From an optimization exercise on the open Yosys and OpenROAD flow, aimed at small area and a short achievable clock period; shortcuts taken in it are not production practice.
At most, simulation tests tie the RTL to the original design; equivalence was not proved.
Some runs may be left out. An edit can pass the tests and still lose a function that they never use.
No functional check of the RTL was part of runs 15 to 28.
Power and IR drop assume default switching activity.

<file path="design.v">
module alu(FPUCLK, RST, A, B, CTRL, OUT);
  input FPUCLK, RST;
  input [31:0] A, B;
  input [2:0] CTRL;
  output reg [31:0] OUT;
  wire s1, c2, s3, c4, s5, c6, s7, c8, s9, c10, s11, c12, s13, c14, s15, c16, s17, c18, s19, c20, s21, c22, s23, c24, s25, c26, s27, c28, s29, c30, s31, c32, s33, c34, s35, c36, s37, c38, s39, c40, s41, c42, s43, c44, s45, c46, s47, c48, s49, c50, s51, c52, s53, c54, s55, c56, s57, c58, s59, c60, s61, c62, s63, c64, s65, c66, s67, c68, s69, c70, s71, c72, s73, c74, s75, c76, s77, c78, s79, c80, s81, c82, s83, c84, s85, c86, s87, c88, s89, c90, s91, c92, s93, c94, s95, c96, s97, c98, s99, c100, s101, c102, s103, c104, s105, c106, s107, c108, s109, c110, s111, c112, s113, c114, s115, c116, s117, c118, s119, c120, s121, c122, s123, c124, s125, c126, s127, c128, s129, c130, s131, c132, s133, c134, s135, c136, s137, c138, s139, c140, s141, c142, s143, c144, s145, c146, s147, c148, s149, c150, s151, c152, s153, c154, s155, c156, s157, c158, s159, c160, s161, c162, s163, c164, s165, c166, s167, c168, s169, c170, s171, c172, s173, c174, s175, c176, s177, c178, s179, c180, s181, c182, s183, c184, s185, c186, s187, c188, s189, c190, s191, c192, s193, c194, s195, c196, s197, c198, s199, c200, s201, c202, s203, c204, s205, c206, s207, c208, s209, c210, s211, c212, s213, c214, s215, c216, s217, c218, s219, c220, s221, c222, s223, c224, s225, c226, s227, c228, s229, c230, s231, c232, s233, c234, s235, c236, s237, c238, s239, c240, s241, c242, s243, c244, s245, c246, s247, c248, s249, c250, s251, c252, s253, c254, s255, c256, s257, c258, s259, c260, s261, c262, s263, c264, s265, c266, s267, c268, s269, c270, s271, c272, s273, c274, s275, c276, s277, c278, s279, c280, s281, c282, s283, c284, s285, c286, s287, c288, s289, c290, s291, c292, s293, c294, s295, c296, s297, c298, s299, c300, s301, c302, s303, c304, s305, c306, s307, c308, s309, c310, s311, c312, s313, c314, s315, c316, s317, c318, s319, c320, s321, c322, s323, c324, s325, c326, s327, c328, s329, c330, s331, c332, s333, c334, s335, c336, s337, c338, s339, c340, s341, c342, s343, c344, s345, c346, s347, c348, s349, c350, s351, c352, s353, c354, s355, c356, s357, c358, s359, c360, s361, c362, s363, c364, s365, c366, s367, c368, s369, c370, s371, c372, s373, c374, s375, c376, s377, c378, s379, c380, s381, c382, s383, c384, s385, c386, s387, c388, s389, c390, s391, c392, s393, c394, s395, c396, s397, c398, s399, c400, s401, c402, s403, c404, s405, c406, s407, c408, s409, c410, s411, c412, s413, c414, s415, c416, s417, c418, s419, c420, s421, c422, s423, c424, s425, c426, s427, c428, s429, c430, s431, c432, s433, c434, s435, c436, s437, c438, s439, c440, s441, c442, s443, c444, s445, c446, s447, c448, s449, c450, s451, c452, s453, c454, s455, c456, s457, c458, s459, c460, s461, c462, s463, c464, s465, c466, s467, c468, s469, c470, s471, c472, s473, c474, s475, c476, s477, c478, s479, c480, s481, c482, s483, c484, s485, c486, s487, c488, s489, c490, s491, c492, s493, c494, s495, c496, s497, c498, s499, c500, s501, c502, s503, c504, s505, c506, s507, c508, s509, c510, s511, c512, s513, c514, s515, c516, s517, c518, s519, c520, s521, c522, s523, c524, s525, c526, s527, c528;
  wire mul0 = CTRL[1], sub0 = CTRL[0];
  wire sa = A[31], sb = B[31];
  wire [7:0] ea = A[30:23], eb = B[30:23];
  wire [22:0] fa = A[22:0], fb = B[22:0];
  wire a_inf = &ea, b_inf = &eb;
  wire a_zero = ~|A, b_zero = ~|B;
  wire [7:0] dab = ea - eb;
  wire [7:0] dba = eb - ea;
  wire d_zero = (ea == eb);
  wire f_lt = (fa < fb);
  wire sp_b = a_zero;             
  wire sp_a = ~a_zero & b_zero;   
  wire sel_b = sp_b | (~sp_a & (dab[7] | (d_zero & f_lt)));
  wire [7:0] sh = dab[7] ? dba : dab;
  wire sh_big = (sh > 8'd23) | sp_a | sp_b;
  wire swap = ~mul0 & sel_b;
  wire eff_sub = sa ^ sb ^ sub0;
  wire [7:0] e_add = sel_b ? eb : ea;
  wire s_add = sp_b ? (sb | sub0) : (sel_b ? (sb ^ sub0) : sa);
  wire inf_s_add = a_inf ? sa : sb;
  wire [7:0] e_mul = ea + eb + 8'h81;
  wire s_mul = sa ^ sb;
  reg [22:0] ma, mb;        
  reg r1_mul, r1_sub, r1_shbig, r1_s, r1_inf, r1_zero;
  reg [4:0] r1_sh;
  reg [7:0] r1_e;
  always @(posedge FPUCLK) begin
    ma <= swap ? fb : fa;
    mb <= swap ? fa : fb;
    r1_mul <= mul0;
    r1_sub <= ~mul0 & eff_sub;
    r1_shbig <= sh_big;
    r1_sh <= sh[4:0];
    r1_e <= mul0 ? e_mul : e_add;
    r1_s <= mul0 ? s_mul : ((a_inf | b_inf) ? inf_s_add : s_add);
    r1_inf <= a_inf | b_inf;
    r1_zero <= mul0 & (a_zero | b_zero);
  end
  wire [23:0] big = {1'b1, ma};
  wire [23:0] sh0 = r1_shbig ? 24'd0 : {1'b1, mb};
  wire [23:0] sh1 = r1_sh[0] ? {1'b0, sh0[23:1]} : sh0;
  wire [23:0] sh2 = r1_sh[1] ? {2'b0, sh1[23:2]} : sh1;
  wire [23:0] sh3 = r1_sh[2] ? {4'b0, sh2[23:4]} : sh2;
  wire [23:0] sh4 = r1_sh[3] ? {8'b0, sh3[23:8]} : sh3;
  wire [23:0] sml = r1_sh[4] ? {16'b0, sh4[23:16]} : sh4;
  wire [23:0] smx = sml ^ {24{r1_sub}};
  assign s1 = mb[0] ^ (ma[22] & mb[1]) ^ (ma[21] & mb[2]);
  assign c2 = (mb[0] & (ma[22] & mb[1])) | (mb[0] & (ma[21] & mb[2])) | ((ma[22] & mb[1]) & (ma[21] & mb[2]));
  assign s3 = (ma[20] & mb[3]) ^ (ma[19] & mb[4]) ^ (ma[18] & mb[5]);
  assign c4 = ((ma[20] & mb[3]) & (ma[19] & mb[4])) | ((ma[20] & mb[3]) & (ma[18] & mb[5])) | ((ma[19] & mb[4]) & (ma[18] & mb[5]));
  assign s5 = (ma[17] & mb[6]) ^ (ma[16] & mb[7]);
  assign c6 = (ma[17] & mb[6]) & (ma[16] & mb[7]);
  assign s7 = mb[1] ^ (ma[22] & mb[2]) ^ (ma[21] & mb[3]);
  assign c8 = (mb[1] & (ma[22] & mb[2])) | (mb[1] & (ma[21] & mb[3])) | ((ma[22] & mb[2]) & (ma[21] & mb[3]));
  assign s9 = (ma[20] & mb[4]) ^ (ma[19] & mb[5]) ^ (ma[18] & mb[6]);
  assign c10 = ((ma[20] & mb[4]) & (ma[19] & mb[5])) | ((ma[20] & mb[4]) & (ma[18] & mb[6])) | ((ma[19] & mb[5]) & (ma[18] & mb[6]));
  assign s11 = (ma[17] & mb[7]) ^ (ma[16] & mb[8]) ^ (ma[15] & mb[9]);
  assign c12 = ((ma[17] & mb[7]) & (ma[16] & mb[8])) | ((ma[17] & mb[7]) & (ma[15] & mb[9])) | ((ma[16] & mb[8]) & (ma[15] & mb[9]));
  assign s13 = (ma[14] & mb[10]) ^ (ma[13] & mb[11]);
  assign c14 = (ma[14] & mb[10]) & (ma[13] & mb[11]);
  assign s15 = mb[2] ^ (ma[22] & mb[3]) ^ (ma[21] & mb[4]);
  assign c16 = (mb[2] & (ma[22] & mb[3])) | (mb[2] & (ma[21] & mb[4])) | ((ma[22] & mb[3]) & (ma[21] & mb[4]));
  assign s17 = (ma[20] & mb[5]) ^ (ma[19] & mb[6]) ^ (ma[18] & mb[7]);
  assign c18 = ((ma[20] & mb[5]) & (ma[19] & mb[6])) | ((ma[20] & mb[5]) & (ma[18] & mb[7])) | ((ma[19] & mb[6]) & (ma[18] & mb[7]));
  assign s19 = (ma[17] & mb[8]) ^ (ma[16] & mb[9]) ^ (ma[15] & mb[10]);
  assign c20 = ((ma[17] & mb[8]) & (ma[16] & mb[9])) | ((ma[17] & mb[8]) & (ma[15] & mb[10])) | ((ma[16] & mb[9]) & (ma[15] & mb[10]));
  assign s21 = (ma[14] & mb[11]) ^ (ma[13] & mb[12]);
  assign c22 = (ma[14] & mb[11]) & (ma[13] & mb[12]);
  assign s23 = mb[3] ^ (ma[22] & mb[4]) ^ (ma[21] & mb[5]);
  assign c24 = (mb[3] & (ma[22] & mb[4])) | (mb[3] & (ma[21] & mb[5])) | ((ma[22] & mb[4]) & (ma[21] & mb[5]));
  assign s25 = (ma[20] & mb[6]) ^ (ma[19] & mb[7]) ^ (ma[18] & mb[8]);
  assign c26 = ((ma[20] & mb[6]) & (ma[19] & mb[7])) | ((ma[20] & mb[6]) & (ma[18] & mb[8])) | ((ma[19] & mb[7]) & (ma[18] & mb[8]));
  assign s27 = (ma[17] & mb[9]) ^ (ma[16] & mb[10]) ^ (ma[15] & mb[11]);
  assign c28 = ((ma[17] & mb[9]) & (ma[16] & mb[10])) | ((ma[17] & mb[9]) & (ma[15] & mb[11])) | ((ma[16] & mb[10]) & (ma[15] & mb[11]));
  assign s29 = mb[4] ^ (ma[22] & mb[5]) ^ (ma[21] & mb[6]);
  assign c30 = (mb[4] & (ma[22] & mb[5])) | (mb[4] & (ma[21] & mb[6])) | ((ma[22] & mb[5]) & (ma[21] & mb[6]));
  assign s31 = (ma[20] & mb[7]) ^ (ma[19] & mb[8]) ^ (ma[18] & mb[9]);
  assign c32 = ((ma[20] & mb[7]) & (ma[19] & mb[8])) | ((ma[20] & mb[7]) & (ma[18] & mb[9])) | ((ma[19] & mb[8]) & (ma[18] & mb[9]));
  assign s33 = mb[5] ^ (ma[22] & mb[6]) ^ (ma[21] & mb[7]);
  assign c34 = (mb[5] & (ma[22] & mb[6])) | (mb[5] & (ma[21] & mb[7])) | ((ma[22] & mb[6]) & (ma[21] & mb[7]));
  assign s35 = s1 ^ s3 ^ s5;
  assign c36 = (s1 & s3) | (s1 & s5) | (s3 & s5);
  assign s37 = (ma[15] & mb[8]) ^ (ma[14] & mb[9]) ^ (ma[13] & mb[10]);
  assign c38 = ((ma[15] & mb[8]) & (ma[14] & mb[9])) | ((ma[15] & mb[8]) & (ma[13] & mb[10])) | ((ma[14] & mb[9]) & (ma[13] & mb[10]));
  assign s39 = (ma[12] & mb[11]) ^ (ma[11] & mb[12]) ^ (ma[10] & mb[13]);
  assign c40 = ((ma[12] & mb[11]) & (ma[11] & mb[12])) | ((ma[12] & mb[11]) & (ma[10] & mb[13])) | ((ma[11] & mb[12]) & (ma[10] & mb[13]));
  assign s41 = s7 ^ s9 ^ s11;
  assign c42 = (s7 & s9) | (s7 & s11) | (s9 & s11);
  assign s43 = s13 ^ (ma[12] & mb[12]) ^ (ma[11] & mb[13]);
  assign c44 = (s13 & (ma[12] & mb[12])) | (s13 & (ma[11] & mb[13])) | ((ma[12] & mb[12]) & (ma[11] & mb[13]));
  assign s45 = (ma[10] & mb[14]) ^ (ma[9] & mb[15]) ^ (ma[8] & mb[16]);
  assign c46 = ((ma[10] & mb[14]) & (ma[9] & mb[15])) | ((ma[10] & mb[14]) & (ma[8] & mb[16])) | ((ma[9] & mb[15]) & (ma[8] & mb[16]));
  assign s47 = (ma[7] & mb[17]) ^ (ma[6] & mb[18]) ^ (ma[5] & mb[19]);
  assign c48 = ((ma[7] & mb[17]) & (ma[6] & mb[18])) | ((ma[7] & mb[17]) & (ma[5] & mb[19])) | ((ma[6] & mb[18]) & (ma[5] & mb[19]));
  assign s49 = (ma[4] & mb[20]) ^ (ma[3] & mb[21]);
  assign c50 = (ma[4] & mb[20]) & (ma[3] & mb[21]);
  assign s51 = s15 ^ s17 ^ s19;
  assign c52 = (s15 & s17) | (s15 & s19) | (s17 & s19);
  assign s53 = s21 ^ (ma[12] & mb[13]) ^ (ma[11] & mb[14]);
  assign c54 = (s21 & (ma[12] & mb[13])) | (s21 & (ma[11] & mb[14])) | ((ma[12] & mb[13]) & (ma[11] & mb[14]));
  assign s55 = (ma[10] & mb[15]) ^ (ma[9] & mb[16]) ^ (ma[8] & mb[17]);
  assign c56 = ((ma[10] & mb[15]) & (ma[9] & mb[16])) | ((ma[10] & mb[15]) & (ma[8] & mb[17])) | ((ma[9] & mb[16]) & (ma[8] & mb[17]));
  assign s57 = (ma[7] & mb[18]) ^ (ma[6] & mb[19]) ^ (ma[5] & mb[20]);
  assign c58 = ((ma[7] & mb[18]) & (ma[6] & mb[19])) | ((ma[7] & mb[18]) & (ma[5] & mb[20])) | ((ma[6] & mb[19]) & (ma[5] & mb[20]));
  assign s59 = (ma[4] & mb[21]) ^ (ma[3] & mb[22]) ^ ma[2];
  assign c60 = ((ma[4] & mb[21]) & (ma[3] & mb[22])) | ((ma[4] & mb[21]) & ma[2]) | ((ma[3] & mb[22]) & ma[2]);
  assign s61 = c8 ^ c10;
  assign c62 = c8 & c10;
  assign s63 = s23 ^ s25 ^ s27;
  assign c64 = (s23 & s25) | (s23 & s27) | (s25 & s27);
  assign s65 = (ma[14] & mb[12]) ^ (ma[13] & mb[13]) ^ (ma[12] & mb[14]);
  assign c66 = ((ma[14] & mb[12]) & (ma[13] & mb[13])) | ((ma[14] & mb[12]) & (ma[12] & mb[14])) | ((ma[13] & mb[13]) & (ma[12] & mb[14]));
  assign s67 = (ma[11] & mb[15]) ^ (ma[10] & mb[16]) ^ (ma[9] & mb[17]);
  assign c68 = ((ma[11] & mb[15]) & (ma[10] & mb[16])) | ((ma[11] & mb[15]) & (ma[9] & mb[17])) | ((ma[10] & mb[16]) & (ma[9] & mb[17]));
  assign s69 = (ma[8] & mb[18]) ^ (ma[7] & mb[19]) ^ (ma[6] & mb[20]);
  assign c70 = ((ma[8] & mb[18]) & (ma[7] & mb[19])) | ((ma[8] & mb[18]) & (ma[6] & mb[20])) | ((ma[7] & mb[19]) & (ma[6] & mb[20]));
  assign s71 = (ma[5] & mb[21]) ^ (ma[4] & mb[22]) ^ ma[3];
  assign c72 = ((ma[5] & mb[21]) & (ma[4] & mb[22])) | ((ma[5] & mb[21]) & ma[3]) | ((ma[4] & mb[22]) & ma[3]);
  assign s73 = c16 ^ c18 ^ c20;
  assign c74 = (c16 & c18) | (c16 & c20) | (c18 & c20);
  assign s75 = s29 ^ s31 ^ (ma[17] & mb[10]);
  assign c76 = (s29 & s31) | (s29 & (ma[17] & mb[10])) | (s31 & (ma[17] & mb[10]));
  assign s77 = (ma[16] & mb[11]) ^ (ma[15] & mb[12]) ^ (ma[14] & mb[13]);
  assign c78 = ((ma[16] & mb[11]) & (ma[15] & mb[12])) | ((ma[16] & mb[11]) & (ma[14] & mb[13])) | ((ma[15] & mb[12]) & (ma[14] & mb[13]));
  assign s79 = (ma[13] & mb[14]) ^ (ma[12] & mb[15]) ^ (ma[11] & mb[16]);
  assign c80 = ((ma[13] & mb[14]) & (ma[12] & mb[15])) | ((ma[13] & mb[14]) & (ma[11] & mb[16])) | ((ma[12] & mb[15]) & (ma[11] & mb[16]));
  assign s81 = (ma[10] & mb[17]) ^ (ma[9] & mb[18]) ^ (ma[8] & mb[19]);
  assign c82 = ((ma[10] & mb[17]) & (ma[9] & mb[18])) | ((ma[10] & mb[17]) & (ma[8] & mb[19])) | ((ma[9] & mb[18]) & (ma[8] & mb[19]));
  assign s83 = (ma[7] & mb[20]) ^ (ma[6] & mb[21]) ^ (ma[5] & mb[22]);
  assign c84 = ((ma[7] & mb[20]) & (ma[6] & mb[21])) | ((ma[7] & mb[20]) & (ma[5] & mb[22])) | ((ma[6] & mb[21]) & (ma[5] & mb[22]));
  assign s85 = ma[4] ^ c24 ^ c26;
  assign c86 = (ma[4] & c24) | (ma[4] & c26) | (c24 & c26);
  assign s87 = s33 ^ (ma[20] & mb[8]) ^ (ma[19] & mb[9]);
  assign c88 = (s33 & (ma[20] & mb[8])) | (s33 & (ma[19] & mb[9])) | ((ma[20] & mb[8]) & (ma[19] & mb[9]));
  assign s89 = (ma[18] & mb[10]) ^ (ma[17] & mb[11]) ^ (ma[16] & mb[12]);
  assign c90 = ((ma[18] & mb[10]) & (ma[17] & mb[11])) | ((ma[18] & mb[10]) & (ma[16] & mb[12])) | ((ma[17] & mb[11]) & (ma[16] & mb[12]));
  assign s91 = (ma[15] & mb[13]) ^ (ma[14] & mb[14]) ^ (ma[13] & mb[15]);
  assign c92 = ((ma[15] & mb[13]) & (ma[14] & mb[14])) | ((ma[15] & mb[13]) & (ma[13] & mb[15])) | ((ma[14] & mb[14]) & (ma[13] & mb[15]));
  assign s93 = (ma[12] & mb[16]) ^ (ma[11] & mb[17]) ^ (ma[10] & mb[18]);
  assign c94 = ((ma[12] & mb[16]) & (ma[11] & mb[17])) | ((ma[12] & mb[16]) & (ma[10] & mb[18])) | ((ma[11] & mb[17]) & (ma[10] & mb[18]));
  assign s95 = (ma[9] & mb[19]) ^ (ma[8] & mb[20]) ^ (ma[7] & mb[21]);
  assign c96 = ((ma[9] & mb[19]) & (ma[8] & mb[20])) | ((ma[9] & mb[19]) & (ma[7] & mb[21])) | ((ma[8] & mb[20]) & (ma[7] & mb[21]));
  assign s97 = (ma[6] & mb[22]) ^ ma[5] ^ c30;
  assign c98 = ((ma[6] & mb[22]) & ma[5]) | ((ma[6] & mb[22]) & c30) | (ma[5] & c30);
  assign s99 = mb[6] ^ (ma[22] & mb[7]) ^ (ma[21] & mb[8]);
  assign c100 = (mb[6] & (ma[22] & mb[7])) | (mb[6] & (ma[21] & mb[8])) | ((ma[22] & mb[7]) & (ma[21] & mb[8]));
  assign s101 = (ma[20] & mb[9]) ^ (ma[19] & mb[10]) ^ (ma[18] & mb[11]);
  assign c102 = ((ma[20] & mb[9]) & (ma[19] & mb[10])) | ((ma[20] & mb[9]) & (ma[18] & mb[11])) | ((ma[19] & mb[10]) & (ma[18] & mb[11]));
  assign s103 = (ma[17] & mb[12]) ^ (ma[16] & mb[13]) ^ (ma[15] & mb[14]);
  assign c104 = ((ma[17] & mb[12]) & (ma[16] & mb[13])) | ((ma[17] & mb[12]) & (ma[15] & mb[14])) | ((ma[16] & mb[13]) & (ma[15] & mb[14]));
  assign s105 = (ma[14] & mb[15]) ^ (ma[13] & mb[16]) ^ (ma[12] & mb[17]);
  assign c106 = ((ma[14] & mb[15]) & (ma[13] & mb[16])) | ((ma[14] & mb[15]) & (ma[12] & mb[17])) | ((ma[13] & mb[16]) & (ma[12] & mb[17]));
  assign s107 = (ma[11] & mb[18]) ^ (ma[10] & mb[19]) ^ (ma[9] & mb[20]);
  assign c108 = ((ma[11] & mb[18]) & (ma[10] & mb[19])) | ((ma[11] & mb[18]) & (ma[9] & mb[20])) | ((ma[10] & mb[19]) & (ma[9] & mb[20]));
  assign s109 = (ma[8] & mb[21]) ^ (ma[7] & mb[22]) ^ ma[6];
  assign c110 = ((ma[8] & mb[21]) & (ma[7] & mb[22])) | ((ma[8] & mb[21]) & ma[6]) | ((ma[7] & mb[22]) & ma[6]);
  assign s111 = mb[7] ^ (ma[22] & mb[8]) ^ (ma[21] & mb[9]);
  assign c112 = (mb[7] & (ma[22] & mb[8])) | (mb[7] & (ma[21] & mb[9])) | ((ma[22] & mb[8]) & (ma[21] & mb[9]));
  assign s113 = (ma[20] & mb[10]) ^ (ma[19] & mb[11]) ^ (ma[18] & mb[12]);
  assign c114 = ((ma[20] & mb[10]) & (ma[19] & mb[11])) | ((ma[20] & mb[10]) & (ma[18] & mb[12])) | ((ma[19] & mb[11]) & (ma[18] & mb[12]));
  assign s115 = (ma[17] & mb[13]) ^ (ma[16] & mb[14]) ^ (ma[15] & mb[15]);
  assign c116 = ((ma[17] & mb[13]) & (ma[16] & mb[14])) | ((ma[17] & mb[13]) & (ma[15] & mb[15])) | ((ma[16] & mb[14]) & (ma[15] & mb[15]));
  assign s117 = (ma[14] & mb[16]) ^ (ma[13] & mb[17]) ^ (ma[12] & mb[18]);
  assign c118 = ((ma[14] & mb[16]) & (ma[13] & mb[17])) | ((ma[14] & mb[16]) & (ma[12] & mb[18])) | ((ma[13] & mb[17]) & (ma[12] & mb[18]));
  assign s119 = (ma[11] & mb[19]) ^ (ma[10] & mb[20]) ^ (ma[9] & mb[21]);
  assign c120 = ((ma[11] & mb[19]) & (ma[10] & mb[20])) | ((ma[11] & mb[19]) & (ma[9] & mb[21])) | ((ma[10] & mb[20]) & (ma[9] & mb[21]));
  assign s121 = mb[8] ^ (ma[22] & mb[9]) ^ (ma[21] & mb[10]);
  assign c122 = (mb[8] & (ma[22] & mb[9])) | (mb[8] & (ma[21] & mb[10])) | ((ma[22] & mb[9]) & (ma[21] & mb[10]));
  assign s123 = (ma[20] & mb[11]) ^ (ma[19] & mb[12]) ^ (ma[18] & mb[13]);
  assign c124 = ((ma[20] & mb[11]) & (ma[19] & mb[12])) | ((ma[20] & mb[11]) & (ma[18] & mb[13])) | ((ma[19] & mb[12]) & (ma[18] & mb[13]));
  assign s125 = (ma[17] & mb[14]) ^ (ma[16] & mb[15]) ^ (ma[15] & mb[16]);
  assign c126 = ((ma[17] & mb[14]) & (ma[16] & mb[15])) | ((ma[17] & mb[14]) & (ma[15] & mb[16])) | ((ma[16] & mb[15]) & (ma[15] & mb[16]));
  assign s127 = (ma[14] & mb[17]) ^ (ma[13] & mb[18]) ^ (ma[12] & mb[19]);
  assign c128 = ((ma[14] & mb[17]) & (ma[13] & mb[18])) | ((ma[14] & mb[17]) & (ma[12] & mb[19])) | ((ma[13] & mb[18]) & (ma[12] & mb[19]));
  assign s129 = mb[9] ^ (ma[22] & mb[10]) ^ (ma[21] & mb[11]);
  assign c130 = (mb[9] & (ma[22] & mb[10])) | (mb[9] & (ma[21] & mb[11])) | ((ma[22] & mb[10]) & (ma[21] & mb[11]));
  assign s131 = (ma[20] & mb[12]) ^ (ma[19] & mb[13]) ^ (ma[18] & mb[14]);
  assign c132 = ((ma[20] & mb[12]) & (ma[19] & mb[13])) | ((ma[20] & mb[12]) & (ma[18] & mb[14])) | ((ma[19] & mb[13]) & (ma[18] & mb[14]));
  assign s133 = (ma[17] & mb[15]) ^ (ma[16] & mb[16]) ^ (ma[15] & mb[17]);
  assign c134 = ((ma[17] & mb[15]) & (ma[16] & mb[16])) | ((ma[17] & mb[15]) & (ma[15] & mb[17])) | ((ma[16] & mb[16]) & (ma[15] & mb[17]));
  assign s135 = mb[10] ^ (ma[22] & mb[11]) ^ (ma[21] & mb[12]);
  assign c136 = (mb[10] & (ma[22] & mb[11])) | (mb[10] & (ma[21] & mb[12])) | ((ma[22] & mb[11]) & (ma[21] & mb[12]));
  assign s137 = (ma[20] & mb[13]) ^ (ma[19] & mb[14]) ^ (ma[18] & mb[15]);
  assign c138 = ((ma[20] & mb[13]) & (ma[19] & mb[14])) | ((ma[20] & mb[13]) & (ma[18] & mb[15])) | ((ma[19] & mb[14]) & (ma[18] & mb[15]));
  assign s139 = mb[11] ^ (ma[22] & mb[12]) ^ (ma[21] & mb[13]);
  assign c140 = (mb[11] & (ma[22] & mb[12])) | (mb[11] & (ma[21] & mb[13])) | ((ma[22] & mb[12]) & (ma[21] & mb[13]));
  assign s141 = s35 ^ s37 ^ s39;
  assign c142 = (s35 & s37) | (s35 & s39) | (s37 & s39);
  assign s143 = (ma[9] & mb[14]) ^ (ma[8] & mb[15]) ^ (ma[7] & mb[16]);
  assign c144 = ((ma[9] & mb[14]) & (ma[8] & mb[15])) | ((ma[9] & mb[14]) & (ma[7] & mb[16])) | ((ma[8] & mb[15]) & (ma[7] & mb[16]));
  assign s145 = s41 ^ s43 ^ s45;
  assign c146 = (s41 & s43) | (s41 & s45) | (s43 & s45);
  assign s147 = s47 ^ s49 ^ (ma[2] & mb[22]);
  assign c148 = (s47 & s49) | (s47 & (ma[2] & mb[22])) | (s49 & (ma[2] & mb[22]));
  assign s149 = ma[1] ^ c2 ^ c4;
  assign c150 = (ma[1] & c2) | (ma[1] & c4) | (c2 & c4);
  assign s151 = s51 ^ s53 ^ s55;
  assign c152 = (s51 & s53) | (s51 & s55) | (s53 & s55);
  assign s153 = s57 ^ s59 ^ s61;
  assign c154 = (s57 & s59) | (s57 & s61) | (s59 & s61);
  assign s155 = c12 ^ c14 ^ c42;
  assign c156 = (c12 & c14) | (c12 & c42) | (c14 & c42);
  assign s157 = c44 ^ c46;
  assign c158 = c44 & c46;
  assign s159 = s63 ^ s65 ^ s67;
  assign c160 = (s63 & s65) | (s63 & s67) | (s65 & s67);
  assign s161 = s69 ^ s71 ^ s73;
  assign c162 = (s69 & s71) | (s69 & s73) | (s71 & s73);
  assign s163 = c22 ^ c52 ^ c54;
  assign c164 = (c22 & c52) | (c22 & c54) | (c52 & c54);
  assign s165 = c56 ^ c58 ^ c60;
  assign c166 = (c56 & c58) | (c56 & c60) | (c58 & c60);
  assign s167 = s75 ^ s77 ^ s79;
  assign c168 = (s75 & s77) | (s75 & s79) | (s77 & s79);
  assign s169 = s81 ^ s83 ^ s85;
  assign c170 = (s81 & s83) | (s81 & s85) | (s83 & s85);
  assign s171 = c28 ^ c64 ^ c66;
  assign c172 = (c28 & c64) | (c28 & c66) | (c64 & c66);
  assign s173 = c68 ^ c70 ^ c72;
  assign c174 = (c68 & c70) | (c68 & c72) | (c70 & c72);
  assign s175 = s87 ^ s89 ^ s91;
  assign c176 = (s87 & s89) | (s87 & s91) | (s89 & s91);
  assign s177 = s93 ^ s95 ^ s97;
  assign c178 = (s93 & s95) | (s93 & s97) | (s95 & s97);
  assign s179 = c32 ^ c76 ^ c78;
  assign c180 = (c32 & c76) | (c32 & c78) | (c76 & c78);
  assign s181 = c80 ^ c82 ^ c84;
  assign c182 = (c80 & c82) | (c80 & c84) | (c82 & c84);
  assign s183 = s99 ^ s101 ^ s103;
  assign c184 = (s99 & s101) | (s99 & s103) | (s101 & s103);
  assign s185 = s105 ^ s107 ^ s109;
  assign c186 = (s105 & s107) | (s105 & s109) | (s107 & s109);
  assign s187 = c34 ^ c88 ^ c90;
  assign c188 = (c34 & c88) | (c34 & c90) | (c88 & c90);
  assign s189 = c92 ^ c94 ^ c96;
  assign c190 = (c92 & c94) | (c92 & c96) | (c94 & c96);
  assign s191 = s111 ^ s113 ^ s115;
  assign c192 = (s111 & s113) | (s111 & s115) | (s113 & s115);
  assign s193 = s117 ^ s119 ^ (ma[8] & mb[22]);
  assign c194 = (s117 & s119) | (s117 & (ma[8] & mb[22])) | (s119 & (ma[8] & mb[22]));
  assign s195 = ma[7] ^ c100 ^ c102;
  assign c196 = (ma[7] & c100) | (ma[7] & c102) | (c100 & c102);
  assign s197 = c104 ^ c106 ^ c108;
  assign c198 = (c104 & c106) | (c104 & c108) | (c106 & c108);
  assign s199 = s121 ^ s123 ^ s125;
  assign c200 = (s121 & s123) | (s121 & s125) | (s123 & s125);
  assign s201 = s127 ^ (ma[11] & mb[20]) ^ (ma[10] & mb[21]);
  assign c202 = (s127 & (ma[11] & mb[20])) | (s127 & (ma[10] & mb[21])) | ((ma[11] & mb[20]) & (ma[10] & mb[21]));
  assign s203 = (ma[9] & mb[22]) ^ ma[8] ^ c112;
  assign c204 = ((ma[9] & mb[22]) & ma[8]) | ((ma[9] & mb[22]) & c112) | (ma[8] & c112);
  assign s205 = c114 ^ c116 ^ c118;
  assign c206 = (c114 & c116) | (c114 & c118) | (c116 & c118);
  assign s207 = s129 ^ s131 ^ s133;
  assign c208 = (s129 & s131) | (s129 & s133) | (s131 & s133);
  assign s209 = (ma[14] & mb[18]) ^ (ma[13] & mb[19]) ^ (ma[12] & mb[20]);
  assign c210 = ((ma[14] & mb[18]) & (ma[13] & mb[19])) | ((ma[14] & mb[18]) & (ma[12] & mb[20])) | ((ma[13] & mb[19]) & (ma[12] & mb[20]));
  assign s211 = (ma[11] & mb[21]) ^ (ma[10] & mb[22]) ^ ma[9];
  assign c212 = ((ma[11] & mb[21]) & (ma[10] & mb[22])) | ((ma[11] & mb[21]) & ma[9]) | ((ma[10] & mb[22]) & ma[9]);
  assign s213 = c122 ^ c124 ^ c126;
  assign c214 = (c122 & c124) | (c122 & c126) | (c124 & c126);
  assign s215 = s135 ^ s137 ^ (ma[17] & mb[16]);
  assign c216 = (s135 & s137) | (s135 & (ma[17] & mb[16])) | (s137 & (ma[17] & mb[16]));
  assign s217 = (ma[16] & mb[17]) ^ (ma[15] & mb[18]) ^ (ma[14] & mb[19]);
  assign c218 = ((ma[16] & mb[17]) & (ma[15] & mb[18])) | ((ma[16] & mb[17]) & (ma[14] & mb[19])) | ((ma[15] & mb[18]) & (ma[14] & mb[19]));
  assign s219 = (ma[13] & mb[20]) ^ (ma[12] & mb[21]) ^ (ma[11] & mb[22]);
  assign c220 = ((ma[13] & mb[20]) & (ma[12] & mb[21])) | ((ma[13] & mb[20]) & (ma[11] & mb[22])) | ((ma[12] & mb[21]) & (ma[11] & mb[22]));
  assign s221 = ma[10] ^ c130 ^ c132;
  assign c222 = (ma[10] & c130) | (ma[10] & c132) | (c130 & c132);
  assign s223 = s139 ^ (ma[20] & mb[14]) ^ (ma[19] & mb[15]);
  assign c224 = (s139 & (ma[20] & mb[14])) | (s139 & (ma[19] & mb[15])) | ((ma[20] & mb[14]) & (ma[19] & mb[15]));
  assign s225 = (ma[18] & mb[16]) ^ (ma[17] & mb[17]) ^ (ma[16] & mb[18]);
  assign c226 = ((ma[18] & mb[16]) & (ma[17] & mb[17])) | ((ma[18] & mb[16]) & (ma[16] & mb[18])) | ((ma[17] & mb[17]) & (ma[16] & mb[18]));
  assign s227 = (ma[15] & mb[19]) ^ (ma[14] & mb[20]) ^ (ma[13] & mb[21]);
  assign c228 = ((ma[15] & mb[19]) & (ma[14] & mb[20])) | ((ma[15] & mb[19]) & (ma[13] & mb[21])) | ((ma[14] & mb[20]) & (ma[13] & mb[21]));
  assign s229 = (ma[12] & mb[22]) ^ ma[11] ^ c136;
  assign c230 = ((ma[12] & mb[22]) & ma[11]) | ((ma[12] & mb[22]) & c136) | (ma[11] & c136);
  assign s231 = mb[12] ^ (ma[22] & mb[13]) ^ (ma[21] & mb[14]);
  assign c232 = (mb[12] & (ma[22] & mb[13])) | (mb[12] & (ma[21] & mb[14])) | ((ma[22] & mb[13]) & (ma[21] & mb[14]));
  assign s233 = (ma[20] & mb[15]) ^ (ma[19] & mb[16]) ^ (ma[18] & mb[17]);
  assign c234 = ((ma[20] & mb[15]) & (ma[19] & mb[16])) | ((ma[20] & mb[15]) & (ma[18] & mb[17])) | ((ma[19] & mb[16]) & (ma[18] & mb[17]));
  assign s235 = (ma[17] & mb[18]) ^ (ma[16] & mb[19]) ^ (ma[15] & mb[20]);
  assign c236 = ((ma[17] & mb[18]) & (ma[16] & mb[19])) | ((ma[17] & mb[18]) & (ma[15] & mb[20])) | ((ma[16] & mb[19]) & (ma[15] & mb[20]));
  assign s237 = (ma[14] & mb[21]) ^ (ma[13] & mb[22]) ^ ma[12];
  assign c238 = ((ma[14] & mb[21]) & (ma[13] & mb[22])) | ((ma[14] & mb[21]) & ma[12]) | ((ma[13] & mb[22]) & ma[12]);
  assign s239 = mb[13] ^ (ma[22] & mb[14]) ^ (ma[21] & mb[15]);
  assign c240 = (mb[13] & (ma[22] & mb[14])) | (mb[13] & (ma[21] & mb[15])) | ((ma[22] & mb[14]) & (ma[21] & mb[15]));
  assign s241 = (ma[20] & mb[16]) ^ (ma[19] & mb[17]) ^ (ma[18] & mb[18]);
  assign c242 = ((ma[20] & mb[16]) & (ma[19] & mb[17])) | ((ma[20] & mb[16]) & (ma[18] & mb[18])) | ((ma[19] & mb[17]) & (ma[18] & mb[18]));
  assign s243 = (ma[17] & mb[19]) ^ (ma[16] & mb[20]) ^ (ma[15] & mb[21]);
  assign c244 = ((ma[17] & mb[19]) & (ma[16] & mb[20])) | ((ma[17] & mb[19]) & (ma[15] & mb[21])) | ((ma[16] & mb[20]) & (ma[15] & mb[21]));
  assign s245 = mb[14] ^ (ma[22] & mb[15]) ^ (ma[21] & mb[16]);
  assign c246 = (mb[14] & (ma[22] & mb[15])) | (mb[14] & (ma[21] & mb[16])) | ((ma[22] & mb[15]) & (ma[21] & mb[16]));
  assign s247 = (ma[20] & mb[17]) ^ (ma[19] & mb[18]) ^ (ma[18] & mb[19]);
  assign c248 = ((ma[20] & mb[17]) & (ma[19] & mb[18])) | ((ma[20] & mb[17]) & (ma[18] & mb[19])) | ((ma[19] & mb[18]) & (ma[18] & mb[19]));
  assign s249 = mb[15] ^ (ma[22] & mb[16]) ^ (ma[21] & mb[17]);
  assign c250 = (mb[15] & (ma[22] & mb[16])) | (mb[15] & (ma[21] & mb[17])) | ((ma[22] & mb[16]) & (ma[21] & mb[17]));
  assign s251 = s141 ^ s143 ^ (ma[6] & mb[17]);
  assign c252 = (s141 & s143) | (s141 & (ma[6] & mb[17])) | (s143 & (ma[6] & mb[17]));
  assign s253 = (ma[5] & mb[18]) ^ (ma[4] & mb[19]);
  assign c254 = (ma[5] & mb[18]) & (ma[4] & mb[19]);
  assign s255 = s145 ^ s147 ^ s149;
  assign c256 = (s145 & s147) | (s145 & s149) | (s147 & s149);
  assign s257 = c6 ^ c36 ^ c38;
  assign c258 = (c6 & c36) | (c6 & c38) | (c36 & c38);
  assign s259 = c40 ^ c142;
  assign c260 = c40 & c142;
  assign s261 = s151 ^ s153 ^ s155;
  assign c262 = (s151 & s153) | (s151 & s155) | (s153 & s155);
  assign s263 = s157 ^ c48 ^ c50;
  assign c264 = (s157 & c48) | (s157 & c50) | (c48 & c50);
  assign s265 = c146 ^ c148 ^ c150;
  assign c266 = (c146 & c148) | (c146 & c150) | (c148 & c150);
  assign s267 = s159 ^ s161 ^ s163;
  assign c268 = (s159 & s161) | (s159 & s163) | (s161 & s163);
  assign s269 = s165 ^ c62 ^ c152;
  assign c270 = (s165 & c62) | (s165 & c152) | (c62 & c152);
  assign s271 = c154 ^ c156 ^ c158;
  assign c272 = (c154 & c156) | (c154 & c158) | (c156 & c158);
  assign s273 = s167 ^ s169 ^ s171;
  assign c274 = (s167 & s169) | (s167 & s171) | (s169 & s171);
  assign s275 = s173 ^ c74 ^ c160;
  assign c276 = (s173 & c74) | (s173 & c160) | (c74 & c160);
  assign s277 = c162 ^ c164 ^ c166;
  assign c278 = (c162 & c164) | (c162 & c166) | (c164 & c166);
  assign s279 = s175 ^ s177 ^ s179;
  assign c280 = (s175 & s177) | (s175 & s179) | (s177 & s179);
  assign s281 = s181 ^ c86 ^ c168;
  assign c282 = (s181 & c86) | (s181 & c168) | (c86 & c168);
  assign s283 = c170 ^ c172 ^ c174;
  assign c284 = (c170 & c172) | (c170 & c174) | (c172 & c174);
  assign s285 = s183 ^ s185 ^ s187;
  assign c286 = (s183 & s185) | (s183 & s187) | (s185 & s187);
  assign s287 = s189 ^ c98 ^ c176;
  assign c288 = (s189 & c98) | (s189 & c176) | (c98 & c176);
  assign s289 = c178 ^ c180 ^ c182;
  assign c290 = (c178 & c180) | (c178 & c182) | (c180 & c182);
  assign s291 = s191 ^ s193 ^ s195;
  assign c292 = (s191 & s193) | (s191 & s195) | (s193 & s195);
  assign s293 = s197 ^ c110 ^ c184;
  assign c294 = (s197 & c110) | (s197 & c184) | (c110 & c184);
  assign s295 = c186 ^ c188 ^ c190;
  assign c296 = (c186 & c188) | (c186 & c190) | (c188 & c190);
  assign s297 = s199 ^ s201 ^ s203;
  assign c298 = (s199 & s201) | (s199 & s203) | (s201 & s203);
  assign s299 = s205 ^ c120 ^ c192;
  assign c300 = (s205 & c120) | (s205 & c192) | (c120 & c192);
  assign s301 = c194 ^ c196 ^ c198;
  assign c302 = (c194 & c196) | (c194 & c198) | (c196 & c198);
  assign s303 = s207 ^ s209 ^ s211;
  assign c304 = (s207 & s209) | (s207 & s211) | (s209 & s211);
  assign s305 = s213 ^ c128 ^ c200;
  assign c306 = (s213 & c128) | (s213 & c200) | (c128 & c200);
  assign s307 = c202 ^ c204 ^ c206;
  assign c308 = (c202 & c204) | (c202 & c206) | (c204 & c206);
  assign s309 = s215 ^ s217 ^ s219;
  assign c310 = (s215 & s217) | (s215 & s219) | (s217 & s219);
  assign s311 = s221 ^ c134 ^ c208;
  assign c312 = (s221 & c134) | (s221 & c208) | (c134 & c208);
  assign s313 = c210 ^ c212 ^ c214;
  assign c314 = (c210 & c212) | (c210 & c214) | (c212 & c214);
  assign s315 = s223 ^ s225 ^ s227;
  assign c316 = (s223 & s225) | (s223 & s227) | (s225 & s227);
  assign s317 = s229 ^ c138 ^ c216;
  assign c318 = (s229 & c138) | (s229 & c216) | (c138 & c216);
  assign s319 = c218 ^ c220 ^ c222;
  assign c320 = (c218 & c220) | (c218 & c222) | (c220 & c222);
  assign s321 = s231 ^ s233 ^ s235;
  assign c322 = (s231 & s233) | (s231 & s235) | (s233 & s235);
  assign s323 = s237 ^ c140 ^ c224;
  assign c324 = (s237 & c140) | (s237 & c224) | (c140 & c224);
  assign s325 = c226 ^ c228 ^ c230;
  assign c326 = (c226 & c228) | (c226 & c230) | (c228 & c230);
  assign s327 = s239 ^ s241 ^ s243;
  assign c328 = (s239 & s241) | (s239 & s243) | (s241 & s243);
  assign s329 = (ma[14] & mb[22]) ^ ma[13] ^ c232;
  assign c330 = ((ma[14] & mb[22]) & ma[13]) | ((ma[14] & mb[22]) & c232) | (ma[13] & c232);
  assign s331 = c234 ^ c236 ^ c238;
  assign c332 = (c234 & c236) | (c234 & c238) | (c236 & c238);
  assign s333 = s245 ^ s247 ^ (ma[17] & mb[20]);
  assign c334 = (s245 & s247) | (s245 & (ma[17] & mb[20])) | (s247 & (ma[17] & mb[20]));
  assign s335 = (ma[16] & mb[21]) ^ (ma[15] & mb[22]) ^ ma[14];
  assign c336 = ((ma[16] & mb[21]) & (ma[15] & mb[22])) | ((ma[16] & mb[21]) & ma[14]) | ((ma[15] & mb[22]) & ma[14]);
  assign s337 = c240 ^ c242 ^ c244;
  assign c338 = (c240 & c242) | (c240 & c244) | (c242 & c244);
  assign s339 = s249 ^ (ma[20] & mb[18]) ^ (ma[19] & mb[19]);
  assign c340 = (s249 & (ma[20] & mb[18])) | (s249 & (ma[19] & mb[19])) | ((ma[20] & mb[18]) & (ma[19] & mb[19]));
  assign s341 = (ma[18] & mb[20]) ^ (ma[17] & mb[21]) ^ (ma[16] & mb[22]);
  assign c342 = ((ma[18] & mb[20]) & (ma[17] & mb[21])) | ((ma[18] & mb[20]) & (ma[16] & mb[22])) | ((ma[17] & mb[21]) & (ma[16] & mb[22]));
  assign s343 = ma[15] ^ c246 ^ c248;
  assign c344 = (ma[15] & c246) | (ma[15] & c248) | (c246 & c248);
  assign s345 = mb[16] ^ (ma[22] & mb[17]) ^ (ma[21] & mb[18]);
  assign c346 = (mb[16] & (ma[22] & mb[17])) | (mb[16] & (ma[21] & mb[18])) | ((ma[22] & mb[17]) & (ma[21] & mb[18]));
  assign s347 = (ma[20] & mb[19]) ^ (ma[19] & mb[20]) ^ (ma[18] & mb[21]);
  assign c348 = ((ma[20] & mb[19]) & (ma[19] & mb[20])) | ((ma[20] & mb[19]) & (ma[18] & mb[21])) | ((ma[19] & mb[20]) & (ma[18] & mb[21]));
  assign s349 = (ma[17] & mb[22]) ^ ma[16] ^ c250;
  assign c350 = ((ma[17] & mb[22]) & ma[16]) | ((ma[17] & mb[22]) & c250) | (ma[16] & c250);
  assign s351 = mb[17] ^ (ma[22] & mb[18]) ^ (ma[21] & mb[19]);
  assign c352 = (mb[17] & (ma[22] & mb[18])) | (mb[17] & (ma[21] & mb[19])) | ((ma[22] & mb[18]) & (ma[21] & mb[19]));
  assign s353 = (ma[20] & mb[20]) ^ (ma[19] & mb[21]) ^ (ma[18] & mb[22]);
  assign c354 = ((ma[20] & mb[20]) & (ma[19] & mb[21])) | ((ma[20] & mb[20]) & (ma[18] & mb[22])) | ((ma[19] & mb[21]) & (ma[18] & mb[22]));
  assign s355 = mb[18] ^ (ma[22] & mb[19]) ^ (ma[21] & mb[20]);
  assign c356 = (mb[18] & (ma[22] & mb[19])) | (mb[18] & (ma[21] & mb[20])) | ((ma[22] & mb[19]) & (ma[21] & mb[20]));
  assign s357 = s251 ^ s253 ^ (ma[3] & mb[20]);
  assign c358 = (s251 & s253) | (s251 & (ma[3] & mb[20])) | (s253 & (ma[3] & mb[20]));
  assign s359 = s255 ^ s257 ^ s259;
  assign c360 = (s255 & s257) | (s255 & s259) | (s257 & s259);
  assign s361 = c144 ^ c252;
  assign c362 = c144 & c252;
  assign s363 = s261 ^ s263 ^ s265;
  assign c364 = (s261 & s263) | (s261 & s265) | (s263 & s265);
  assign s365 = c256 ^ c258 ^ c260;
  assign c366 = (c256 & c258) | (c256 & c260) | (c258 & c260);
  assign s367 = s267 ^ s269 ^ s271;
  assign c368 = (s267 & s269) | (s267 & s271) | (s269 & s271);
  assign s369 = c262 ^ c264 ^ c266;
  assign c370 = (c262 & c264) | (c262 & c266) | (c264 & c266);
  assign s371 = s273 ^ s275 ^ s277;
  assign c372 = (s273 & s275) | (s273 & s277) | (s275 & s277);
  assign s373 = c268 ^ c270 ^ c272;
  assign c374 = (c268 & c270) | (c268 & c272) | (c270 & c272);
  assign s375 = s279 ^ s281 ^ s283;
  assign c376 = (s279 & s281) | (s279 & s283) | (s281 & s283);
  assign s377 = c274 ^ c276 ^ c278;
  assign c378 = (c274 & c276) | (c274 & c278) | (c276 & c278);
  assign s379 = s285 ^ s287 ^ s289;
  assign c380 = (s285 & s287) | (s285 & s289) | (s287 & s289);
  assign s381 = c280 ^ c282 ^ c284;
  assign c382 = (c280 & c282) | (c280 & c284) | (c282 & c284);
  assign s383 = s291 ^ s293 ^ s295;
  assign c384 = (s291 & s293) | (s291 & s295) | (s293 & s295);
  assign s385 = c286 ^ c288 ^ c290;
  assign c386 = (c286 & c288) | (c286 & c290) | (c288 & c290);
  assign s387 = s297 ^ s299 ^ s301;
  assign c388 = (s297 & s299) | (s297 & s301) | (s299 & s301);
  assign s389 = c292 ^ c294 ^ c296;
  assign c390 = (c292 & c294) | (c292 & c296) | (c294 & c296);
  assign s391 = s303 ^ s305 ^ s307;
  assign c392 = (s303 & s305) | (s303 & s307) | (s305 & s307);
  assign s393 = c298 ^ c300 ^ c302;
  assign c394 = (c298 & c300) | (c298 & c302) | (c300 & c302);
  assign s395 = s309 ^ s311 ^ s313;
  assign c396 = (s309 & s311) | (s309 & s313) | (s311 & s313);
  assign s397 = c304 ^ c306 ^ c308;
  assign c398 = (c304 & c306) | (c304 & c308) | (c306 & c308);
  assign s399 = s315 ^ s317 ^ s319;
  assign c400 = (s315 & s317) | (s315 & s319) | (s317 & s319);
  assign s401 = c310 ^ c312 ^ c314;
  assign c402 = (c310 & c312) | (c310 & c314) | (c312 & c314);
  assign s403 = s321 ^ s323 ^ s325;
  assign c404 = (s321 & s323) | (s321 & s325) | (s323 & s325);
  assign s405 = c316 ^ c318 ^ c320;
  assign c406 = (c316 & c318) | (c316 & c320) | (c318 & c320);
  assign s407 = s327 ^ s329 ^ s331;
  assign c408 = (s327 & s329) | (s327 & s331) | (s329 & s331);
  assign s409 = c322 ^ c324 ^ c326;
  assign c410 = (c322 & c324) | (c322 & c326) | (c324 & c326);
  assign s411 = s333 ^ s335 ^ s337;
  assign c412 = (s333 & s335) | (s333 & s337) | (s335 & s337);
  assign s413 = c328 ^ c330 ^ c332;
  assign c414 = (c328 & c330) | (c328 & c332) | (c330 & c332);
  assign s415 = s339 ^ s341 ^ s343;
  assign c416 = (s339 & s341) | (s339 & s343) | (s341 & s343);
  assign s417 = c334 ^ c336 ^ c338;
  assign c418 = (c334 & c336) | (c334 & c338) | (c336 & c338);
  assign s419 = s345 ^ s347 ^ s349;
  assign c420 = (s345 & s347) | (s345 & s349) | (s347 & s349);
  assign s421 = c340 ^ c342 ^ c344;
  assign c422 = (c340 & c342) | (c340 & c344) | (c342 & c344);
  assign s423 = s351 ^ s353 ^ ma[17];
  assign c424 = (s351 & s353) | (s351 & ma[17]) | (s353 & ma[17]);
  assign s425 = c346 ^ c348 ^ c350;
  assign c426 = (c346 & c348) | (c346 & c350) | (c348 & c350);
  assign s427 = s355 ^ (ma[20] & mb[21]) ^ (ma[19] & mb[22]);
  assign c428 = (s355 & (ma[20] & mb[21])) | (s355 & (ma[19] & mb[22])) | ((ma[20] & mb[21]) & (ma[19] & mb[22]));
  assign s429 = ma[18] ^ c352 ^ c354;
  assign c430 = (ma[18] & c352) | (ma[18] & c354) | (c352 & c354);
  assign s431 = mb[19] ^ (ma[22] & mb[20]) ^ (ma[21] & mb[21]);
  assign c432 = (mb[19] & (ma[22] & mb[20])) | (mb[19] & (ma[21] & mb[21])) | ((ma[22] & mb[20]) & (ma[21] & mb[21]));
  assign s433 = (ma[20] & mb[22]) ^ ma[19] ^ c356;
  assign c434 = ((ma[20] & mb[22]) & ma[19]) | ((ma[20] & mb[22]) & c356) | (ma[19] & c356);
  assign s435 = mb[20] ^ (ma[22] & mb[21]) ^ (ma[21] & mb[22]);
  assign c436 = (mb[20] & (ma[22] & mb[21])) | (mb[20] & (ma[21] & mb[22])) | ((ma[22] & mb[21]) & (ma[21] & mb[22]));
  reg [91:0] r2_m;
  reg [7:0] r2_e;
  reg r2_mul, r2_sub, r2_s, r2_inf, r2_zero;
  always @(posedge FPUCLK) begin
    r2_m <= {(r1_mul ? 1'b0 : smx[23]), (r1_mul ? 1'b0 : big[23]), (r1_mul ? ma[22] : smx[22]), (r1_mul ? mb[22] : big[22]), (r1_mul & c436), (r1_mul & ma[21]), (r1_mul ? (ma[22] & mb[22]) : smx[21]), (r1_mul ? mb[21] : big[21]), (r1_mul & c434), (r1_mul & c432), (r1_mul ? ma[20] : smx[20]), (r1_mul ? s435 : big[20]), (r1_mul & c430), (r1_mul & c428), (r1_mul ? s433 : smx[19]), (r1_mul ? s431 : big[19]), (r1_mul & c426), (r1_mul & c424), (r1_mul ? s429 : smx[18]), (r1_mul ? s427 : big[18]), (r1_mul & c422), (r1_mul & c420), (r1_mul ? s425 : smx[17]), (r1_mul ? s423 : big[17]), (r1_mul & c418), (r1_mul & c416), (r1_mul ? s421 : smx[16]), (r1_mul ? s419 : big[16]), (r1_mul & c414), (r1_mul & c412), (r1_mul ? s417 : smx[15]), (r1_mul ? s415 : big[15]), (r1_mul & c410), (r1_mul & c408), (r1_mul ? s413 : smx[14]), (r1_mul ? s411 : big[14]), (r1_mul & c406), (r1_mul & c404), (r1_mul ? s409 : smx[13]), (r1_mul ? s407 : big[13]), (r1_mul & c402), (r1_mul & c400), (r1_mul ? s405 : smx[12]), (r1_mul ? s403 : big[12]), (r1_mul & c398), (r1_mul & c396), (r1_mul ? s401 : smx[11]), (r1_mul ? s399 : big[11]), (r1_mul & c394), (r1_mul & c392), (r1_mul ? s397 : smx[10]), (r1_mul ? s395 : big[10]), (r1_mul & c390), (r1_mul & c388), (r1_mul ? s393 : smx[9]), (r1_mul ? s391 : big[9]), (r1_mul & c386), (r1_mul & c384), (r1_mul ? s389 : smx[8]), (r1_mul ? s387 : big[8]), (r1_mul & c382), (r1_mul & c380), (r1_mul ? s385 : smx[7]), (r1_mul ? s383 : big[7]), (r1_mul & c378), (r1_mul & c376), (r1_mul ? s381 : smx[6]), (r1_mul ? s379 : big[6]), (r1_mul & c374), (r1_mul & c372), (r1_mul ? s377 : smx[5]), (r1_mul ? s375 : big[5]), (r1_mul & c370), (r1_mul & c368), (r1_mul ? s373 : smx[4]), (r1_mul ? s371 : big[4]), (r1_mul & c366), (r1_mul & c364), (r1_mul ? s369 : smx[3]), (r1_mul ? s367 : big[3]), (r1_mul & c362), (r1_mul & c360), (r1_mul ? s365 : smx[2]), (r1_mul ? s363 : big[2]), (r1_mul & c358), (r1_mul & c254), (r1_mul ? s361 : smx[1]), (r1_mul ? s359 : big[1]), (r1_mul & ma[0]), (r1_mul ? (ma[1] & mb[22]) : r1_sub), (r1_mul ? (ma[2] & mb[21]) : smx[0]), (r1_mul ? s357 : big[0])};
    r2_e <= r1_e;
    r2_mul <= r1_mul;
    r2_sub <= r1_sub;
    r2_s <= r1_s;
    r2_inf <= r1_inf;
    r2_zero <= r1_zero;
  end
  assign s437 = r2_m[0] ^ r2_m[1];
  assign c438 = r2_m[0] & r2_m[1];
  assign s439 = r2_m[4] ^ r2_m[5] ^ r2_m[6];
  assign c440 = (r2_m[4] & r2_m[5]) | (r2_m[4] & r2_m[6]) | (r2_m[5] & r2_m[6]);
  assign s441 = r2_m[8] ^ r2_m[9] ^ r2_m[10];
  assign c442 = (r2_m[8] & r2_m[9]) | (r2_m[8] & r2_m[10]) | (r2_m[9] & r2_m[10]);
  assign s443 = r2_m[12] ^ r2_m[13] ^ r2_m[14];
  assign c444 = (r2_m[12] & r2_m[13]) | (r2_m[12] & r2_m[14]) | (r2_m[13] & r2_m[14]);
  assign s445 = r2_m[16] ^ r2_m[17] ^ r2_m[18];
  assign c446 = (r2_m[16] & r2_m[17]) | (r2_m[16] & r2_m[18]) | (r2_m[17] & r2_m[18]);
  assign s447 = r2_m[20] ^ r2_m[21] ^ r2_m[22];
  assign c448 = (r2_m[20] & r2_m[21]) | (r2_m[20] & r2_m[22]) | (r2_m[21] & r2_m[22]);
  assign s449 = r2_m[24] ^ r2_m[25] ^ r2_m[26];
  assign c450 = (r2_m[24] & r2_m[25]) | (r2_m[24] & r2_m[26]) | (r2_m[25] & r2_m[26]);
  assign s451 = r2_m[28] ^ r2_m[29] ^ r2_m[30];
  assign c452 = (r2_m[28] & r2_m[29]) | (r2_m[28] & r2_m[30]) | (r2_m[29] & r2_m[30]);
  assign s453 = r2_m[32] ^ r2_m[33] ^ r2_m[34];
  assign c454 = (r2_m[32] & r2_m[33]) | (r2_m[32] & r2_m[34]) | (r2_m[33] & r2_m[34]);
  assign s455 = r2_m[36] ^ r2_m[37] ^ r2_m[38];
  assign c456 = (r2_m[36] & r2_m[37]) | (r2_m[36] & r2_m[38]) | (r2_m[37] & r2_m[38]);
  assign s457 = r2_m[40] ^ r2_m[41] ^ r2_m[42];
  assign c458 = (r2_m[40] & r2_m[41]) | (r2_m[40] & r2_m[42]) | (r2_m[41] & r2_m[42]);
  assign s459 = r2_m[44] ^ r2_m[45] ^ r2_m[46];
  assign c460 = (r2_m[44] & r2_m[45]) | (r2_m[44] & r2_m[46]) | (r2_m[45] & r2_m[46]);
  assign s461 = r2_m[48] ^ r2_m[49] ^ r2_m[50];
  assign c462 = (r2_m[48] & r2_m[49]) | (r2_m[48] & r2_m[50]) | (r2_m[49] & r2_m[50]);
  assign s463 = r2_m[52] ^ r2_m[53] ^ r2_m[54];
  assign c464 = (r2_m[52] & r2_m[53]) | (r2_m[52] & r2_m[54]) | (r2_m[53] & r2_m[54]);
  assign s465 = r2_m[56] ^ r2_m[57] ^ r2_m[58];
  assign c466 = (r2_m[56] & r2_m[57]) | (r2_m[56] & r2_m[58]) | (r2_m[57] & r2_m[58]);
  assign s467 = r2_m[60] ^ r2_m[61] ^ r2_m[62];
  assign c468 = (r2_m[60] & r2_m[61]) | (r2_m[60] & r2_m[62]) | (r2_m[61] & r2_m[62]);
  assign s469 = r2_m[64] ^ r2_m[65] ^ r2_m[66];
  assign c470 = (r2_m[64] & r2_m[65]) | (r2_m[64] & r2_m[66]) | (r2_m[65] & r2_m[66]);
  assign s471 = r2_m[68] ^ r2_m[69] ^ r2_m[70];
  assign c472 = (r2_m[68] & r2_m[69]) | (r2_m[68] & r2_m[70]) | (r2_m[69] & r2_m[70]);
  assign s473 = r2_m[72] ^ r2_m[73] ^ r2_m[74];
  assign c474 = (r2_m[72] & r2_m[73]) | (r2_m[72] & r2_m[74]) | (r2_m[73] & r2_m[74]);
  assign s475 = r2_m[76] ^ r2_m[77] ^ r2_m[78];
  assign c476 = (r2_m[76] & r2_m[77]) | (r2_m[76] & r2_m[78]) | (r2_m[77] & r2_m[78]);
  assign s477 = r2_m[80] ^ r2_m[81] ^ r2_m[82];
  assign c478 = (r2_m[80] & r2_m[81]) | (r2_m[80] & r2_m[82]) | (r2_m[81] & r2_m[82]);
  assign s479 = r2_m[84] ^ r2_m[85] ^ r2_m[86];
  assign c480 = (r2_m[84] & r2_m[85]) | (r2_m[84] & r2_m[86]) | (r2_m[85] & r2_m[86]);
  assign s481 = s437 ^ r2_m[2];
  assign c482 = s437 & r2_m[2];
  assign s483 = s439 ^ r2_m[7] ^ c438;
  assign c484 = (s439 & r2_m[7]) | (s439 & c438) | (r2_m[7] & c438);
  assign s485 = s441 ^ r2_m[11] ^ c440;
  assign c486 = (s441 & r2_m[11]) | (s441 & c440) | (r2_m[11] & c440);
  assign s487 = s443 ^ r2_m[15] ^ c442;
  assign c488 = (s443 & r2_m[15]) | (s443 & c442) | (r2_m[15] & c442);
  assign s489 = s445 ^ r2_m[19] ^ c444;
  assign c490 = (s445 & r2_m[19]) | (s445 & c444) | (r2_m[19] & c444);
  assign s491 = s447 ^ r2_m[23] ^ c446;
  assign c492 = (s447 & r2_m[23]) | (s447 & c446) | (r2_m[23] & c446);
  assign s493 = s449 ^ r2_m[27] ^ c448;
  assign c494 = (s449 & r2_m[27]) | (s449 & c448) | (r2_m[27] & c448);
  assign s495 = s451 ^ r2_m[31] ^ c450;
  assign c496 = (s451 & r2_m[31]) | (s451 & c450) | (r2_m[31] & c450);
  assign s497 = s453 ^ r2_m[35] ^ c452;
  assign c498 = (s453 & r2_m[35]) | (s453 & c452) | (r2_m[35] & c452);
  assign s499 = s455 ^ r2_m[39] ^ c454;
  assign c500 = (s455 & r2_m[39]) | (s455 & c454) | (r2_m[39] & c454);
  assign s501 = s457 ^ r2_m[43] ^ c456;
  assign c502 = (s457 & r2_m[43]) | (s457 & c456) | (r2_m[43] & c456);
  assign s503 = s459 ^ r2_m[47] ^ c458;
  assign c504 = (s459 & r2_m[47]) | (s459 & c458) | (r2_m[47] & c458);
  assign s505 = s461 ^ r2_m[51] ^ c460;
  assign c506 = (s461 & r2_m[51]) | (s461 & c460) | (r2_m[51] & c460);
  assign s507 = s463 ^ r2_m[55] ^ c462;
  assign c508 = (s463 & r2_m[55]) | (s463 & c462) | (r2_m[55] & c462);
  assign s509 = s465 ^ r2_m[59] ^ c464;
  assign c510 = (s465 & r2_m[59]) | (s465 & c464) | (r2_m[59] & c464);
  assign s511 = s467 ^ r2_m[63] ^ c466;
  assign c512 = (s467 & r2_m[63]) | (s467 & c466) | (r2_m[63] & c466);
  assign s513 = s469 ^ r2_m[67] ^ c468;
  assign c514 = (s469 & r2_m[67]) | (s469 & c468) | (r2_m[67] & c468);
  assign s515 = s471 ^ r2_m[71] ^ c470;
  assign c516 = (s471 & r2_m[71]) | (s471 & c470) | (r2_m[71] & c470);
  assign s517 = s473 ^ r2_m[75] ^ c472;
  assign c518 = (s473 & r2_m[75]) | (s473 & c472) | (r2_m[75] & c472);
  assign s519 = s475 ^ r2_m[79] ^ c474;
  assign c520 = (s475 & r2_m[79]) | (s475 & c474) | (r2_m[79] & c474);
  assign s521 = s477 ^ r2_m[83] ^ c476;
  assign c522 = (s477 & r2_m[83]) | (s477 & c476) | (r2_m[83] & c476);
  assign s523 = s479 ^ r2_m[87] ^ c478;
  assign c524 = (s479 & r2_m[87]) | (s479 & c478) | (r2_m[87] & c478);
  assign s525 = r2_m[88] ^ r2_m[89] ^ c480;
  assign c526 = (r2_m[88] & r2_m[89]) | (r2_m[88] & c480) | (r2_m[89] & c480);
  assign s527 = r2_m[90] ^ r2_m[91] ^ r2_mul;
  assign c528 = (r2_m[90] & r2_m[91]) | (r2_m[90] & r2_mul) | (r2_m[91] & r2_mul);
  wire [24:0] mrow0 = {c528, s527, s525, s523, s521, s519, s517, s515, s513, s511, s509, s507, s505, s503, s501, s499, s497, s495, s493, s491, s489, s487, s485, s483, s481};
  wire [24:0] mrow1 = {1'b0, c526, c524, c522, c520, c518, c516, c514, c512, c510, c508, c506, c504, c502, c500, c498, c496, c494, c492, c490, c488, c486, c484, c482, r2_m[3]};
  wire [24:0] msum = mrow0 + mrow1;
  wire [24:0] m3 = {msum[24] & ~r2_sub, msum[23:0]};
  reg [24:0] r3_m;
  reg [7:0] r3_e;
  reg r3_s, r3_inf, r3_zero;
  always @(posedge FPUCLK) begin
    r3_m <= m3;
    r3_e <= r2_e;
    r3_s <= r2_s;
    r3_inf <= r2_inf;
    r3_zero <= r2_zero;
  end
  reg [4:0] lz;
  integer i;
  always @(*) begin
    lz = 5'd24;
    for (i = 0; i < 24; i = i + 1)
      if (r3_m[i]) lz = 5'd23 - i;
  end
  wire [23:0] nsh = r3_m[23:0] << lz;
  wire m_zero = ~|r3_m;
  wire [22:0] frac = r3_m[24] ? r3_m[23:1] : nsh[22:0];
  wire [7:0] e_n = r3_m[24] ? r3_e + 8'd1 : r3_e - {3'b0, lz};
  wire [31:0] res = r3_inf ? {r3_s, 8'hff, 23'd0} :
                    (r3_zero | m_zero) ? 32'd0 : {r3_s, e_n, frac};
  always @(posedge FPUCLK or negedge RST) begin
    if (!RST) OUT <= 32'd0;
    else OUT <= res;
  end
endmodule
</file>
<file path="run.sh">
#!/bin/bash
# synth_recipe.tcl (not shown) runs the flow's synth.tcl, then flattens the netlist and writes it again
# the make line also repeats each setting of config.mk as NAME=value (left out here)
make -C /OpenROAD-flow-scripts/flow DESIGN_CONFIG=/design/flow/config.mk WORK_HOME=/design/flow/orfs CLKGATE_MAP_FILE= SYNTH_SCRIPT=/design/flow/synth_recipe.tcl finish
</file>
<file path="config.mk">
export PLATFORM = sky130hd
export DESIGN_NAME = alu
export DESIGN_NICKNAME = alu
export VERILOG_FILES = /design/flow/design.v
export SDC_FILE = /design/flow/constraint.sdc
export NUM_CORES = 4
export LEC_CHECK = 0
export CAP_MARGIN = 20
export CELL_PAD_IN_SITES_DETAIL_PLACEMENT = 1
export CORE_MARGIN = 2
export CORE_UTILIZATION = 35
export SETUP_SLACK_MARGIN = 4
export SLEW_MARGIN = 20
</file>
<file path="constraint.sdc">
create_clock -name core_clock -period 7.0 [get_ports {FPUCLK}]
set_input_delay 1.4000 -clock core_clock [delete_from_list [all_inputs] [get_ports {FPUCLK}]]
set_output_delay 1.4000 -clock core_clock [all_outputs]
set_load 0.01 [all_outputs]
</file>
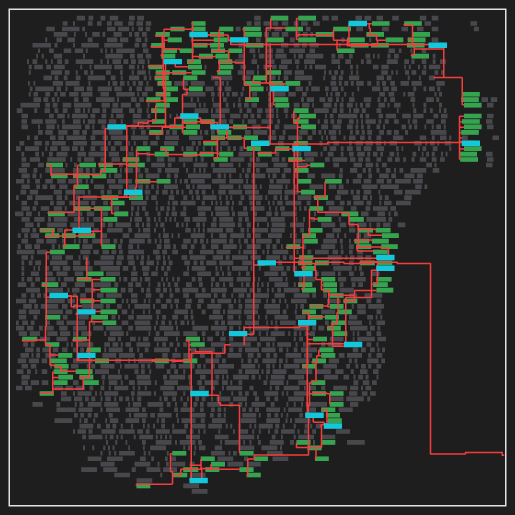
Fig. 1. Clock network drawn from the DEF (run 1).
Drawn at 2 px/um.
[red] clock wires | length: 3580 um
[green] flip-flops | count: 238
[cyan] cells driving clock nets | count: 28
routed clock nets	29

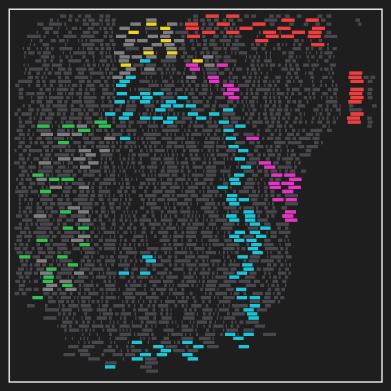
Fig. 2. Where the registers sit (run 1).
Drawn at 1.5 px/um. Other sequential cells in the stronger grey, the rest of the logic in the fainter grey.
colour	netlist name	sequential cells
red	OUT	32
yellow	r2_e	8
magenta	r3_m	25
green	ma	23
cyan	r2_m	92
not coloured	58
sequential share of cell area: 18.5%
area occupied by registers: 0.00507 mm^2
seq pwr: 2.49 mW

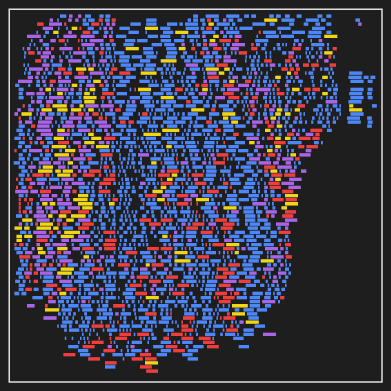
Fig. 3. Drive-strength map (run 1).
Drawn at 1.5 px/um.
colour	size	cells	share	most used
yellow	drive 6 and up	135	5.5%	buf_6
blue	drive 1 or less	1679	69%	inv_1
red	drive 2	318	13%	fa_2
purple	drive 3 to 4	312	13%	buf_4

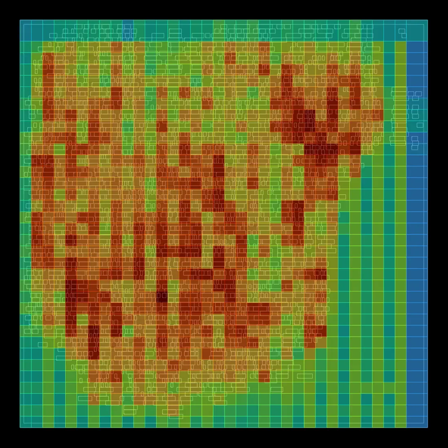
Fig. 4. Track usage over the die (run 1).
GRT met2 Usage: 43.2%
Final Core Density: 46.6%

==> run notes, run 1 <==
* Critical path cell sequence: dlygate4sd2_1 > ha_1 > nor2b_1 > a2111oi_4 > o21ai_2 > a21oi_4 > o311ai_4 > buf_6 > a21oi_4 > buf_12 > buf_12 > buf_12 > buf_16 > mux2_4
* Post-synth EDFFs at 0
* Cts hold-fix bufs at 0
* Max-cap viol count at 0
* CTS root buf: clkbuf_16
* Reg clk slew, reported paths at 60 ps
* Max stage delay on crit path at 370 ps
* Multi-input gate area in the final layout at 0.0162 mm^2
* Most frequent cells in the layout: inv_1 (255), and2_1 (233), fa_1 (184)
* Min-Delay Endpoint: r2_inf
* Overflow left after global routing at 0
* Dominant cell by count in the synthesized netlist: inv_1
* Longest Clk Path Bufs at 3
* Worst reg2reg startpoint: ma[15]
* Yosys warnings at 1
* Largest register FFs at 92
* Delay-heaviest family, CP: buffers and inverters
* Leakage at 11.9 nW
* Met2 WL at 38.4 mm
* Pwr top: combinational logic
* Layout cells sized above 1 at 31.3%
* Tap cells at 773
* Clock Buffer Count at 34
* Commonest non-fill, non-tap cell in the layout: inv_1
* Worst min-delay path class: reg -> reg
* Worst Tran Pin Value at 1140 ps
* Hold depth at 0
* Die Y at 247 um
* Top Usage Layer GRT: met2
* Relative slew slack at 23.8%
* Final Slew Violations at 0
* Nonclk inv count at 315
* Status: timing/DRC/antenna clean
* Sequential share of power at 18.1%
* Synthesized area at 0.0207 mm^2
* M1 WL at 29.8 mm
* Post-synthesis compound-gate area fraction at 11.8%
* Met1 GRT Util at 29.2%
* Avg WL per Cell at 23.6 um
* Overall power at 13.8 mW
* VDD IR-drop max at 0.000270 V
* Multi-input gate count at 1561
* Max-area cell class: multi-input gates
* Detailed Routing Iterations Pass 1 at 5
Fig. 5: run 1, placed cells, one colour a class
Drawn at 1.5 px/um.
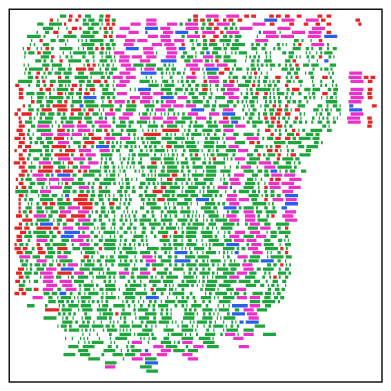

--- run 2 (diff from run 1) ---
--- a/config.mk
+++ b/config.mk
@@ -10,4 +10,4 @@
 export CORE_MARGIN = 2
 export CORE_UTILIZATION = 35
-export SETUP_SLACK_MARGIN = 4
+export SETUP_SLACK_MARGIN = 2
 export SLEW_MARGIN = 20
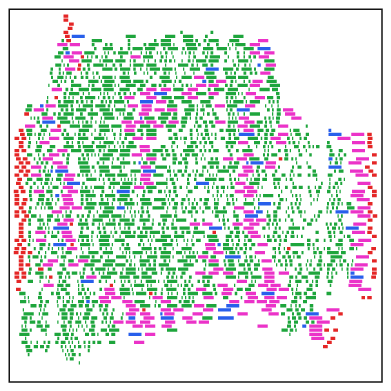
Fig. 6. Placed cells, one colour a class (run 2).
Drawn at 1.5 px/um.
colour	class	cells
magenta	flops	238
blue	clock drivers and dummy loads	52
red	other buffers and delay cells	115
green	all other logic	1875
Core Rows: 89
final instance area: 0.0234 mm^2
sequential share of cell area: 21.1%

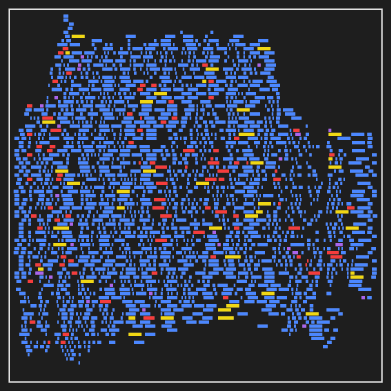
Fig. 7. Drive-strength map (run 2).
Drawn at 1.5 px/um.
colour	size	cells	share	most used
blue	drive 1 or less	2128	93%	inv_1
yellow	drive 6 and up	41	1.8%	clkbuf_16
red	drive 2	85	3.7%	mux2_2
purple	drive 3 to 4	26	1.1%	buf_4

==> run 2 against run 1 <==
Still clean. Global-route usage decreased by 2.1 points. Die area unchanged. Sequential power is 2% lower. Fmax is 20% lower. Hold slack lost 11 ps. Clock power is essentially flat. Non-clock buffer count shrank 163. Utilization is 6.9 points lower. Power fell by 18%. Highest routed layer is now met4.
==> run notes, run 2 <==
* Status: timing/DRC/antenna clean
* Tap cells at 773
* Worst Tran Pin Value at 1160 ps
* GRT met2 Usage at 38.7%
* Most frequent cells in the layout: inv_1 (312), and2_1 (262), fa_1 (258)
* Cts hold-fix bufs at 0
* Multi-input gate area in the final layout at 0.0142 mm^2
* Layout cells sized above 1 at 6.67%
* Yosys warnings at 1
* Avg WL per Cell at 21.7 um
* Hold depth at 0
* Commonest non-fill, non-tap cell in the layout: inv_1
* Min-delay src: r2_e[5]
* Top Usage Layer GRT: met2
* Relative slew slack at 22.5%
* Clock Buffer Count at 33
* Pwr top: combinational logic
* Ys flop type: dfxtp_1
* Dominant cell by count in the synthesized netlist: inv_1
* Longest Clk Path Bufs at 3
* Overall power at 11.3 mW
* Delay-heaviest family, CP: buffers and inverters
* Reg clk slew, reported paths at 60 ps
* M1 WL at 27.4 mm
* Max-cap viol count at 0
* Final Slew Violations at 0
* Max stage delay on crit path at 740 ps
* Overflow left after global routing at 0
* Die Y at 247 um
* Detailed Routing Iterations Pass 1 at 5
* VDD IR-drop max at 0.000255 V
* Area occupied by registers at 0.00493 mm^2
* Critical path cell sequence: clkdlybuf4s50_1 > inv_1 > ha_1 > nor2b_1 > o21ai_1 > a21o_1 > a21oi_1 > o21ai_0 > o311ai_1 > buf_4 > a21oi_4 > buf_6 > mux2_2
* Post-synth EDFFs at 0
* Antenna-violating nets left at 0
* Met2 WL at 32.8 mm
* Worst reg2reg startpoint: r2_m[4]
* Seq pwr at 2.43 mW
* Synth Area in Adders at 30.5%
* Multi-input gate count at 1561
* Post-synthesis compound-gate area fraction at 11.8%
* Leakage at 10.3 nW
* Min-Delay Endpoint: r3_e[5]
* Max-area cell class: multi-input gates
* Synthesized area at 0.0207 mm^2
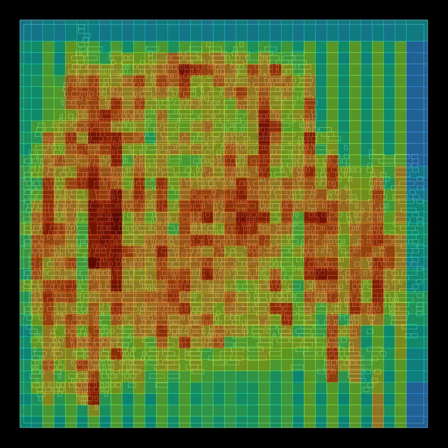
Fig. 8. Track usage over the die (run 2).
Final Core Density: 39.7%
met1 GRT Util: 27.7%
GRT Overall Usage: 22.0%

Fig. 9: run 2, where the registers sit
Drawn at 1.5 px/um. Other sequential cells in the stronger grey, the rest of the logic in the fainter grey.
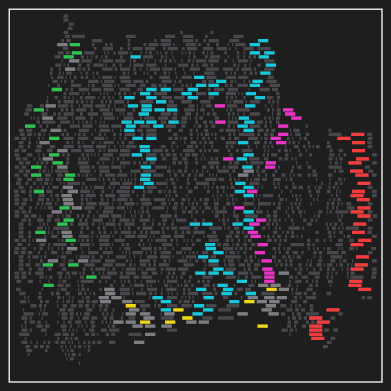

--- run 3 (diff from run 2) ---
--- a/config.mk
+++ b/config.mk
@@ -10,4 +10,4 @@
 export CORE_MARGIN = 2
 export CORE_UTILIZATION = 35
-export SETUP_SLACK_MARGIN = 2
+export SETUP_SLACK_MARGIN = 5
 export SLEW_MARGIN = 20
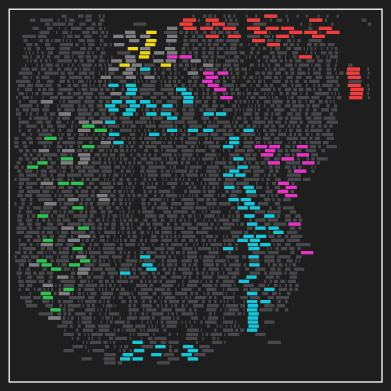
Fig. 10. Where the registers sit (run 3).
Drawn at 1.5 px/um. Other sequential cells in the stronger grey, the rest of the logic in the fainter grey.
colour	netlist name	sequential cells
green	ma	23
yellow	r2_e	8
cyan	r2_m	92
red	OUT	32
magenta	r3_m	25
Final Core Density: 49.3%
seq pwr: 2.47 mW
area occupied by registers: 0.00508 mm^2
sequential share of cell area: 17.5%

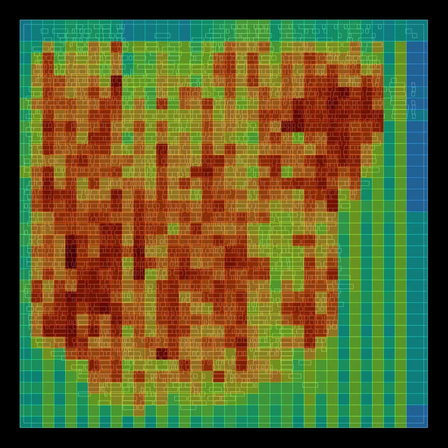
Fig. 11. Track usage over the die (run 3).
M3 GR Usage: 3.27%
GRT met2 Usage: 46.0%
Avg WL per Cell: 25.1 um
GRT Overall Usage: 25.6%

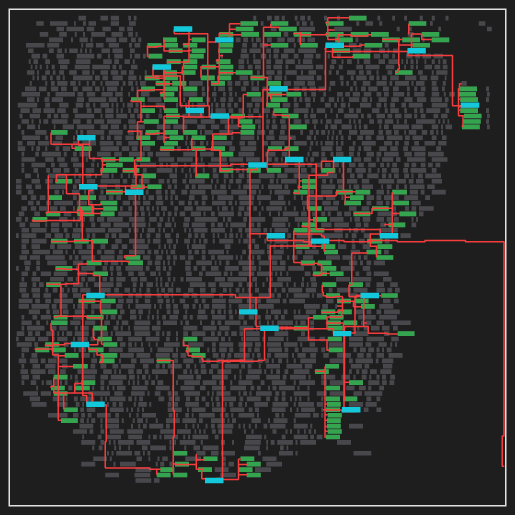
Fig. 12. Clock network drawn from the DEF (run 3).
Drawn at 2 px/um.
[red] clock wires | length: 3840 um
[green] flip-flops | count: 238
[cyan] cells driving clock nets | count: 27
routed clock nets	28

==> run 3 against run 2 <==
Via count increased by 12%. Critical endpoint is now mb[12]. Synthesized cell count unchanged. Fmax increased by 16%.
==> run notes, run 3 <==
* Area growth syn-to-layout at 39.8%
* Post-synth EDFFs at 0
* Max stage delay on crit path at 460 ps
* Top Usage Layer GRT: met2
* Pwr top: combinational logic
* Crit path top cell by count: buf_12
* Skew final at 21.7 ps
* Worst min-delay path class: reg -> reg
* Clock Buffer Count at 36
* Min-delay src: r2_e[4]
* Synth Area in Adders at 30.5%
* Final instance area at 0.0290 mm^2
* CTS root buf: clkbuf_16
* Multi-input gate count at 1562
* Worst setup path end: mb[12]
* Core Rows at 89
* Dpl ws at 1580 ps
* Commonest non-fill, non-tap cell in the layout: inv_1
* Ys flop type: dfxtp_1
* Core area at 0.0588 mm^2
* Max-cap viol count at 0
* Leakage at 12.6 nW
* M1 WL at 31.3 mm
* Final Slew Violations at 0
* Reg clk slew, reported paths at 70 ps
* Worst reg2reg startpoint: ma[15]
* Clk. pwr at 1.62 mW
* Tap cells at 773
* Relative slew slack at 27.9%
* Layout cells sized above 1 at 42.1%
* Overflow left after global routing at 0
* CP Capture Type: flop
* Delay-heaviest family, CP: compound AO/OA/AOI/OAI gates
* Worst Tran Pin Value at 1080 ps
* Detailed Routing Iterations Pass 1 at 5
* Status: timing/DRC/antenna clean
* Multi-input gate area in the final layout at 0.0169 mm^2
* Met2 WL at 42.1 mm
* Dpl cells at 3000
* Buf/Inv on CP at 8
* Longest Clk Path Bufs at 3
* Max-area cell class: multi-input gates
* Met1 GRT Util at 30.5%
* Overall power at 15.3 mW
* Routability-driven placement congestion ratio at 0.897
* Antenna-violating nets left at 0
* Largest register FFs at 92
* Synthesized area at 0.0207 mm^2
* Sequential share of power at 16.1%
* Die Y at 247 um
* Most frequent cells in the layout: inv_1 (241), and2_1 (191), fa_1 (153)
* VDD IR-drop max at 0.000317 V
* Biggest regs: r2_m (92), OUT (32), r3_m (25)
* Min-Delay Endpoint: r3_e[4]
* Critical path cell sequence: buf_12 > inv_12 > ha_4 > a21o_1 > a221o_1 > a2111oi_4 > o21ai_1 > a21oi_2 > o311ai_2 > buf_6 > a21oi_4 > buf_12 > buf_12 > buf_12 > buf_16 > buf_6 > nand2_2 > o21ai_1
* Nonclk inv count at 316
* Post-synthesis compound-gate area fraction at 11.8%
Fig. 13: run 3, drive-strength map
Drawn at 1.5 px/um.
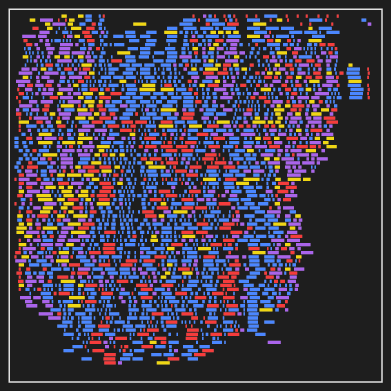

--- run 4 (diff from run 3) ---
==> flow/run.sh (new file) <==
#!/bin/bash
set -euo pipefail
cd "$(dirname "$0")/.."
export BUFFER_PORTS_ARGS="-buffer_cell sky130_fd_sc_hd__buf_2"
bash standard.sh > standard_flow.log 2>&1
==> standard.sh (new file) <==
#!/bin/bash
# synth_recipe.tcl (not shown) runs the flow's synth.tcl, then flattens the netlist and writes it again
# the make line also repeats each setting of config.mk as NAME=value (left out here)
make -C /OpenROAD-flow-scripts/flow DESIGN_CONFIG=/design/flow/config.mk WORK_HOME=/design/flow/orfs CLKGATE_MAP_FILE= SYNTH_SCRIPT=/design/flow/synth_recipe.tcl "${@:-finish}"
--- a/config.mk
+++ b/config.mk
@@ -10,4 +10,4 @@
 export CORE_MARGIN = 2
 export CORE_UTILIZATION = 35
-export SETUP_SLACK_MARGIN = 5
+export SETUP_SLACK_MARGIN = 4
 export SLEW_MARGIN = 20
removed: run.sh
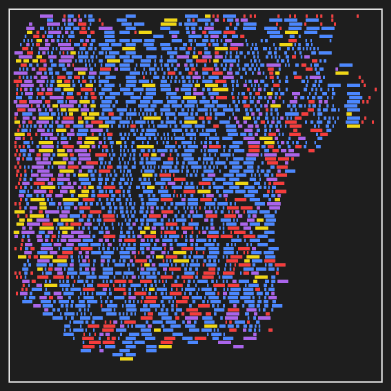
Fig. 14. Drive-strength map (run 4).
Drawn at 1.5 px/um.
colour	size	cells	share	most used
yellow	drive 6 and up	115	4.8%	buf_6
red	drive 2	371	15%	buf_2
purple	drive 3 to 4	306	13%	buf_4
blue	drive 1 or less	1628	67%	inv_1

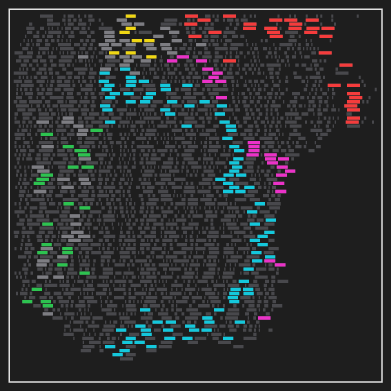
Fig. 15. Where the registers sit (run 4).
Drawn at 1.5 px/um. Other sequential cells in the stronger grey, the rest of the logic in the fainter grey.
colour	netlist name	sequential cells
cyan	r2_m	92
magenta	r3_m	25
yellow	r2_e	8
green	ma	23
red	OUT	32
not coloured	58

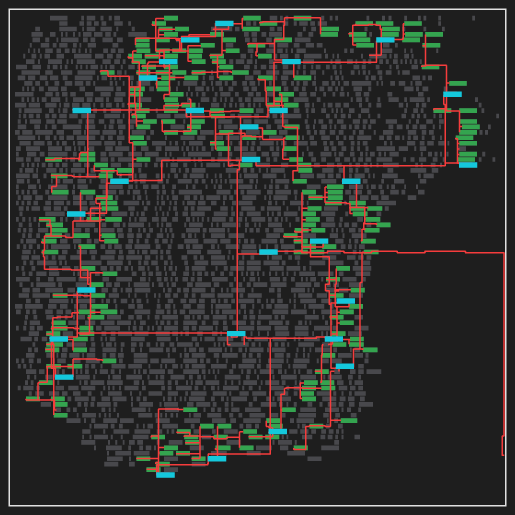
Fig. 16. Clock network drawn from the DEF (run 4).
Drawn at 2 px/um.
[red] clock wires | length: 3570 um
[green] flip-flops | count: 238
[cyan] cells driving clock nets | count: 28
routed clock nets	29
skew final: 44.1 ps
Clock power frac: 11.6%

==> run 4 against run 3 <==
Still clean. Clock-buffer cell count fell by 2. Global-route usage is 1.9 points lower. Synthesized cell count stayed put. Clock skew up 22 ps. Clock power shrank 3%. Flip-flop and latch count unchanged. Critical endpoint is now r2_m[16]. Critical path depth down 8. Largest cell class unchanged. Register-to-register slack improved by 40 ps. Fmax up 10%. Utilization is 4.1 points lower. Synthesized area unchanged.
==> run notes, run 4 <==
* CP Capture Type: flop
* Final Slew Violations at 0
* Status: timing/DRC/antenna clean
* Layout cells sized above 1 at 32.7%
* Worst reg2reg startpoint: ma[20]
* Core area at 0.0588 mm^2
* Most frequent cells in the layout: inv_1 (260), and2_1 (217), fa_1 (191)
* Delay-heaviest family, CP: adder cells
* Area growth syn-to-layout at 28.1%
* Dominant cell by count in the synthesized netlist: inv_1
* Nonclk inv count at 315
* Final Core Density at 45.2%
* Worst min-delay path class: reg -> reg
* Synthesized area at 0.0207 mm^2
* Min-delay src: r1_e[4]
* Met2 WL at 37.7 mm
* Max-area cell class: multi-input gates
* Routability-driven placement congestion ratio at 0.907
* Relative slew slack at 31.6%
* Critical path cell sequence: buf_12 > and2_4 > fa_1 > fa_1 > inv_2 > fa_2 > inv_2 > fa_2 > fa_2 > mux2_2
* Core Rows at 89
* Biggest regs: r2_m (92), OUT (32), r3_m (25)
* Post-synth EDFFs at 0
* Max-cap viol count at 0
* Cts hold-fix bufs at 0
Fig. 17: run 4, placed cells, one colour a class
Drawn at 1.5 px/um.
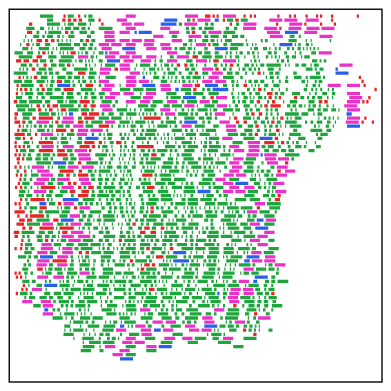

--- run 5 (diff from run 4) ---
--- a/design.v
+++ b/design.v
@@ -3,5 +3,5 @@
   input [31:0] A, B;
   input [2:0] CTRL;
-  output reg [31:0] OUT;
+  output [31:0] OUT;
   wire s1, c2, s3, c4, s5, c6, s7, c8, s9, c10, s11, c12, s13, c14, s15, c16, s17, c18, s19, c20, s21, c22, s23, c24, s25, c26, s27, c28, s29, c30, s31, c32, s33, c34, s35, c36, s37, c38, s39, c40, s41, c42, s43, c44, s45, c46, s47, c48, s49, c50, s51, c52, s53, c54, s55, c56, s57, c58, s59, c60, s61, c62, s63, c64, s65, c66, s67, c68, s69, c70, s71, c72, s73, c74, s75, c76, s77, c78, s79, c80, s81, c82, s83, c84, s85, c86, s87, c88, s89, c90, s91, c92, s93, c94, s95, c96, s97, c98, s99, c100, s101, c102, s103, c104, s105, c106, s107, c108, s109, c110, s111, c112, s113, c114, s115, c116, s117, c118, s119, c120, s121, c122, s123, c124, s125, c126, s127, c128, s129, c130, s131, c132, s133, c134, s135, c136, s137, c138, s139, c140, s141, c142, s143, c144, s145, c146, s147, c148, s149, c150, s151, c152, s153, c154, s155, c156, s157, c158, s159, c160, s161, c162, s163, c164, s165, c166, s167, c168, s169, c170, s171, c172, s173, c174, s175, c176, s177, c178, s179, c180, s181, c182, s183, c184, s185, c186, s187, c188, s189, c190, s191, c192, s193, c194, s195, c196, s197, c198, s199, c200, s201, c202, s203, c204, s205, c206, s207, c208, s209, c210, s211, c212, s213, c214, s215, c216, s217, c218, s219, c220, s221, c222, s223, c224, s225, c226, s227, c228, s229, c230, s231, c232, s233, c234, s235, c236, s237, c238, s239, c240, s241, c242, s243, c244, s245, c246, s247, c248, s249, c250, s251, c252, s253, c254, s255, c256, s257, c258, s259, c260, s261, c262, s263, c264, s265, c266, s267, c268, s269, c270, s271, c272, s273, c274, s275, c276, s277, c278, s279, c280, s281, c282, s283, c284, s285, c286, s287, c288, s289, c290, s291, c292, s293, c294, s295, c296, s297, c298, s299, c300, s301, c302, s303, c304, s305, c306, s307, c308, s309, c310, s311, c312, s313, c314, s315, c316, s317, c318, s319, c320, s321, c322, s323, c324, s325, c326, s327, c328, s329, c330, s331, c332, s333, c334, s335, c336, s337, c338, s339, c340, s341, c342, s343, c344, s345, c346, s347, c348, s349, c350, s351, c352, s353, c354, s355, c356, s357, c358, s359, c360, s361, c362, s363, c364, s365, c366, s367, c368, s369, c370, s371, c372, s373, c374, s375, c376, s377, c378, s379, c380, s381, c382, s383, c384, s385, c386, s387, c388, s389, c390, s391, c392, s393, c394, s395, c396, s397, c398, s399, c400, s401, c402, s403, c404, s405, c406, s407, c408, s409, c410, s411, c412, s413, c414, s415, c416, s417, c418, s419, c420, s421, c422, s423, c424, s425, c426, s427, c428, s429, c430, s431, c432, s433, c434, s435, c436, s437, c438, s439, c440, s441, c442, s443, c444, s445, c446, s447, c448, s449, c450, s451, c452, s453, c454, s455, c456, s457, c458, s459, c460, s461, c462, s463, c464, s465, c466, s467, c468, s469, c470, s471, c472, s473, c474, s475, c476, s477, c478, s479, c480, s481, c482, s483, c484, s485, c486, s487, c488, s489, c490, s491, c492, s493, c494, s495, c496, s497, c498, s499, c500, s501, c502, s503, c504, s505, c506, s507, c508, s509, c510, s511, c512, s513, c514, s515, c516, s517, c518, s519, c520, s521, c522, s523, c524, s525, c526, s527, c528;
   wire mul0 = CTRL[1], sub0 = CTRL[0];
@@ -22,27 +22,30 @@
   wire swap = ~mul0 & sel_b;
   wire eff_sub = sa ^ sb ^ sub0;
-  wire [7:0] e_add = sel_b ? eb : ea;
-  wire s_add = sp_b ? (sb | sub0) : (sel_b ? (sb ^ sub0) : sa);
   wire inf_s_add = a_inf ? sa : sb;
   wire [7:0] e_mul = ea + eb + 8'h81;
   wire s_mul = sa ^ sb;
   reg [22:0] ma, mb;        
-  reg r1_mul, r1_sub, r1_shbig, r1_s, r1_inf, r1_zero;
+  reg r1_swap, r1_mul, r1_sub, r1_shbig, r1_sa, r1_sb, r1_inf, r1_zero;
   reg [4:0] r1_sh;
-  reg [7:0] r1_e;
+  reg [7:0] r1_ea, r1_eb;
   always @(posedge FPUCLK) begin
-    ma <= swap ? fb : fa;
-    mb <= swap ? fa : fb;
+    ma <= fa;
+    mb <= fb;
+    r1_swap <= swap;
     r1_mul <= mul0;
     r1_sub <= ~mul0 & eff_sub;
     r1_shbig <= sh_big;
     r1_sh <= sh[4:0];
-    r1_e <= mul0 ? e_mul : e_add;
-    r1_s <= mul0 ? s_mul : ((a_inf | b_inf) ? inf_s_add : s_add);
+    r1_ea <= mul0 ? e_mul : ea;
+    r1_eb <= eb;
+    r1_sa <= mul0 ? s_mul : ((a_inf | b_inf) ? inf_s_add : sa);
+    r1_sb <= (a_inf | b_inf) ? inf_s_add : (sp_b ? (sb | sub0) : (sb ^ sub0));
     r1_inf <= a_inf | b_inf;
     r1_zero <= mul0 & (a_zero | b_zero);
   end
-  wire [23:0] big = {1'b1, ma};
-  wire [23:0] sh0 = r1_shbig ? 24'd0 : {1'b1, mb};
+  wire [22:0] xa = r1_swap ? mb : ma;
+  wire [22:0] xb = r1_swap ? ma : mb;
+  wire [23:0] big = {1'b1, xa};
+  wire [23:0] sh0 = r1_shbig ? 24'd0 : {1'b1, xb};
   wire [23:0] sh1 = r1_sh[0] ? {1'b0, sh0[23:1]} : sh0;
   wire [23:0] sh2 = r1_sh[1] ? {2'b0, sh1[23:2]} : sh1;
@@ -492,8 +495,8 @@
   always @(posedge FPUCLK) begin
     r2_m <= {(r1_mul ? 1'b0 : smx[23]), (r1_mul ? 1'b0 : big[23]), (r1_mul ? ma[22] : smx[22]), (r1_mul ? mb[22] : big[22]), (r1_mul & c436), (r1_mul & ma[21]), (r1_mul ? (ma[22] & mb[22]) : smx[21]), (r1_mul ? mb[21] : big[21]), (r1_mul & c434), (r1_mul & c432), (r1_mul ? ma[20] : smx[20]), (r1_mul ? s435 : big[20]), (r1_mul & c430), (r1_mul & c428), (r1_mul ? s433 : smx[19]), (r1_mul ? s431 : big[19]), (r1_mul & c426), (r1_mul & c424), (r1_mul ? s429 : smx[18]), (r1_mul ? s427 : big[18]), (r1_mul & c422), (r1_mul & c420), (r1_mul ? s425 : smx[17]), (r1_mul ? s423 : big[17]), (r1_mul & c418), (r1_mul & c416), (r1_mul ? s421 : smx[16]), (r1_mul ? s419 : big[16]), (r1_mul & c414), (r1_mul & c412), (r1_mul ? s417 : smx[15]), (r1_mul ? s415 : big[15]), (r1_mul & c410), (r1_mul & c408), (r1_mul ? s413 : smx[14]), (r1_mul ? s411 : big[14]), (r1_mul & c406), (r1_mul & c404), (r1_mul ? s409 : smx[13]), (r1_mul ? s407 : big[13]), (r1_mul & c402), (r1_mul & c400), (r1_mul ? s405 : smx[12]), (r1_mul ? s403 : big[12]), (r1_mul & c398), (r1_mul & c396), (r1_mul ? s401 : smx[11]), (r1_mul ? s399 : big[11]), (r1_mul & c394), (r1_mul & c392), (r1_mul ? s397 : smx[10]), (r1_mul ? s395 : big[10]), (r1_mul & c390), (r1_mul & c388), (r1_mul ? s393 : smx[9]), (r1_mul ? s391 : big[9]), (r1_mul & c386), (r1_mul & c384), (r1_mul ? s389 : smx[8]), (r1_mul ? s387 : big[8]), (r1_mul & c382), (r1_mul & c380), (r1_mul ? s385 : smx[7]), (r1_mul ? s383 : big[7]), (r1_mul & c378), (r1_mul & c376), (r1_mul ? s381 : smx[6]), (r1_mul ? s379 : big[6]), (r1_mul & c374), (r1_mul & c372), (r1_mul ? s377 : smx[5]), (r1_mul ? s375 : big[5]), (r1_mul & c370), (r1_mul & c368), (r1_mul ? s373 : smx[4]), (r1_mul ? s371 : big[4]), (r1_mul & c366), (r1_mul & c364), (r1_mul ? s369 : smx[3]), (r1_mul ? s367 : big[3]), (r1_mul & c362), (r1_mul & c360), (r1_mul ? s365 : smx[2]), (r1_mul ? s363 : big[2]), (r1_mul & c358), (r1_mul & c254), (r1_mul ? s361 : smx[1]), (r1_mul ? s359 : big[1]), (r1_mul & ma[0]), (r1_mul ? (ma[1] & mb[22]) : r1_sub), (r1_mul ? (ma[2] & mb[21]) : smx[0]), (r1_mul ? s357 : big[0])};
-    r2_e <= r1_e;
+    r2_e <= r1_swap ? r1_eb : r1_ea;
     r2_mul <= r1_mul;
     r2_sub <= r1_sub;
-    r2_s <= r1_s;
+    r2_s <= r1_swap ? r1_sb : r1_sa;
     r2_inf <= r1_inf;
     r2_zero <= r1_zero;
@@ -615,10 +618,28 @@
   wire m_zero = ~|r3_m;
   wire [22:0] frac = r3_m[24] ? r3_m[23:1] : nsh[22:0];
-  wire [7:0] e_n = r3_m[24] ? r3_e + 8'd1 : r3_e - {3'b0, lz};
-  wire [31:0] res = r3_inf ? {r3_s, 8'hff, 23'd0} :
-                    (r3_zero | m_zero) ? 32'd0 : {r3_s, e_n, frac};
+  wire [7:0] r3_e1 = r3_e + 8'd1;
+  wire kill = r3_zero | m_zero;                  
+  wire fixed = r3_inf | kill;                    
+  wire [7:0] e_base = r3_inf ? 8'hff : kill ? 8'h00 : (r3_m[24] ? r3_e1 : r3_e);
+  wire [4:0] e_dec = (fixed | r3_m[24]) ? 5'd0 : lz;
+  wire [5:0] e_lo = {1'b0, e_base[4:0]} - {1'b0, e_dec};
+  wire [2:0] e_hm1 = e_base[7:5] - 3'd1;
+  reg r4_s, r4_b, r4_fx;
+  reg [4:0] r4_lo;
+  reg [2:0] r4_hi, r4_hm1;
+  reg [22:0] r4_f;
   always @(posedge FPUCLK or negedge RST) begin
-    if (!RST) OUT <= 32'd0;
-    else OUT <= res;
+    if (!RST) begin
+      r4_s <= 1'b0; r4_b <= 1'b0; r4_fx <= 1'b0; r4_lo <= 5'd0; r4_hi <= 3'd0; r4_hm1 <= 3'd0; r4_f <= 23'd0;
+    end else begin
+      r4_s <= r3_s & (r3_inf | ~kill);
+      r4_b <= e_lo[5];
+      r4_lo <= e_lo[4:0];
+      r4_hi <= e_base[7:5];
+      r4_hm1 <= e_hm1;
+      r4_fx <= fixed;
+      r4_f <= frac;
+    end
   end
+  assign OUT = {r4_s, r4_b ? r4_hm1 : r4_hi, r4_lo, r4_f & {23{~r4_fx}}};
 endmodule
--- a/config.mk
+++ b/config.mk
@@ -12,2 +12,3 @@
 export SETUP_SLACK_MARGIN = 4
 export SLEW_MARGIN = 20
+export TNS_END_PERCENT = 5
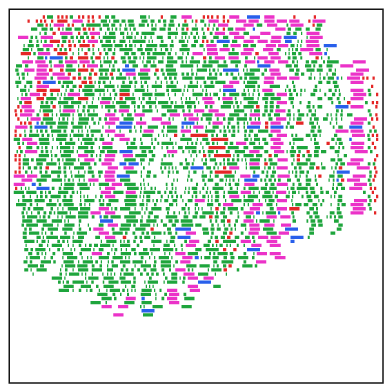
Fig. 18. Placed cells, one colour a class (run 5).
Drawn at 1.5 px/um.
colour	class	cells
red	other buffers and delay cells	180
blue	clock drivers and dummy loads	53
green	all other logic	1816
magenta	flops	253

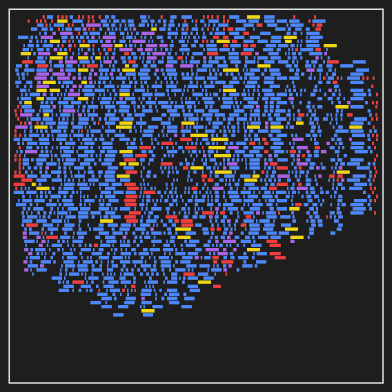
Fig. 19. Drive-strength map (run 5).
Drawn at 1.5 px/um.
colour	size	cells	share	most used
red	drive 2	206	8.9%	buf_2
blue	drive 1 or less	1909	83%	inv_1
purple	drive 3 to 4	124	5.4%	buf_4
yellow	drive 6 and up	63	2.7%	clkbuf_16

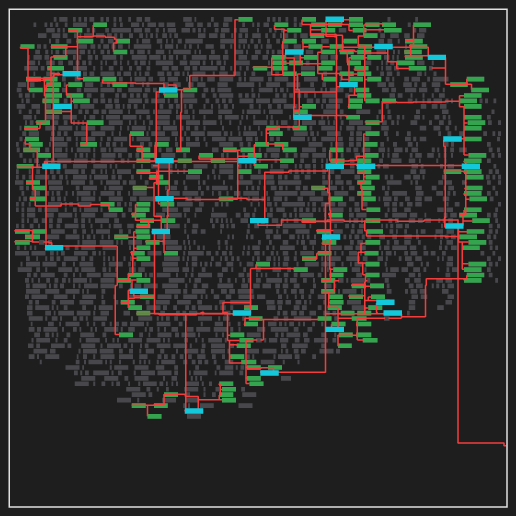
Fig. 20. Clock network drawn from the DEF (run 5).
Drawn at 2 px/um.
[red] clock wires | length: 3880 um
[green] flip-flops | count: 253
[cyan] cells driving clock nets | count: 29
routed clock nets	30
Clk. pwr: 1.59 mW
clock latency on the worst-skew pair: 590 ps

==> run 5 against run 4 <==
Still clean on timing, DRC and antenna. Die area increased by 0.50%. Cell count shrank 3.6%. Via count is 5.6% lower. Wire length fell by 6.7%. Largest cell class unchanged.
==> run notes, run 5 <==
* Avg WL per Cell at 22.7 um
* Buf/Inv on CP at 2
* Detailed Routing Iterations Pass 1 at 5
* Min-Delay Endpoint: r3_e[1]
* Layout cells sized above 1 at 17.1%
* Dpl cells at 2969
* GRT Overall Usage at 22.7%
* Crit path top cell by count: fa_1
* Met2 WL at 34.2 mm
* Clock Buffer Count at 36
* Seq pwr at 2.35 mW
* Status: timing/DRC/antenna clean
* Delay-heaviest family, CP: compound AO/OA/AOI/OAI gates
* Critical path cell sequence: fa_1 > inv_1 > fa_1 > inv_2 > ha_4 > a211oi_4 > o21ai_1 > a31o_2 > o311a_4 > o31ai_4 > a211o_1 > nand2_2 > a311oi_2 > xnor2_1
* Core area at 0.0590 mm^2
* Met1 GRT Util at 28.2%
* Top Usage Layer GRT: met2
* Tap cells at 773
* Synth Area in Adders at 30.3%
* Multi-input gate area in the final layout at 0.0144 mm^2
* Yosys warnings at 1
* Area growth syn-to-layout at 16.3%
* M3 GR Usage at 3.90%
* Dpl ws at 2690 ps
* Largest register FFs at 92
* Worst Tran Pin Value at 1110 ps
* Core Rows at 89
* Post-synthesis compound-gate area fraction at 9.13%
* Worst setup path end: r3_m[23]
* Post-synth EDFFs at 0
* Antenna-violating nets left at 0
* Max-area cell class: multi-input gates
* GRT met2 Usage at 38.7%
* Multi-input gate count at 1513
* Worst reg2reg startpoint: r2_m[4]
* Synthesized area at 0.0209 mm^2
* Overall power at 9.74 mW
* Longest Clk Path Bufs at 3
* Max stage delay on crit path at 520 ps
* Min-delay src: r2_e[1]
* Leakage at 11.1 nW
* Relative slew slack at 25.7%
* Commonest non-fill, non-tap cell in the layout: inv_1
* Sequential share of cell area at 22.0%
* CP Capture Type: flop
* Final instance area at 0.0243 mm^2
* Final Core Density at 41.1%
* Routability-driven placement congestion ratio at 0.879
* Sequential share of power at 24.1%
* Worst min-delay path class: reg -> reg
* Most frequent cells in the layout: inv_1 (291), fa_1 (253), and2_1 (248)
* Overflow left after global routing at 0
* Pwr top: combinational logic
* Nonclk inv count at 303
Fig. 21: run 5, where the registers sit
Drawn at 1.5 px/um. Other sequential cells in the stronger grey, the rest of the logic in the fainter grey.
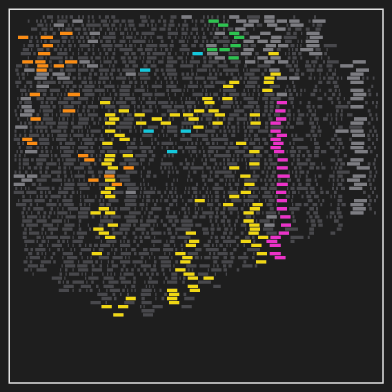

--- run 6 (diff from run 5) ---
==> flow/run.sh (replaced) <==
#!/bin/bash
set -euo pipefail
cd "$(dirname "$0")/.."
export BUFFER_PORTS_ARGS="-buffer_cell sky130_fd_sc_hd__buf_2"
export SYNTH_ARGS="-noabc"
bash standard.sh > standard_flow.log 2>&1
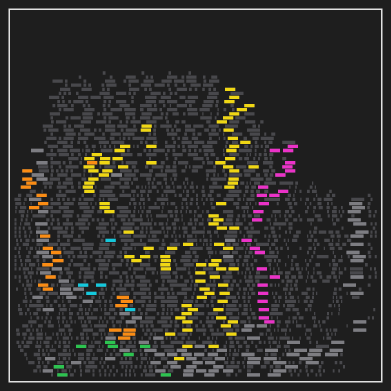
Fig. 22. Where the registers sit (run 6).
Drawn at 1.5 px/um. Other sequential cells in the stronger grey, the rest of the logic in the fainter grey.
colour	netlist name	sequential cells
yellow	r2_m	92
orange	ma	23
green	r1_eb	8
cyan	r1_sh	5
magenta	r3_m	25
not coloured	100

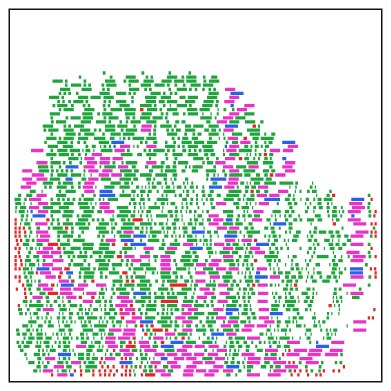
Fig. 23. Placed cells, one colour a class (run 6).
Drawn at 1.5 px/um.
colour	class	cells
red	other buffers and delay cells	150
green	all other logic	1670
magenta	flops	253
blue	clock drivers and dummy loads	53
final instance area: 0.0237 mm^2
core area: 0.0588 mm^2
sequential share of cell area: 22.4%
Final Core Density: 40.3%

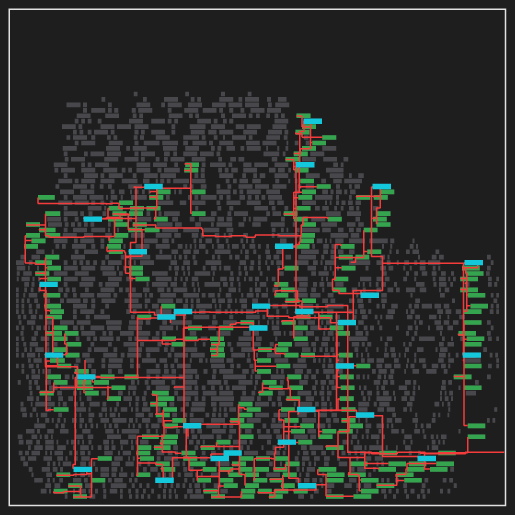
Fig. 24. Clock network drawn from the DEF (run 6).
Drawn at 2 px/um.
[green] flip-flops | count: 253
[red] clock wires | length: 3580 um
[cyan] cells driving clock nets | count: 30
routed clock nets	31

==> run 6 against run 5 <==
Still clean. Die area fell by 0.60%. Flip-flop and latch count unchanged. Setup slack better by 200 ps. Critical path type unchanged. Largest cell class unchanged. Largest power group unchanged.
==> run notes, run 6 <==
* GRT Overall Usage at 22.7%
* GRT met2 Usage at 38.9%
* Clk. pwr at 1.66 mW
* Dominant cell by count in the synthesized netlist: and2_1
* Area occupied by registers at 0.00532 mm^2
* Post-synthesis compound-gate area fraction at 11.7%
* Delay-heaviest family, CP: adder cells
* Ys flop type: dfxtp_1
* Die Y at 247 um
* Top Usage Layer GRT: met2
* Synthesized area at 0.0207 mm^2
* Sequential share of power at 22.7%
* Clock power frac at 16.2%
* Cts hold-fix bufs at 0
* Post-synth EDFFs at 0
* Core Rows at 89
* Multi-input gate count at 1585
* Min-Delay Endpoint: r3_zero
* Relative slew slack at 23.0%
* Clock Buffer Count at 41
* Final Slew Violations at 0
* VDD IR-drop max at 0.000292 V
* Nonclk inv count at 85
* Clock latency on the worst-skew pair at 580 ps
* Tap cells at 773
* Worst reg2reg startpoint: mb[11]
* Worst setup path end: r2_m[12]
* Hold depth at 0
* Met2 WL at 33.6 mm
* Pwr top: combinational logic
* CTS root buf: clkbuf_16
* Worst Tran Pin Value at 1150 ps
* Commonest non-fill, non-tap cell in the layout: and2_1
* Overall power at 10.3 mW
* Seq pwr at 2.34 mW
* M1 WL at 28.6 mm
* Buf/Inv on CP at 1
* Biggest regs: r2_m (92), r3_m (25)
* Critical path cell sequence: buf_6 > and2_1 > fa_1 > fa_2 > fa_2 > fa_1 > fa_1 > nand2_1 > o21ai_2
* Multi-input gate area in the final layout at 0.0150 mm^2
* Status: timing/DRC/antenna clean
Fig. 25: run 6, drive-strength map
Drawn at 1.5 px/um.
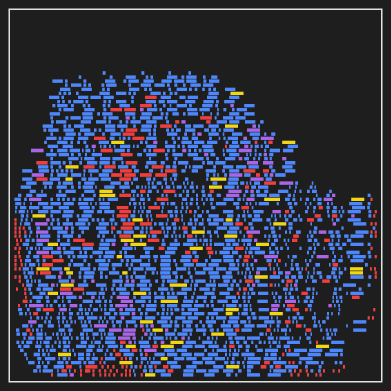

--- run 7 (diff from run 6) ---
--- a/config.mk
+++ b/config.mk
@@ -12,3 +12,3 @@
 export SETUP_SLACK_MARGIN = 4
 export SLEW_MARGIN = 20
-export TNS_END_PERCENT = 5
+export TNS_END_PERCENT = 20
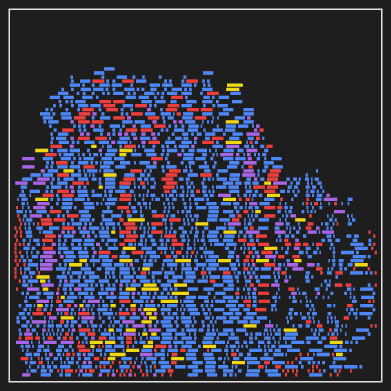
Fig. 26. Drive-strength map (run 7).
Drawn at 1.5 px/um.
colour	size	cells	share	most used
purple	drive 3 to 4	149	6.9%	buf_4
red	drive 2	302	14%	buf_2
blue	drive 1 or less	1633	76%	and2_1
yellow	drive 6 and up	70	3.2%	clkbuf_16
Area growth syn-to-layout: 18.0%
Final WS setup: 3500 ps

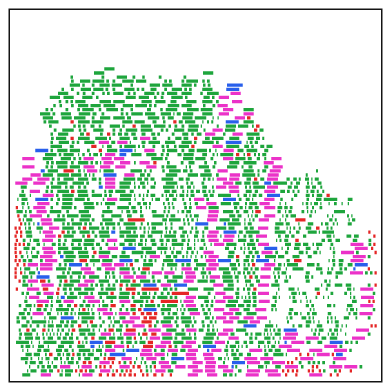
Fig. 27. Placed cells, one colour a class (run 7).
Drawn at 1.5 px/um.
colour	class	cells
magenta	flops	253
green	all other logic	1670
blue	clock drivers and dummy loads	51
red	other buffers and delay cells	180

==> run 7 against run 6 <==
Clock-buffer cell count fell by 5. Flip-flop and latch count is the same. Clock power decreased by 3%. Hold slack got worse by 1.9 ps. Synthesized area unchanged. Still clean on timing, DRC and antenna. Fmax is 1.0% lower. Sequential power grew 4%. Largest cell class unchanged.
==> run notes, run 7 <==
* Status: timing/DRC/antenna clean
* Antenna-violating nets left at 0
* Avg WL per Cell at 25.6 um
* Worst reg2reg startpoint: ma[20]
* Dpl cells at 2816
* Multi-input gate area in the final layout at 0.0154 mm^2
* Layout cells sized above 1 at 24.2%
* Skew final at 32.6 ps
* Synthesized area at 0.0207 mm^2
* Max-area cell class: multi-input gates
* Ys flop type: dfxtp_1
* CTS root buf: clkbuf_16
* Critical path cell sequence: buf_12 > and2_1 > fa_2 > fa_2 > fa_2 > fa_2 > fa_2 > nand2_1 > o21ai_1
* Core area at 0.0588 mm^2
* Met1 GRT Util at 30.4%
* Delay-heaviest family, CP: adder cells
* Buf/Inv on CP at 1
* VDD IR-drop max at 0.000264 V
* GRT met2 Usage at 40.4%
* Clock Buffer Count at 36
* Final Core Density at 41.6%
* Post-synth EDFFs at 0
* Dominant cell by count in the synthesized netlist: and2_1
* CP Capture Type: flop
* Worst Tran Pin Value at 1110 ps
* Met2 WL at 36.5 mm
* Synth Area in Adders at 30.8%
* Core Rows at 89
* Sequential share of power at 23.0%
* Max stage delay on crit path at 580 ps
* Relative slew slack at 25.8%
* Clock power frac at 15.2%
* Die Y at 247 um
* Clock latency on the worst-skew pair at 580 ps
* Reg clk slew, reported paths at 70 ps
* Tap cells at 773
* Post-synthesis compound-gate area fraction at 11.7%
* Commonest non-fill, non-tap cell in the layout: and2_1
* Overall power at 10.6 mW
* Detailed Routing Iterations Pass 1 at 5
* Largest register FFs at 92
* Min-Delay Endpoint: r3_e[5]
* Most frequent cells in the layout: and2_1 (276), fa_1 (205), dfxtp_1 (168)
* Worst setup path end: r2_m[12]
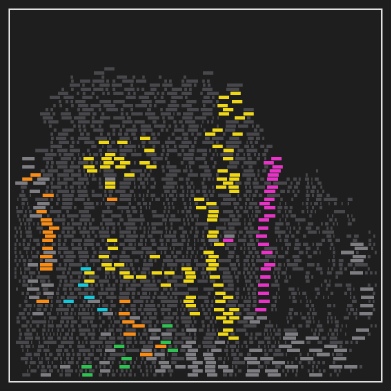
Fig. 28. Where the registers sit (run 7).
Drawn at 1.5 px/um. Other sequential cells in the stronger grey, the rest of the logic in the fainter grey.
colour	netlist name	sequential cells
green	r1_eb	8
yellow	r2_m	92
orange	ma	23
magenta	r3_m	25
cyan	r1_sh	5
sequential share of cell area: 21.9%
area occupied by registers: 0.00537 mm^2

Fig. 29: run 7, track usage over the die
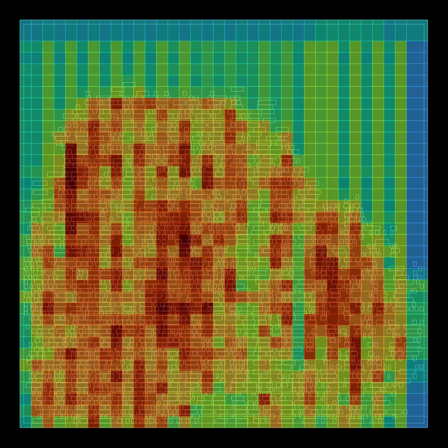

--- run 8 (diff from run 7) ---
--- a/config.mk
+++ b/config.mk
@@ -10,5 +10,5 @@
 export CORE_MARGIN = 2
 export CORE_UTILIZATION = 35
-export SETUP_SLACK_MARGIN = 4
+export SETUP_SLACK_MARGIN = 5
 export SLEW_MARGIN = 20
-export TNS_END_PERCENT = 20
+export TNS_END_PERCENT = 5
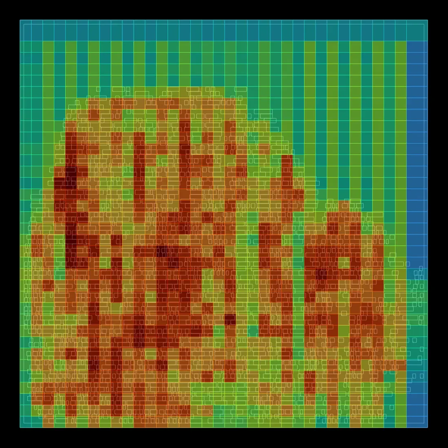
Fig. 30. Track usage over the die (run 8).
Final Core Density: 42.7%
GRT met2 Usage: 40.9%
GRT Overall Usage: 24.0%
M3 GR Usage: 3.16%
met1 GRT Util: 30.7%

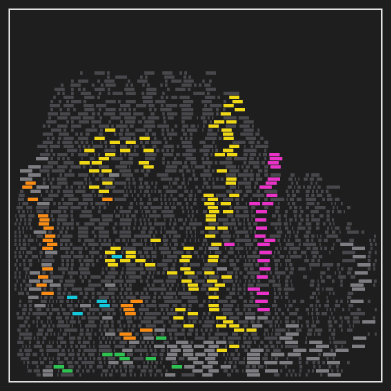
Fig. 31. Where the registers sit (run 8).
Drawn at 1.5 px/um. Other sequential cells in the stronger grey, the rest of the logic in the fainter grey.
colour	netlist name	sequential cells
green	r1_eb	8
cyan	r1_sh	5
yellow	r2_m	92
orange	ma	23
magenta	r3_m	25
sequential share of cell area: 21.4%
area occupied by registers: 0.00538 mm^2
seq pwr: 2.41 mW

==> run 8 against run 7 <==
Combinational power rose by 6.1%. Power rose by 4.4%. First-iteration DRC count rose by 5.4%. Global-route usage shrank 0.20 points. Critical path type unchanged.
==> run notes, run 8 <==
* Status: timing/DRC/antenna clean
* Min-delay src: r2_e[3]
* Post-synthesis compound-gate area fraction at 11.7%
* Yosys warnings at 1
* Area growth syn-to-layout at 21.1%
* Final Slew Violations at 0
* Nonclk inv count at 85
* Delay-heaviest family, CP: adder cells
* Tap cells at 773
* Min-Delay Endpoint: r3_e[3]
* Pwr top: combinational logic
* Clock Buffer Count at 36
* Largest register FFs at 92
* Core area at 0.0588 mm^2
* Cts hold-fix bufs at 0
* Sequential share of power at 21.8%
* Worst Tran Pin Value at 1130 ps
* Clock power frac at 15.4%
* Max-cap viol count at 0
* CP Capture Type: flop
* Multi-input gate count at 1586
* Routability-driven placement congestion ratio at 0.910
* Ys flop type: dfxtp_1
* Worst reg2reg startpoint: ma[21]
* Worst min-delay path class: reg -> reg
* Biggest regs: r2_m (92), r3_m (25)
* Dpl ws at 2890 ps
* Overall power at 11.0 mW
* Final WS setup at 3550 ps
* Met2 WL at 37.2 mm
* Relative slew slack at 24.8%
* Longest Clk Path Bufs at 3
* Clock latency on the worst-skew pair at 570 ps
* Worst setup path end: r2_m[4]
* Reg clk slew, reported paths at 60 ps
* Buf/Inv on CP at 1
* M1 WL at 30.3 mm
* Clk. pwr at 1.70 mW
* Overflow left after global routing at 0
* Crit path top cell by count: fa_2
* Avg WL per Cell at 25.8 um
* Dominant cell by count in the synthesized netlist: and2_1
* Leakage at 10.5 nW
* Layout cells sized above 1 at 25.8%
* Synth Area in Adders at 30.8%
* Top Usage Layer GRT: met2
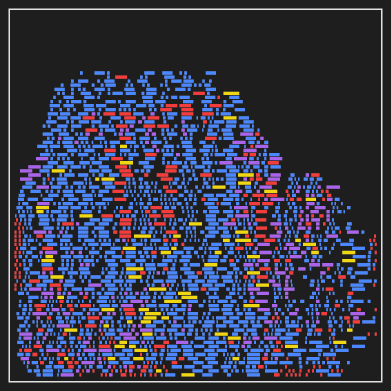
Fig. 32. Drive-strength map (run 8).
Drawn at 1.5 px/um.
colour	size	cells	share	most used
purple	drive 3 to 4	218	9.9%	buf_4
red	drive 2	279	13%	buf_2
blue	drive 1 or less	1634	74%	and2_1
yellow	drive 6 and up	70	3.2%	clkbuf_16

Fig. 33: run 8, placed cells, one colour a class
Drawn at 1.5 px/um.
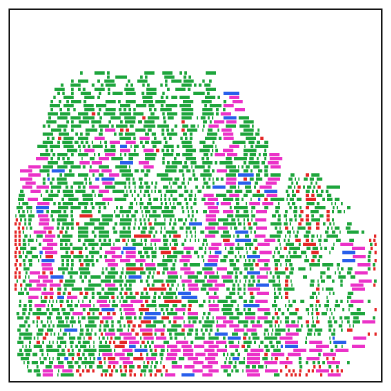

--- run 9 (diff from run 8) ---
--- a/config.mk
+++ b/config.mk
@@ -10,5 +10,5 @@
 export CORE_MARGIN = 2
 export CORE_UTILIZATION = 35
-export SETUP_SLACK_MARGIN = 5
+export SETUP_SLACK_MARGIN = 3.6
 export SLEW_MARGIN = 20
 export TNS_END_PERCENT = 5
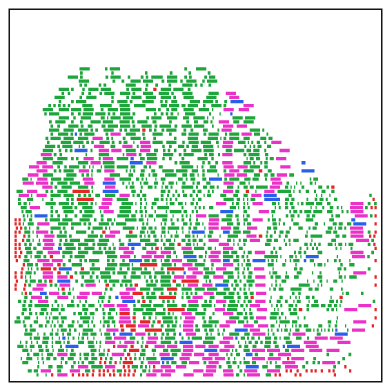
Fig. 34. Placed cells, one colour a class (run 9).
Drawn at 1.5 px/um.
colour	class	cells
magenta	flops	253
green	all other logic	1670
blue	clock drivers and dummy loads	52
red	other buffers and delay cells	148

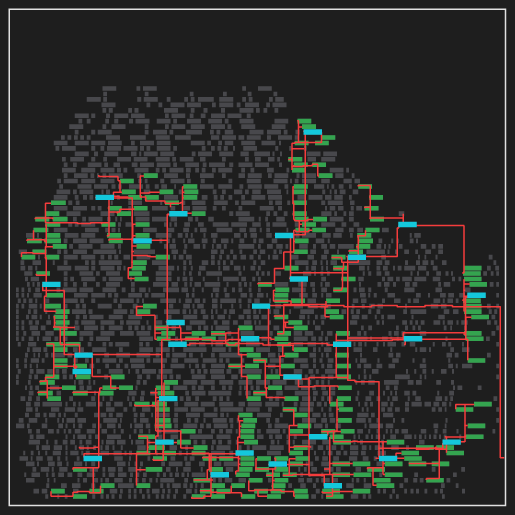
Fig. 35. Clock network drawn from the DEF (run 9).
Drawn at 2 px/um.
[red] clock wires | length: 3530 um
[green] flip-flops | count: 253
[cyan] cells driving clock nets | count: 29
routed clock nets	30

==> run 9 against run 8 <==
Still clean. Utilization fell by 2.6 points. Setup slack worse by 5.2 ps. First-iteration DRC count is 20% lower. Clock power fell by 11%. Die area unchanged. Largest cell class unchanged. Largest power group unchanged.
==> run notes, run 9 <==
* Status: timing/DRC/antenna clean
* Largest register FFs at 92
* GRT Overall Usage at 23.4%
* Worst Tran Pin Value at 1130 ps
* M3 GR Usage at 3.45%
* Synth Area in Adders at 30.8%
* Worst setup path end: r2_m[12]
* CP Capture Type: flop
* Max stage delay on crit path at 600 ps
* Crit path top cell by count: fa_1
* VDD IR-drop max at 0.000238 V
* Max-area cell class: multi-input gates
* Min-delay src: r2_e[3]
* Worst min-delay path class: reg -> reg
* Buf/Inv on CP at 1
* Detailed Routing Iterations Pass 1 at 5
* Delay-heaviest family, CP: adder cells
* Longest Clk Path Bufs at 3
* GRT met2 Usage at 40.3%
* Max-cap viol count at 0
* Post-synthesis compound-gate area fraction at 11.7%
* Relative slew slack at 24.5%
* CTS root buf: clkbuf_16
* Final Slew Violations at 0
* Die Y at 247 um
* Critical path cell sequence: buf_12 > and2_4 > fa_1 > fa_1 > fa_1 > fa_1 > fa_1 > nand2_1 > o21ai_1
* Routability-driven placement congestion ratio at 0.901
* Nonclk inv count at 85
* Area occupied by registers at 0.00531 mm^2
* Clock latency on the worst-skew pair at 570 ps
* Overflow left after global routing at 0
* Hold depth at 0
* Dominant cell by count in the synthesized netlist: and2_1
* Sequential share of cell area at 22.5%
* Final Core Density at 40.1%
* Dpl ws at 3010 ps
* Core Rows at 89
* Multi-input gate count at 1585
* Sequential share of power at 24.0%
* Core area at 0.0588 mm^2
* Leakage at 10.0 nW
* Cts hold-fix bufs at 0
* Pwr top: combinational logic
* Reg clk slew, reported paths at 60 ps
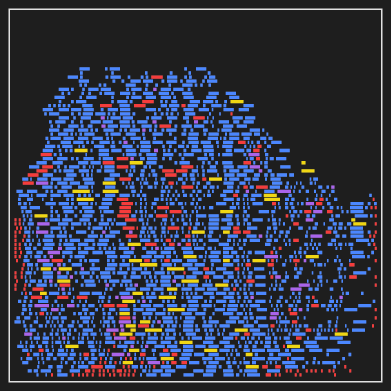
Fig. 36. Drive-strength map (run 9).
Drawn at 1.5 px/um.
colour	size	cells	share	most used
red	drive 2	221	10%	buf_2
purple	drive 3 to 4	72	3.4%	buf_4
yellow	drive 6 and up	54	2.5%	clkbuf_16
blue	drive 1 or less	1776	84%	and2_1
Final WS setup: 3540 ps
Area growth syn-to-layout: 13.7%
final instance area: 0.0236 mm^2

Fig. 37: run 9, where the registers sit
Drawn at 1.5 px/um. Other sequential cells in the stronger grey, the rest of the logic in the fainter grey.
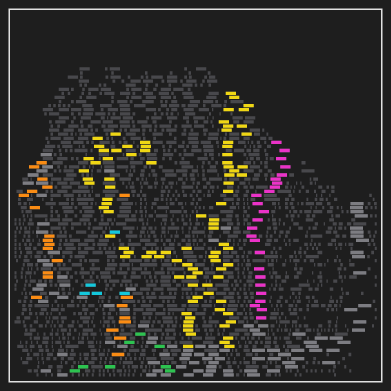

--- run 10 (diff from run 9) ---
--- a/config.mk
+++ b/config.mk
@@ -10,4 +10,5 @@
 export CORE_MARGIN = 2
 export CORE_UTILIZATION = 35
+export PLACE_DENSITY = 0.7
 export SETUP_SLACK_MARGIN = 3.6
 export SLEW_MARGIN = 20
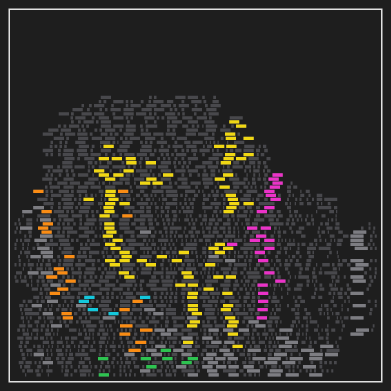
Fig. 38. Where the registers sit (run 10).
Drawn at 1.5 px/um. Other sequential cells in the stronger grey, the rest of the logic in the fainter grey.
colour	netlist name	sequential cells
magenta	r3_m	25
orange	ma	23
yellow	r2_m	92
green	r1_eb	8
cyan	r1_sh	5

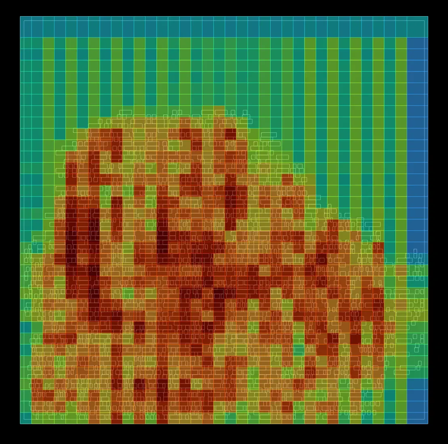
Fig. 39. Track usage over the die (run 10).
M3 GR Usage: 5.51%
Final Core Density: 39.8%
GRT met2 Usage: 43.1%
GRT Overall Usage: 25.2%
Top Usage Layer GRT: met2

==> run 10 against run 9 <==
Sequential power increased by 2%. Register-to-register slack worse by 190 ps. Global-route usage rose by 1.8 points. Fmax decreased by 5.3%. Power grew 5.2%. Critical endpoint is now r3_m[22]. Largest power group unchanged.
==> run notes, run 10 <==
* Detailed Routing Iterations Pass 1 at 5
* Die Y at 247 um
* Post-synthesis compound-gate area fraction at 11.7%
* Sequential share of cell area at 22.7%
* CTS root buf: clkbuf_16
* Dpl cells at 2820
* Status: timing/DRC/antenna clean
* Overflow left after global routing at 0
* Most frequent cells in the layout: and2_1 (296), fa_1 (252), dfxtp_1 (193)
* Met1 GRT Util at 29.8%
* Avg WL per Cell at 26.7 um
* Overall power at 10.2 mW
* Critical path cell sequence: fa_1 > fa_1 > ha_1 > a21o_1 > a21oi_1 > a31oi_1 > a41oi_2 > a21oi_2 > a21o_1 > a21oi_1 > xnor2_1
* Met2 WL at 37.1 mm
* Multi-input gate area in the final layout at 0.0148 mm^2
* Max-area cell class: multi-input gates
* Min-delay src: r2_zero
* Worst min-delay path class: reg -> reg
* Synthesized area at 0.0207 mm^2
* Worst Tran Pin Value at 1230 ps
* Core Rows at 89
* Clock Buffer Count at 34
* VDD IR-drop max at 0.000255 V
* Pwr top: combinational logic
* Buf/Inv on CP at 0
* Clock power frac at 15.6%
* Reg clk slew, reported paths at 70 ps
* Tap cells at 773
* M1 WL at 29.3 mm
* Max stage delay on crit path at 570 ps
* Clk. pwr at 1.60 mW
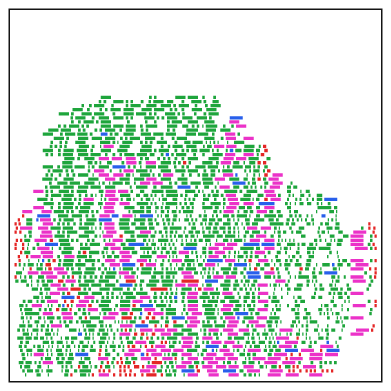
Fig. 40. Placed cells, one colour a class (run 10).
Drawn at 1.5 px/um.
colour	class	cells
green	all other logic	1670
magenta	flops	253
blue	clock drivers and dummy loads	52
red	other buffers and delay cells	148

Fig. 41: run 10, drive-strength map
Drawn at 1.5 px/um.
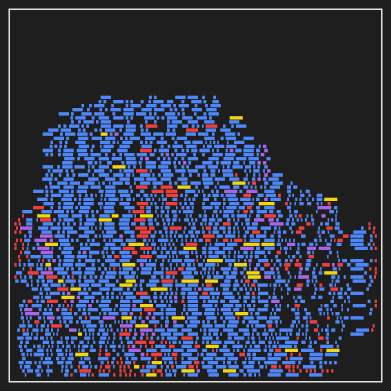

--- run 11 (diff from run 10) ---
--- a/config.mk
+++ b/config.mk
@@ -10,6 +10,5 @@
 export CORE_MARGIN = 2
 export CORE_UTILIZATION = 35
-export PLACE_DENSITY = 0.7
 export SETUP_SLACK_MARGIN = 3.6
 export SLEW_MARGIN = 20
-export TNS_END_PERCENT = 5
+export TNS_END_PERCENT = 0
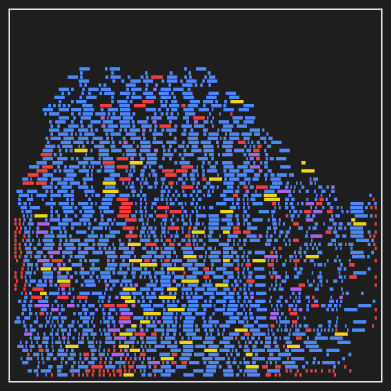
Fig. 42. Drive-strength map (run 11).
Drawn at 1.5 px/um.
colour	size	cells	share	most used
yellow	drive 6 and up	52	2.5%	clkbuf_16
purple	drive 3 to 4	67	3.2%	buf_4
blue	drive 1 or less	1777	84%	and2_1
red	drive 2	222	10%	buf_2

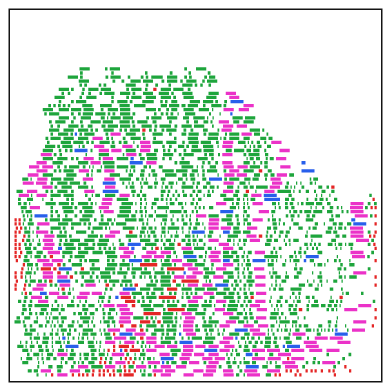
Fig. 43. Placed cells, one colour a class (run 11).
Drawn at 1.5 px/um.
colour	class	cells
red	other buffers and delay cells	143
green	all other logic	1670
magenta	flops	253
blue	clock drivers and dummy loads	52
Final Core Density: 39.9%
final instance area: 0.0235 mm^2
sequential share of cell area: 22.6%

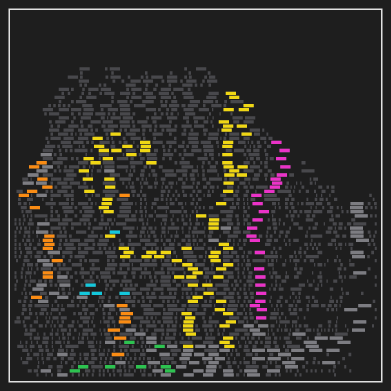
Fig. 44. Where the registers sit (run 11).
Drawn at 1.5 px/um. Other sequential cells in the stronger grey, the rest of the logic in the fainter grey.
colour	netlist name	sequential cells
magenta	r3_m	25
orange	ma	23
green	r1_eb	8
yellow	r2_m	92
cyan	r1_sh	5
not coloured	100
area occupied by registers: 0.00531 mm^2
seq pwr: 2.33 mW

==> run 11 against run 10 <==
Still clean on timing, DRC and antenna. Clock power down 5%. Synthesized cell count unchanged. Fmax rose by 4.7%. Wire length shrank 9.5%. Via count decreased by 4.3%. Critical path depth decreased by 2. Clock-buffer cell count is 1 higher. Utilization rose by 0.11 points. Cell count decreased by 0.28%. First-iteration DRC count down 17%. Critical endpoint is now r2_m[16].
==> run notes, run 11 <==
* Status: timing/DRC/antenna clean
* Core area at 0.0588 mm^2
* Post-synth EDFFs at 0
* Pwr top: combinational logic
* Synthesized area at 0.0207 mm^2
* Biggest regs: r2_m (92), r3_m (25)
* CP Capture Type: flop
* Multi-input gate area in the final layout at 0.0149 mm^2
* Max-cap viol count at 0
* Yosys warnings at 1
* Top Usage Layer GRT: met2
* Dominant cell by count in the synthesized netlist: and2_1
* Met2 WL at 33.6 mm
* Max stage delay on crit path at 560 ps
* GRT met2 Usage at 39.7%
* M1 WL at 29.1 mm
* Worst Tran Pin Value at 1100 ps
* Final Slew Violations at 0
* Skew final at 15.7 ps
* Buf/Inv on CP at 1
* Worst min-delay path class: reg -> reg
* GRT Overall Usage at 23.3%
* Overflow left after global routing at 0
* Met1 GRT Util at 29.8%
* Routability-driven placement congestion ratio at 0.901
* Hold depth at 0
* Dpl ws at 3010 ps
* Synth Area in Adders at 30.8%
* Area growth syn-to-layout at 13.2%
* Max-area cell class: multi-input gates
* Clock power frac at 15.6%
* Tap cells at 773
* Detailed Routing Iterations Pass 1 at 5
* Crit path top cell by count: fa_1
* Clock latency on the worst-skew pair at 570 ps
* Longest Clk Path Bufs at 3
* Worst reg2reg startpoint: ma[18]
* CTS root buf: clkbuf_16
* Delay-heaviest family, CP: adder cells
* Largest register FFs at 92
* Cts hold-fix bufs at 0
* Clock Buffer Count at 35
* Core Rows at 89
* Dpl cells at 2823
* Layout cells sized above 1 at 16.1%
* Reg clk slew, reported paths at 60 ps
--- run 12 (diff from run 11) ---
--- a/config.mk
+++ b/config.mk
@@ -12,3 +12,3 @@
 export SETUP_SLACK_MARGIN = 3.6
 export SLEW_MARGIN = 20
-export TNS_END_PERCENT = 0
+export TNS_END_PERCENT = 2
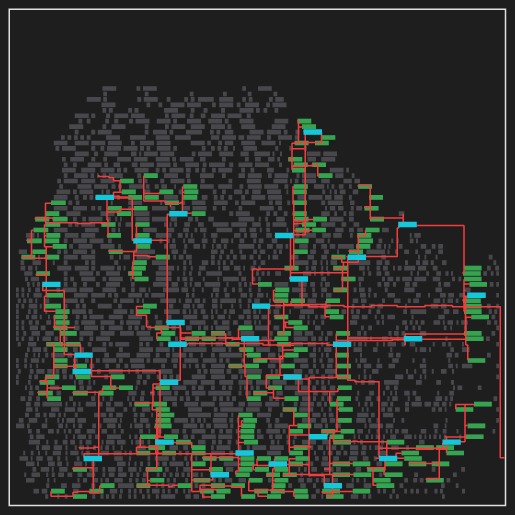
Fig. 45. Clock network drawn from the DEF (run 12).
Drawn at 2 px/um.
[green] flip-flops | count: 253
[red] clock wires | length: 3540 um
[cyan] cells driving clock nets | count: 29
routed clock nets	30
Clk. pwr: 1.52 mW
clock latency on the worst-skew pair: 570 ps

==> run 12 against run 11 <==
Still clean on timing, DRC and antenna. Flip-flop and latch count unchanged. Global-route usage stayed put. Utilization stayed put. Clock skew unchanged. Clock-buffer cell count unchanged. Power stayed put. Critical path type unchanged. Largest power group unchanged.
==> run notes, run 12 <==
* Status: timing/DRC/antenna clean
* Top Usage Layer GRT: met2
* Hold depth at 0
* Skew final at 15.7 ps
* Tap cells at 773
* Synthesized area at 0.0207 mm^2
* Overall power at 9.73 mW
* M1 WL at 29.1 mm
* Multi-input gate count at 1585
* Dpl ws at 3010 ps
* Pwr top: combinational logic
* Largest register FFs at 92
* Ys flop type: dfxtp_1
* CTS root buf: clkbuf_16
* Biggest regs: r2_m (92), r3_m (25)
* Sequential share of cell area at 22.6%
* Min-Delay Endpoint: r3_e[3]
* Seq pwr at 2.33 mW
* Dpl cells at 2823
* CP Capture Type: flop
* Longest Clk Path Bufs at 3
* Clock Buffer Count at 35
* Core Rows at 89
* Delay-heaviest family, CP: adder cells
* Relative slew slack at 26.6%
* Crit path top cell by count: fa_1
* Layout cells sized above 1 at 16.1%
* Cts hold-fix bufs at 0
* Post-synthesis compound-gate area fraction at 11.7%
* VDD IR-drop max at 0.000239 V
* Area growth syn-to-layout at 13.2%
* Post-synth EDFFs at 0
* Sequential share of power at 24.0%
* Max stage delay on crit path at 560 ps
* Nonclk inv count at 85
* Most frequent cells in the layout: and2_1 (293), fa_1 (249), dfxtp_1 (190)
* Final Core Density at 39.9%
* Clock power frac at 15.6%
* Reg clk slew, reported paths at 60 ps
* Yosys warnings at 1
* Final instance area at 0.0235 mm^2
* Worst min-delay path class: reg -> reg
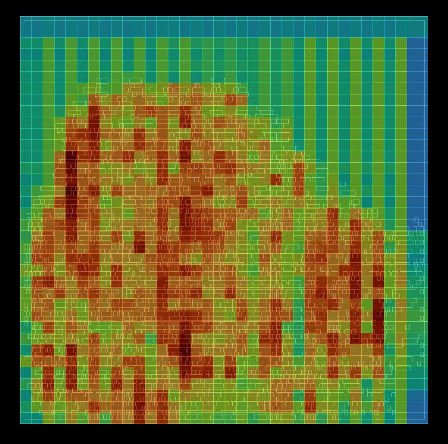
Fig. 46. Track usage over the die (run 12).
Avg WL per Cell: 24.2 um
GRT Overall Usage: 23.3%
M3 GR Usage: 3.61%
met1 GRT Util: 29.8%
GRT met2 Usage: 39.7%

--- run 13 (diff from run 12) ---
--- a/config.mk
+++ b/config.mk
@@ -10,5 +10,7 @@
 export CORE_MARGIN = 2
 export CORE_UTILIZATION = 35
+export CTS_CLUSTER_DIAMETER = 80
+export CTS_CLUSTER_SIZE = 30
 export SETUP_SLACK_MARGIN = 3.6
 export SLEW_MARGIN = 20
-export TNS_END_PERCENT = 2
+export TNS_END_PERCENT = 5
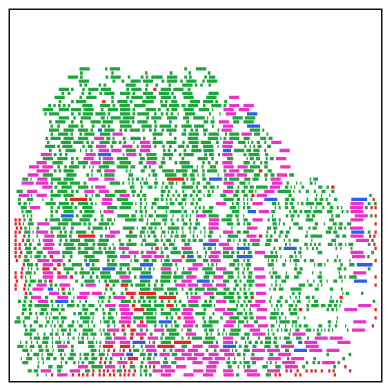
Fig. 47. Placed cells, one colour a class (run 13).
Drawn at 1.5 px/um.
colour	class	cells
magenta	flops	253
blue	clock drivers and dummy loads	32
green	all other logic	1670
red	other buffers and delay cells	145

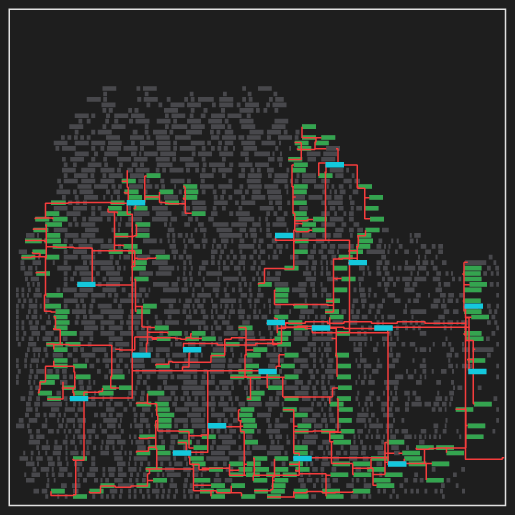
Fig. 48. Clock network drawn from the DEF (run 13).
Drawn at 2 px/um.
[cyan] cells driving clock nets | count: 18
[green] flip-flops | count: 253
[red] clock wires | length: 3230 um
routed clock nets	19
skew final: 26.2 ps
Clock power frac: 12.8%

==> run 13 against run 12 <==
Critical endpoint is now r2_m[12]. Utilization decreased by 0.37 points. Fmax shrank 1.3%. First-iteration DRC count increased by 0.91%. Clock-buffer cell count fell by 14. Clock power fell by about 20%.
==> run notes, run 13 <==
* Die Y at 247 um
* Final Slew Violations at 0
* Routability-driven placement congestion ratio at 0.901
* Core area at 0.0588 mm^2
* Pwr top: combinational logic
* Max stage delay on crit path at 570 ps
* Multi-input gate count at 1585
* Layout cells sized above 1 at 15.5%
* Min-delay src: r2_e[2]
* Clock Buffer Count at 21
* Final instance area at 0.0233 mm^2
* Status: timing/DRC/antenna clean
* Nonclk inv count at 85
* VDD IR-drop max at 0.000304 V
* Synthesized area at 0.0207 mm^2
* Largest register FFs at 92
* GRT met2 Usage at 39.1%
* Crit path top cell by count: fa_1
* Reg clk slew, reported paths at 110 ps
* Dpl cells at 2823
* Seq pwr at 2.33 mW
* Cts hold-fix bufs at 0
* Synth Area in Adders at 30.8%
* Worst setup path end: r2_m[12]
* Antenna-violating nets left at 0
* Clock latency on the worst-skew pair at 540 ps
* Overall power at 9.40 mW
* Avg WL per Cell at 24.3 um
* Multi-input gate area in the final layout at 0.0149 mm^2
* Met1 GRT Util at 30.0%
* Met2 WL at 33.2 mm
* Clk. pwr at 1.21 mW
* Worst Tran Pin Value at 1100 ps
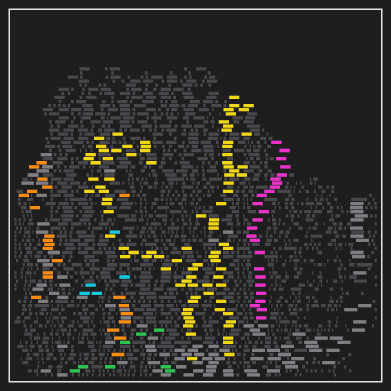
Fig. 49. Where the registers sit (run 13).
Drawn at 1.5 px/um. Other sequential cells in the stronger grey, the rest of the logic in the fainter grey.
colour	netlist name	sequential cells
orange	ma	23
cyan	r1_sh	5
magenta	r3_m	25
green	r1_eb	8
yellow	r2_m	92
not coloured	100
Final Core Density: 39.6%
area occupied by registers: 0.00532 mm^2
sequential share of cell area: 22.9%

Fig. 50: run 13, drive-strength map
Drawn at 1.5 px/um.
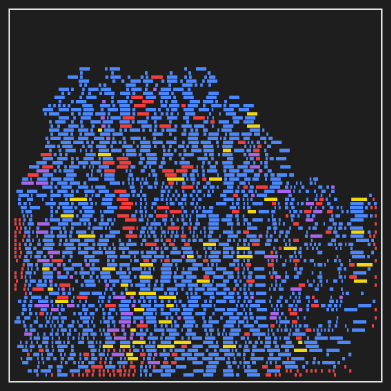

--- run 14 (diff from run 13) ---
--- a/config.mk
+++ b/config.mk
@@ -7,9 +7,7 @@
 export LEC_CHECK = 0
 export CAP_MARGIN = 20
-export CELL_PAD_IN_SITES_DETAIL_PLACEMENT = 1
+export CELL_PAD_IN_SITES_DETAIL_PLACEMENT = 0
 export CORE_MARGIN = 2
 export CORE_UTILIZATION = 35
-export CTS_CLUSTER_DIAMETER = 80
-export CTS_CLUSTER_SIZE = 30
 export SETUP_SLACK_MARGIN = 3.6
 export SLEW_MARGIN = 20
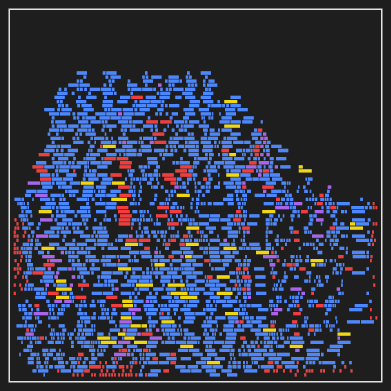
Fig. 51. Drive-strength map (run 14).
Drawn at 1.5 px/um.
colour	size	cells	share	most used
red	drive 2	219	10%	buf_2
blue	drive 1 or less	1779	84%	and2_1
purple	drive 3 to 4	72	3.4%	buf_4
yellow	drive 6 and up	52	2.5%	clkbuf_16
Area growth syn-to-layout: 13.4%
Signal buffers: 148

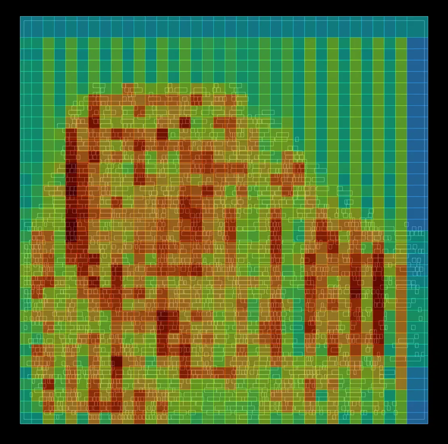
Fig. 52. Track usage over the die (run 14).
M3 GR Usage: 3.33%
GRT met2 Usage: 34.8%
Avg WL per Cell: 22.0 um

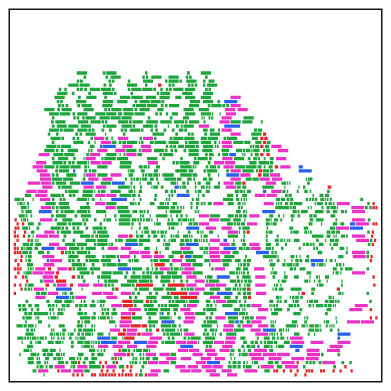
Fig. 53. Placed cells, one colour a class (run 14).
Drawn at 1.5 px/um.
colour	class	cells
red	other buffers and delay cells	148
green	all other logic	1670
blue	clock drivers and dummy loads	51
magenta	flops	253
sequential share of cell area: 22.6%
Final Core Density: 40.0%
final instance area: 0.0235 mm^2

==> run 14 against run 13 <==
Still clean. Non-clock buffer count increased by 3. Power increased by 4.1%. Cell count increased by 0.84%. Setup slack improved by 27 ps. Combinational power about the same. Clock skew decreased by 3.2 ps. Global-route usage decreased by 2.1 points. Synthesized cell count unchanged. Final area increased by 1.1%. Critical path type unchanged. Largest cell class unchanged. Largest power group unchanged.
==> run notes, run 14 <==
* GRT Overall Usage at 21.1%
* Area occupied by registers at 0.00531 mm^2
* VDD IR-drop max at 0.000277 V
* M1 WL at 27.6 mm
* Post-synthesis compound-gate area fraction at 11.7%
* Crit path top cell by count: fa_1
* Dpl ws at 3000 ps
* Commonest non-fill, non-tap cell in the layout: and2_1
* Worst Tran Pin Value at 1040 ps
* Min-delay src: r1_zero
* Leakage at 9.98 nW
* Min-Delay Endpoint: r2_zero
* Most frequent cells in the layout: and2_1 (296), fa_1 (249), dfxtp_1 (192)
* Status: timing/DRC/antenna clean
* Final Slew Violations at 0
* Max-cap viol count at 0
* Final WS setup at 3490 ps
* Multi-input gate count at 1585
* Die Y at 247 um
* Antenna-violating nets left at 0
* Clock latency on the worst-skew pair at 580 ps
* Layout cells sized above 1 at 16.2%
* Post-synth EDFFs at 0
* Multi-input gate area in the final layout at 0.0148 mm^2
* Core Rows at 89
* Worst reg2reg startpoint: ma[21]
* Overflow left after global routing at 0
* Worst setup path end: r2_m[16]
* Clock power frac at 16.5%
Fig. 54: run 14, where the registers sit
Drawn at 1.5 px/um. Other sequential cells in the stronger grey, the rest of the logic in the fainter grey.
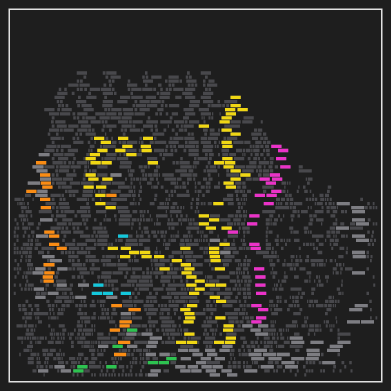

--- run 15 (diff from run 14) ---
--- a/design.v
+++ b/design.v
@@ -25,11 +25,11 @@
   wire [7:0] e_mul = ea + eb + 8'h81;
   wire s_mul = sa ^ sb;
-  reg [22:0] ma, mb;        
+  reg [22:0] nma, nmb;      
   reg r1_swap, r1_mul, r1_sub, r1_shbig, r1_sa, r1_sb, r1_inf, r1_zero;
   reg [4:0] r1_sh;
   reg [7:0] r1_ea, r1_eb;
   always @(posedge FPUCLK) begin
-    ma <= fa;
-    mb <= fb;
+    nma <= ~fa;
+    nmb <= ~fb;
     r1_swap <= swap;
     r1_mul <= mul0;
@@ -44,4 +44,5 @@
     r1_zero <= mul0 & (a_zero | b_zero);
   end
+  wire [22:0] ma = ~nma, mb = ~nmb;
   wire [22:0] xa = r1_swap ? mb : ma;
   wire [22:0] xb = r1_swap ? ma : mb;
--- a/config.mk
+++ b/config.mk
@@ -7,5 +7,5 @@
 export LEC_CHECK = 0
 export CAP_MARGIN = 20
-export CELL_PAD_IN_SITES_DETAIL_PLACEMENT = 0
+export CELL_PAD_IN_SITES_DETAIL_PLACEMENT = 1
 export CORE_MARGIN = 2
 export CORE_UTILIZATION = 35
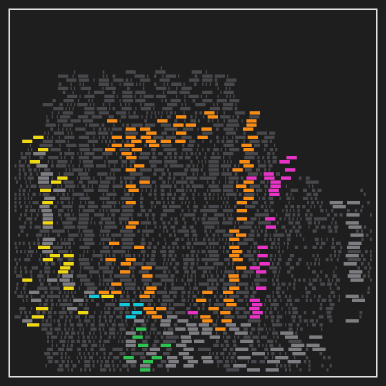
Fig. 55. Where the registers sit (run 15).
Drawn at 1.5 px/um. Other sequential cells in the stronger grey, the rest of the logic in the fainter grey.
colour	netlist name	sequential cells
cyan	r1_sh	5
green	r1_eb	8
orange	r2_m	92
yellow	nma	23
magenta	r3_m	25
Final Core Density: 40.5%
sequential share of cell area: 23.1%
area occupied by registers: 0.00530 mm^2
seq pwr: 2.28 mW

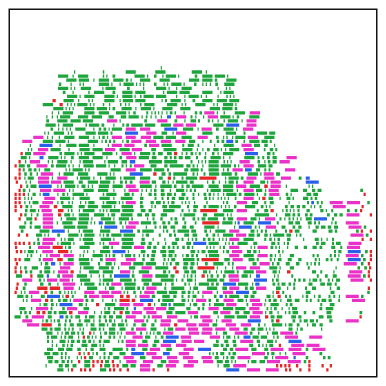
Fig. 56. Placed cells, one colour a class (run 15).
Drawn at 1.5 px/um.
colour	class	cells
blue	clock drivers and dummy loads	54
red	other buffers and delay cells	145
green	all other logic	1739
magenta	flops	253
Core Rows: 87
core area: 0.0567 mm^2

==> run 15 against run 14 <==
Still clean. Clock skew down 0.93 ps. Wire length up 6.2%. Critical path depth up 1. Fmax down 4.8%.
==> run notes, run 15 <==
* M3 GR Usage at 3.51%
* Antenna-violating nets left at 0
* Clk. pwr at 1.55 mW
* Multi-input gate count at 1571
* Layout cells sized above 1 at 17.1%
* Sequential share of power at 22.5%
* Min-delay src: r1_zero
* Dominant cell by count in the synthesized netlist: nor2_1
* Status: timing/DRC/antenna clean
* Nonclk inv count at 168
* Met2 WL at 33.1 mm
* Longest Clk Path Bufs at 3
* Min-Delay Endpoint: r2_zero
* Commonest non-fill, non-tap cell in the layout: nor2_1
* Skew final at 22.1 ps
* Max-area cell class: multi-input gates
* M1 WL at 27.3 mm
* Critical path cell sequence: buf_12 > or2_2 > fa_1 > inv_1 > fa_1 > fa_1 > fa_1 > fa_1 > nand2_1 > o21ai_0
* CTS root buf: clkbuf_16
* Post-synth EDFFs at 0
* Max-cap viol count at 0
* VDD IR-drop max at 0.000346 V
* Dpl ws at 2910 ps
* Worst min-delay path class: reg -> reg
* Synth Area in Adders at 31.7%
* Final WS setup at 3320 ps
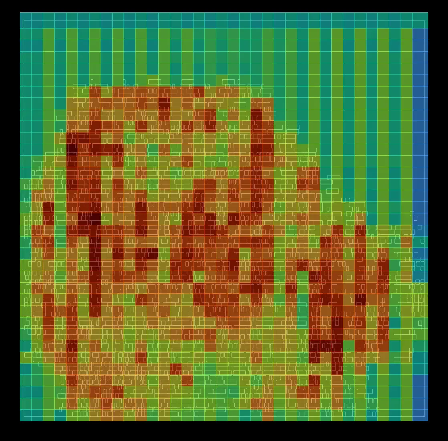
Fig. 57. Track usage over the die (run 15).
Avg WL per Cell: 23.0 um
met1 GRT Util: 28.0%
GRT Overall Usage: 22.8%
GRT met2 Usage: 39.8%

Fig. 58: run 15, clock network drawn from the DEF
Drawn at 2 px/um.
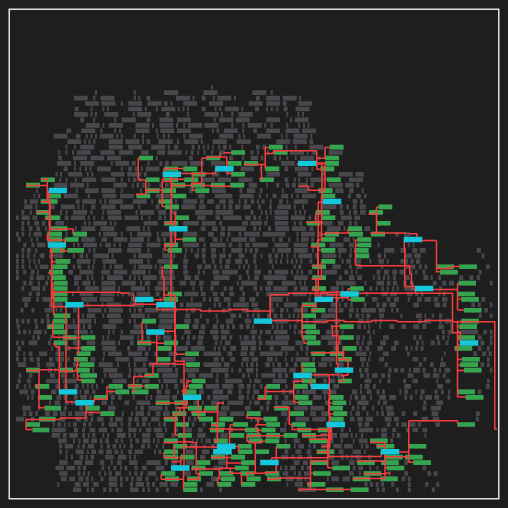

--- run 16 (diff from run 15) ---
--- a/config.mk
+++ b/config.mk
@@ -10,5 +10,5 @@
 export CORE_MARGIN = 2
 export CORE_UTILIZATION = 35
-export SETUP_SLACK_MARGIN = 3.6
+export SETUP_SLACK_MARGIN = 4
 export SLEW_MARGIN = 20
 export TNS_END_PERCENT = 5
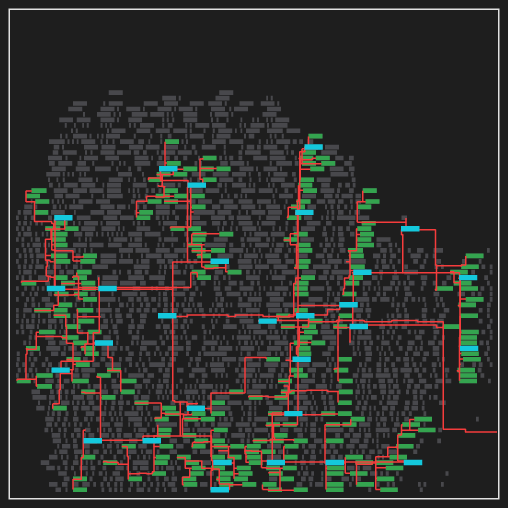
Fig. 59. Clock network drawn from the DEF (run 16).
Drawn at 2 px/um.
[red] clock wires | length: 3360 um
[green] flip-flops | count: 253
[cyan] cells driving clock nets | count: 29
routed clock nets	30

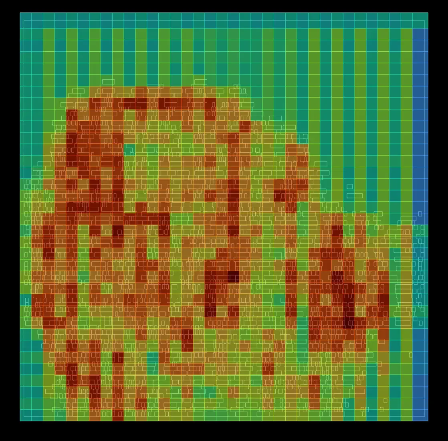
Fig. 60. Track usage over the die (run 16).
met1 GRT Util: 27.9%
M3 GR Usage: 4.01%
GRT Overall Usage: 22.2%

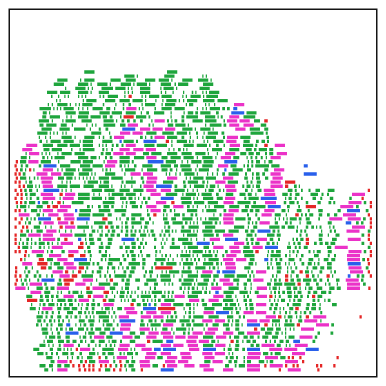
Fig. 61. Placed cells, one colour a class (run 16).
Drawn at 1.5 px/um.
colour	class	cells
green	all other logic	1741
blue	clock drivers and dummy loads	52
magenta	flops	253
red	other buffers and delay cells	161
final instance area: 0.0231 mm^2
Final Core Density: 40.8%
sequential share of cell area: 23.0%

==> run 16 against run 15 <==
Global-route usage decreased by 0.66 points. Hold slack got worse by 8.8 ps. Clock power increased by 6%. First-iteration DRC count increased by 12%. Critical path depth decreased by 1. Sequential power about the same. Critical endpoint is now r2_m[8]. Combinational power decreased by 5.4%. Flip-flop and latch count unchanged. Clock skew increased by 3.8 ps. Clock-buffer cell count decreased by 4. Register-to-register slack improved by 50 ps.
==> run notes, run 16 <==
* Status: timing/DRC/antenna clean
* Multi-input gate count at 1573
* Largest register FFs at 92
* Pwr top: combinational logic
* Max stage delay on crit path at 530 ps
* Dominant cell by count in the synthesized netlist: nor2_1
* CP Capture Type: flop
* Reg clk slew, reported paths at 70 ps
* Overflow left after global routing at 0
* Clk. pwr at 1.64 mW
* Buf/Inv on CP at 1
* Min-Delay Endpoint: r3_zero
* Biggest regs: r2_m (92), r3_m (25)
* Worst Tran Pin Value at 947 ps
* Signal buffers at 161
* Most frequent cells in the layout: nor2_1 (303), fa_1 (244), dfxtp_1 (191)
* Final Slew Violations at 0
* Die Y at 244 um
* Dpl cells at 2876
* Seq pwr at 2.30 mW
* Clock Buffer Count at 35
* Delay-heaviest family, CP: adder cells
* Antenna-violating nets left at 0
* Yosys warnings at 1
* GRT met2 Usage at 37.7%
* Leakage at 10.2 nW
* Crit path top cell by count: fa_1
* Sequential share of power at 23.2%
* Cts hold-fix bufs at 0
* Layout cells sized above 1 at 18.5%
* Detailed Routing Iterations Pass 1 at 5
* Tap cells at 756
* M1 WL at 27.6 mm
* Post-synthesis compound-gate area fraction at 10.8%
* Overall power at 9.91 mW
* Hold depth at 0
* Skew final at 25.8 ps
* Worst reg2reg startpoint: nma[18]
* Max-area cell class: multi-input gates
* Routability-driven placement congestion ratio at 0.921
* Ys flop type: dfxtp_1
* Max-cap viol count at 0
* VDD IR-drop max at 0.000276 V
* Dpl ws at 3040 ps
* Final WS setup at 3370 ps
* Critical path cell sequence: buf_6 > nor2_1 > fa_1 > fa_1 > fa_1 > fa_1 > fa_1 > nand2_1 > o21ai_0
* Core Rows at 87
* Longest Clk Path Bufs at 3
* Synthesized area at 0.0202 mm^2
* Clock power frac at 16.6%
* Core area at 0.0567 mm^2
* Clock latency on the worst-skew pair at 570 ps
* Top Usage Layer GRT: met2
Fig. 62: run 16, drive-strength map
Drawn at 1.5 px/um.
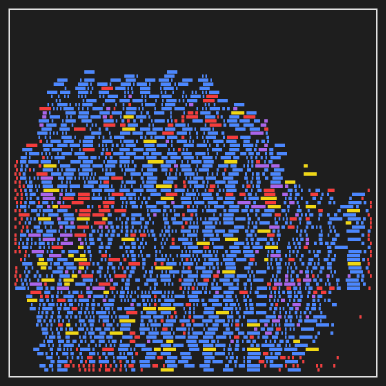

--- run 17 (diff from run 16) ---
--- a/design.v
+++ b/design.v
@@ -25,11 +25,11 @@
   wire [7:0] e_mul = ea + eb + 8'h81;
   wire s_mul = sa ^ sb;
-  reg [22:0] nma, nmb;      
+  reg [22:0] ma, mb;        
   reg r1_swap, r1_mul, r1_sub, r1_shbig, r1_sa, r1_sb, r1_inf, r1_zero;
   reg [4:0] r1_sh;
   reg [7:0] r1_ea, r1_eb;
   always @(posedge FPUCLK) begin
-    nma <= ~fa;
-    nmb <= ~fb;
+    ma <= swap ? fb : fa;    
+    mb <= swap ? fa : fb;
     r1_swap <= swap;
     r1_mul <= mul0;
@@ -44,7 +44,6 @@
     r1_zero <= mul0 & (a_zero | b_zero);
   end
-  wire [22:0] ma = ~nma, mb = ~nmb;
-  wire [22:0] xa = r1_swap ? mb : ma;
-  wire [22:0] xb = r1_swap ? ma : mb;
+  wire [22:0] xa = ma;
+  wire [22:0] xb = mb;
   wire [23:0] big = {1'b1, xa};
   wire [23:0] sh0 = r1_shbig ? 24'd0 : {1'b1, xb};
--- a/config.mk
+++ b/config.mk
@@ -10,5 +10,5 @@
 export CORE_MARGIN = 2
 export CORE_UTILIZATION = 35
-export SETUP_SLACK_MARGIN = 4
+export SETUP_SLACK_MARGIN = 3.6
 export SLEW_MARGIN = 20
 export TNS_END_PERCENT = 5
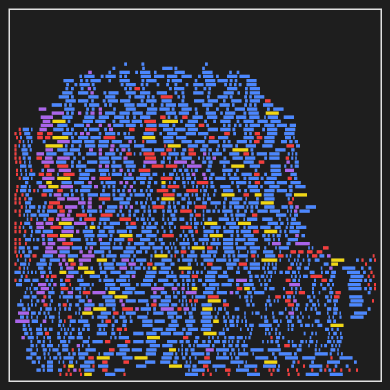
Fig. 63. Drive-strength map (run 17).
Drawn at 1.5 px/um.
colour	size	cells	share	most used
blue	drive 1 or less	1658	79%	and2_1
red	drive 2	241	11%	buf_2
purple	drive 3 to 4	146	6.9%	buf_4
yellow	drive 6 and up	57	2.7%	clkbuf_16

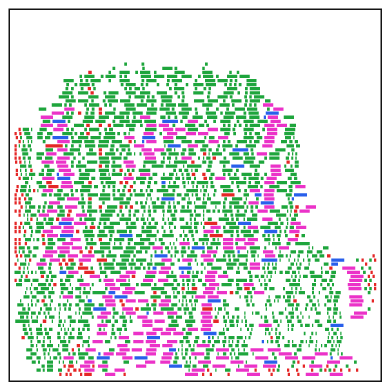
Fig. 64. Placed cells, one colour a class (run 17).
Drawn at 1.5 px/um.
colour	class	cells
magenta	flops	253
green	all other logic	1619
blue	clock drivers and dummy loads	51
red	other buffers and delay cells	179

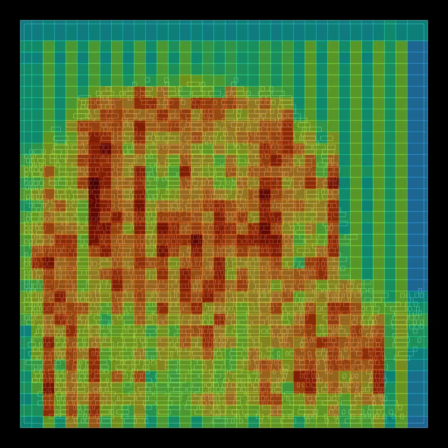
Fig. 65. Track usage over the die (run 17).
met1 GRT Util: 27.8%
Avg WL per Cell: 23.0 um
M3 GR Usage: 2.46%

==> run 17 against run 16 <==
Cell count shrank 3.0%. Non-clock buffer count grew 18. Utilization shrank 0.23 points. Synthesized cell count shrank 6.0%. Final area grew 2.9%. Flip-flop and latch count is the same. Fmax shrank 3.2%. Power grew 26%. Clock power shrank 6%. Via count shrank 4.5%. Combinational power grew 42%. Clock-buffer cell count grew 5. Critical path type unchanged. Critical endpoint is now r3_m[23].
==> run notes, run 17 <==
* Skew final at 27.2 ps
* Min-Delay Endpoint: r3_e[7]
* Multi-input gate area in the final layout at 0.0150 mm^2
* Reg clk slew, reported paths at 60 ps
* Multi-input gate count at 1547
* Biggest regs: r2_m (92), r3_m (25)
* Pwr top: combinational logic
* Longest Clk Path Bufs at 3
* Clock power frac at 12.3%
* GRT Overall Usage at 21.6%
* M1 WL at 28.3 mm
* Clk. pwr at 1.54 mW
* Signal buffers at 179
* Most frequent cells in the layout: and2_1 (284), fa_1 (247), dfxtp_1 (187)
* Area occupied by registers at 0.00533 mm^2
* Status: timing/DRC/antenna clean
* Seq pwr at 2.50 mW
* Synthesized area at 0.0207 mm^2
* Antenna-violating nets left at 0
* Post-synthesis compound-gate area fraction at 9.84%
* CP Capture Type: flop
* Met2 WL at 32.1 mm
* Synth Area in Adders at 30.9%
* Final instance area at 0.0238 mm^2
* Dpl cells at 2765
* Routability-driven placement congestion ratio at 0.902
* GRT met2 Usage at 36.5%
* Overflow left after global routing at 0
* Critical path cell sequence: fa_2 > fa_2 > ha_4 > a21o_1 > a2111oi_4 > buf_4 > o21a_1 > o21ai_2 > a41o_1 > o31a_1 > o21a_1 > o41ai_2 > xnor2_1
* Dominant cell by count in the synthesized netlist: and2_1
* CTS root buf: clkbuf_16
* Final Core Density at 40.6%
* Post-synth EDFFs at 0
* Worst reg2reg startpoint: r2_m[28]
* Dpl ws at 1750 ps
* Layout cells sized above 1 at 21.1%
* Sequential share of cell area at 22.4%
* Die Y at 247 um
* Largest register FFs at 92
* Buf/Inv on CP at 1
* Detailed Routing Iterations Pass 1 at 5
* Worst min-delay path class: reg -> reg
* Tap cells at 773
* Core area at 0.0587 mm^2
Fig. 66: run 17, where the registers sit
Drawn at 1.5 px/um. Other sequential cells in the stronger grey, the rest of the logic in the fainter grey.
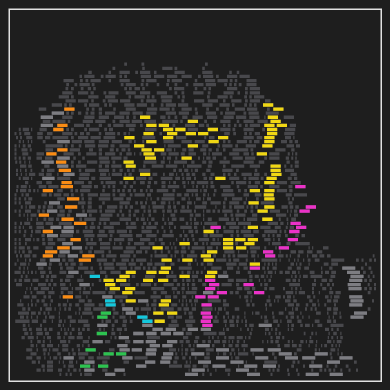

--- run 18 (diff from run 17) ---
--- a/design.v
+++ b/design.v
@@ -12,5 +12,4 @@
   wire a_zero = ~|A, b_zero = ~|B;
   wire [7:0] dab = ea - eb;
-  wire [7:0] dba = eb - ea;
   wire d_zero = (ea == eb);
   wire f_lt = (fa < fb);
@@ -18,6 +17,4 @@
   wire sp_a = ~a_zero & b_zero;   
   wire sel_b = sp_b | (~sp_a & (dab[7] | (d_zero & f_lt)));
-  wire [7:0] sh = dab[7] ? dba : dab;
-  wire sh_big = (sh > 8'd23) | sp_a | sp_b;
   wire swap = ~mul0 & sel_b;
   wire eff_sub = sa ^ sb ^ sub0;
@@ -25,16 +22,17 @@
   wire [7:0] e_mul = ea + eb + 8'h81;
   wire s_mul = sa ^ sb;
-  reg [22:0] ma, mb;        
-  reg r1_swap, r1_mul, r1_sub, r1_shbig, r1_sa, r1_sb, r1_inf, r1_zero;
-  reg [4:0] r1_sh;
+  reg [22:0] nma, nmb;      
+  reg r1_swap, r1_mul, r1_sub, r1_sa, r1_sb, r1_inf, r1_zero;
+  reg [7:0] r1_d;
+  reg r1_sp;
   reg [7:0] r1_ea, r1_eb;
   always @(posedge FPUCLK) begin
-    ma <= swap ? fb : fa;    
-    mb <= swap ? fa : fb;
+    nma <= ~(swap ? fb : fa);    
+    nmb <= ~(swap ? fa : fb);
     r1_swap <= swap;
     r1_mul <= mul0;
     r1_sub <= ~mul0 & eff_sub;
-    r1_shbig <= sh_big;
-    r1_sh <= sh[4:0];
+    r1_d <= dab;
+    r1_sp <= sp_a | sp_b;
     r1_ea <= mul0 ? e_mul : ea;
     r1_eb <= eb;
@@ -44,13 +42,20 @@
     r1_zero <= mul0 & (a_zero | b_zero);
   end
+  wire [22:0] ma = ~nma, mb = ~nmb;
   wire [22:0] xa = ma;
   wire [22:0] xb = mb;
   wire [23:0] big = {1'b1, xa};
-  wire [23:0] sh0 = r1_shbig ? 24'd0 : {1'b1, xb};
+  wire neg = r1_d[7];
+  wire [6:0] u = r1_d[6:0] ^ {7{neg}};
+  wire [4:0] r1_sh = u[4:0];
+  wire r1_shbig = (|u[6:5]) | (&u[4:3]) | (neg & (u[4:0] == 5'd23)) | r1_sp;
+  wire [23:0] sh0 = {1'b1, xb};
   wire [23:0] sh1 = r1_sh[0] ? {1'b0, sh0[23:1]} : sh0;
   wire [23:0] sh2 = r1_sh[1] ? {2'b0, sh1[23:2]} : sh1;
   wire [23:0] sh3 = r1_sh[2] ? {4'b0, sh2[23:4]} : sh2;
   wire [23:0] sh4 = r1_sh[3] ? {8'b0, sh3[23:8]} : sh3;
-  wire [23:0] sml = r1_sh[4] ? {16'b0, sh4[23:16]} : sh4;
+  wire [23:0] sh5 = r1_sh[4] ? {16'b0, sh4[23:16]} : sh4;
+  wire [23:0] sh6 = neg ? {1'b0, sh5[23:1]} : sh5;
+  wire [23:0] sml = r1_shbig ? 24'd0 : sh6;
   wire [23:0] smx = sml ^ {24{r1_sub}};
   assign s1 = mb[0] ^ (ma[22] & mb[1]) ^ (ma[21] & mb[2]);
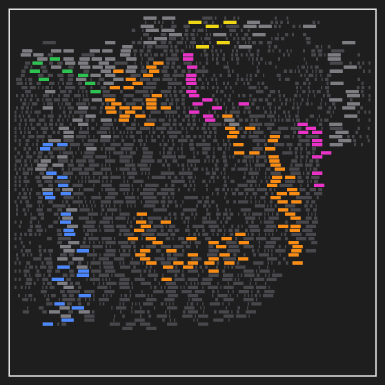
Fig. 67. Where the registers sit (run 18).
Drawn at 1.5 px/um. Other sequential cells in the stronger grey, the rest of the logic in the fainter grey.
colour	netlist name	sequential cells
yellow	r4_lo	5
green	r1_eb	8
blue	nma	23
magenta	r3_m	25
orange	r2_m	92

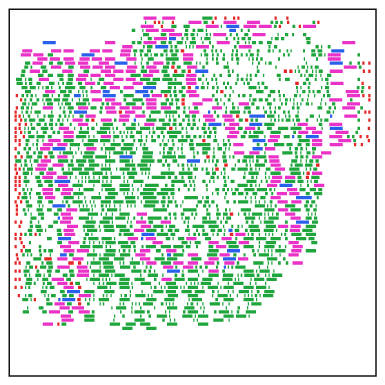
Fig. 68. Placed cells, one colour a class (run 18).
Drawn at 1.5 px/um.
colour	class	cells
blue	clock drivers and dummy loads	51
magenta	flops	256
green	all other logic	1678
red	other buffers and delay cells	133
core area: 0.0565 mm^2
Final Core Density: 40.0%
sequential share of cell area: 23.7%

==> run 18 against run 17 <==
Critical path type unchanged. Sequential share of layout area is 1.3 points higher. Non-clock buffer count decreased by 46. Flip-flop and latch count increased by 3.
==> run notes, run 18 <==
* Core Rows at 87
* Multi-input gate area in the final layout at 0.0140 mm^2
* Tap cells at 756
* CP Capture Type: flop
* Area occupied by registers at 0.00537 mm^2
* Seq pwr at 2.56 mW
* Ys flop type: dfxtp_1
* Max-area cell class: multi-input gates
* Buf/Inv on CP at 1
* Most frequent cells in the layout: nor2_1 (302), fa_1 (250), dfxtp_1 (191)
* Nonclk inv count at 136
* GRT Overall Usage at 22.4%
* Dpl ws at 1970 ps
* Overflow left after global routing at 0
* Dpl cells at 2807
* Detailed Routing Iterations Pass 1 at 5
* Dominant cell by count in the synthesized netlist: nor2_1
* Synthesized area at 0.0201 mm^2
* Final WS setup at 3250 ps
* Top Usage Layer GRT: met2
* VDD IR-drop max at 0.000273 V
* Area growth syn-to-layout at 12.7%
* Biggest regs: r2_m (92), r3_m (25)
* Max-cap viol count at 0
* Clock power frac at 12.8%
* M3 GR Usage at 3.26%
* Status: timing/DRC/antenna clean
* Worst reg2reg startpoint: r2_m[6]
* Signal buffers at 133
* Min-Delay Endpoint: r2_zero
* Critical path cell sequence: fa_1 > fa_1 > ha_1 > a21o_1 > a21o_1 > a2111oi_4 > o211ai_1 > a2111oi_4 > buf_4 > o31ai_2 > a21o_1 > a21oi_2 > xnor2_2
* Avg WL per Cell at 23.2 um
* Overall power at 12.4 mW
* Post-synthesis compound-gate area fraction at 10.5%
* Relative slew slack at 30.2%
* Min-delay src: r1_zero
* Met2 WL at 32.0 mm
* Sequential share of power at 20.7%
* Delay-heaviest family, CP: compound AO/OA/AOI/OAI gates
* Antenna-violating nets left at 0
* Commonest non-fill, non-tap cell in the layout: nor2_1
* Worst Tran Pin Value at 1040 ps
* Final Slew Violations at 0
* Leakage at 10.1 nW
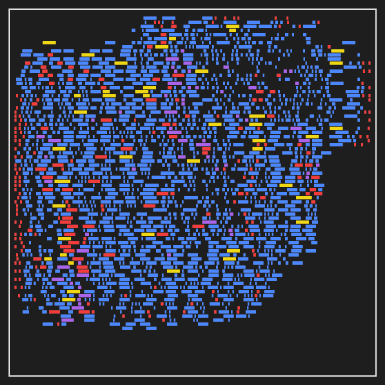
Fig. 69. Drive-strength map (run 18).
Drawn at 1.5 px/um.
colour	size	cells	share	most used
red	drive 2	236	11%	buf_2
purple	drive 3 to 4	60	2.8%	buf_4
yellow	drive 6 and up	42	2.0%	clkbuf_16
blue	drive 1 or less	1780	84%	nor2_1

Fig. 70: run 18, track usage over the die
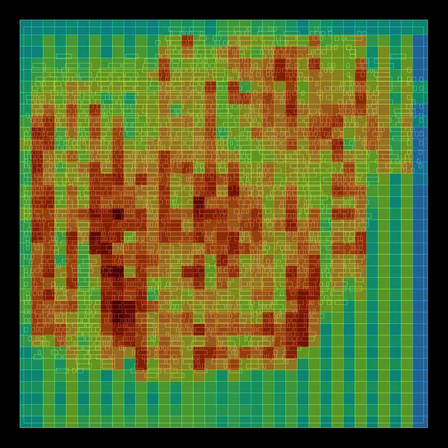

--- run 19 (diff from run 18) ---
--- a/config.mk
+++ b/config.mk
@@ -10,5 +10,5 @@
 export CORE_MARGIN = 2
 export CORE_UTILIZATION = 35
-export SETUP_SLACK_MARGIN = 3.6
+export SETUP_SLACK_MARGIN = 4
 export SLEW_MARGIN = 20
 export TNS_END_PERCENT = 5
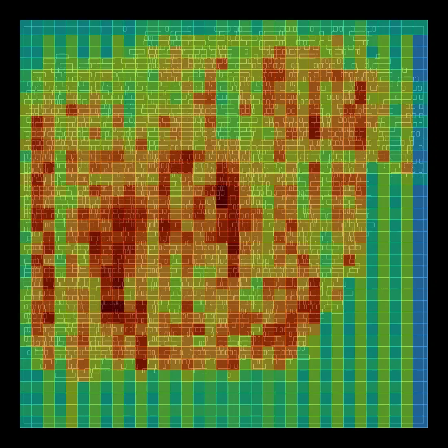
Fig. 71. Track usage over the die (run 19).
GRT Overall Usage: 22.6%
Final Core Density: 41.7%
GRT met2 Usage: 38.3%
met1 GRT Util: 28.9%
Avg WL per Cell: 23.0 um

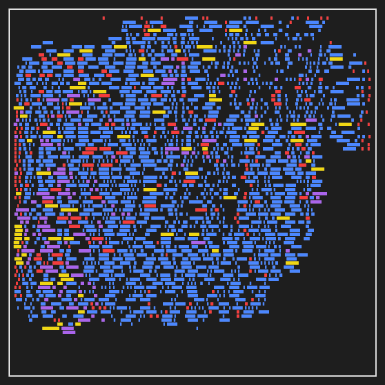
Fig. 72. Drive-strength map (run 19).
Drawn at 1.5 px/um.
colour	size	cells	share	most used
red	drive 2	230	11%	buf_2
blue	drive 1 or less	1733	80%	nor2_1
yellow	drive 6 and up	68	3.1%	clkbuf_16
purple	drive 3 to 4	141	6.5%	buf_4

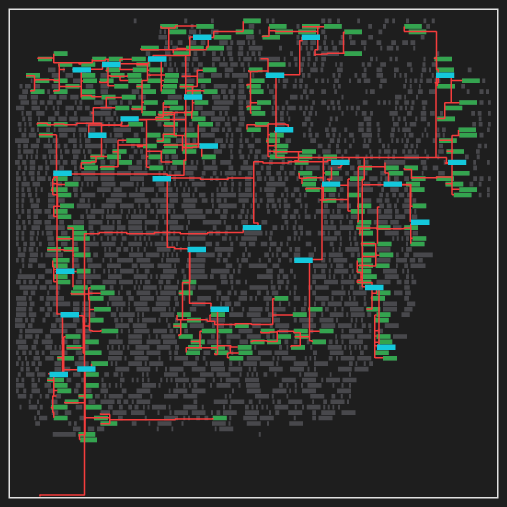
Fig. 73. Clock network drawn from the DEF (run 19).
Drawn at 2 px/um.
[cyan] cells driving clock nets | count: 29
[red] clock wires | length: 3530 um
[green] flip-flops | count: 256
routed clock nets	30
Clk. pwr: 1.57 mW
clock latency on the worst-skew pair: 590 ps
Clock power frac: 12.6%

==> run 19 against run 18 <==
Still clean. Critical path depth unchanged. Utilization rose by 1.7 points. Register-to-register slack lost 20 ps. Final area up 4.2%. Non-clock buffer count is 53 higher. Setup slack lost 22 ps. Cell count up 1.9%. Clock-buffer cell count down 4. Clock power about the same. First-iteration DRC count is 13% lower. Wire length is 0.86% higher. Via count up 0.88%. Critical path type unchanged. Largest cell class unchanged.
==> run notes, run 19 <==
* Status: timing/DRC/antenna clean
* Dpl ws at 2190 ps
* Overflow left after global routing at 0
* Routability-driven placement congestion ratio at 0.944
* Pwr top: combinational logic
* Nonclk inv count at 136
* Dominant cell by count in the synthesized netlist: nor2_1
* Area occupied by registers at 0.00538 mm^2
* Worst min-delay path class: reg -> reg
* Commonest non-fill, non-tap cell in the layout: nor2_1
* Met2 WL at 31.9 mm
* Skew final at 17.8 ps
* Antenna-violating nets left at 0
* Leakage at 10.6 nW
* Synthesized area at 0.0201 mm^2
* Max-area cell class: multi-input gates
* Min-Delay Endpoint: r3_zero
* Sequential share of power at 20.0%
* Clock Buffer Count at 38
* Yosys warnings at 1
* Reg clk slew, reported paths at 60 ps
* Max stage delay on crit path at 560 ps
* Multi-input gate count at 1541
* Cts hold-fix bufs at 0
* Detailed Routing Iterations Pass 1 at 5
* Max-cap viol count at 0
* Synth Area in Adders at 31.2%
* Relative slew slack at 30.2%
* Post-synth EDFFs at 0
* CTS root buf: clkbuf_16
* Dpl cells at 2811
* Top Usage Layer GRT: met2
* Worst reg2reg startpoint: r2_m[5]
* Delay-heaviest family, CP: compound AO/OA/AOI/OAI gates
* Critical path cell sequence: fa_1 > fa_1 > ha_1 > a21o_1 > a21o_1 > a2111oi_4 > o211ai_1 > a2111oi_4 > buf_6 > o31ai_4 > a21o_1 > a21oi_2 > xnor2_2
* Ys flop type: dfxtp_1
* Tap cells at 756
* Longest Clk Path Bufs at 3
* Buf/Inv on CP at 1
* Hold depth at 0
* Worst setup path end: r3_m[17]
* Seq pwr at 2.51 mW
Fig. 74: run 19, where the registers sit
Drawn at 1.5 px/um. Other sequential cells in the stronger grey, the rest of the logic in the fainter grey.
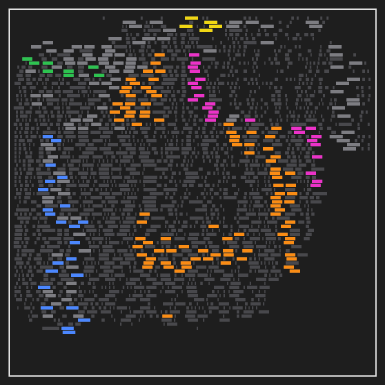

--- run 20 (diff from run 19) ---
--- a/config.mk
+++ b/config.mk
@@ -10,5 +10,5 @@
 export CORE_MARGIN = 2
 export CORE_UTILIZATION = 35
-export SETUP_SLACK_MARGIN = 4
+export SETUP_SLACK_MARGIN = 4.4
 export SLEW_MARGIN = 20
 export TNS_END_PERCENT = 5
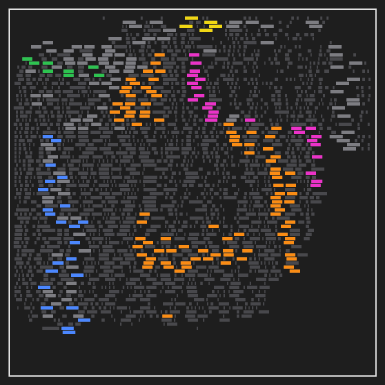
Fig. 75. Where the registers sit (run 20).
Drawn at 1.5 px/um. Other sequential cells in the stronger grey, the rest of the logic in the fainter grey.
colour	netlist name	sequential cells
blue	nma	23
magenta	r3_m	25
green	r1_eb	8
yellow	r4_lo	5
orange	r2_m	92
not coloured	103

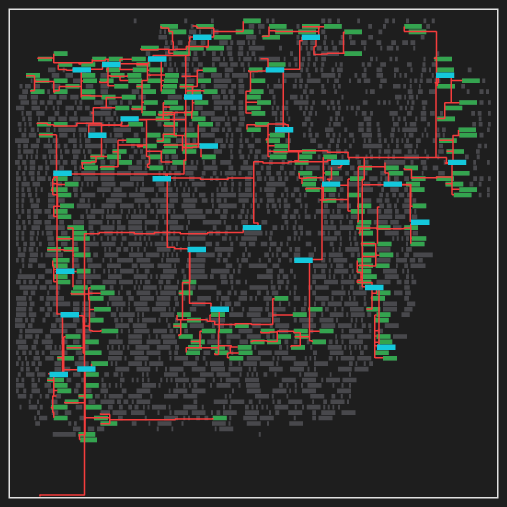
Fig. 76. Clock network drawn from the DEF (run 20).
Drawn at 2 px/um.
[green] flip-flops | count: 256
[red] clock wires | length: 3540 um
[cyan] cells driving clock nets | count: 29
routed clock nets	30
skew final: 16.7 ps
Clk. pwr: 1.58 mW
Clock power frac: 12.5%

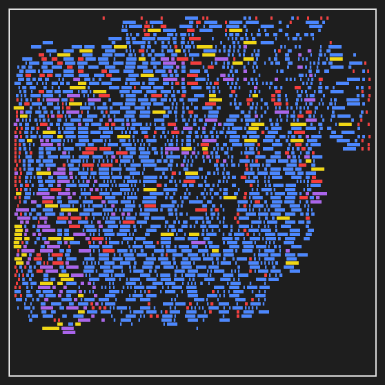
Fig. 77. Drive-strength map (run 20).
Drawn at 1.5 px/um.
colour	size	cells	share	most used
purple	drive 3 to 4	146	6.7%	buf_4
red	drive 2	240	11%	buf_2
yellow	drive 6 and up	71	3.3%	clkbuf_16
blue	drive 1 or less	1717	79%	nor2_1
Signal buffers: 188
Final WS setup: 3230 ps
Area growth syn-to-layout: 18.3%
final instance area: 0.0237 mm^2

==> run 20 against run 19 <==
Clock power about the same. Clock-buffer cell count is the same. Combinational power grew 0.5%. Sequential power about the same. Register-to-register slack hardly changed. Highest routed layer unchanged. Critical path depth stayed put. Final area is 0.63% higher. Cell count is essentially flat. Non-clock buffer count grew 2.
==> run notes, run 20 <==
* Status: timing/DRC/antenna clean
* GRT met2 Usage at 38.3%
* Layout cells sized above 1 at 21.0%
* Clock latency on the worst-skew pair at 590 ps
* Dominant cell by count in the synthesized netlist: nor2_1
* CP Capture Type: flop
* Final Core Density at 42.0%
* Die Y at 243 um
* Max-cap viol count at 0
* Nonclk inv count at 136
* Ys flop type: dfxtp_1
* Seq pwr at 2.54 mW
* Hold depth at 0
* Max-area cell class: multi-input gates
* M1 WL at 27.8 mm
* Cts hold-fix bufs at 0
* Max stage delay on crit path at 550 ps
* Clock Buffer Count at 38
* Reg clk slew, reported paths at 60 ps
* Worst Tran Pin Value at 1050 ps
* Pwr top: combinational logic
* Synth Area in Adders at 31.2%
* Post-synthesis compound-gate area fraction at 10.5%
* Routability-driven placement congestion ratio at 0.944
* Longest Clk Path Bufs at 3
* Final Slew Violations at 0
* Multi-input gate area in the final layout at 0.0144 mm^2
* Yosys warnings at 1
* Top Usage Layer GRT: met2
* Sequential share of cell area at 22.7%
* Avg WL per Cell at 22.9 um
* Buf/Inv on CP at 1
* M3 GR Usage at 3.44%
* VDD IR-drop max at 0.000257 V
* Leakage at 10.6 nW
* Multi-input gate count at 1541
* GRT Overall Usage at 22.6%
* Worst min-delay path class: reg -> reg
* Relative slew slack at 30.3%
Fig. 78: run 20, track usage over the die
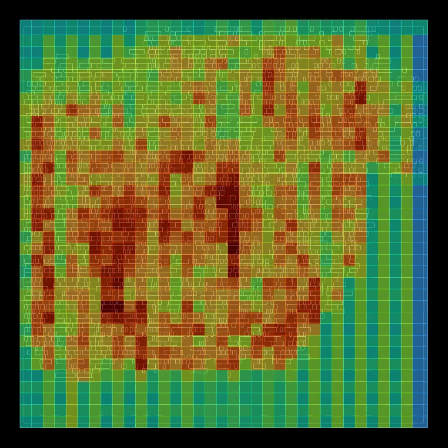

--- run 21 (diff from run 20) ---
--- a/config.mk
+++ b/config.mk
@@ -10,5 +10,5 @@
 export CORE_MARGIN = 2
 export CORE_UTILIZATION = 35
-export SETUP_SLACK_MARGIN = 4.4
+export SETUP_SLACK_MARGIN = 2.8
 export SLEW_MARGIN = 20
 export TNS_END_PERCENT = 5
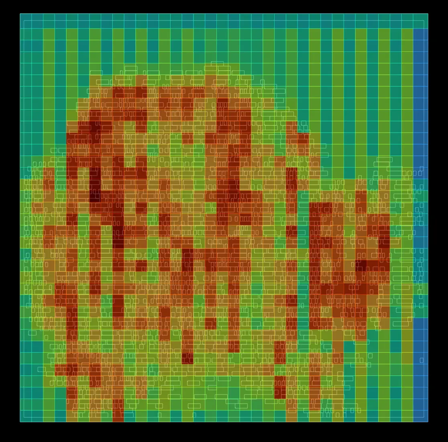
Fig. 79. Track usage over the die (run 21).
Avg WL per Cell: 22.4 um
met1 GRT Util: 26.6%
GRT Overall Usage: 21.6%
GRT met2 Usage: 38.0%
M3 GR Usage: 3.22%

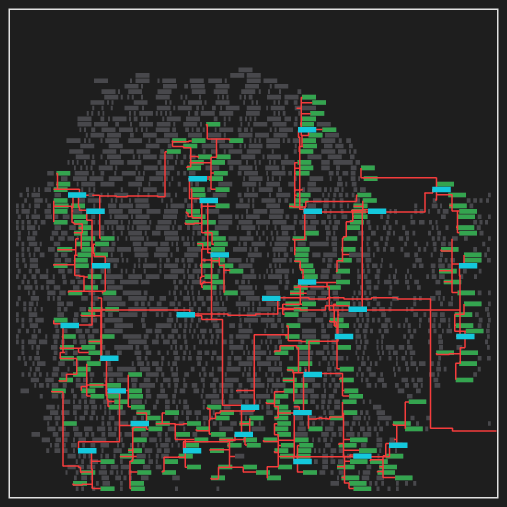
Fig. 80. Clock network drawn from the DEF (run 21).
Drawn at 2 px/um.
[cyan] cells driving clock nets | count: 30
[red] clock wires | length: 3420 um
[green] flip-flops | count: 256
routed clock nets	31
skew final: 17.9 ps
Clk. pwr: 1.59 mW
Clock power frac: 13.6%
clock latency on the worst-skew pair: 570 ps

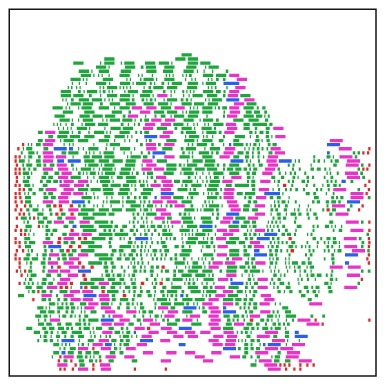
Fig. 81. Placed cells, one colour a class (run 21).
Drawn at 1.5 px/um.
colour	class	cells
red	other buffers and delay cells	134
blue	clock drivers and dummy loads	56
green	all other logic	1678
magenta	flops	256

==> run 21 against run 20 <==
Still clean on timing, DRC and antenna. Utilization is 2.5 points lower. Synthesized cell count did not move. Non-clock buffer count down 54. Cell count fell by 1.7%. Critical endpoint is now r2_m[21]. Largest cell class unchanged. Largest power group unchanged.
==> run notes, run 21 <==
* Core Rows at 87
* VDD IR-drop max at 0.000245 V
* Met2 WL at 31.7 mm
* Post-synth EDFFs at 0
* Min-delay src: r2_zero
* Reg clk slew, reported paths at 60 ps
* Overflow left after global routing at 0
* Dominant cell by count in the synthesized netlist: nor2_1
* Final WS setup at 2660 ps
* Cts hold-fix bufs at 0
* Max-cap viol count at 0
* Min-Delay Endpoint: r3_zero
* Yosys warnings at 1
* CP Capture Type: flop
* Dpl cells at 2815
* CTS root buf: clkbuf_16
* Hold depth at 0
* Pwr top: combinational logic
* Commonest non-fill, non-tap cell in the layout: nor2_1
* Top Usage Layer GRT: met2
* Multi-input gate count at 1542
* Buf/Inv on CP at 1
* Critical path cell sequence: or2_2 > fa_1 > inv_1 > fa_1 > fa_1 > fa_1 > fa_1 > nand2_1 > nand3_1
* Largest register FFs at 92
* Status: timing/DRC/antenna clean
* Max stage delay on crit path at 1070 ps
* Antenna-violating nets left at 0
* Routability-driven placement congestion ratio at 0.930
* Most frequent cells in the layout: nor2_1 (303), fa_1 (257), dfxtp_1 (216)
* Longest Clk Path Bufs at 3
Fig. 82: run 21, drive-strength map
Drawn at 1.5 px/um.
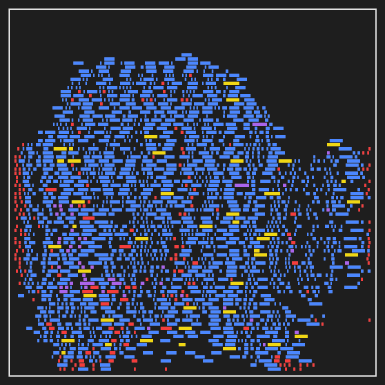

--- run 22 (diff from run 21) ---
--- a/config.mk
+++ b/config.mk
@@ -10,5 +10,5 @@
 export CORE_MARGIN = 2
 export CORE_UTILIZATION = 35
-export SETUP_SLACK_MARGIN = 2.8
+export SETUP_SLACK_MARGIN = 3.2
 export SLEW_MARGIN = 20
 export TNS_END_PERCENT = 5
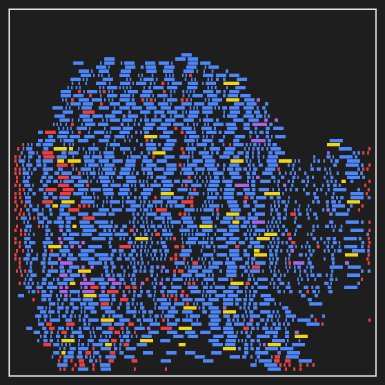
Fig. 83. Drive-strength map (run 22).
Drawn at 1.5 px/um.
colour	size	cells	share	most used
yellow	drive 6 and up	44	2.1%	clkbuf_16
red	drive 2	217	10%	buf_2
purple	drive 3 to 4	49	2.3%	buf_4
blue	drive 1 or less	1812	85%	nor2_1
Final WS setup: 3150 ps
Area growth syn-to-layout: 11.9%

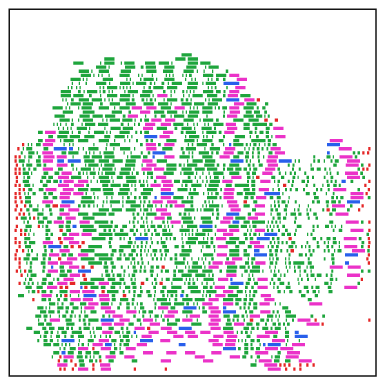
Fig. 84. Placed cells, one colour a class (run 22).
Drawn at 1.5 px/um.
colour	class	cells
red	other buffers and delay cells	132
green	all other logic	1678
magenta	flops	256
blue	clock drivers and dummy loads	56
final instance area: 0.0225 mm^2
Final Core Density: 39.7%

==> run 22 against run 21 <==
Wire length up 0.63%. Synthesized area is the same. Via count up 0.18%. Fmax up 13%. Critical path type unchanged. Critical endpoint is now r3_m[17]. Largest cell class unchanged.
==> run notes, run 22 <==
* Nonclk inv count at 136
* Clock Buffer Count at 37
* Overall power at 11.9 mW
* Yosys warnings at 1
* Multi-input gate count at 1542
* Hold depth at 0
* Delay-heaviest family, CP: compound AO/OA/AOI/OAI gates
* M1 WL at 26.6 mm
* Max-cap viol count at 0
* Synth Area in Adders at 31.2%
* Status: timing/DRC/antenna clean
* M3 GR Usage at 3.17%
* Dominant cell by count in the synthesized netlist: nor2_1
* Largest register FFs at 92
* Clock power frac at 13.3%
* Worst reg2reg startpoint: r2_m[6]
* Cts hold-fix bufs at 0
* Max-area cell class: multi-input gates
* Buf/Inv on CP at 1
* Signal buffers at 132
* Detailed Routing Iterations Pass 1 at 5
* Die Y at 243 um
* Leakage at 10.1 nW
* Dpl cells at 2815
* Crit path top cell by count: a21o_1
* Antenna-violating nets left at 0
* Routability-driven placement congestion ratio at 0.930
* Clk. pwr at 1.59 mW
* Tap cells at 756
* Dpl ws at 1870 ps
* Met2 WL at 31.9 mm
* Overflow left after global routing at 0
* Worst min-delay path class: reg -> reg
* Layout cells sized above 1 at 14.6%
* Met1 GRT Util at 26.7%
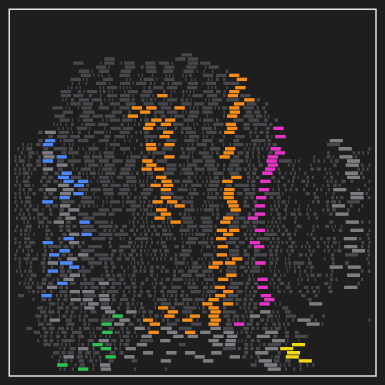
Fig. 85. Where the registers sit (run 22).
Drawn at 1.5 px/um. Other sequential cells in the stronger grey, the rest of the logic in the fainter grey.
colour	netlist name	sequential cells
green	r1_eb	8
orange	r2_m	92
blue	nma	23
magenta	r3_m	25
yellow	r4_lo	5
not coloured	103
area occupied by registers: 0.00533 mm^2
seq pwr: 2.47 mW
sequential share of cell area: 23.8%

Fig. 86: run 22, clock network drawn from the DEF
Drawn at 2 px/um.
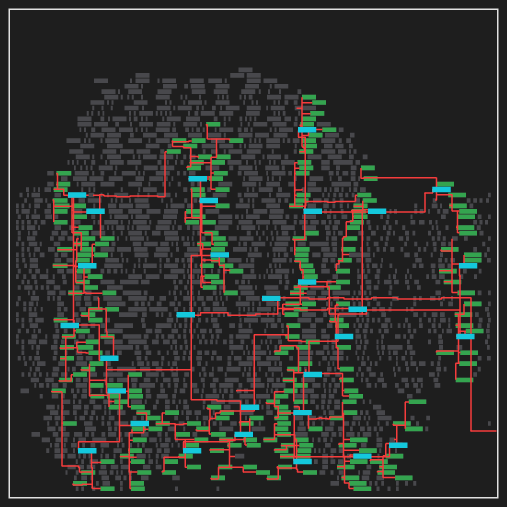

--- run 23 (diff from run 22) ---
--- a/design.v
+++ b/design.v
@@ -28,6 +28,6 @@
   reg [7:0] r1_ea, r1_eb;
   always @(posedge FPUCLK) begin
-    nma <= ~(swap ? fb : fa);    
-    nmb <= ~(swap ? fa : fb);
+    nma <= ~fa;
+    nmb <= ~fb;
     r1_swap <= swap;
     r1_mul <= mul0;
@@ -43,6 +43,6 @@
   end
   wire [22:0] ma = ~nma, mb = ~nmb;
-  wire [22:0] xa = ma;
-  wire [22:0] xb = mb;
+  wire [22:0] xa = r1_swap ? mb : ma;
+  wire [22:0] xb = r1_swap ? ma : mb;
   wire [23:0] big = {1'b1, xa};
   wire neg = r1_d[7];
--- a/config.mk
+++ b/config.mk
@@ -10,5 +10,5 @@
 export CORE_MARGIN = 2
 export CORE_UTILIZATION = 35
-export SETUP_SLACK_MARGIN = 3.2
+export SETUP_SLACK_MARGIN = 3.6
 export SLEW_MARGIN = 20
 export TNS_END_PERCENT = 5
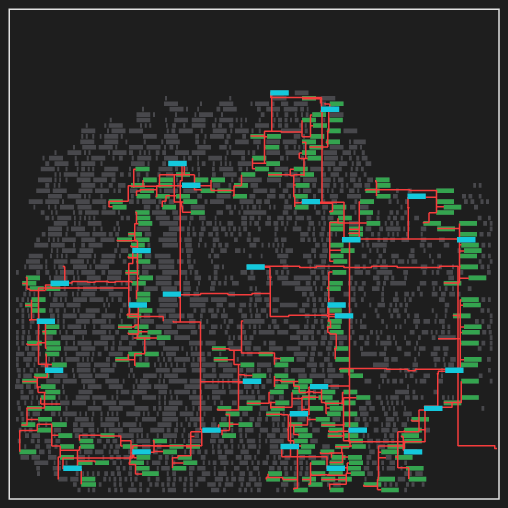
Fig. 87. Clock network drawn from the DEF (run 23).
Drawn at 2 px/um.
[green] flip-flops | count: 256
[cyan] cells driving clock nets | count: 29
[red] clock wires | length: 3490 um
routed clock nets	30
skew final: 13.7 ps
clock latency on the worst-skew pair: 590 ps

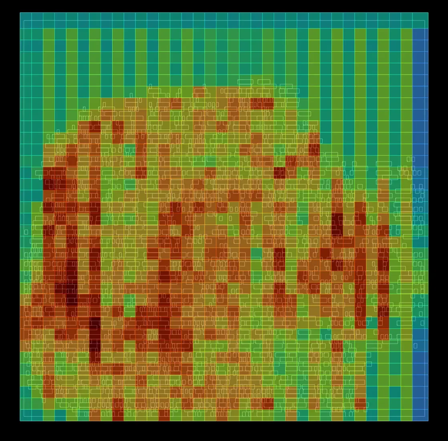
Fig. 88. Track usage over the die (run 23).
GRT Overall Usage: 22.5%
Avg WL per Cell: 23.2 um
Final Core Density: 40.2%

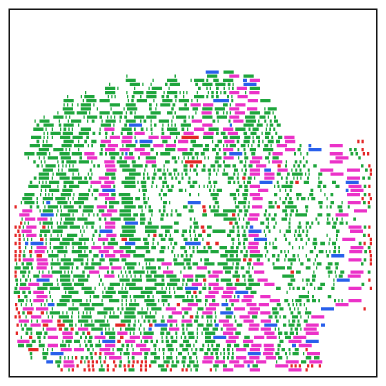
Fig. 89. Placed cells, one colour a class (run 23).
Drawn at 1.5 px/um.
colour	class	cells
blue	clock drivers and dummy loads	54
red	other buffers and delay cells	142
magenta	flops	256
green	all other logic	1691

==> run 23 against run 22 <==
Die area is 0.49% higher. First-iteration DRC count grew 11%. Via count rose by 1.1%. Combinational power fell by 21%. Fmax down 2.2%. Clock skew down 6.5 ps. Non-clock buffer count grew 10. Critical path type unchanged. Largest cell class unchanged. Highest routed layer unchanged.
==> run notes, run 23 <==
* Status: timing/DRC/antenna clean
* Dpl ws at 2800 ps
* Biggest regs: r2_m (92), r3_m (25)
* Detailed Routing Iterations Pass 1 at 5
* Overall power at 10.0 mW
* Synthesized area at 0.0202 mm^2
* Sequential share of cell area at 23.4%
* M3 GR Usage at 3.07%
* Longest Clk Path Bufs at 3
* Delay-heaviest family, CP: adder cells
* Commonest non-fill, non-tap cell in the layout: nor2_1
* CTS root buf: clkbuf_16
* Worst reg2reg startpoint: r2_m[28]
* Top Usage Layer GRT: met2
* Cts hold-fix bufs at 0
* VDD IR-drop max at 0.000233 V
* Core Rows at 87
* Overflow left after global routing at 0
* Buf/Inv on CP at 0
* Seq pwr at 2.28 mW
* Signal buffers at 142
* Worst Tran Pin Value at 1110 ps
* Final instance area at 0.0228 mm^2
* Ys flop type: dfxtp_1
* Multi-input gate area in the final layout at 0.0140 mm^2
* Antenna-violating nets left at 0
* Max-area cell class: multi-input gates
* GRT met2 Usage at 38.0%
* Clk. pwr at 1.57 mW
* Clock power frac at 15.6%
* Synth Area in Adders at 31.1%
* Hold depth at 0
* Largest register FFs at 92
* Area growth syn-to-layout at 13.2%
* CP Capture Type: flop
Fig. 90: run 23, where the registers sit
Drawn at 1.5 px/um. Other sequential cells in the stronger grey, the rest of the logic in the fainter grey.
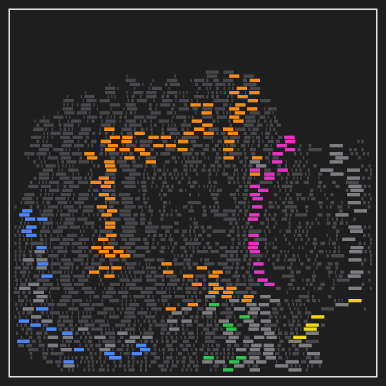

--- run 24 (diff from run 23) ---
--- a/design.v
+++ b/design.v
@@ -23,26 +23,24 @@
   wire s_mul = sa ^ sb;
   reg [22:0] nma, nmb;      
-  reg r1_swap, r1_mul, r1_sub, r1_sa, r1_sb, r1_inf, r1_zero;
+  reg r1_mul, r1_sub, r1_s, r1_inf, r1_zero;
   reg [7:0] r1_d;
   reg r1_sp;
-  reg [7:0] r1_ea, r1_eb;
+  reg [7:0] r1_e;
   always @(posedge FPUCLK) begin
-    nma <= ~fa;
-    nmb <= ~fb;
-    r1_swap <= swap;
+    nma <= ~(swap ? fb : fa);    
+    nmb <= ~(swap ? fa : fb);
     r1_mul <= mul0;
     r1_sub <= ~mul0 & eff_sub;
     r1_d <= dab;
     r1_sp <= sp_a | sp_b;
-    r1_ea <= mul0 ? e_mul : ea;
-    r1_eb <= eb;
-    r1_sa <= mul0 ? s_mul : ((a_inf | b_inf) ? inf_s_add : sa);
-    r1_sb <= (a_inf | b_inf) ? inf_s_add : (sp_b ? (sb | sub0) : (sb ^ sub0));
+    r1_e <= mul0 ? e_mul : (swap ? eb : ea);
+    r1_s <= swap ? ((a_inf | b_inf) ? inf_s_add : (sp_b ? (sb | sub0) : (sb ^ sub0)))
+                 : (mul0 ? s_mul : ((a_inf | b_inf) ? inf_s_add : sa));
     r1_inf <= a_inf | b_inf;
     r1_zero <= mul0 & (a_zero | b_zero);
   end
   wire [22:0] ma = ~nma, mb = ~nmb;
-  wire [22:0] xa = r1_swap ? mb : ma;
-  wire [22:0] xb = r1_swap ? ma : mb;
+  wire [22:0] xa = ma;
+  wire [22:0] xb = mb;
   wire [23:0] big = {1'b1, xa};
   wire neg = r1_d[7];
@@ -500,8 +498,8 @@
   always @(posedge FPUCLK) begin
     r2_m <= {(r1_mul ? 1'b0 : smx[23]), (r1_mul ? 1'b0 : big[23]), (r1_mul ? ma[22] : smx[22]), (r1_mul ? mb[22] : big[22]), (r1_mul & c436), (r1_mul & ma[21]), (r1_mul ? (ma[22] & mb[22]) : smx[21]), (r1_mul ? mb[21] : big[21]), (r1_mul & c434), (r1_mul & c432), (r1_mul ? ma[20] : smx[20]), (r1_mul ? s435 : big[20]), (r1_mul & c430), (r1_mul & c428), (r1_mul ? s433 : smx[19]), (r1_mul ? s431 : big[19]), (r1_mul & c426), (r1_mul & c424), (r1_mul ? s429 : smx[18]), (r1_mul ? s427 : big[18]), (r1_mul & c422), (r1_mul & c420), (r1_mul ? s425 : smx[17]), (r1_mul ? s423 : big[17]), (r1_mul & c418), (r1_mul & c416), (r1_mul ? s421 : smx[16]), (r1_mul ? s419 : big[16]), (r1_mul & c414), (r1_mul & c412), (r1_mul ? s417 : smx[15]), (r1_mul ? s415 : big[15]), (r1_mul & c410), (r1_mul & c408), (r1_mul ? s413 : smx[14]), (r1_mul ? s411 : big[14]), (r1_mul & c406), (r1_mul & c404), (r1_mul ? s409 : smx[13]), (r1_mul ? s407 : big[13]), (r1_mul & c402), (r1_mul & c400), (r1_mul ? s405 : smx[12]), (r1_mul ? s403 : big[12]), (r1_mul & c398), (r1_mul & c396), (r1_mul ? s401 : smx[11]), (r1_mul ? s399 : big[11]), (r1_mul & c394), (r1_mul & c392), (r1_mul ? s397 : smx[10]), (r1_mul ? s395 : big[10]), (r1_mul & c390), (r1_mul & c388), (r1_mul ? s393 : smx[9]), (r1_mul ? s391 : big[9]), (r1_mul & c386), (r1_mul & c384), (r1_mul ? s389 : smx[8]), (r1_mul ? s387 : big[8]), (r1_mul & c382), (r1_mul & c380), (r1_mul ? s385 : smx[7]), (r1_mul ? s383 : big[7]), (r1_mul & c378), (r1_mul & c376), (r1_mul ? s381 : smx[6]), (r1_mul ? s379 : big[6]), (r1_mul & c374), (r1_mul & c372), (r1_mul ? s377 : smx[5]), (r1_mul ? s375 : big[5]), (r1_mul & c370), (r1_mul & c368), (r1_mul ? s373 : smx[4]), (r1_mul ? s371 : big[4]), (r1_mul & c366), (r1_mul & c364), (r1_mul ? s369 : smx[3]), (r1_mul ? s367 : big[3]), (r1_mul & c362), (r1_mul & c360), (r1_mul ? s365 : smx[2]), (r1_mul ? s363 : big[2]), (r1_mul & c358), (r1_mul & c254), (r1_mul ? s361 : smx[1]), (r1_mul ? s359 : big[1]), (r1_mul & ma[0]), (r1_mul ? (ma[1] & mb[22]) : r1_sub), (r1_mul ? (ma[2] & mb[21]) : smx[0]), (r1_mul ? s357 : big[0])};
-    r2_e <= r1_swap ? r1_eb : r1_ea;
+    r2_e <= r1_e;
     r2_mul <= r1_mul;
     r2_sub <= r1_sub;
-    r2_s <= r1_swap ? r1_sb : r1_sa;
+    r2_s <= r1_s;
     r2_inf <= r1_inf;
     r2_zero <= r1_zero;
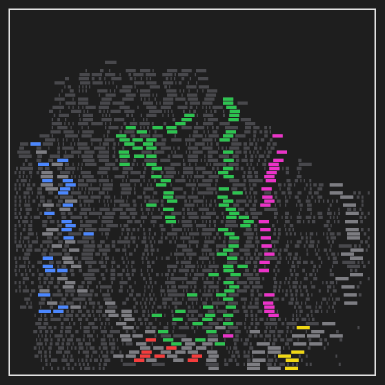
Fig. 91. Where the registers sit (run 24).
Drawn at 1.5 px/um. Other sequential cells in the stronger grey, the rest of the logic in the fainter grey.
colour	netlist name	sequential cells
blue	nma	23
yellow	r4_lo	5
magenta	r3_m	25
red	r2_e	8
green	r2_m	92
not coloured	93

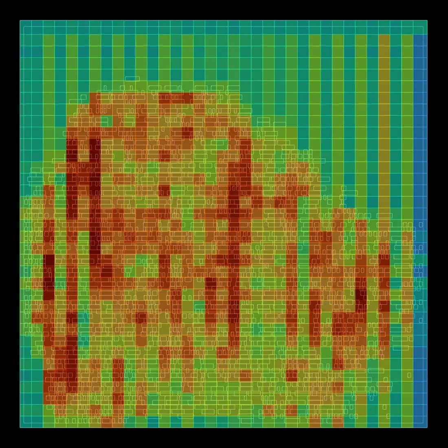
Fig. 92. Track usage over the die (run 24).
Avg WL per Cell: 21.9 um
met1 GRT Util: 27.5%
M3 GR Usage: 2.83%
GRT Overall Usage: 21.2%
GRT met2 Usage: 35.7%

==> run 24 against run 23 <==
Still clean. First-iteration DRC count rose by 8.2%. Utilization fell by 0.28 points. Hold slack improved by 1.5 ps. Synthesized cell count fell by 0.63%. Combinational power rose by 23%. Register-to-register slack barely moved. Critical path depth fell by 2. Clock-buffer cell count rose by 3. Via count fell by 2.1%. Global-route usage fell by 1.3 points. Die area fell by 0.85%. Largest cell class unchanged. Largest power group unchanged.
==> run notes, run 24 <==
* CP Capture Type: flop
* Syn_area_per_cell at 9.73 um^2
* Relative slew slack at 37.0%
* Biggest regs: r2_m (92), r3_m (25)
* Critical path cell sequence: nor2_1 > fa_1 > fa_1 > fa_1 > fa_2 > fa_2 > a21o_1 > mux2_4 > o22ai_2 > a31oi_2
* M1 WL at 26.6 mm
* Largest register FFs at 92
* Multi-input gate area in the final layout at 0.0141 mm^2
* Worst reg2reg startpoint: nmb[7]
* Ys flop type: dfxtp_1
* Overall power at 11.4 mW
* Tap cells at 756
* Sequential share of power at 21.0%
* Min-Delay Endpoint: r2_e[3]
* Seq pwr at 2.39 mW
* Top Usage Layer GRT: met2
* Max-area cell class: multi-input gates
* Post-synthesis compound-gate area fraction at 10.7%
* Most frequent cells in the layout: nor2_1 (299), fa_1 (238), dfxtp_1 (190)
* Clock power frac at 12.2%
* Antenna-violating nets left at 0
* Dpl ws at 1910 ps
* Area occupied by registers at 0.00515 mm^2
* Core Rows at 87
* Commonest non-fill, non-tap cell in the layout: nor2_1
* Cts hold-fix bufs at 0
* Status: timing/DRC/antenna clean
* Worst Tran Pin Value at 944 ps
* Dpl cells at 2818
* Crit path top cell by count: fa_1
* Clock latency on the worst-skew pair at 560 ps
* Longest Clk Path Bufs at 3
* Signal buffers at 145
* Final Slew Violations at 0
* Final WS setup at 3060 ps
* Yosys cell types at 74
* CTS root buf: clkbuf_16
* Delay-heaviest family, CP: adder cells
* Synth Area in Adders at 31.4%
* Pwr top: combinational logic
* Nonclk inv count at 133
* Met2 WL at 30.2 mm
* Multi-input gate count at 1556
* Worst setup path end: r2_m[21]
* Overflow left after global routing at 0
* Clk. pwr at 1.39 mW
* Worst min-delay path class: reg -> reg
* VDD IR-drop max at 0.000256 V
* Skew final at 26.8 ps
* Area growth syn-to-layout at 12.7%
* Post-synth EDFFs at 0
* Synthesized area at 0.0200 mm^2
* Reg clk slew, reported paths at 60 ps
* Layout cells sized above 1 at 16.5%
* CTS tree: yes
* Hold depth at 0
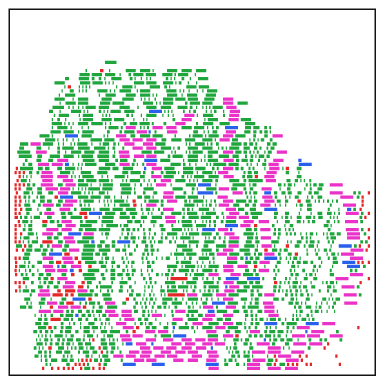
Fig. 93. Placed cells, one colour a class (run 24).
Drawn at 1.5 px/um.
colour	class	cells
green	all other logic	1689
blue	clock drivers and dummy loads	49
red	other buffers and delay cells	145
magenta	flops	246
core area: 0.0564 mm^2
final instance area: 0.0225 mm^2
Final Core Density: 40.0%
sequential share of cell area: 22.9%

Fig. 94: run 24, drive-strength map
Drawn at 1.5 px/um.
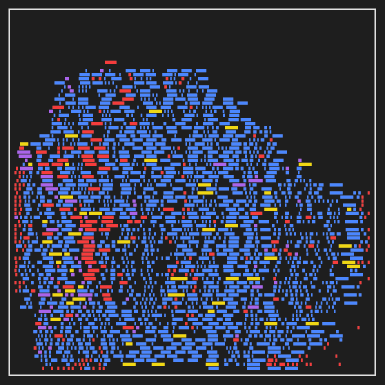

--- run 25 (diff from run 24) ---
--- a/design.v
+++ b/design.v
@@ -3,58 +3,36 @@
   input [31:0] A, B;
   input [2:0] CTRL;
-  output [31:0] OUT;
+  output reg [31:0] OUT;
   wire s1, c2, s3, c4, s5, c6, s7, c8, s9, c10, s11, c12, s13, c14, s15, c16, s17, c18, s19, c20, s21, c22, s23, c24, s25, c26, s27, c28, s29, c30, s31, c32, s33, c34, s35, c36, s37, c38, s39, c40, s41, c42, s43, c44, s45, c46, s47, c48, s49, c50, s51, c52, s53, c54, s55, c56, s57, c58, s59, c60, s61, c62, s63, c64, s65, c66, s67, c68, s69, c70, s71, c72, s73, c74, s75, c76, s77, c78, s79, c80, s81, c82, s83, c84, s85, c86, s87, c88, s89, c90, s91, c92, s93, c94, s95, c96, s97, c98, s99, c100, s101, c102, s103, c104, s105, c106, s107, c108, s109, c110, s111, c112, s113, c114, s115, c116, s117, c118, s119, c120, s121, c122, s123, c124, s125, c126, s127, c128, s129, c130, s131, c132, s133, c134, s135, c136, s137, c138, s139, c140, s141, c142, s143, c144, s145, c146, s147, c148, s149, c150, s151, c152, s153, c154, s155, c156, s157, c158, s159, c160, s161, c162, s163, c164, s165, c166, s167, c168, s169, c170, s171, c172, s173, c174, s175, c176, s177, c178, s179, c180, s181, c182, s183, c184, s185, c186, s187, c188, s189, c190, s191, c192, s193, c194, s195, c196, s197, c198, s199, c200, s201, c202, s203, c204, s205, c206, s207, c208, s209, c210, s211, c212, s213, c214, s215, c216, s217, c218, s219, c220, s221, c222, s223, c224, s225, c226, s227, c228, s229, c230, s231, c232, s233, c234, s235, c236, s237, c238, s239, c240, s241, c242, s243, c244, s245, c246, s247, c248, s249, c250, s251, c252, s253, c254, s255, c256, s257, c258, s259, c260, s261, c262, s263, c264, s265, c266, s267, c268, s269, c270, s271, c272, s273, c274, s275, c276, s277, c278, s279, c280, s281, c282, s283, c284, s285, c286, s287, c288, s289, c290, s291, c292, s293, c294, s295, c296, s297, c298, s299, c300, s301, c302, s303, c304, s305, c306, s307, c308, s309, c310, s311, c312, s313, c314, s315, c316, s317, c318, s319, c320, s321, c322, s323, c324, s325, c326, s327, c328, s329, c330, s331, c332, s333, c334, s335, c336, s337, c338, s339, c340, s341, c342, s343, c344, s345, c346, s347, c348, s349, c350, s351, c352, s353, c354, s355, c356, s357, c358, s359, c360, s361, c362, s363, c364, s365, c366, s367, c368, s369, c370, s371, c372, s373, c374, s375, c376, s377, c378, s379, c380, s381, c382, s383, c384, s385, c386, s387, c388, s389, c390, s391, c392, s393, c394, s395, c396, s397, c398, s399, c400, s401, c402, s403, c404, s405, c406, s407, c408, s409, c410, s411, c412, s413, c414, s415, c416, s417, c418, s419, c420, s421, c422, s423, c424, s425, c426, s427, c428, s429, c430, s431, c432, s433, c434, s435, c436, s437, c438, s439, c440, s441, c442, s443, c444, s445, c446, s447, c448, s449, c450, s451, c452, s453, c454, s455, c456, s457, c458, s459, c460, s461, c462, s463, c464, s465, c466, s467, c468, s469, c470, s471, c472, s473, c474, s475, c476, s477, c478, s479, c480, s481, c482, s483, c484, s485, c486, s487, c488, s489, c490, s491, c492, s493, c494, s495, c496, s497, c498, s499, c500, s501, c502, s503, c504, s505, c506, s507, c508, s509, c510, s511, c512, s513, c514, s515, c516, s517, c518, s519, c520, s521, c522, s523, c524, s525, c526, s527, c528;
-  wire mul0 = CTRL[1], sub0 = CTRL[0];
-  wire sa = A[31], sb = B[31];
-  wire [7:0] ea = A[30:23], eb = B[30:23];
-  wire [22:0] fa = A[22:0], fb = B[22:0];
+  reg [31:0] r1_a, r1_b;
+  reg r1_mul, r1_sub;
+  always @(posedge FPUCLK) begin
+    r1_a <= A; r1_b <= B;
+    r1_mul <= CTRL[1]; r1_sub <= CTRL[0];
+  end
+  wire sa = r1_a[31], sb = r1_b[31];
+  wire [7:0] ea = r1_a[30:23], eb = r1_b[30:23];
+  wire [22:0] ma = r1_a[22:0], mb = r1_b[22:0];
   wire a_inf = &ea, b_inf = &eb;
-  wire a_zero = ~|A, b_zero = ~|B;
-  wire [7:0] dab = ea - eb;
+  wire a_zero = ~|r1_a, b_zero = ~|r1_b;
+  wire [8:0] dab = {1'b0, ea} - {1'b0, eb};
+  wire [7:0] dba = eb - ea;
   wire d_zero = (ea == eb);
-  wire f_lt = (fa < fb);
+  wire f_lt = (ma < mb);
   wire sp_b = a_zero;             
   wire sp_a = ~a_zero & b_zero;   
   wire sel_b = sp_b | (~sp_a & (dab[7] | (d_zero & f_lt)));
-  wire swap = ~mul0 & sel_b;
-  wire eff_sub = sa ^ sb ^ sub0;
+  wire [7:0] sh = sel_b ? dba : dab[7:0];
+  wire sh_big = (sh > 8'd23) | sp_a | sp_b;
+  wire [23:0] big = sel_b ? {1'b1, mb} : {1'b1, ma};
+  wire [23:0] sml0 = sel_b ? {1'b1, ma} : {1'b1, mb};
+  wire [23:0] sml = sh_big ? 24'd0 : (sml0 >> sh[4:0]);
+  wire eff_sub = sa ^ sb ^ r1_sub;
+  wire [23:0] smx = sml ^ {24{eff_sub}};
+  wire [7:0] e_add = sel_b ? eb : ea;
+  wire s_add = sp_b ? (sb | r1_sub) : (sel_b ? (sb ^ r1_sub) : sa);
   wire inf_s_add = a_inf ? sa : sb;
   wire [7:0] e_mul = ea + eb + 8'h81;
   wire s_mul = sa ^ sb;
-  reg [22:0] nma, nmb;      
-  reg r1_mul, r1_sub, r1_s, r1_inf, r1_zero;
-  reg [7:0] r1_d;
-  reg r1_sp;
-  reg [7:0] r1_e;
-  always @(posedge FPUCLK) begin
-    nma <= ~(swap ? fb : fa);    
-    nmb <= ~(swap ? fa : fb);
-    r1_mul <= mul0;
-    r1_sub <= ~mul0 & eff_sub;
-    r1_d <= dab;
-    r1_sp <= sp_a | sp_b;
-    r1_e <= mul0 ? e_mul : (swap ? eb : ea);
-    r1_s <= swap ? ((a_inf | b_inf) ? inf_s_add : (sp_b ? (sb | sub0) : (sb ^ sub0)))
-                 : (mul0 ? s_mul : ((a_inf | b_inf) ? inf_s_add : sa));
-    r1_inf <= a_inf | b_inf;
-    r1_zero <= mul0 & (a_zero | b_zero);
-  end
-  wire [22:0] ma = ~nma, mb = ~nmb;
-  wire [22:0] xa = ma;
-  wire [22:0] xb = mb;
-  wire [23:0] big = {1'b1, xa};
-  wire neg = r1_d[7];
-  wire [6:0] u = r1_d[6:0] ^ {7{neg}};
-  wire [4:0] r1_sh = u[4:0];
-  wire r1_shbig = (|u[6:5]) | (&u[4:3]) | (neg & (u[4:0] == 5'd23)) | r1_sp;
-  wire [23:0] sh0 = {1'b1, xb};
-  wire [23:0] sh1 = r1_sh[0] ? {1'b0, sh0[23:1]} : sh0;
-  wire [23:0] sh2 = r1_sh[1] ? {2'b0, sh1[23:2]} : sh1;
-  wire [23:0] sh3 = r1_sh[2] ? {4'b0, sh2[23:4]} : sh2;
-  wire [23:0] sh4 = r1_sh[3] ? {8'b0, sh3[23:8]} : sh3;
-  wire [23:0] sh5 = r1_sh[4] ? {16'b0, sh4[23:16]} : sh4;
-  wire [23:0] sh6 = neg ? {1'b0, sh5[23:1]} : sh5;
-  wire [23:0] sml = r1_shbig ? 24'd0 : sh6;
-  wire [23:0] smx = sml ^ {24{r1_sub}};
   assign s1 = mb[0] ^ (ma[22] & mb[1]) ^ (ma[21] & mb[2]);
   assign c2 = (mb[0] & (ma[22] & mb[1])) | (mb[0] & (ma[21] & mb[2])) | ((ma[22] & mb[1]) & (ma[21] & mb[2]));
@@ -497,11 +475,11 @@
   reg r2_mul, r2_sub, r2_s, r2_inf, r2_zero;
   always @(posedge FPUCLK) begin
-    r2_m <= {(r1_mul ? 1'b0 : smx[23]), (r1_mul ? 1'b0 : big[23]), (r1_mul ? ma[22] : smx[22]), (r1_mul ? mb[22] : big[22]), (r1_mul & c436), (r1_mul & ma[21]), (r1_mul ? (ma[22] & mb[22]) : smx[21]), (r1_mul ? mb[21] : big[21]), (r1_mul & c434), (r1_mul & c432), (r1_mul ? ma[20] : smx[20]), (r1_mul ? s435 : big[20]), (r1_mul & c430), (r1_mul & c428), (r1_mul ? s433 : smx[19]), (r1_mul ? s431 : big[19]), (r1_mul & c426), (r1_mul & c424), (r1_mul ? s429 : smx[18]), (r1_mul ? s427 : big[18]), (r1_mul & c422), (r1_mul & c420), (r1_mul ? s425 : smx[17]), (r1_mul ? s423 : big[17]), (r1_mul & c418), (r1_mul & c416), (r1_mul ? s421 : smx[16]), (r1_mul ? s419 : big[16]), (r1_mul & c414), (r1_mul & c412), (r1_mul ? s417 : smx[15]), (r1_mul ? s415 : big[15]), (r1_mul & c410), (r1_mul & c408), (r1_mul ? s413 : smx[14]), (r1_mul ? s411 : big[14]), (r1_mul & c406), (r1_mul & c404), (r1_mul ? s409 : smx[13]), (r1_mul ? s407 : big[13]), (r1_mul & c402), (r1_mul & c400), (r1_mul ? s405 : smx[12]), (r1_mul ? s403 : big[12]), (r1_mul & c398), (r1_mul & c396), (r1_mul ? s401 : smx[11]), (r1_mul ? s399 : big[11]), (r1_mul & c394), (r1_mul & c392), (r1_mul ? s397 : smx[10]), (r1_mul ? s395 : big[10]), (r1_mul & c390), (r1_mul & c388), (r1_mul ? s393 : smx[9]), (r1_mul ? s391 : big[9]), (r1_mul & c386), (r1_mul & c384), (r1_mul ? s389 : smx[8]), (r1_mul ? s387 : big[8]), (r1_mul & c382), (r1_mul & c380), (r1_mul ? s385 : smx[7]), (r1_mul ? s383 : big[7]), (r1_mul & c378), (r1_mul & c376), (r1_mul ? s381 : smx[6]), (r1_mul ? s379 : big[6]), (r1_mul & c374), (r1_mul & c372), (r1_mul ? s377 : smx[5]), (r1_mul ? s375 : big[5]), (r1_mul & c370), (r1_mul & c368), (r1_mul ? s373 : smx[4]), (r1_mul ? s371 : big[4]), (r1_mul & c366), (r1_mul & c364), (r1_mul ? s369 : smx[3]), (r1_mul ? s367 : big[3]), (r1_mul & c362), (r1_mul & c360), (r1_mul ? s365 : smx[2]), (r1_mul ? s363 : big[2]), (r1_mul & c358), (r1_mul & c254), (r1_mul ? s361 : smx[1]), (r1_mul ? s359 : big[1]), (r1_mul & ma[0]), (r1_mul ? (ma[1] & mb[22]) : r1_sub), (r1_mul ? (ma[2] & mb[21]) : smx[0]), (r1_mul ? s357 : big[0])};
-    r2_e <= r1_e;
+    r2_m <= {(r1_mul ? 1'b0 : smx[23]), (r1_mul ? 1'b0 : big[23]), (r1_mul ? ma[22] : smx[22]), (r1_mul ? mb[22] : big[22]), (r1_mul & c436), (r1_mul & ma[21]), (r1_mul ? (ma[22] & mb[22]) : smx[21]), (r1_mul ? mb[21] : big[21]), (r1_mul & c434), (r1_mul & c432), (r1_mul ? ma[20] : smx[20]), (r1_mul ? s435 : big[20]), (r1_mul & c430), (r1_mul & c428), (r1_mul ? s433 : smx[19]), (r1_mul ? s431 : big[19]), (r1_mul & c426), (r1_mul & c424), (r1_mul ? s429 : smx[18]), (r1_mul ? s427 : big[18]), (r1_mul & c422), (r1_mul & c420), (r1_mul ? s425 : smx[17]), (r1_mul ? s423 : big[17]), (r1_mul & c418), (r1_mul & c416), (r1_mul ? s421 : smx[16]), (r1_mul ? s419 : big[16]), (r1_mul & c414), (r1_mul & c412), (r1_mul ? s417 : smx[15]), (r1_mul ? s415 : big[15]), (r1_mul & c410), (r1_mul & c408), (r1_mul ? s413 : smx[14]), (r1_mul ? s411 : big[14]), (r1_mul & c406), (r1_mul & c404), (r1_mul ? s409 : smx[13]), (r1_mul ? s407 : big[13]), (r1_mul & c402), (r1_mul & c400), (r1_mul ? s405 : smx[12]), (r1_mul ? s403 : big[12]), (r1_mul & c398), (r1_mul & c396), (r1_mul ? s401 : smx[11]), (r1_mul ? s399 : big[11]), (r1_mul & c394), (r1_mul & c392), (r1_mul ? s397 : smx[10]), (r1_mul ? s395 : big[10]), (r1_mul & c390), (r1_mul & c388), (r1_mul ? s393 : smx[9]), (r1_mul ? s391 : big[9]), (r1_mul & c386), (r1_mul & c384), (r1_mul ? s389 : smx[8]), (r1_mul ? s387 : big[8]), (r1_mul & c382), (r1_mul & c380), (r1_mul ? s385 : smx[7]), (r1_mul ? s383 : big[7]), (r1_mul & c378), (r1_mul & c376), (r1_mul ? s381 : smx[6]), (r1_mul ? s379 : big[6]), (r1_mul & c374), (r1_mul & c372), (r1_mul ? s377 : smx[5]), (r1_mul ? s375 : big[5]), (r1_mul & c370), (r1_mul & c368), (r1_mul ? s373 : smx[4]), (r1_mul ? s371 : big[4]), (r1_mul & c366), (r1_mul & c364), (r1_mul ? s369 : smx[3]), (r1_mul ? s367 : big[3]), (r1_mul & c362), (r1_mul & c360), (r1_mul ? s365 : smx[2]), (r1_mul ? s363 : big[2]), (r1_mul & c358), (r1_mul & c254), (r1_mul ? s361 : smx[1]), (r1_mul ? s359 : big[1]), (r1_mul & ma[0]), (r1_mul ? (ma[1] & mb[22]) : eff_sub), (r1_mul ? (ma[2] & mb[21]) : smx[0]), (r1_mul ? s357 : big[0])};
+    r2_e <= r1_mul ? e_mul : e_add;
     r2_mul <= r1_mul;
-    r2_sub <= r1_sub;
-    r2_s <= r1_s;
-    r2_inf <= r1_inf;
-    r2_zero <= r1_zero;
+    r2_sub <= ~r1_mul & eff_sub;
+    r2_s <= r1_mul ? s_mul : ((a_inf | b_inf) ? inf_s_add : s_add);
+    r2_inf <= a_inf | b_inf;
+    r2_zero <= r1_mul & (a_zero | b_zero);
   end
   assign s437 = r2_m[0] ^ r2_m[1];
@@ -621,28 +599,10 @@
   wire m_zero = ~|r3_m;
   wire [22:0] frac = r3_m[24] ? r3_m[23:1] : nsh[22:0];
-  wire [7:0] r3_e1 = r3_e + 8'd1;
-  wire kill = r3_zero | m_zero;                  
-  wire fixed = r3_inf | kill;                    
-  wire [7:0] e_base = r3_inf ? 8'hff : kill ? 8'h00 : (r3_m[24] ? r3_e1 : r3_e);
-  wire [4:0] e_dec = (fixed | r3_m[24]) ? 5'd0 : lz;
-  wire [5:0] e_lo = {1'b0, e_base[4:0]} - {1'b0, e_dec};
-  wire [2:0] e_hm1 = e_base[7:5] - 3'd1;
-  reg r4_s, r4_b, r4_fx;
-  reg [4:0] r4_lo;
-  reg [2:0] r4_hi, r4_hm1;
-  reg [22:0] r4_f;
+  wire [7:0] e_n = r3_m[24] ? r3_e + 8'd1 : r3_e - {3'b0, lz};
+  wire [31:0] res = r3_inf ? {r3_s, 8'hff, 23'd0} :
+                    (r3_zero | m_zero) ? 32'd0 : {r3_s, e_n, frac};
   always @(posedge FPUCLK or negedge RST) begin
-    if (!RST) begin
-      r4_s <= 1'b0; r4_b <= 1'b0; r4_fx <= 1'b0; r4_lo <= 5'd0; r4_hi <= 3'd0; r4_hm1 <= 3'd0; r4_f <= 23'd0;
-    end else begin
-      r4_s <= r3_s & (r3_inf | ~kill);
-      r4_b <= e_lo[5];
-      r4_lo <= e_lo[4:0];
-      r4_hi <= e_base[7:5];
-      r4_hm1 <= e_hm1;
-      r4_fx <= fixed;
-      r4_f <= frac;
-    end
+    if (!RST) OUT <= 32'd0;
+    else OUT <= res;
   end
-  assign OUT = {r4_s, r4_b ? r4_hm1 : r4_hi, r4_lo, r4_f & {23{~r4_fx}}};
 endmodule
==> run.sh (new file) <==
#!/bin/bash
# synth_recipe.tcl (not shown) runs the flow's synth.tcl, then flattens the netlist and writes it again
# the make line also repeats each setting of config.mk as NAME=value (left out here)
make -C /OpenROAD-flow-scripts/flow DESIGN_CONFIG=/design/flow/config.mk WORK_HOME=/design/flow/orfs CLKGATE_MAP_FILE= SYNTH_SCRIPT=/design/flow/synth_recipe.tcl finish
--- a/config.mk
+++ b/config.mk
@@ -10,5 +10,4 @@
 export CORE_MARGIN = 2
 export CORE_UTILIZATION = 35
-export SETUP_SLACK_MARGIN = 3.6
+export SETUP_SLACK_MARGIN = 3
 export SLEW_MARGIN = 20
-export TNS_END_PERCENT = 5
removed: flow/run.sh
removed: standard.sh
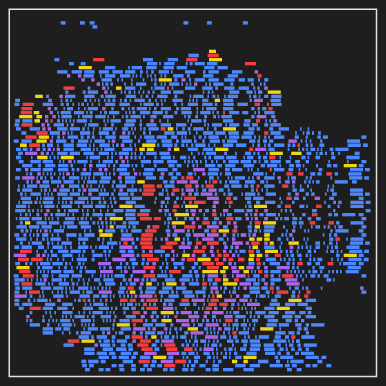
Fig. 95. Drive-strength map (run 25).
Drawn at 1.5 px/um.
colour	size	cells	share	most used
yellow	drive 6 and up	81	3.4%	clkbuf_16
purple	drive 3 to 4	216	9.1%	buf_4
blue	drive 1 or less	1908	81%	inv_1
red	drive 2	161	6.8%	dfxtp_2
Final WS setup: 2680 ps
Signal buffers: 273
Area growth syn-to-layout: 25.1%
final instance area: 0.0252 mm^2

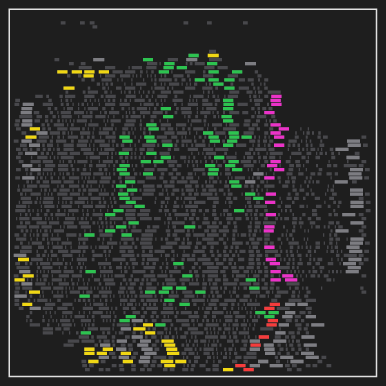
Fig. 96. Where the registers sit (run 25).
Drawn at 1.5 px/um. Other sequential cells in the stronger grey, the rest of the logic in the fainter grey.
colour	netlist name	sequential cells
red	r2_e	8
magenta	r3_m	25
yellow	r1_a	32
green	r2_m	92
not coloured	82

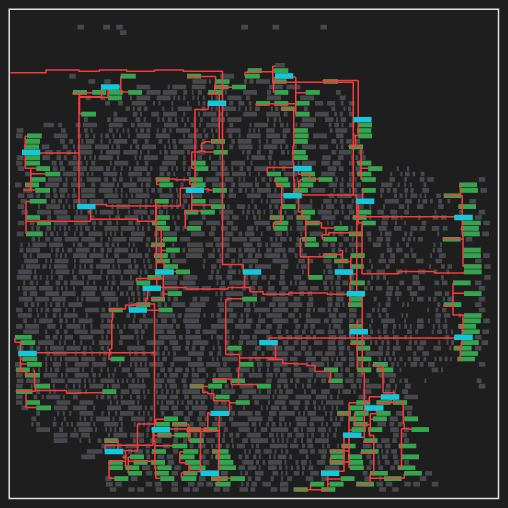
Fig. 97. Clock network drawn from the DEF (run 25).
Drawn at 2 px/um.
[cyan] cells driving clock nets | count: 29
[green] flip-flops | count: 239
[red] clock wires | length: 3520 um
routed clock nets	30
flops lie	widely spread

==> run 25 against run 24 <==
Non-clock buffer count up 128. Power down 4.8%. Fmax down 8.9%. Cell count up 8.2%. Critical endpoint is now r2_m[29]. Critical path type unchanged.
==> run notes, run 25 <==
* VDD IR-drop max at 0.000279 V
* Min-delay src: r2_e[3]
* Delay-heaviest family, CP: multiplexers
* Worst setup path end: r2_m[29]
* Avg WL per Cell at 24.4 um
* Hold depth at 0
* M1 WL at 29.4 mm
* Min-Delay Endpoint: r3_e[3]
* Reg clk slew, reported paths at 60 ps
* Nonclk inv count at 307
* Crit path top cell by count: mux4_2
* Core area at 0.0566 mm^2
* Area occupied by registers at 0.00502 mm^2
* Worst min-delay path class: reg -> reg
* Worst reg2reg startpoint: r1_b[20]
* Clock latency on the worst-skew pair at 590 ps
* CP Capture Type: flop
* Status: timing/DRC/antenna clean
* Routability-driven placement congestion ratio at 0.923
* Largest register FFs at 92
* Top Usage Layer GRT: met2
* Max-cap viol count at 0
* Commonest non-fill, non-tap cell in the layout: inv_1
* Buf/Inv on CP at 5
* Relative slew slack at 37.9%
* CTS tree: yes
Fig. 98: run 25, placed cells, one colour a class
Drawn at 1.5 px/um.
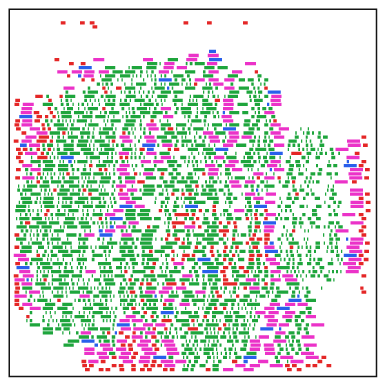

--- run 26 (diff from run 25) ---
--- a/design.v
+++ b/design.v
@@ -4,5 +4,5 @@
   input [2:0] CTRL;
   output reg [31:0] OUT;
-  wire s1, c2, s3, c4, s5, c6, s7, c8, s9, c10, s11, c12, s13, c14, s15, c16, s17, c18, s19, c20, s21, c22, s23, c24, s25, c26, s27, c28, s29, c30, s31, c32, s33, c34, s35, c36, s37, c38, s39, c40, s41, c42, s43, c44, s45, c46, s47, c48, s49, c50, s51, c52, s53, c54, s55, c56, s57, c58, s59, c60, s61, c62, s63, c64, s65, c66, s67, c68, s69, c70, s71, c72, s73, c74, s75, c76, s77, c78, s79, c80, s81, c82, s83, c84, s85, c86, s87, c88, s89, c90, s91, c92, s93, c94, s95, c96, s97, c98, s99, c100, s101, c102, s103, c104, s105, c106, s107, c108, s109, c110, s111, c112, s113, c114, s115, c116, s117, c118, s119, c120, s121, c122, s123, c124, s125, c126, s127, c128, s129, c130, s131, c132, s133, c134, s135, c136, s137, c138, s139, c140, s141, c142, s143, c144, s145, c146, s147, c148, s149, c150, s151, c152, s153, c154, s155, c156, s157, c158, s159, c160, s161, c162, s163, c164, s165, c166, s167, c168, s169, c170, s171, c172, s173, c174, s175, c176, s177, c178, s179, c180, s181, c182, s183, c184, s185, c186, s187, c188, s189, c190, s191, c192, s193, c194, s195, c196, s197, c198, s199, c200, s201, c202, s203, c204, s205, c206, s207, c208, s209, c210, s211, c212, s213, c214, s215, c216, s217, c218, s219, c220, s221, c222, s223, c224, s225, c226, s227, c228, s229, c230, s231, c232, s233, c234, s235, c236, s237, c238, s239, c240, s241, c242, s243, c244, s245, c246, s247, c248, s249, c250, s251, c252, s253, c254, s255, c256, s257, c258, s259, c260, s261, c262, s263, c264, s265, c266, s267, c268, s269, c270, s271, c272, s273, c274, s275, c276, s277, c278, s279, c280, s281, c282, s283, c284, s285, c286, s287, c288, s289, c290, s291, c292, s293, c294, s295, c296, s297, c298, s299, c300, s301, c302, s303, c304, s305, c306, s307, c308, s309, c310, s311, c312, s313, c314, s315, c316, s317, c318, s319, c320, s321, c322, s323, c324, s325, c326, s327, c328, s329, c330, s331, c332, s333, c334, s335, c336, s337, c338, s339, c340, s341, c342, s343, c344, s345, c346, s347, c348, s349, c350, s351, c352, s353, c354, s355, c356, s357, c358, s359, c360, s361, c362, s363, c364, s365, c366, s367, c368, s369, c370, s371, c372, s373, c374, s375, c376, s377, c378, s379, c380, s381, c382, s383, c384, s385, c386, s387, c388, s389, c390, s391, c392, s393, c394, s395, c396, s397, c398, s399, c400, s401, c402, s403, c404, s405, c406, s407, c408, s409, c410, s411, c412, s413, c414, s415, c416, s417, c418, s419, c420, s421, c422, s423, c424, s425, c426, s427, c428, s429, c430, s431, c432, s433, c434, s435, c436, s437, c438, s439, c440, s441, c442, s443, c444, s445, c446, s447, c448, s449, c450, s451, c452, s453, c454, s455, c456, s457, c458, s459, c460, s461, c462, s463, c464, s465, c466, s467, c468, s469, c470, s471, c472, s473, c474, s475, c476, s477, c478, s479, c480, s481, c482, s483, c484, s485, c486, s487, c488, s489, c490, s491, c492, s493, c494, s495, c496, s497, c498, s499, c500, s501, c502, s503, c504, s505, c506, s507, c508, s509, c510, s511, c512, s513, c514, s515, c516, s517, c518, s519, c520, s521, c522, s523, c524, s525, c526, s527, c528;
+  wire s1, c2, s3, c4, s5, c6, s7, c8, s9, c10, s11, c12, s13, c14, s15, c16, s17, c18, s19, c20, s21, c22, s23, c24, s25, c26, s27, c28, s29, c30, s31, c32, s33, c34, s35, c36, s37, c38, s39, c40, s41, c42, s43, c44, s45, c46, s47, c48, s49, c50, s51, c52, s53, c54, s55, c56, s57, c58, s59, c60, s61, c62, s63, c64, s65, c66, s67, c68, s69, c70, s71, c72, s73, c74, s75, c76, s77, c78, s79, c80, s81, c82, s83, c84, s85, c86, s87, c88, s89, c90, s91, c92, s93, c94, s95, c96, s97, c98, s99, c100, s101, c102, s103, c104, s105, c106, s107, c108, s109, c110, s111, c112, s113, c114, s115, c116, s117, c118, s119, c120, s121, c122, s123, c124, s125, c126, s127, c128, s129, c130, s131, c132, s133, c134, s135, c136, s137, c138, s139, c140, s141, c142, s143, c144, s145, c146, s147, c148, s149, c150, s151, c152, s153, c154, s155, c156, s157, c158, s159, c160, s161, c162, s163, c164, s165, c166, s167, c168, s169, c170, s171, c172, s173, c174, s175, c176, s177, c178, s179, c180, s181, c182, s183, c184, s185, c186, s187, c188, s189, c190, s191, c192, s193, c194, s195, c196, s197, c198, s199, c200, s201, c202, s203, c204, s205, c206, s207, c208, s209, c210, s211, c212, s213, c214, s215, c216, s217, c218, s219, c220, s221, c222, s223, c224, s225, c226, s227, c228, s229, c230, s231, c232, s233, c234, s235, c236, s237, c238, s239, c240, s241, c242, s243, c244, s245, c246, s247, c248, s249, c250, s251, c252, s253, c254, s255, c256, s257, c258, s259, c260, s261, c262, s263, c264, s265, c266, s267, c268, s269, c270, s271, c272, s273, c274, s275, c276, s277, c278, s279, c280, s281, c282, s283, c284, s285, c286, s287, c288, s289, c290, s291, c292, s293, c294, s295, c296, s297, c298, s299, c300, s301, c302, s303, c304, s305, c306, s307, c308, s309, c310, s311, c312, s313, c314, s315, c316, s317, c318, s319, c320, s321, c322, s323, c324, s325, c326, s327, c328, s329, c330, s331, c332, s333, c334, s335, c336, s337, c338, s339, c340, s341, c342, s343, c344, s345, c346, s347, c348, s349, c350, s351, c352, s353, c354, s355, c356, s357, c358, s359, c360, s361, c362, s363, c364, s365, c366, s367, c368, s369, c370, s371, c372, s373, c374, s375, c376, s377, c378, s379, c380, s381, c382, s383, c384, s385, c386, s387, c388, s389, c390, s391, c392, s393, c394, s395, c396, s397, c398, s399, c400, s401, c402, s403, c404, s405, c406, s407, c408, s409, c410, s411, c412, s413, c414, s415, c416, s417, c418, s419, c420, s421, c422, s423, c424, s425, c426, s427, c428, s429, c430, s431, c432, s433, c434, s435, c436, s437, c438, s439, c440, s441, c442, s443, c444, s445, c446, s447, c448, s449, c450, s451, c452, s453, c454, s455, c456, s457, c458, s459, c460, s461, c462, s463, c464, s465, c466, s467, c468, s469, c470, s471, c472, s473, c474, s475, c476, s477, c478, s479, c480, s481, c482, s483, c484, s485, c486, s487, c488, s489, c490, s491, c492, s493, c494, s495, c496, s497, c498, s499, c500, s501, c502, s503, c504, s505, c506, s507, c508, s509, c510, s511, c512, s513, c514, s515, c516, s517, c518, s519, c520, s521, c522, s523, c524, s525, c526;
   reg [31:0] r1_a, r1_b;
   reg r1_mul, r1_sub;
@@ -28,7 +28,6 @@
   wire [23:0] sml0 = sel_b ? {1'b1, ma} : {1'b1, mb};
   wire [23:0] sml = sh_big ? 24'd0 : (sml0 >> sh[4:0]);
-  wire eff_sub = sa ^ sb ^ r1_sub;
-  wire [23:0] smx = sml ^ {24{eff_sub}};
   wire [7:0] e_add = sel_b ? eb : ea;
+  wire eff_sub = sa ^ sb ^ r1_sub;
   wire s_add = sp_b ? (sb | r1_sub) : (sel_b ? (sb ^ r1_sub) : sa);
   wire inf_s_add = a_inf ? sa : sb;
@@ -471,12 +470,16 @@
   assign s435 = mb[20] ^ (ma[22] & mb[21]) ^ (ma[21] & mb[22]);
   assign c436 = (mb[20] & (ma[22] & mb[21])) | (mb[20] & (ma[21] & mb[22])) | ((ma[22] & mb[21]) & (ma[21] & mb[22]));
-  reg [91:0] r2_m;
+  reg [89:0] r2_m;
+  reg [22:0] r2_big;
+  reg [23:0] r2_sml;
   reg [7:0] r2_e;
   reg r2_mul, r2_sub, r2_s, r2_inf, r2_zero;
   always @(posedge FPUCLK) begin
-    r2_m <= {(r1_mul ? 1'b0 : smx[23]), (r1_mul ? 1'b0 : big[23]), (r1_mul ? ma[22] : smx[22]), (r1_mul ? mb[22] : big[22]), (r1_mul & c436), (r1_mul & ma[21]), (r1_mul ? (ma[22] & mb[22]) : smx[21]), (r1_mul ? mb[21] : big[21]), (r1_mul & c434), (r1_mul & c432), (r1_mul ? ma[20] : smx[20]), (r1_mul ? s435 : big[20]), (r1_mul & c430), (r1_mul & c428), (r1_mul ? s433 : smx[19]), (r1_mul ? s431 : big[19]), (r1_mul & c426), (r1_mul & c424), (r1_mul ? s429 : smx[18]), (r1_mul ? s427 : big[18]), (r1_mul & c422), (r1_mul & c420), (r1_mul ? s425 : smx[17]), (r1_mul ? s423 : big[17]), (r1_mul & c418), (r1_mul & c416), (r1_mul ? s421 : smx[16]), (r1_mul ? s419 : big[16]), (r1_mul & c414), (r1_mul & c412), (r1_mul ? s417 : smx[15]), (r1_mul ? s415 : big[15]), (r1_mul & c410), (r1_mul & c408), (r1_mul ? s413 : smx[14]), (r1_mul ? s411 : big[14]), (r1_mul & c406), (r1_mul & c404), (r1_mul ? s409 : smx[13]), (r1_mul ? s407 : big[13]), (r1_mul & c402), (r1_mul & c400), (r1_mul ? s405 : smx[12]), (r1_mul ? s403 : big[12]), (r1_mul & c398), (r1_mul & c396), (r1_mul ? s401 : smx[11]), (r1_mul ? s399 : big[11]), (r1_mul & c394), (r1_mul & c392), (r1_mul ? s397 : smx[10]), (r1_mul ? s395 : big[10]), (r1_mul & c390), (r1_mul & c388), (r1_mul ? s393 : smx[9]), (r1_mul ? s391 : big[9]), (r1_mul & c386), (r1_mul & c384), (r1_mul ? s389 : smx[8]), (r1_mul ? s387 : big[8]), (r1_mul & c382), (r1_mul & c380), (r1_mul ? s385 : smx[7]), (r1_mul ? s383 : big[7]), (r1_mul & c378), (r1_mul & c376), (r1_mul ? s381 : smx[6]), (r1_mul ? s379 : big[6]), (r1_mul & c374), (r1_mul & c372), (r1_mul ? s377 : smx[5]), (r1_mul ? s375 : big[5]), (r1_mul & c370), (r1_mul & c368), (r1_mul ? s373 : smx[4]), (r1_mul ? s371 : big[4]), (r1_mul & c366), (r1_mul & c364), (r1_mul ? s369 : smx[3]), (r1_mul ? s367 : big[3]), (r1_mul & c362), (r1_mul & c360), (r1_mul ? s365 : smx[2]), (r1_mul ? s363 : big[2]), (r1_mul & c358), (r1_mul & c254), (r1_mul ? s361 : smx[1]), (r1_mul ? s359 : big[1]), (r1_mul & ma[0]), (r1_mul ? (ma[1] & mb[22]) : eff_sub), (r1_mul ? (ma[2] & mb[21]) : smx[0]), (r1_mul ? s357 : big[0])};
+    r2_m <= {ma[22], mb[22], c436, ma[21], (ma[22] & mb[22]), mb[21], c434, c432, ma[20], s435, c430, c428, s433, s431, c426, c424, s429, s427, c422, c420, s425, s423, c418, c416, s421, s419, c414, c412, s417, s415, c410, c408, s413, s411, c406, c404, s409, s407, c402, c400, s405, s403, c398, c396, s401, s399, c394, c392, s397, s395, c390, c388, s393, s391, c386, c384, s389, s387, c382, c380, s385, s383, c378, c376, s381, s379, c374, c372, s377, s375, c370, c368, s373, s371, c366, c364, s369, s367, c362, c360, s365, s363, c358, c254, s361, s359, ma[0], (ma[1] & mb[22]), (ma[2] & mb[21]), s357};
+    r2_big <= big[22:0];
+    r2_sml <= sml;
     r2_e <= r1_mul ? e_mul : e_add;
     r2_mul <= r1_mul;
-    r2_sub <= ~r1_mul & eff_sub;
+    r2_sub <= eff_sub;
     r2_s <= r1_mul ? s_mul : ((a_inf | b_inf) ? inf_s_add : s_add);
     r2_inf <= a_inf | b_inf;
@@ -573,10 +576,9 @@
   assign s525 = r2_m[88] ^ r2_m[89] ^ c480;
   assign c526 = (r2_m[88] & r2_m[89]) | (r2_m[88] & c480) | (r2_m[89] & c480);
-  assign s527 = r2_m[90] ^ r2_m[91] ^ r2_mul;
-  assign c528 = (r2_m[90] & r2_m[91]) | (r2_m[90] & r2_mul) | (r2_m[91] & r2_mul);
-  wire [24:0] mrow0 = {c528, s527, s525, s523, s521, s519, s517, s515, s513, s511, s509, s507, s505, s503, s501, s499, s497, s495, s493, s491, s489, s487, s485, s483, s481};
+  wire [24:0] mrow0 = {1'b0, 1'b1, s525, s523, s521, s519, s517, s515, s513, s511, s509, s507, s505, s503, s501, s499, s497, s495, s493, s491, s489, s487, s485, s483, s481};
   wire [24:0] mrow1 = {1'b0, c526, c524, c522, c520, c518, c516, c514, c512, c510, c508, c506, c504, c502, c500, c498, c496, c494, c492, c490, c488, c486, c484, c482, r2_m[3]};
   wire [24:0] msum = mrow0 + mrow1;
-  wire [24:0] m3 = {msum[24] & ~r2_sub, msum[23:0]};
+  wire [24:0] asum = {1'b0, 1'b1, r2_big} + {1'b0, r2_sml ^ {24{r2_sub}}} + r2_sub;
+  wire [24:0] m3 = r2_mul ? msum : {asum[24] & ~r2_sub, asum[23:0]};
   reg [24:0] r3_m;
   reg [7:0] r3_e;
--- a/config.mk
+++ b/config.mk
@@ -10,4 +10,3 @@
 export CORE_MARGIN = 2
 export CORE_UTILIZATION = 35
-export SETUP_SLACK_MARGIN = 3
 export SLEW_MARGIN = 20
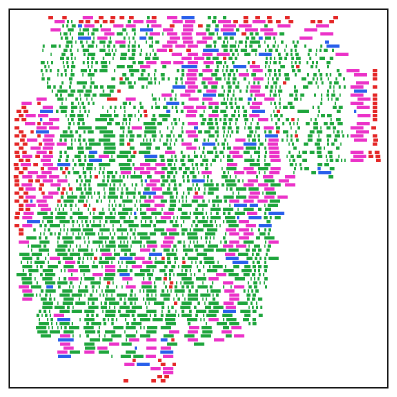
Fig. 99. Placed cells, one colour a class (run 26).
Drawn at 1.5 px/um.
colour	class	cells
magenta	flops	284
red	other buffers and delay cells	147
green	all other logic	1796
blue	clock drivers and dummy loads	61
final instance area: 0.0246 mm^2
core area: 0.0604 mm^2
Core Rows: 90

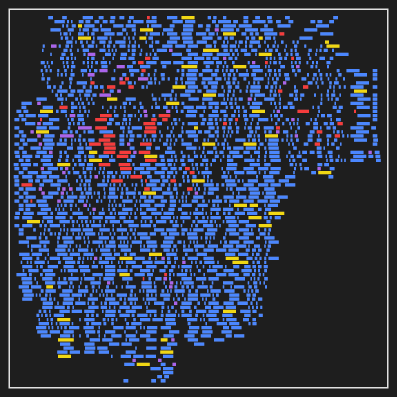
Fig. 100. Drive-strength map (run 26).
Drawn at 1.5 px/um.
colour	size	cells	share	most used
purple	drive 3 to 4	61	2.7%	buf_4
blue	drive 1 or less	2115	92%	fa_1
red	drive 2	61	2.7%	mux4_2
yellow	drive 6 and up	51	2.2%	clkbuf_16

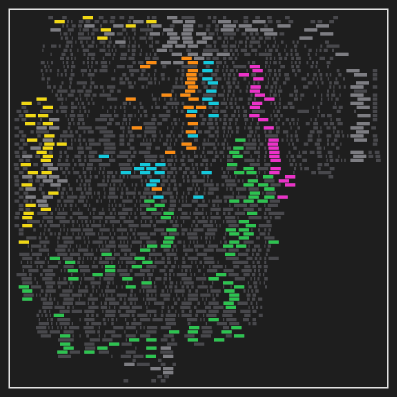
Fig. 101. Where the registers sit (run 26).
Drawn at 1.5 px/um. Other sequential cells in the stronger grey, the rest of the logic in the fainter grey.
colour	netlist name	sequential cells
yellow	r1_a	32
cyan	r2_big	23
orange	r2_sml	24
magenta	r3_m	25
green	r2_m	90

==> run 26 against run 25 <==
Still clean. Synthesized area increased by 6.3%. Fmax shrank 17%. Via count down 1.3%. Flip-flop and latch count rose by 45. Final area is 2.3% lower. Critical path depth fell by 2. Clock-buffer cell count increased by 4. First-iteration DRC count down 3.2%. Sequential share of layout area grew 3.8 points. Hold slack improved by 1.8 ps. Critical endpoint is now r2_sml[3].
==> run notes, run 26 <==
* Buf/Inv on CP at 2
* Critical path cell sequence: inv_1 > ha_1 > nand4_1 > nor3_1 > nand2_1 > o211ai_1 > a311oi_4 > nor2_4 > mux2i_4 > buf_4 > mux2i_1 > mux2_2 > a2bb2oi_1 > o21ai_0
* Status: timing/DRC/antenna clean
* Final Slew Violations at 0
* Ys flop type: dfxtp_1
* Most frequent cells in the layout: fa_1 (258), dfxtp_1 (251), inv_1 (234)
* Antenna-violating nets left at 0
* Multi-input gate area in the final layout at 0.0143 mm^2
* Routability-driven placement congestion ratio at 0.932
* GRT met2 Usage at 38.4%
* Post-synth EDFFs at 0
* Max stage delay on crit path at 840 ps
* Longest Clk Path Bufs at 3
* Worst reg2reg startpoint: r1_b[7]
* Layout cells sized above 1 at 7.56%
* GRT Overall Usage at 23.6%
* Multi-input gate count at 1552
* Nonclk inv count at 244
* Final Core Density at 40.8%
* Clock Buffer Count at 41
* Worst min-delay path class: reg -> reg
* Min-Delay Endpoint: r3_zero
* Signal buffers at 147
* Dpl ws at 1880 ps
* Largest register FFs at 90
* Commonest non-fill, non-tap cell in the layout: fa_1
Fig. 102: run 26, track usage over the die
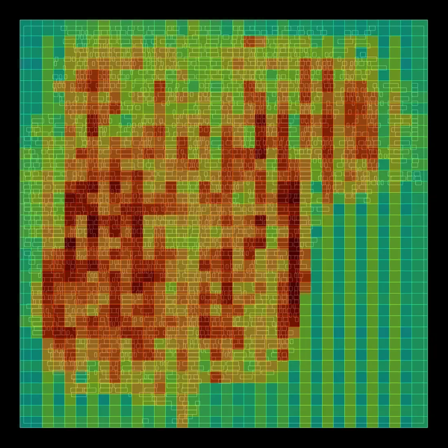

--- run 27: outline of the changes from run 26 ---
design.v: 610 -> 1065 lines; modules unchanged: 0
  cla: new, 16 lines
  hcla: new, 14 lines
  ha: new, 6 lines
  ocla: new, 13 lines
  tcla: new, 11 lines
  twos_cla: new, 13 lines
  cla_add: new, 14 lines
  twoscomp: new, 11 lines
  shifter: new, 32 lines
  normal: new, 119 lines
  mul_l1: new, 115 lines
  mul_l2: new, 53 lines
  mul_l3: new, 29 lines
  mul_l4: new, 14 lines
  mul_l5: new, 13 lines
  alu: edited, 610 -> 592 lines
==> module mul_l5 as of run 27 <==
module mul_l5(W12345678910111213141516,W1718192021222324,OUT);
		input  [19:0] W12345678910111213141516;
		input  [24:0] W1718192021222324;
		output [24:0] OUT;
	wire CARRY_0, CARRY_1, CARRY_2, CARRY_3, CARRY_4, CARRY_5;
	cla  l5_00(.A(W12345678910111213141516[3:0]), .B(W1718192021222324[3:0]), .CIN(1'b0), .COUT(CARRY_0), .S(OUT[3:0]));
	cla  l5_01(.A(W12345678910111213141516[7:4]), .B(W1718192021222324[7:4]), .CIN(CARRY_0), .COUT(CARRY_1), .S(OUT[7:4]));
	cla  l5_02(.A(W12345678910111213141516[11:8]), .B(W1718192021222324[11:8]), .CIN(CARRY_1), .COUT(CARRY_2), .S(OUT[11:8]));
	cla  l5_03(.A(W12345678910111213141516[15:12]), .B(W1718192021222324[15:12]), .CIN(CARRY_2), .COUT(CARRY_3), .S(OUT[15:12]));
	cla  l5_04(.A(W12345678910111213141516[19:16]), .B(W1718192021222324[19:16]), .CIN(CARRY_3), .COUT(CARRY_4), .S(OUT[19:16]));
	ocla l5_05(.A(W1718192021222324[23:20]), .CIN(CARRY_4), .COUT(CARRY_5), .S(OUT[23:20]));
	ha   l5_06(.A(W1718192021222324[24]), .B(CARRY_5), .COUT(), .SUM(OUT[24]));
endmodule 
==> module cla as of run 27 <==
module cla(A,B,CIN,COUT,S);
input [3:0] A,B ;
input CIN ;
output COUT ;
output [3:0] S ;
wire [3:0] P,G ;
assign P = A^B ;
assign G = A&B ;
wire [3:0] Carry ;
assign Carry[0] = G[0] | (P[0]&CIN) ;
assign Carry[1] = G[1] | (P[1]&G[0]) | (P[1]&P[0]&CIN) ;
assign Carry[2] = G[2] | (P[2]&G[1]) | (P[2]&P[1]&G[0]) | (P[2]&P[1]&P[0]&CIN) ;
assign Carry[3] = G[3] | (P[3]&G[2]) | (P[3]&P[2]&G[1]) | (P[3]&P[2]&P[1]&G[0]) | (P[3]&P[2]&P[1]&P[0]&CIN) ;
assign COUT = Carry[3] ;
assign S = P ^ {Carry[2:0],CIN} ;
endmodule 
==> module ha as of run 27 <==
module ha(A,B,SUM,COUT);
		input  A, B;
		output SUM, COUT;
	assign SUM  = A^B;
	assign COUT = A&B;
endmodule
==> module mul_l3 as of run 27 <==
module mul_l3(W1234,W5678,W9101112,W13141516,W17181920,W21222324,OUT12345678,OUT910111213141516,OUT1718192021222324);
        input  [5:0]  W1234;
		input  [9:0]  W5678;
		input  [13:0] W9101112;
		input  [17:0] W13141516;
		input  [21:0] W17181920;
		input  [24:0] W21222324;
		output [10:0] OUT12345678;
		output [18:0] OUT910111213141516;
		output [24:0] OUT1718192021222324;
	wire CARRY12345678_0, CARRY12345678_1;
	cla  l3_00(.A(W1234[3:0]), .B(W5678[3:0]), .CIN(1'b0), .COUT(CARRY12345678_0), .S(OUT12345678[3:0]));
	cla  l3_01(.A({2'b0,W1234[5:4]}), .B(W5678[7:4]), .CIN(CARRY12345678_0), .COUT(CARRY12345678_1), .S(OUT12345678[7:4]));
	tcla l3_02(.A(W5678[9:8]), .CIN(CARRY12345678_1), .COUT(OUT12345678[10]), .S(OUT12345678[9:8]));
	wire CARRY910111213141516_0, CARRY910111213141516_1, CARRY910111213141516_2, CARRY910111213141516_3;
	cla  l3_10(.A(W9101112[3:0]), .B(W13141516[3:0]), .CIN(1'b0), .COUT(CARRY910111213141516_0), .S(OUT910111213141516[3:0]));
	cla  l3_11(.A(W9101112[7:4]), .B(W13141516[7:4]), .CIN(CARRY910111213141516_0), .COUT(CARRY910111213141516_1), .S(OUT910111213141516[7:4]));
	cla  l3_12(.A(W9101112[11:8]), .B(W13141516[11:8]), .CIN(CARRY910111213141516_1), .COUT(CARRY910111213141516_2), .S(OUT910111213141516[11:8]));
	cla  l3_13(.A({2'b0,W9101112[13:12]}), .B(W13141516[15:12]), .CIN(CARRY910111213141516_2), .COUT(CARRY910111213141516_3), .S(OUT910111213141516[15:12]));
	tcla l3_14(.A(W13141516[17:16]), .CIN(CARRY910111213141516_3), .COUT(OUT910111213141516[18]), .S(OUT910111213141516[17:16]));
	wire CARRY1718192021222324_0, CARRY1718192021222324_1, CARRY1718192021222324_2, CARRY1718192021222324_3, CARRY1718192021222324_4, CARRY1718192021222324_5;
	cla l3_20(.A(W17181920[3:0]), .B(W21222324[3:0]), .CIN(1'b0), .COUT(CARRY1718192021222324_0), .S(OUT1718192021222324[3:0]));
	cla l3_21(.A(W17181920[7:4]), .B(W21222324[7:4]), .CIN(CARRY1718192021222324_0), .COUT(CARRY1718192021222324_1), .S(OUT1718192021222324[7:4]));
	cla l3_22(.A(W17181920[11:8]), .B(W21222324[11:8]), .CIN(CARRY1718192021222324_1), .COUT(CARRY1718192021222324_2), .S(OUT1718192021222324[11:8]));
	cla l3_23(.A(W17181920[15:12]), .B(W21222324[15:12]), .CIN(CARRY1718192021222324_2), .COUT(CARRY1718192021222324_3), .S(OUT1718192021222324[15:12]));
	cla l3_24(.A(W17181920[19:16]), .B(W21222324[19:16]), .CIN(CARRY1718192021222324_3), .COUT(CARRY1718192021222324_4), .S(OUT1718192021222324[19:16]));
	cla l3_25(.A({2'b0,W17181920[21:20]}), .B(W21222324[23:20]), .CIN(CARRY1718192021222324_4), .COUT(CARRY1718192021222324_5), .S(OUT1718192021222324[23:20]));
	ha  l3_26(.A(W21222324[24]), .B(CARRY1718192021222324_5), .COUT(), .SUM(OUT1718192021222324[24]));
endmodule 
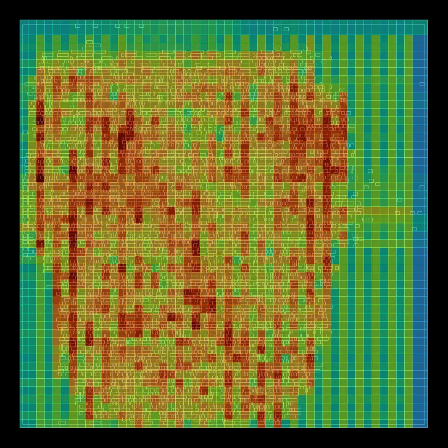
Fig. 103. Track usage over the die (run 27).
M3 GR Usage: 3.82%
GRT met2 Usage: 36.5%
met1 GRT Util: 33.2%
Final Core Density: 39.5%

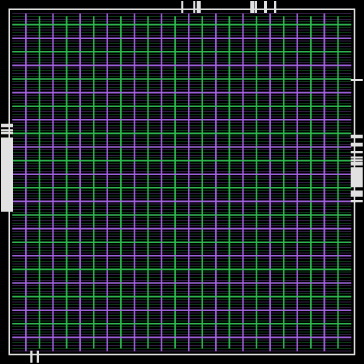
Fig. 104. PDN straps and rails (run 27).
Drawn at 1 px/um. Pins as bars on the die edge.
colour	net
purple	VSS
green	VDD
met5 straps	24
met4 straps	24
signal pins	101
met1 rails	125

==> run 27 against run 26 <==
Critical path depth rose by 18. Fmax down 22%. Power up 69%. Non-clock buffer count is 33 higher. Utilization shrank 1.2 points. First-iteration DRC count grew 150%. Synthesized cell count rose by 110%. Global-route usage down 0.30 points.
==> run notes, run 27 <==
* Core Rows at 124
* Syn_area_per_cell at 8.66 um^2
* Multi-input gate count at 3648
* Dpl cells at 6064
* Worst Tran Pin Value at 1110 ps
* Detailed Routing Iterations Pass 1 at 9
* Die Y at 344 um
* Clock Buffer Count at 83
* CTS root buf: clkbuf_16
* Longest Clk Path Bufs at 3
* Worst reg2reg startpoint: RML3_910111213141516[1]
* CP Capture Type: flop
* Seq pwr at 5.00 mW
* Max stage delay on crit path at 460 ps
* Sequential share of cell area at 29.4%
* Crit path top cell by count: a21o_1
* Signal buffers at 180
* Routability-driven placement congestion ratio at 0.938
* Core area at 0.114 mm^2
* Buf/Inv on CP at 2
* Final instance area at 0.0452 mm^2
* Leakage at 21.6 nW
* Sequential share of power at 23.7%
* Avg WL per Cell at 22.5 um
* Final Slew Violations at 0
* Overall power at 21.1 mW
* Nonclk inv count at 193
* Tap cells at 1512
* Met2 WL at 61.3 mm
* M1 WL at 63.9 mm
* Layout cells sized above 1 at 5.85%
* Ys flop type: dfrtp_1
* VDD IR-drop max at 0.000251 V
* Most frequent cells in the layout: nand2_1 (758), dfrtp_1 (529), ha_1 (357)
* Min-Delay Endpoint: SP1[5]
* GRT Overall Usage at 23.3%
* Area growth syn-to-layout at 11.9%
* Status: timing/DRC/antenna clean
* Worst setup path end: OUT[30]
* Post-synthesis compound-gate area fraction at 18.6%
* Post-synth EDFFs at 0
* Overflow left after global routing at 0
* Reg clk slew, reported paths at 60 ps
* Antenna-violating nets left at 0
* Top Usage Layer GRT: met2
* Yosys warnings at 3
* Multi-input gate area in the final layout at 0.0254 mm^2
* Yosys cell types at 93
* Area occupied by registers at 0.0133 mm^2
* Max-cap viol count at 0
* Final WS setup at 353 ps
* Synth Area in Adders at 15.7%
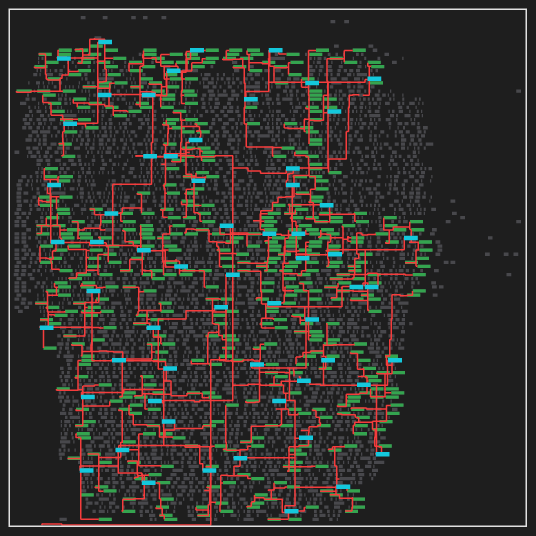
Fig. 105. Clock network drawn from the DEF (run 27).
Drawn at 1.5 px/um.
[cyan] cells driving clock nets | count: 60
[red] clock wires | length: 8220 um
[green] flip-flops | count: 531
routed clock nets	61
Clock power frac: 17.4%
Clk. pwr: 3.66 mW
clock latency on the worst-skew pair: 670 ps
skew final: 26.9 ps

Fig. 106: run 27, placed cells, one colour a class
Drawn at 1 px/um.
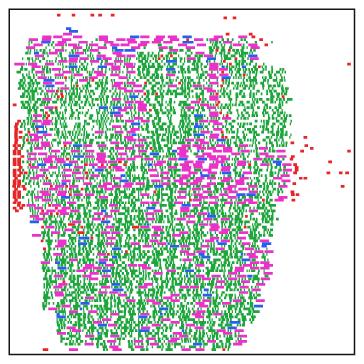

## Run 28: large edit since run 27, in outline
design.v: 1065 -> 877 lines; modules unchanged: 0
  alu: edited, 592 -> 877 lines
  removed: cla, hcla, ha, ocla, tcla, twos_cla, cla_add, twoscomp, shifter, normal, mul_l1, mul_l2, mul_l3, mul_l4, mul_l5
--- a/config.mk
+++ b/config.mk
@@ -10,3 +10,4 @@
 export CORE_MARGIN = 2
 export CORE_UTILIZATION = 35
+export SETUP_SLACK_MARGIN = 4
 export SLEW_MARGIN = 20
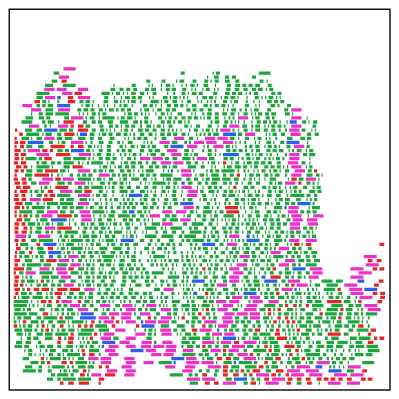
Fig. 107. Placed cells, one colour a class (run 28).
Drawn at 1.5 px/um.
colour	class	cells
red	other buffers and delay cells	253
magenta	flops	238
green	all other logic	2297
blue	clock drivers and dummy loads	50
sequential share of cell area: 18.2%
Core Rows: 91
core area: 0.0615 mm^2
final instance area: 0.0277 mm^2

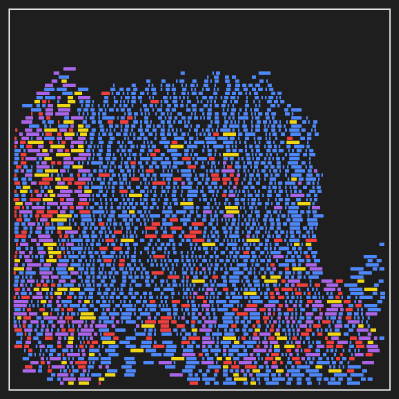
Fig. 108. Drive-strength map (run 28).
Drawn at 1.5 px/um.
colour	size	cells	share	most used
purple	drive 3 to 4	269	9.5%	buf_4
blue	drive 1 or less	2196	77%	xnor2_1
red	drive 2	259	9.1%	a21oi_2
yellow	drive 6 and up	114	4.0%	buf_6

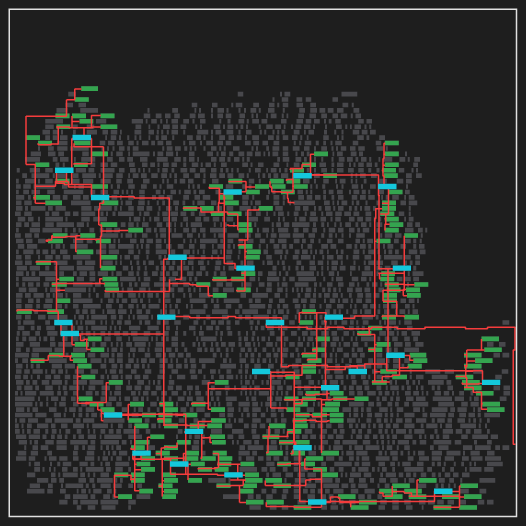
Fig. 109. Clock network drawn from the DEF (run 28).
Drawn at 2 px/um.
[green] flip-flops | count: 238
[red] clock wires | length: 3540 um
[cyan] cells driving clock nets | count: 27
flops lie	widely spread
Clock power frac: 9.3%
skew final: 22.4 ps
Clk. pwr: 1.53 mW
clock latency on the worst-skew pair: 580 ps

==> run 28 against run 27 <==
Synthesized area is 46% lower. Largest cell class unchanged. Wire length is 40% lower. Via count is 41% lower. Synthesized cell count is 43% lower. Critical path depth is 18 lower. Critical path type is now in -> reg. Clock power is 58% lower. Power is 22% lower. Die area is 46% lower.
==> run notes, run 28 <==
* Status: timing/DRC/antenna clean
* Met2 WL at 40.6 mm
* Crit path top cell by count: buf_6
* Signal buffers at 253
* M3 GR Usage at 3.52%
* Worst Tran Pin Value at 1270 ps
* Routability-driven placement congestion ratio at 0.929
* Min-delay src: r1_e[1]
* Hold depth at 0
* GRT Overall Usage at 23.5%
* Final WS setup at 3420 ps
* Commonest non-fill, non-tap cell in the layout: xnor2_1
* Delay-heaviest family, CP: compound AO/OA/AOI/OAI gates
* Pwr top: combinational logic
* Most frequent cells in the layout: xnor2_1 (375), nand2_1 (368), nor2_1 (169)
* Longest Clk Path Bufs at 3
* Dominant cell by count in the synthesized netlist: xnor2_1
* Final Slew Violations at 0
* Reg clk slew, reported paths at 60 ps
* Max stage delay on crit path at 320 ps
* CP Capture Type: flop
* Worst setup path end: r1_shbig
* Tap cells at 790
* Overflow left after global routing at 0
* Area occupied by registers at 0.00503 mm^2
* Multi-input gate area in the final layout at 0.0176 mm^2
* Dpl cells at 3450
* Max-area cell class: multi-input gates
* Syn_area_per_cell at 8.08 um^2
* Seq pwr at 2.55 mW
* Ys flop type: dfxtp_1
* Post-synthesis compound-gate area fraction at 13.9%
* Largest register FFs at 92
* Layout cells sized above 1 at 22.6%
* Multi-input gate count at 2179
* M1 WL at 33.7 mm
* Antenna-violating nets left at 0
* CTS tree: yes
* Overall power at 16.4 mW
* Clock Buffer Count at 37
* Met1 GRT Util at 28.3%
* Detailed Routing Iterations Pass 1 at 7
* Nonclk inv count at 118
* Leakage at 10.9 nW
* Yosys cell types at 89
* Die Y at 253 um
* Min-Delay Endpoint: r2_e[1]
* Worst reg2reg startpoint: r3_m[18]
* Relative slew slack at 15.4%
* Synthesized area at 0.0217 mm^2
* VDD IR-drop max at 0.000335 V

## Gallery

Placed cells, one colour a class.
Drawn at 1.5 px/um.
image #1
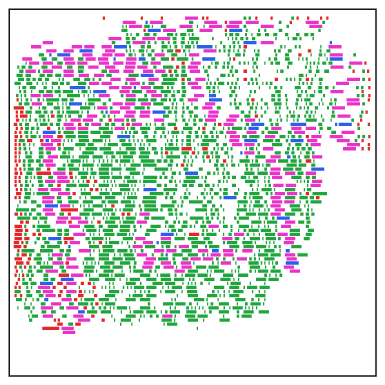
image #2
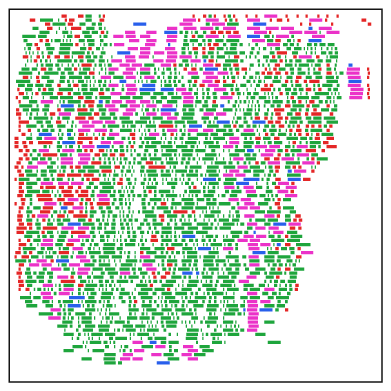
Image #2 comes from run 3.
Image #1 comes from run 19.
Of these, highest utilization: image #2

Key to image #1:
colour	class	cells
blue	clock drivers and dummy loads	53
red	other buffers and delay cells	186
magenta	flops	256
green	all other logic	1677


==> notes/layouts.md <==
Pictures saved along the way, in no particular order.

Where the registers sit.
Drawn at 1.5 px/um. Other sequential cells in the stronger grey, the rest of the logic in the fainter grey.
Plate I
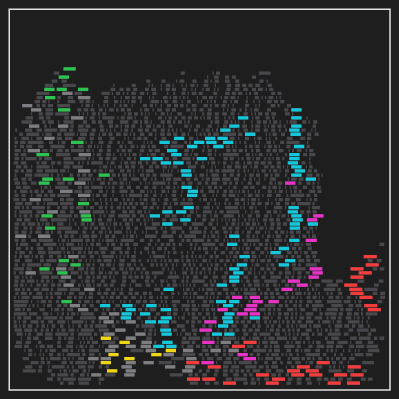
Plate II
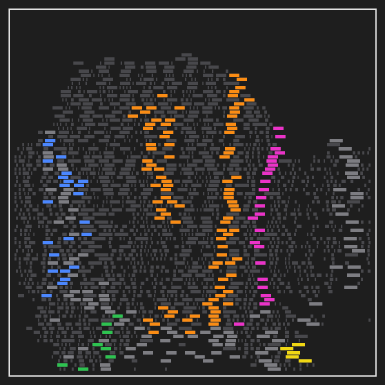
Plate I comes from run 28.
Plate II comes from run 21.
- most cells: Plate I

Key to Plate I:
colour	netlist name	sequential cells
yellow	r2_e	8
magenta	r3_m	25
green	ma	23
cyan	r2_m	92
red	OUT	32
not coloured	58

-- re-timing with driven ports --
The flow's constraints put no driver on any port. The routed layouts listed below were extracted and timed again, unchanged, in two steps.
Step 1 assumes that a clkbuf_16 drives the clock port and a buf_2 every other input.
Step 2 also shifts input and output timing later by t, the mid clock arrival at the registers, as if the neighbouring blocks saw the same clock.
a / b / c = ideal ports / drivers / drivers and shift; a / b = the first two.
run	t, ns	slack for setup (ns)	hold slack, ns	latest minus earliest clock arrival (ns)
run 1	0.639	3.223 / 3.240 / 2.601	0.327 / 0.327 / 0.327	0.047 / 0.047
run 2	0.628	2.294 / 2.328 / 1.700	0.316 / 0.316 / 0.316	0.021 / 0.022
run 3	0.639	2.953 / 2.958 / 2.319	0.329 / 0.329 / 0.329	0.022 / 0.022
run 4	0.641	3.325 / 3.325 / 2.730	0.327 / 0.327 / 0.327	0.045 / 0.045
run 5	0.647	3.343 / 3.343 / 2.791	0.321 / 0.321 / 0.321	0.014 / 0.014
run 6	0.623	3.539 / 3.539 / 2.958	0.323 / 0.323 / 0.323	0.019 / 0.019
run 7	0.621	3.503 / 3.503 / 3.274	0.321 / 0.321 / 0.321	0.033 / 0.032
run 8	0.621	3.546 / 3.546 / 3.327	0.328 / 0.328 / 0.328	0.022 / 0.022
run 9	0.617	3.541 / 3.541 / 2.983	0.322 / 0.322 / 0.322	0.015 / 0.016
run 10	0.625	3.348 / 3.348 / 2.862	0.326 / 0.326 / 0.326	0.016 / 0.016
run 11	0.618	3.512 / 3.512 / 2.941	0.323 / 0.323 / 0.323	0.016 / 0.016
run 12	0.618	3.512 / 3.512 / 2.941	0.323 / 0.323 / 0.323	0.016 / 0.016
run 13	0.585	3.465 / 3.465 / 2.974	0.325 / 0.325 / 0.325	0.027 / 0.027
run 14	0.620	3.492 / 3.492 / 2.968	0.324 / 0.324 / 0.324	0.026 / 0.026
run 15	0.613	3.315 / 3.315 / 2.858	0.336 / 0.336 / 0.336	0.024 / 0.024
run 16	0.608	3.367 / 3.367 / 2.955	0.328 / 0.328 / 0.328	0.028 / 0.028
run 17	0.635	3.248 / 3.248 / 2.893	0.325 / 0.325 / 0.325	0.030 / 0.030
run 18	0.631	3.249 / 3.249 / 2.858	0.325 / 0.325 / 0.325	0.027 / 0.027
run 19	0.644	3.227 / 3.227 / 3.025	0.327 / 0.327 / 0.327	0.019 / 0.018
run 20	0.646	3.229 / 3.229 / 3.033	0.327 / 0.327 / 0.327	0.017 / 0.018
run 21	0.619	2.662 / 2.662 / 2.373	0.328 / 0.328 / 0.328	0.018 / 0.018
run 22	0.620	3.155 / 3.155 / 2.632	0.328 / 0.328 / 0.328	0.020 / 0.020
run 23	0.638	3.068 / 3.068 / 3.019	0.323 / 0.323 / 0.323	0.014 / 0.014
run 24	0.607	3.062 / 3.062 / 2.857	0.325 / 0.325 / 0.325	0.031 / 0.031
run 25	0.635	2.679 / 2.679 / 2.679	0.323 / 0.323 / 0.323	0.027 / 0.027
run 26	0.616	1.785 / 1.785 / 1.785	0.324 / 0.324 / 0.324	0.035 / 0.034
run 27	0.722	0.353 / 0.353 / 0.353	0.348 / 0.348 / 0.348	0.029 / 0.029
run 28	0.620	3.418 / 3.419 / 2.799	0.327 / 0.327 / 0.327	0.023 / 0.022
After both steps every run listed still meets setup and hold. For run 3, which loses most, drivers alone change the setup slack by +0.005 ns; drivers and shift together by -0.634 ns.
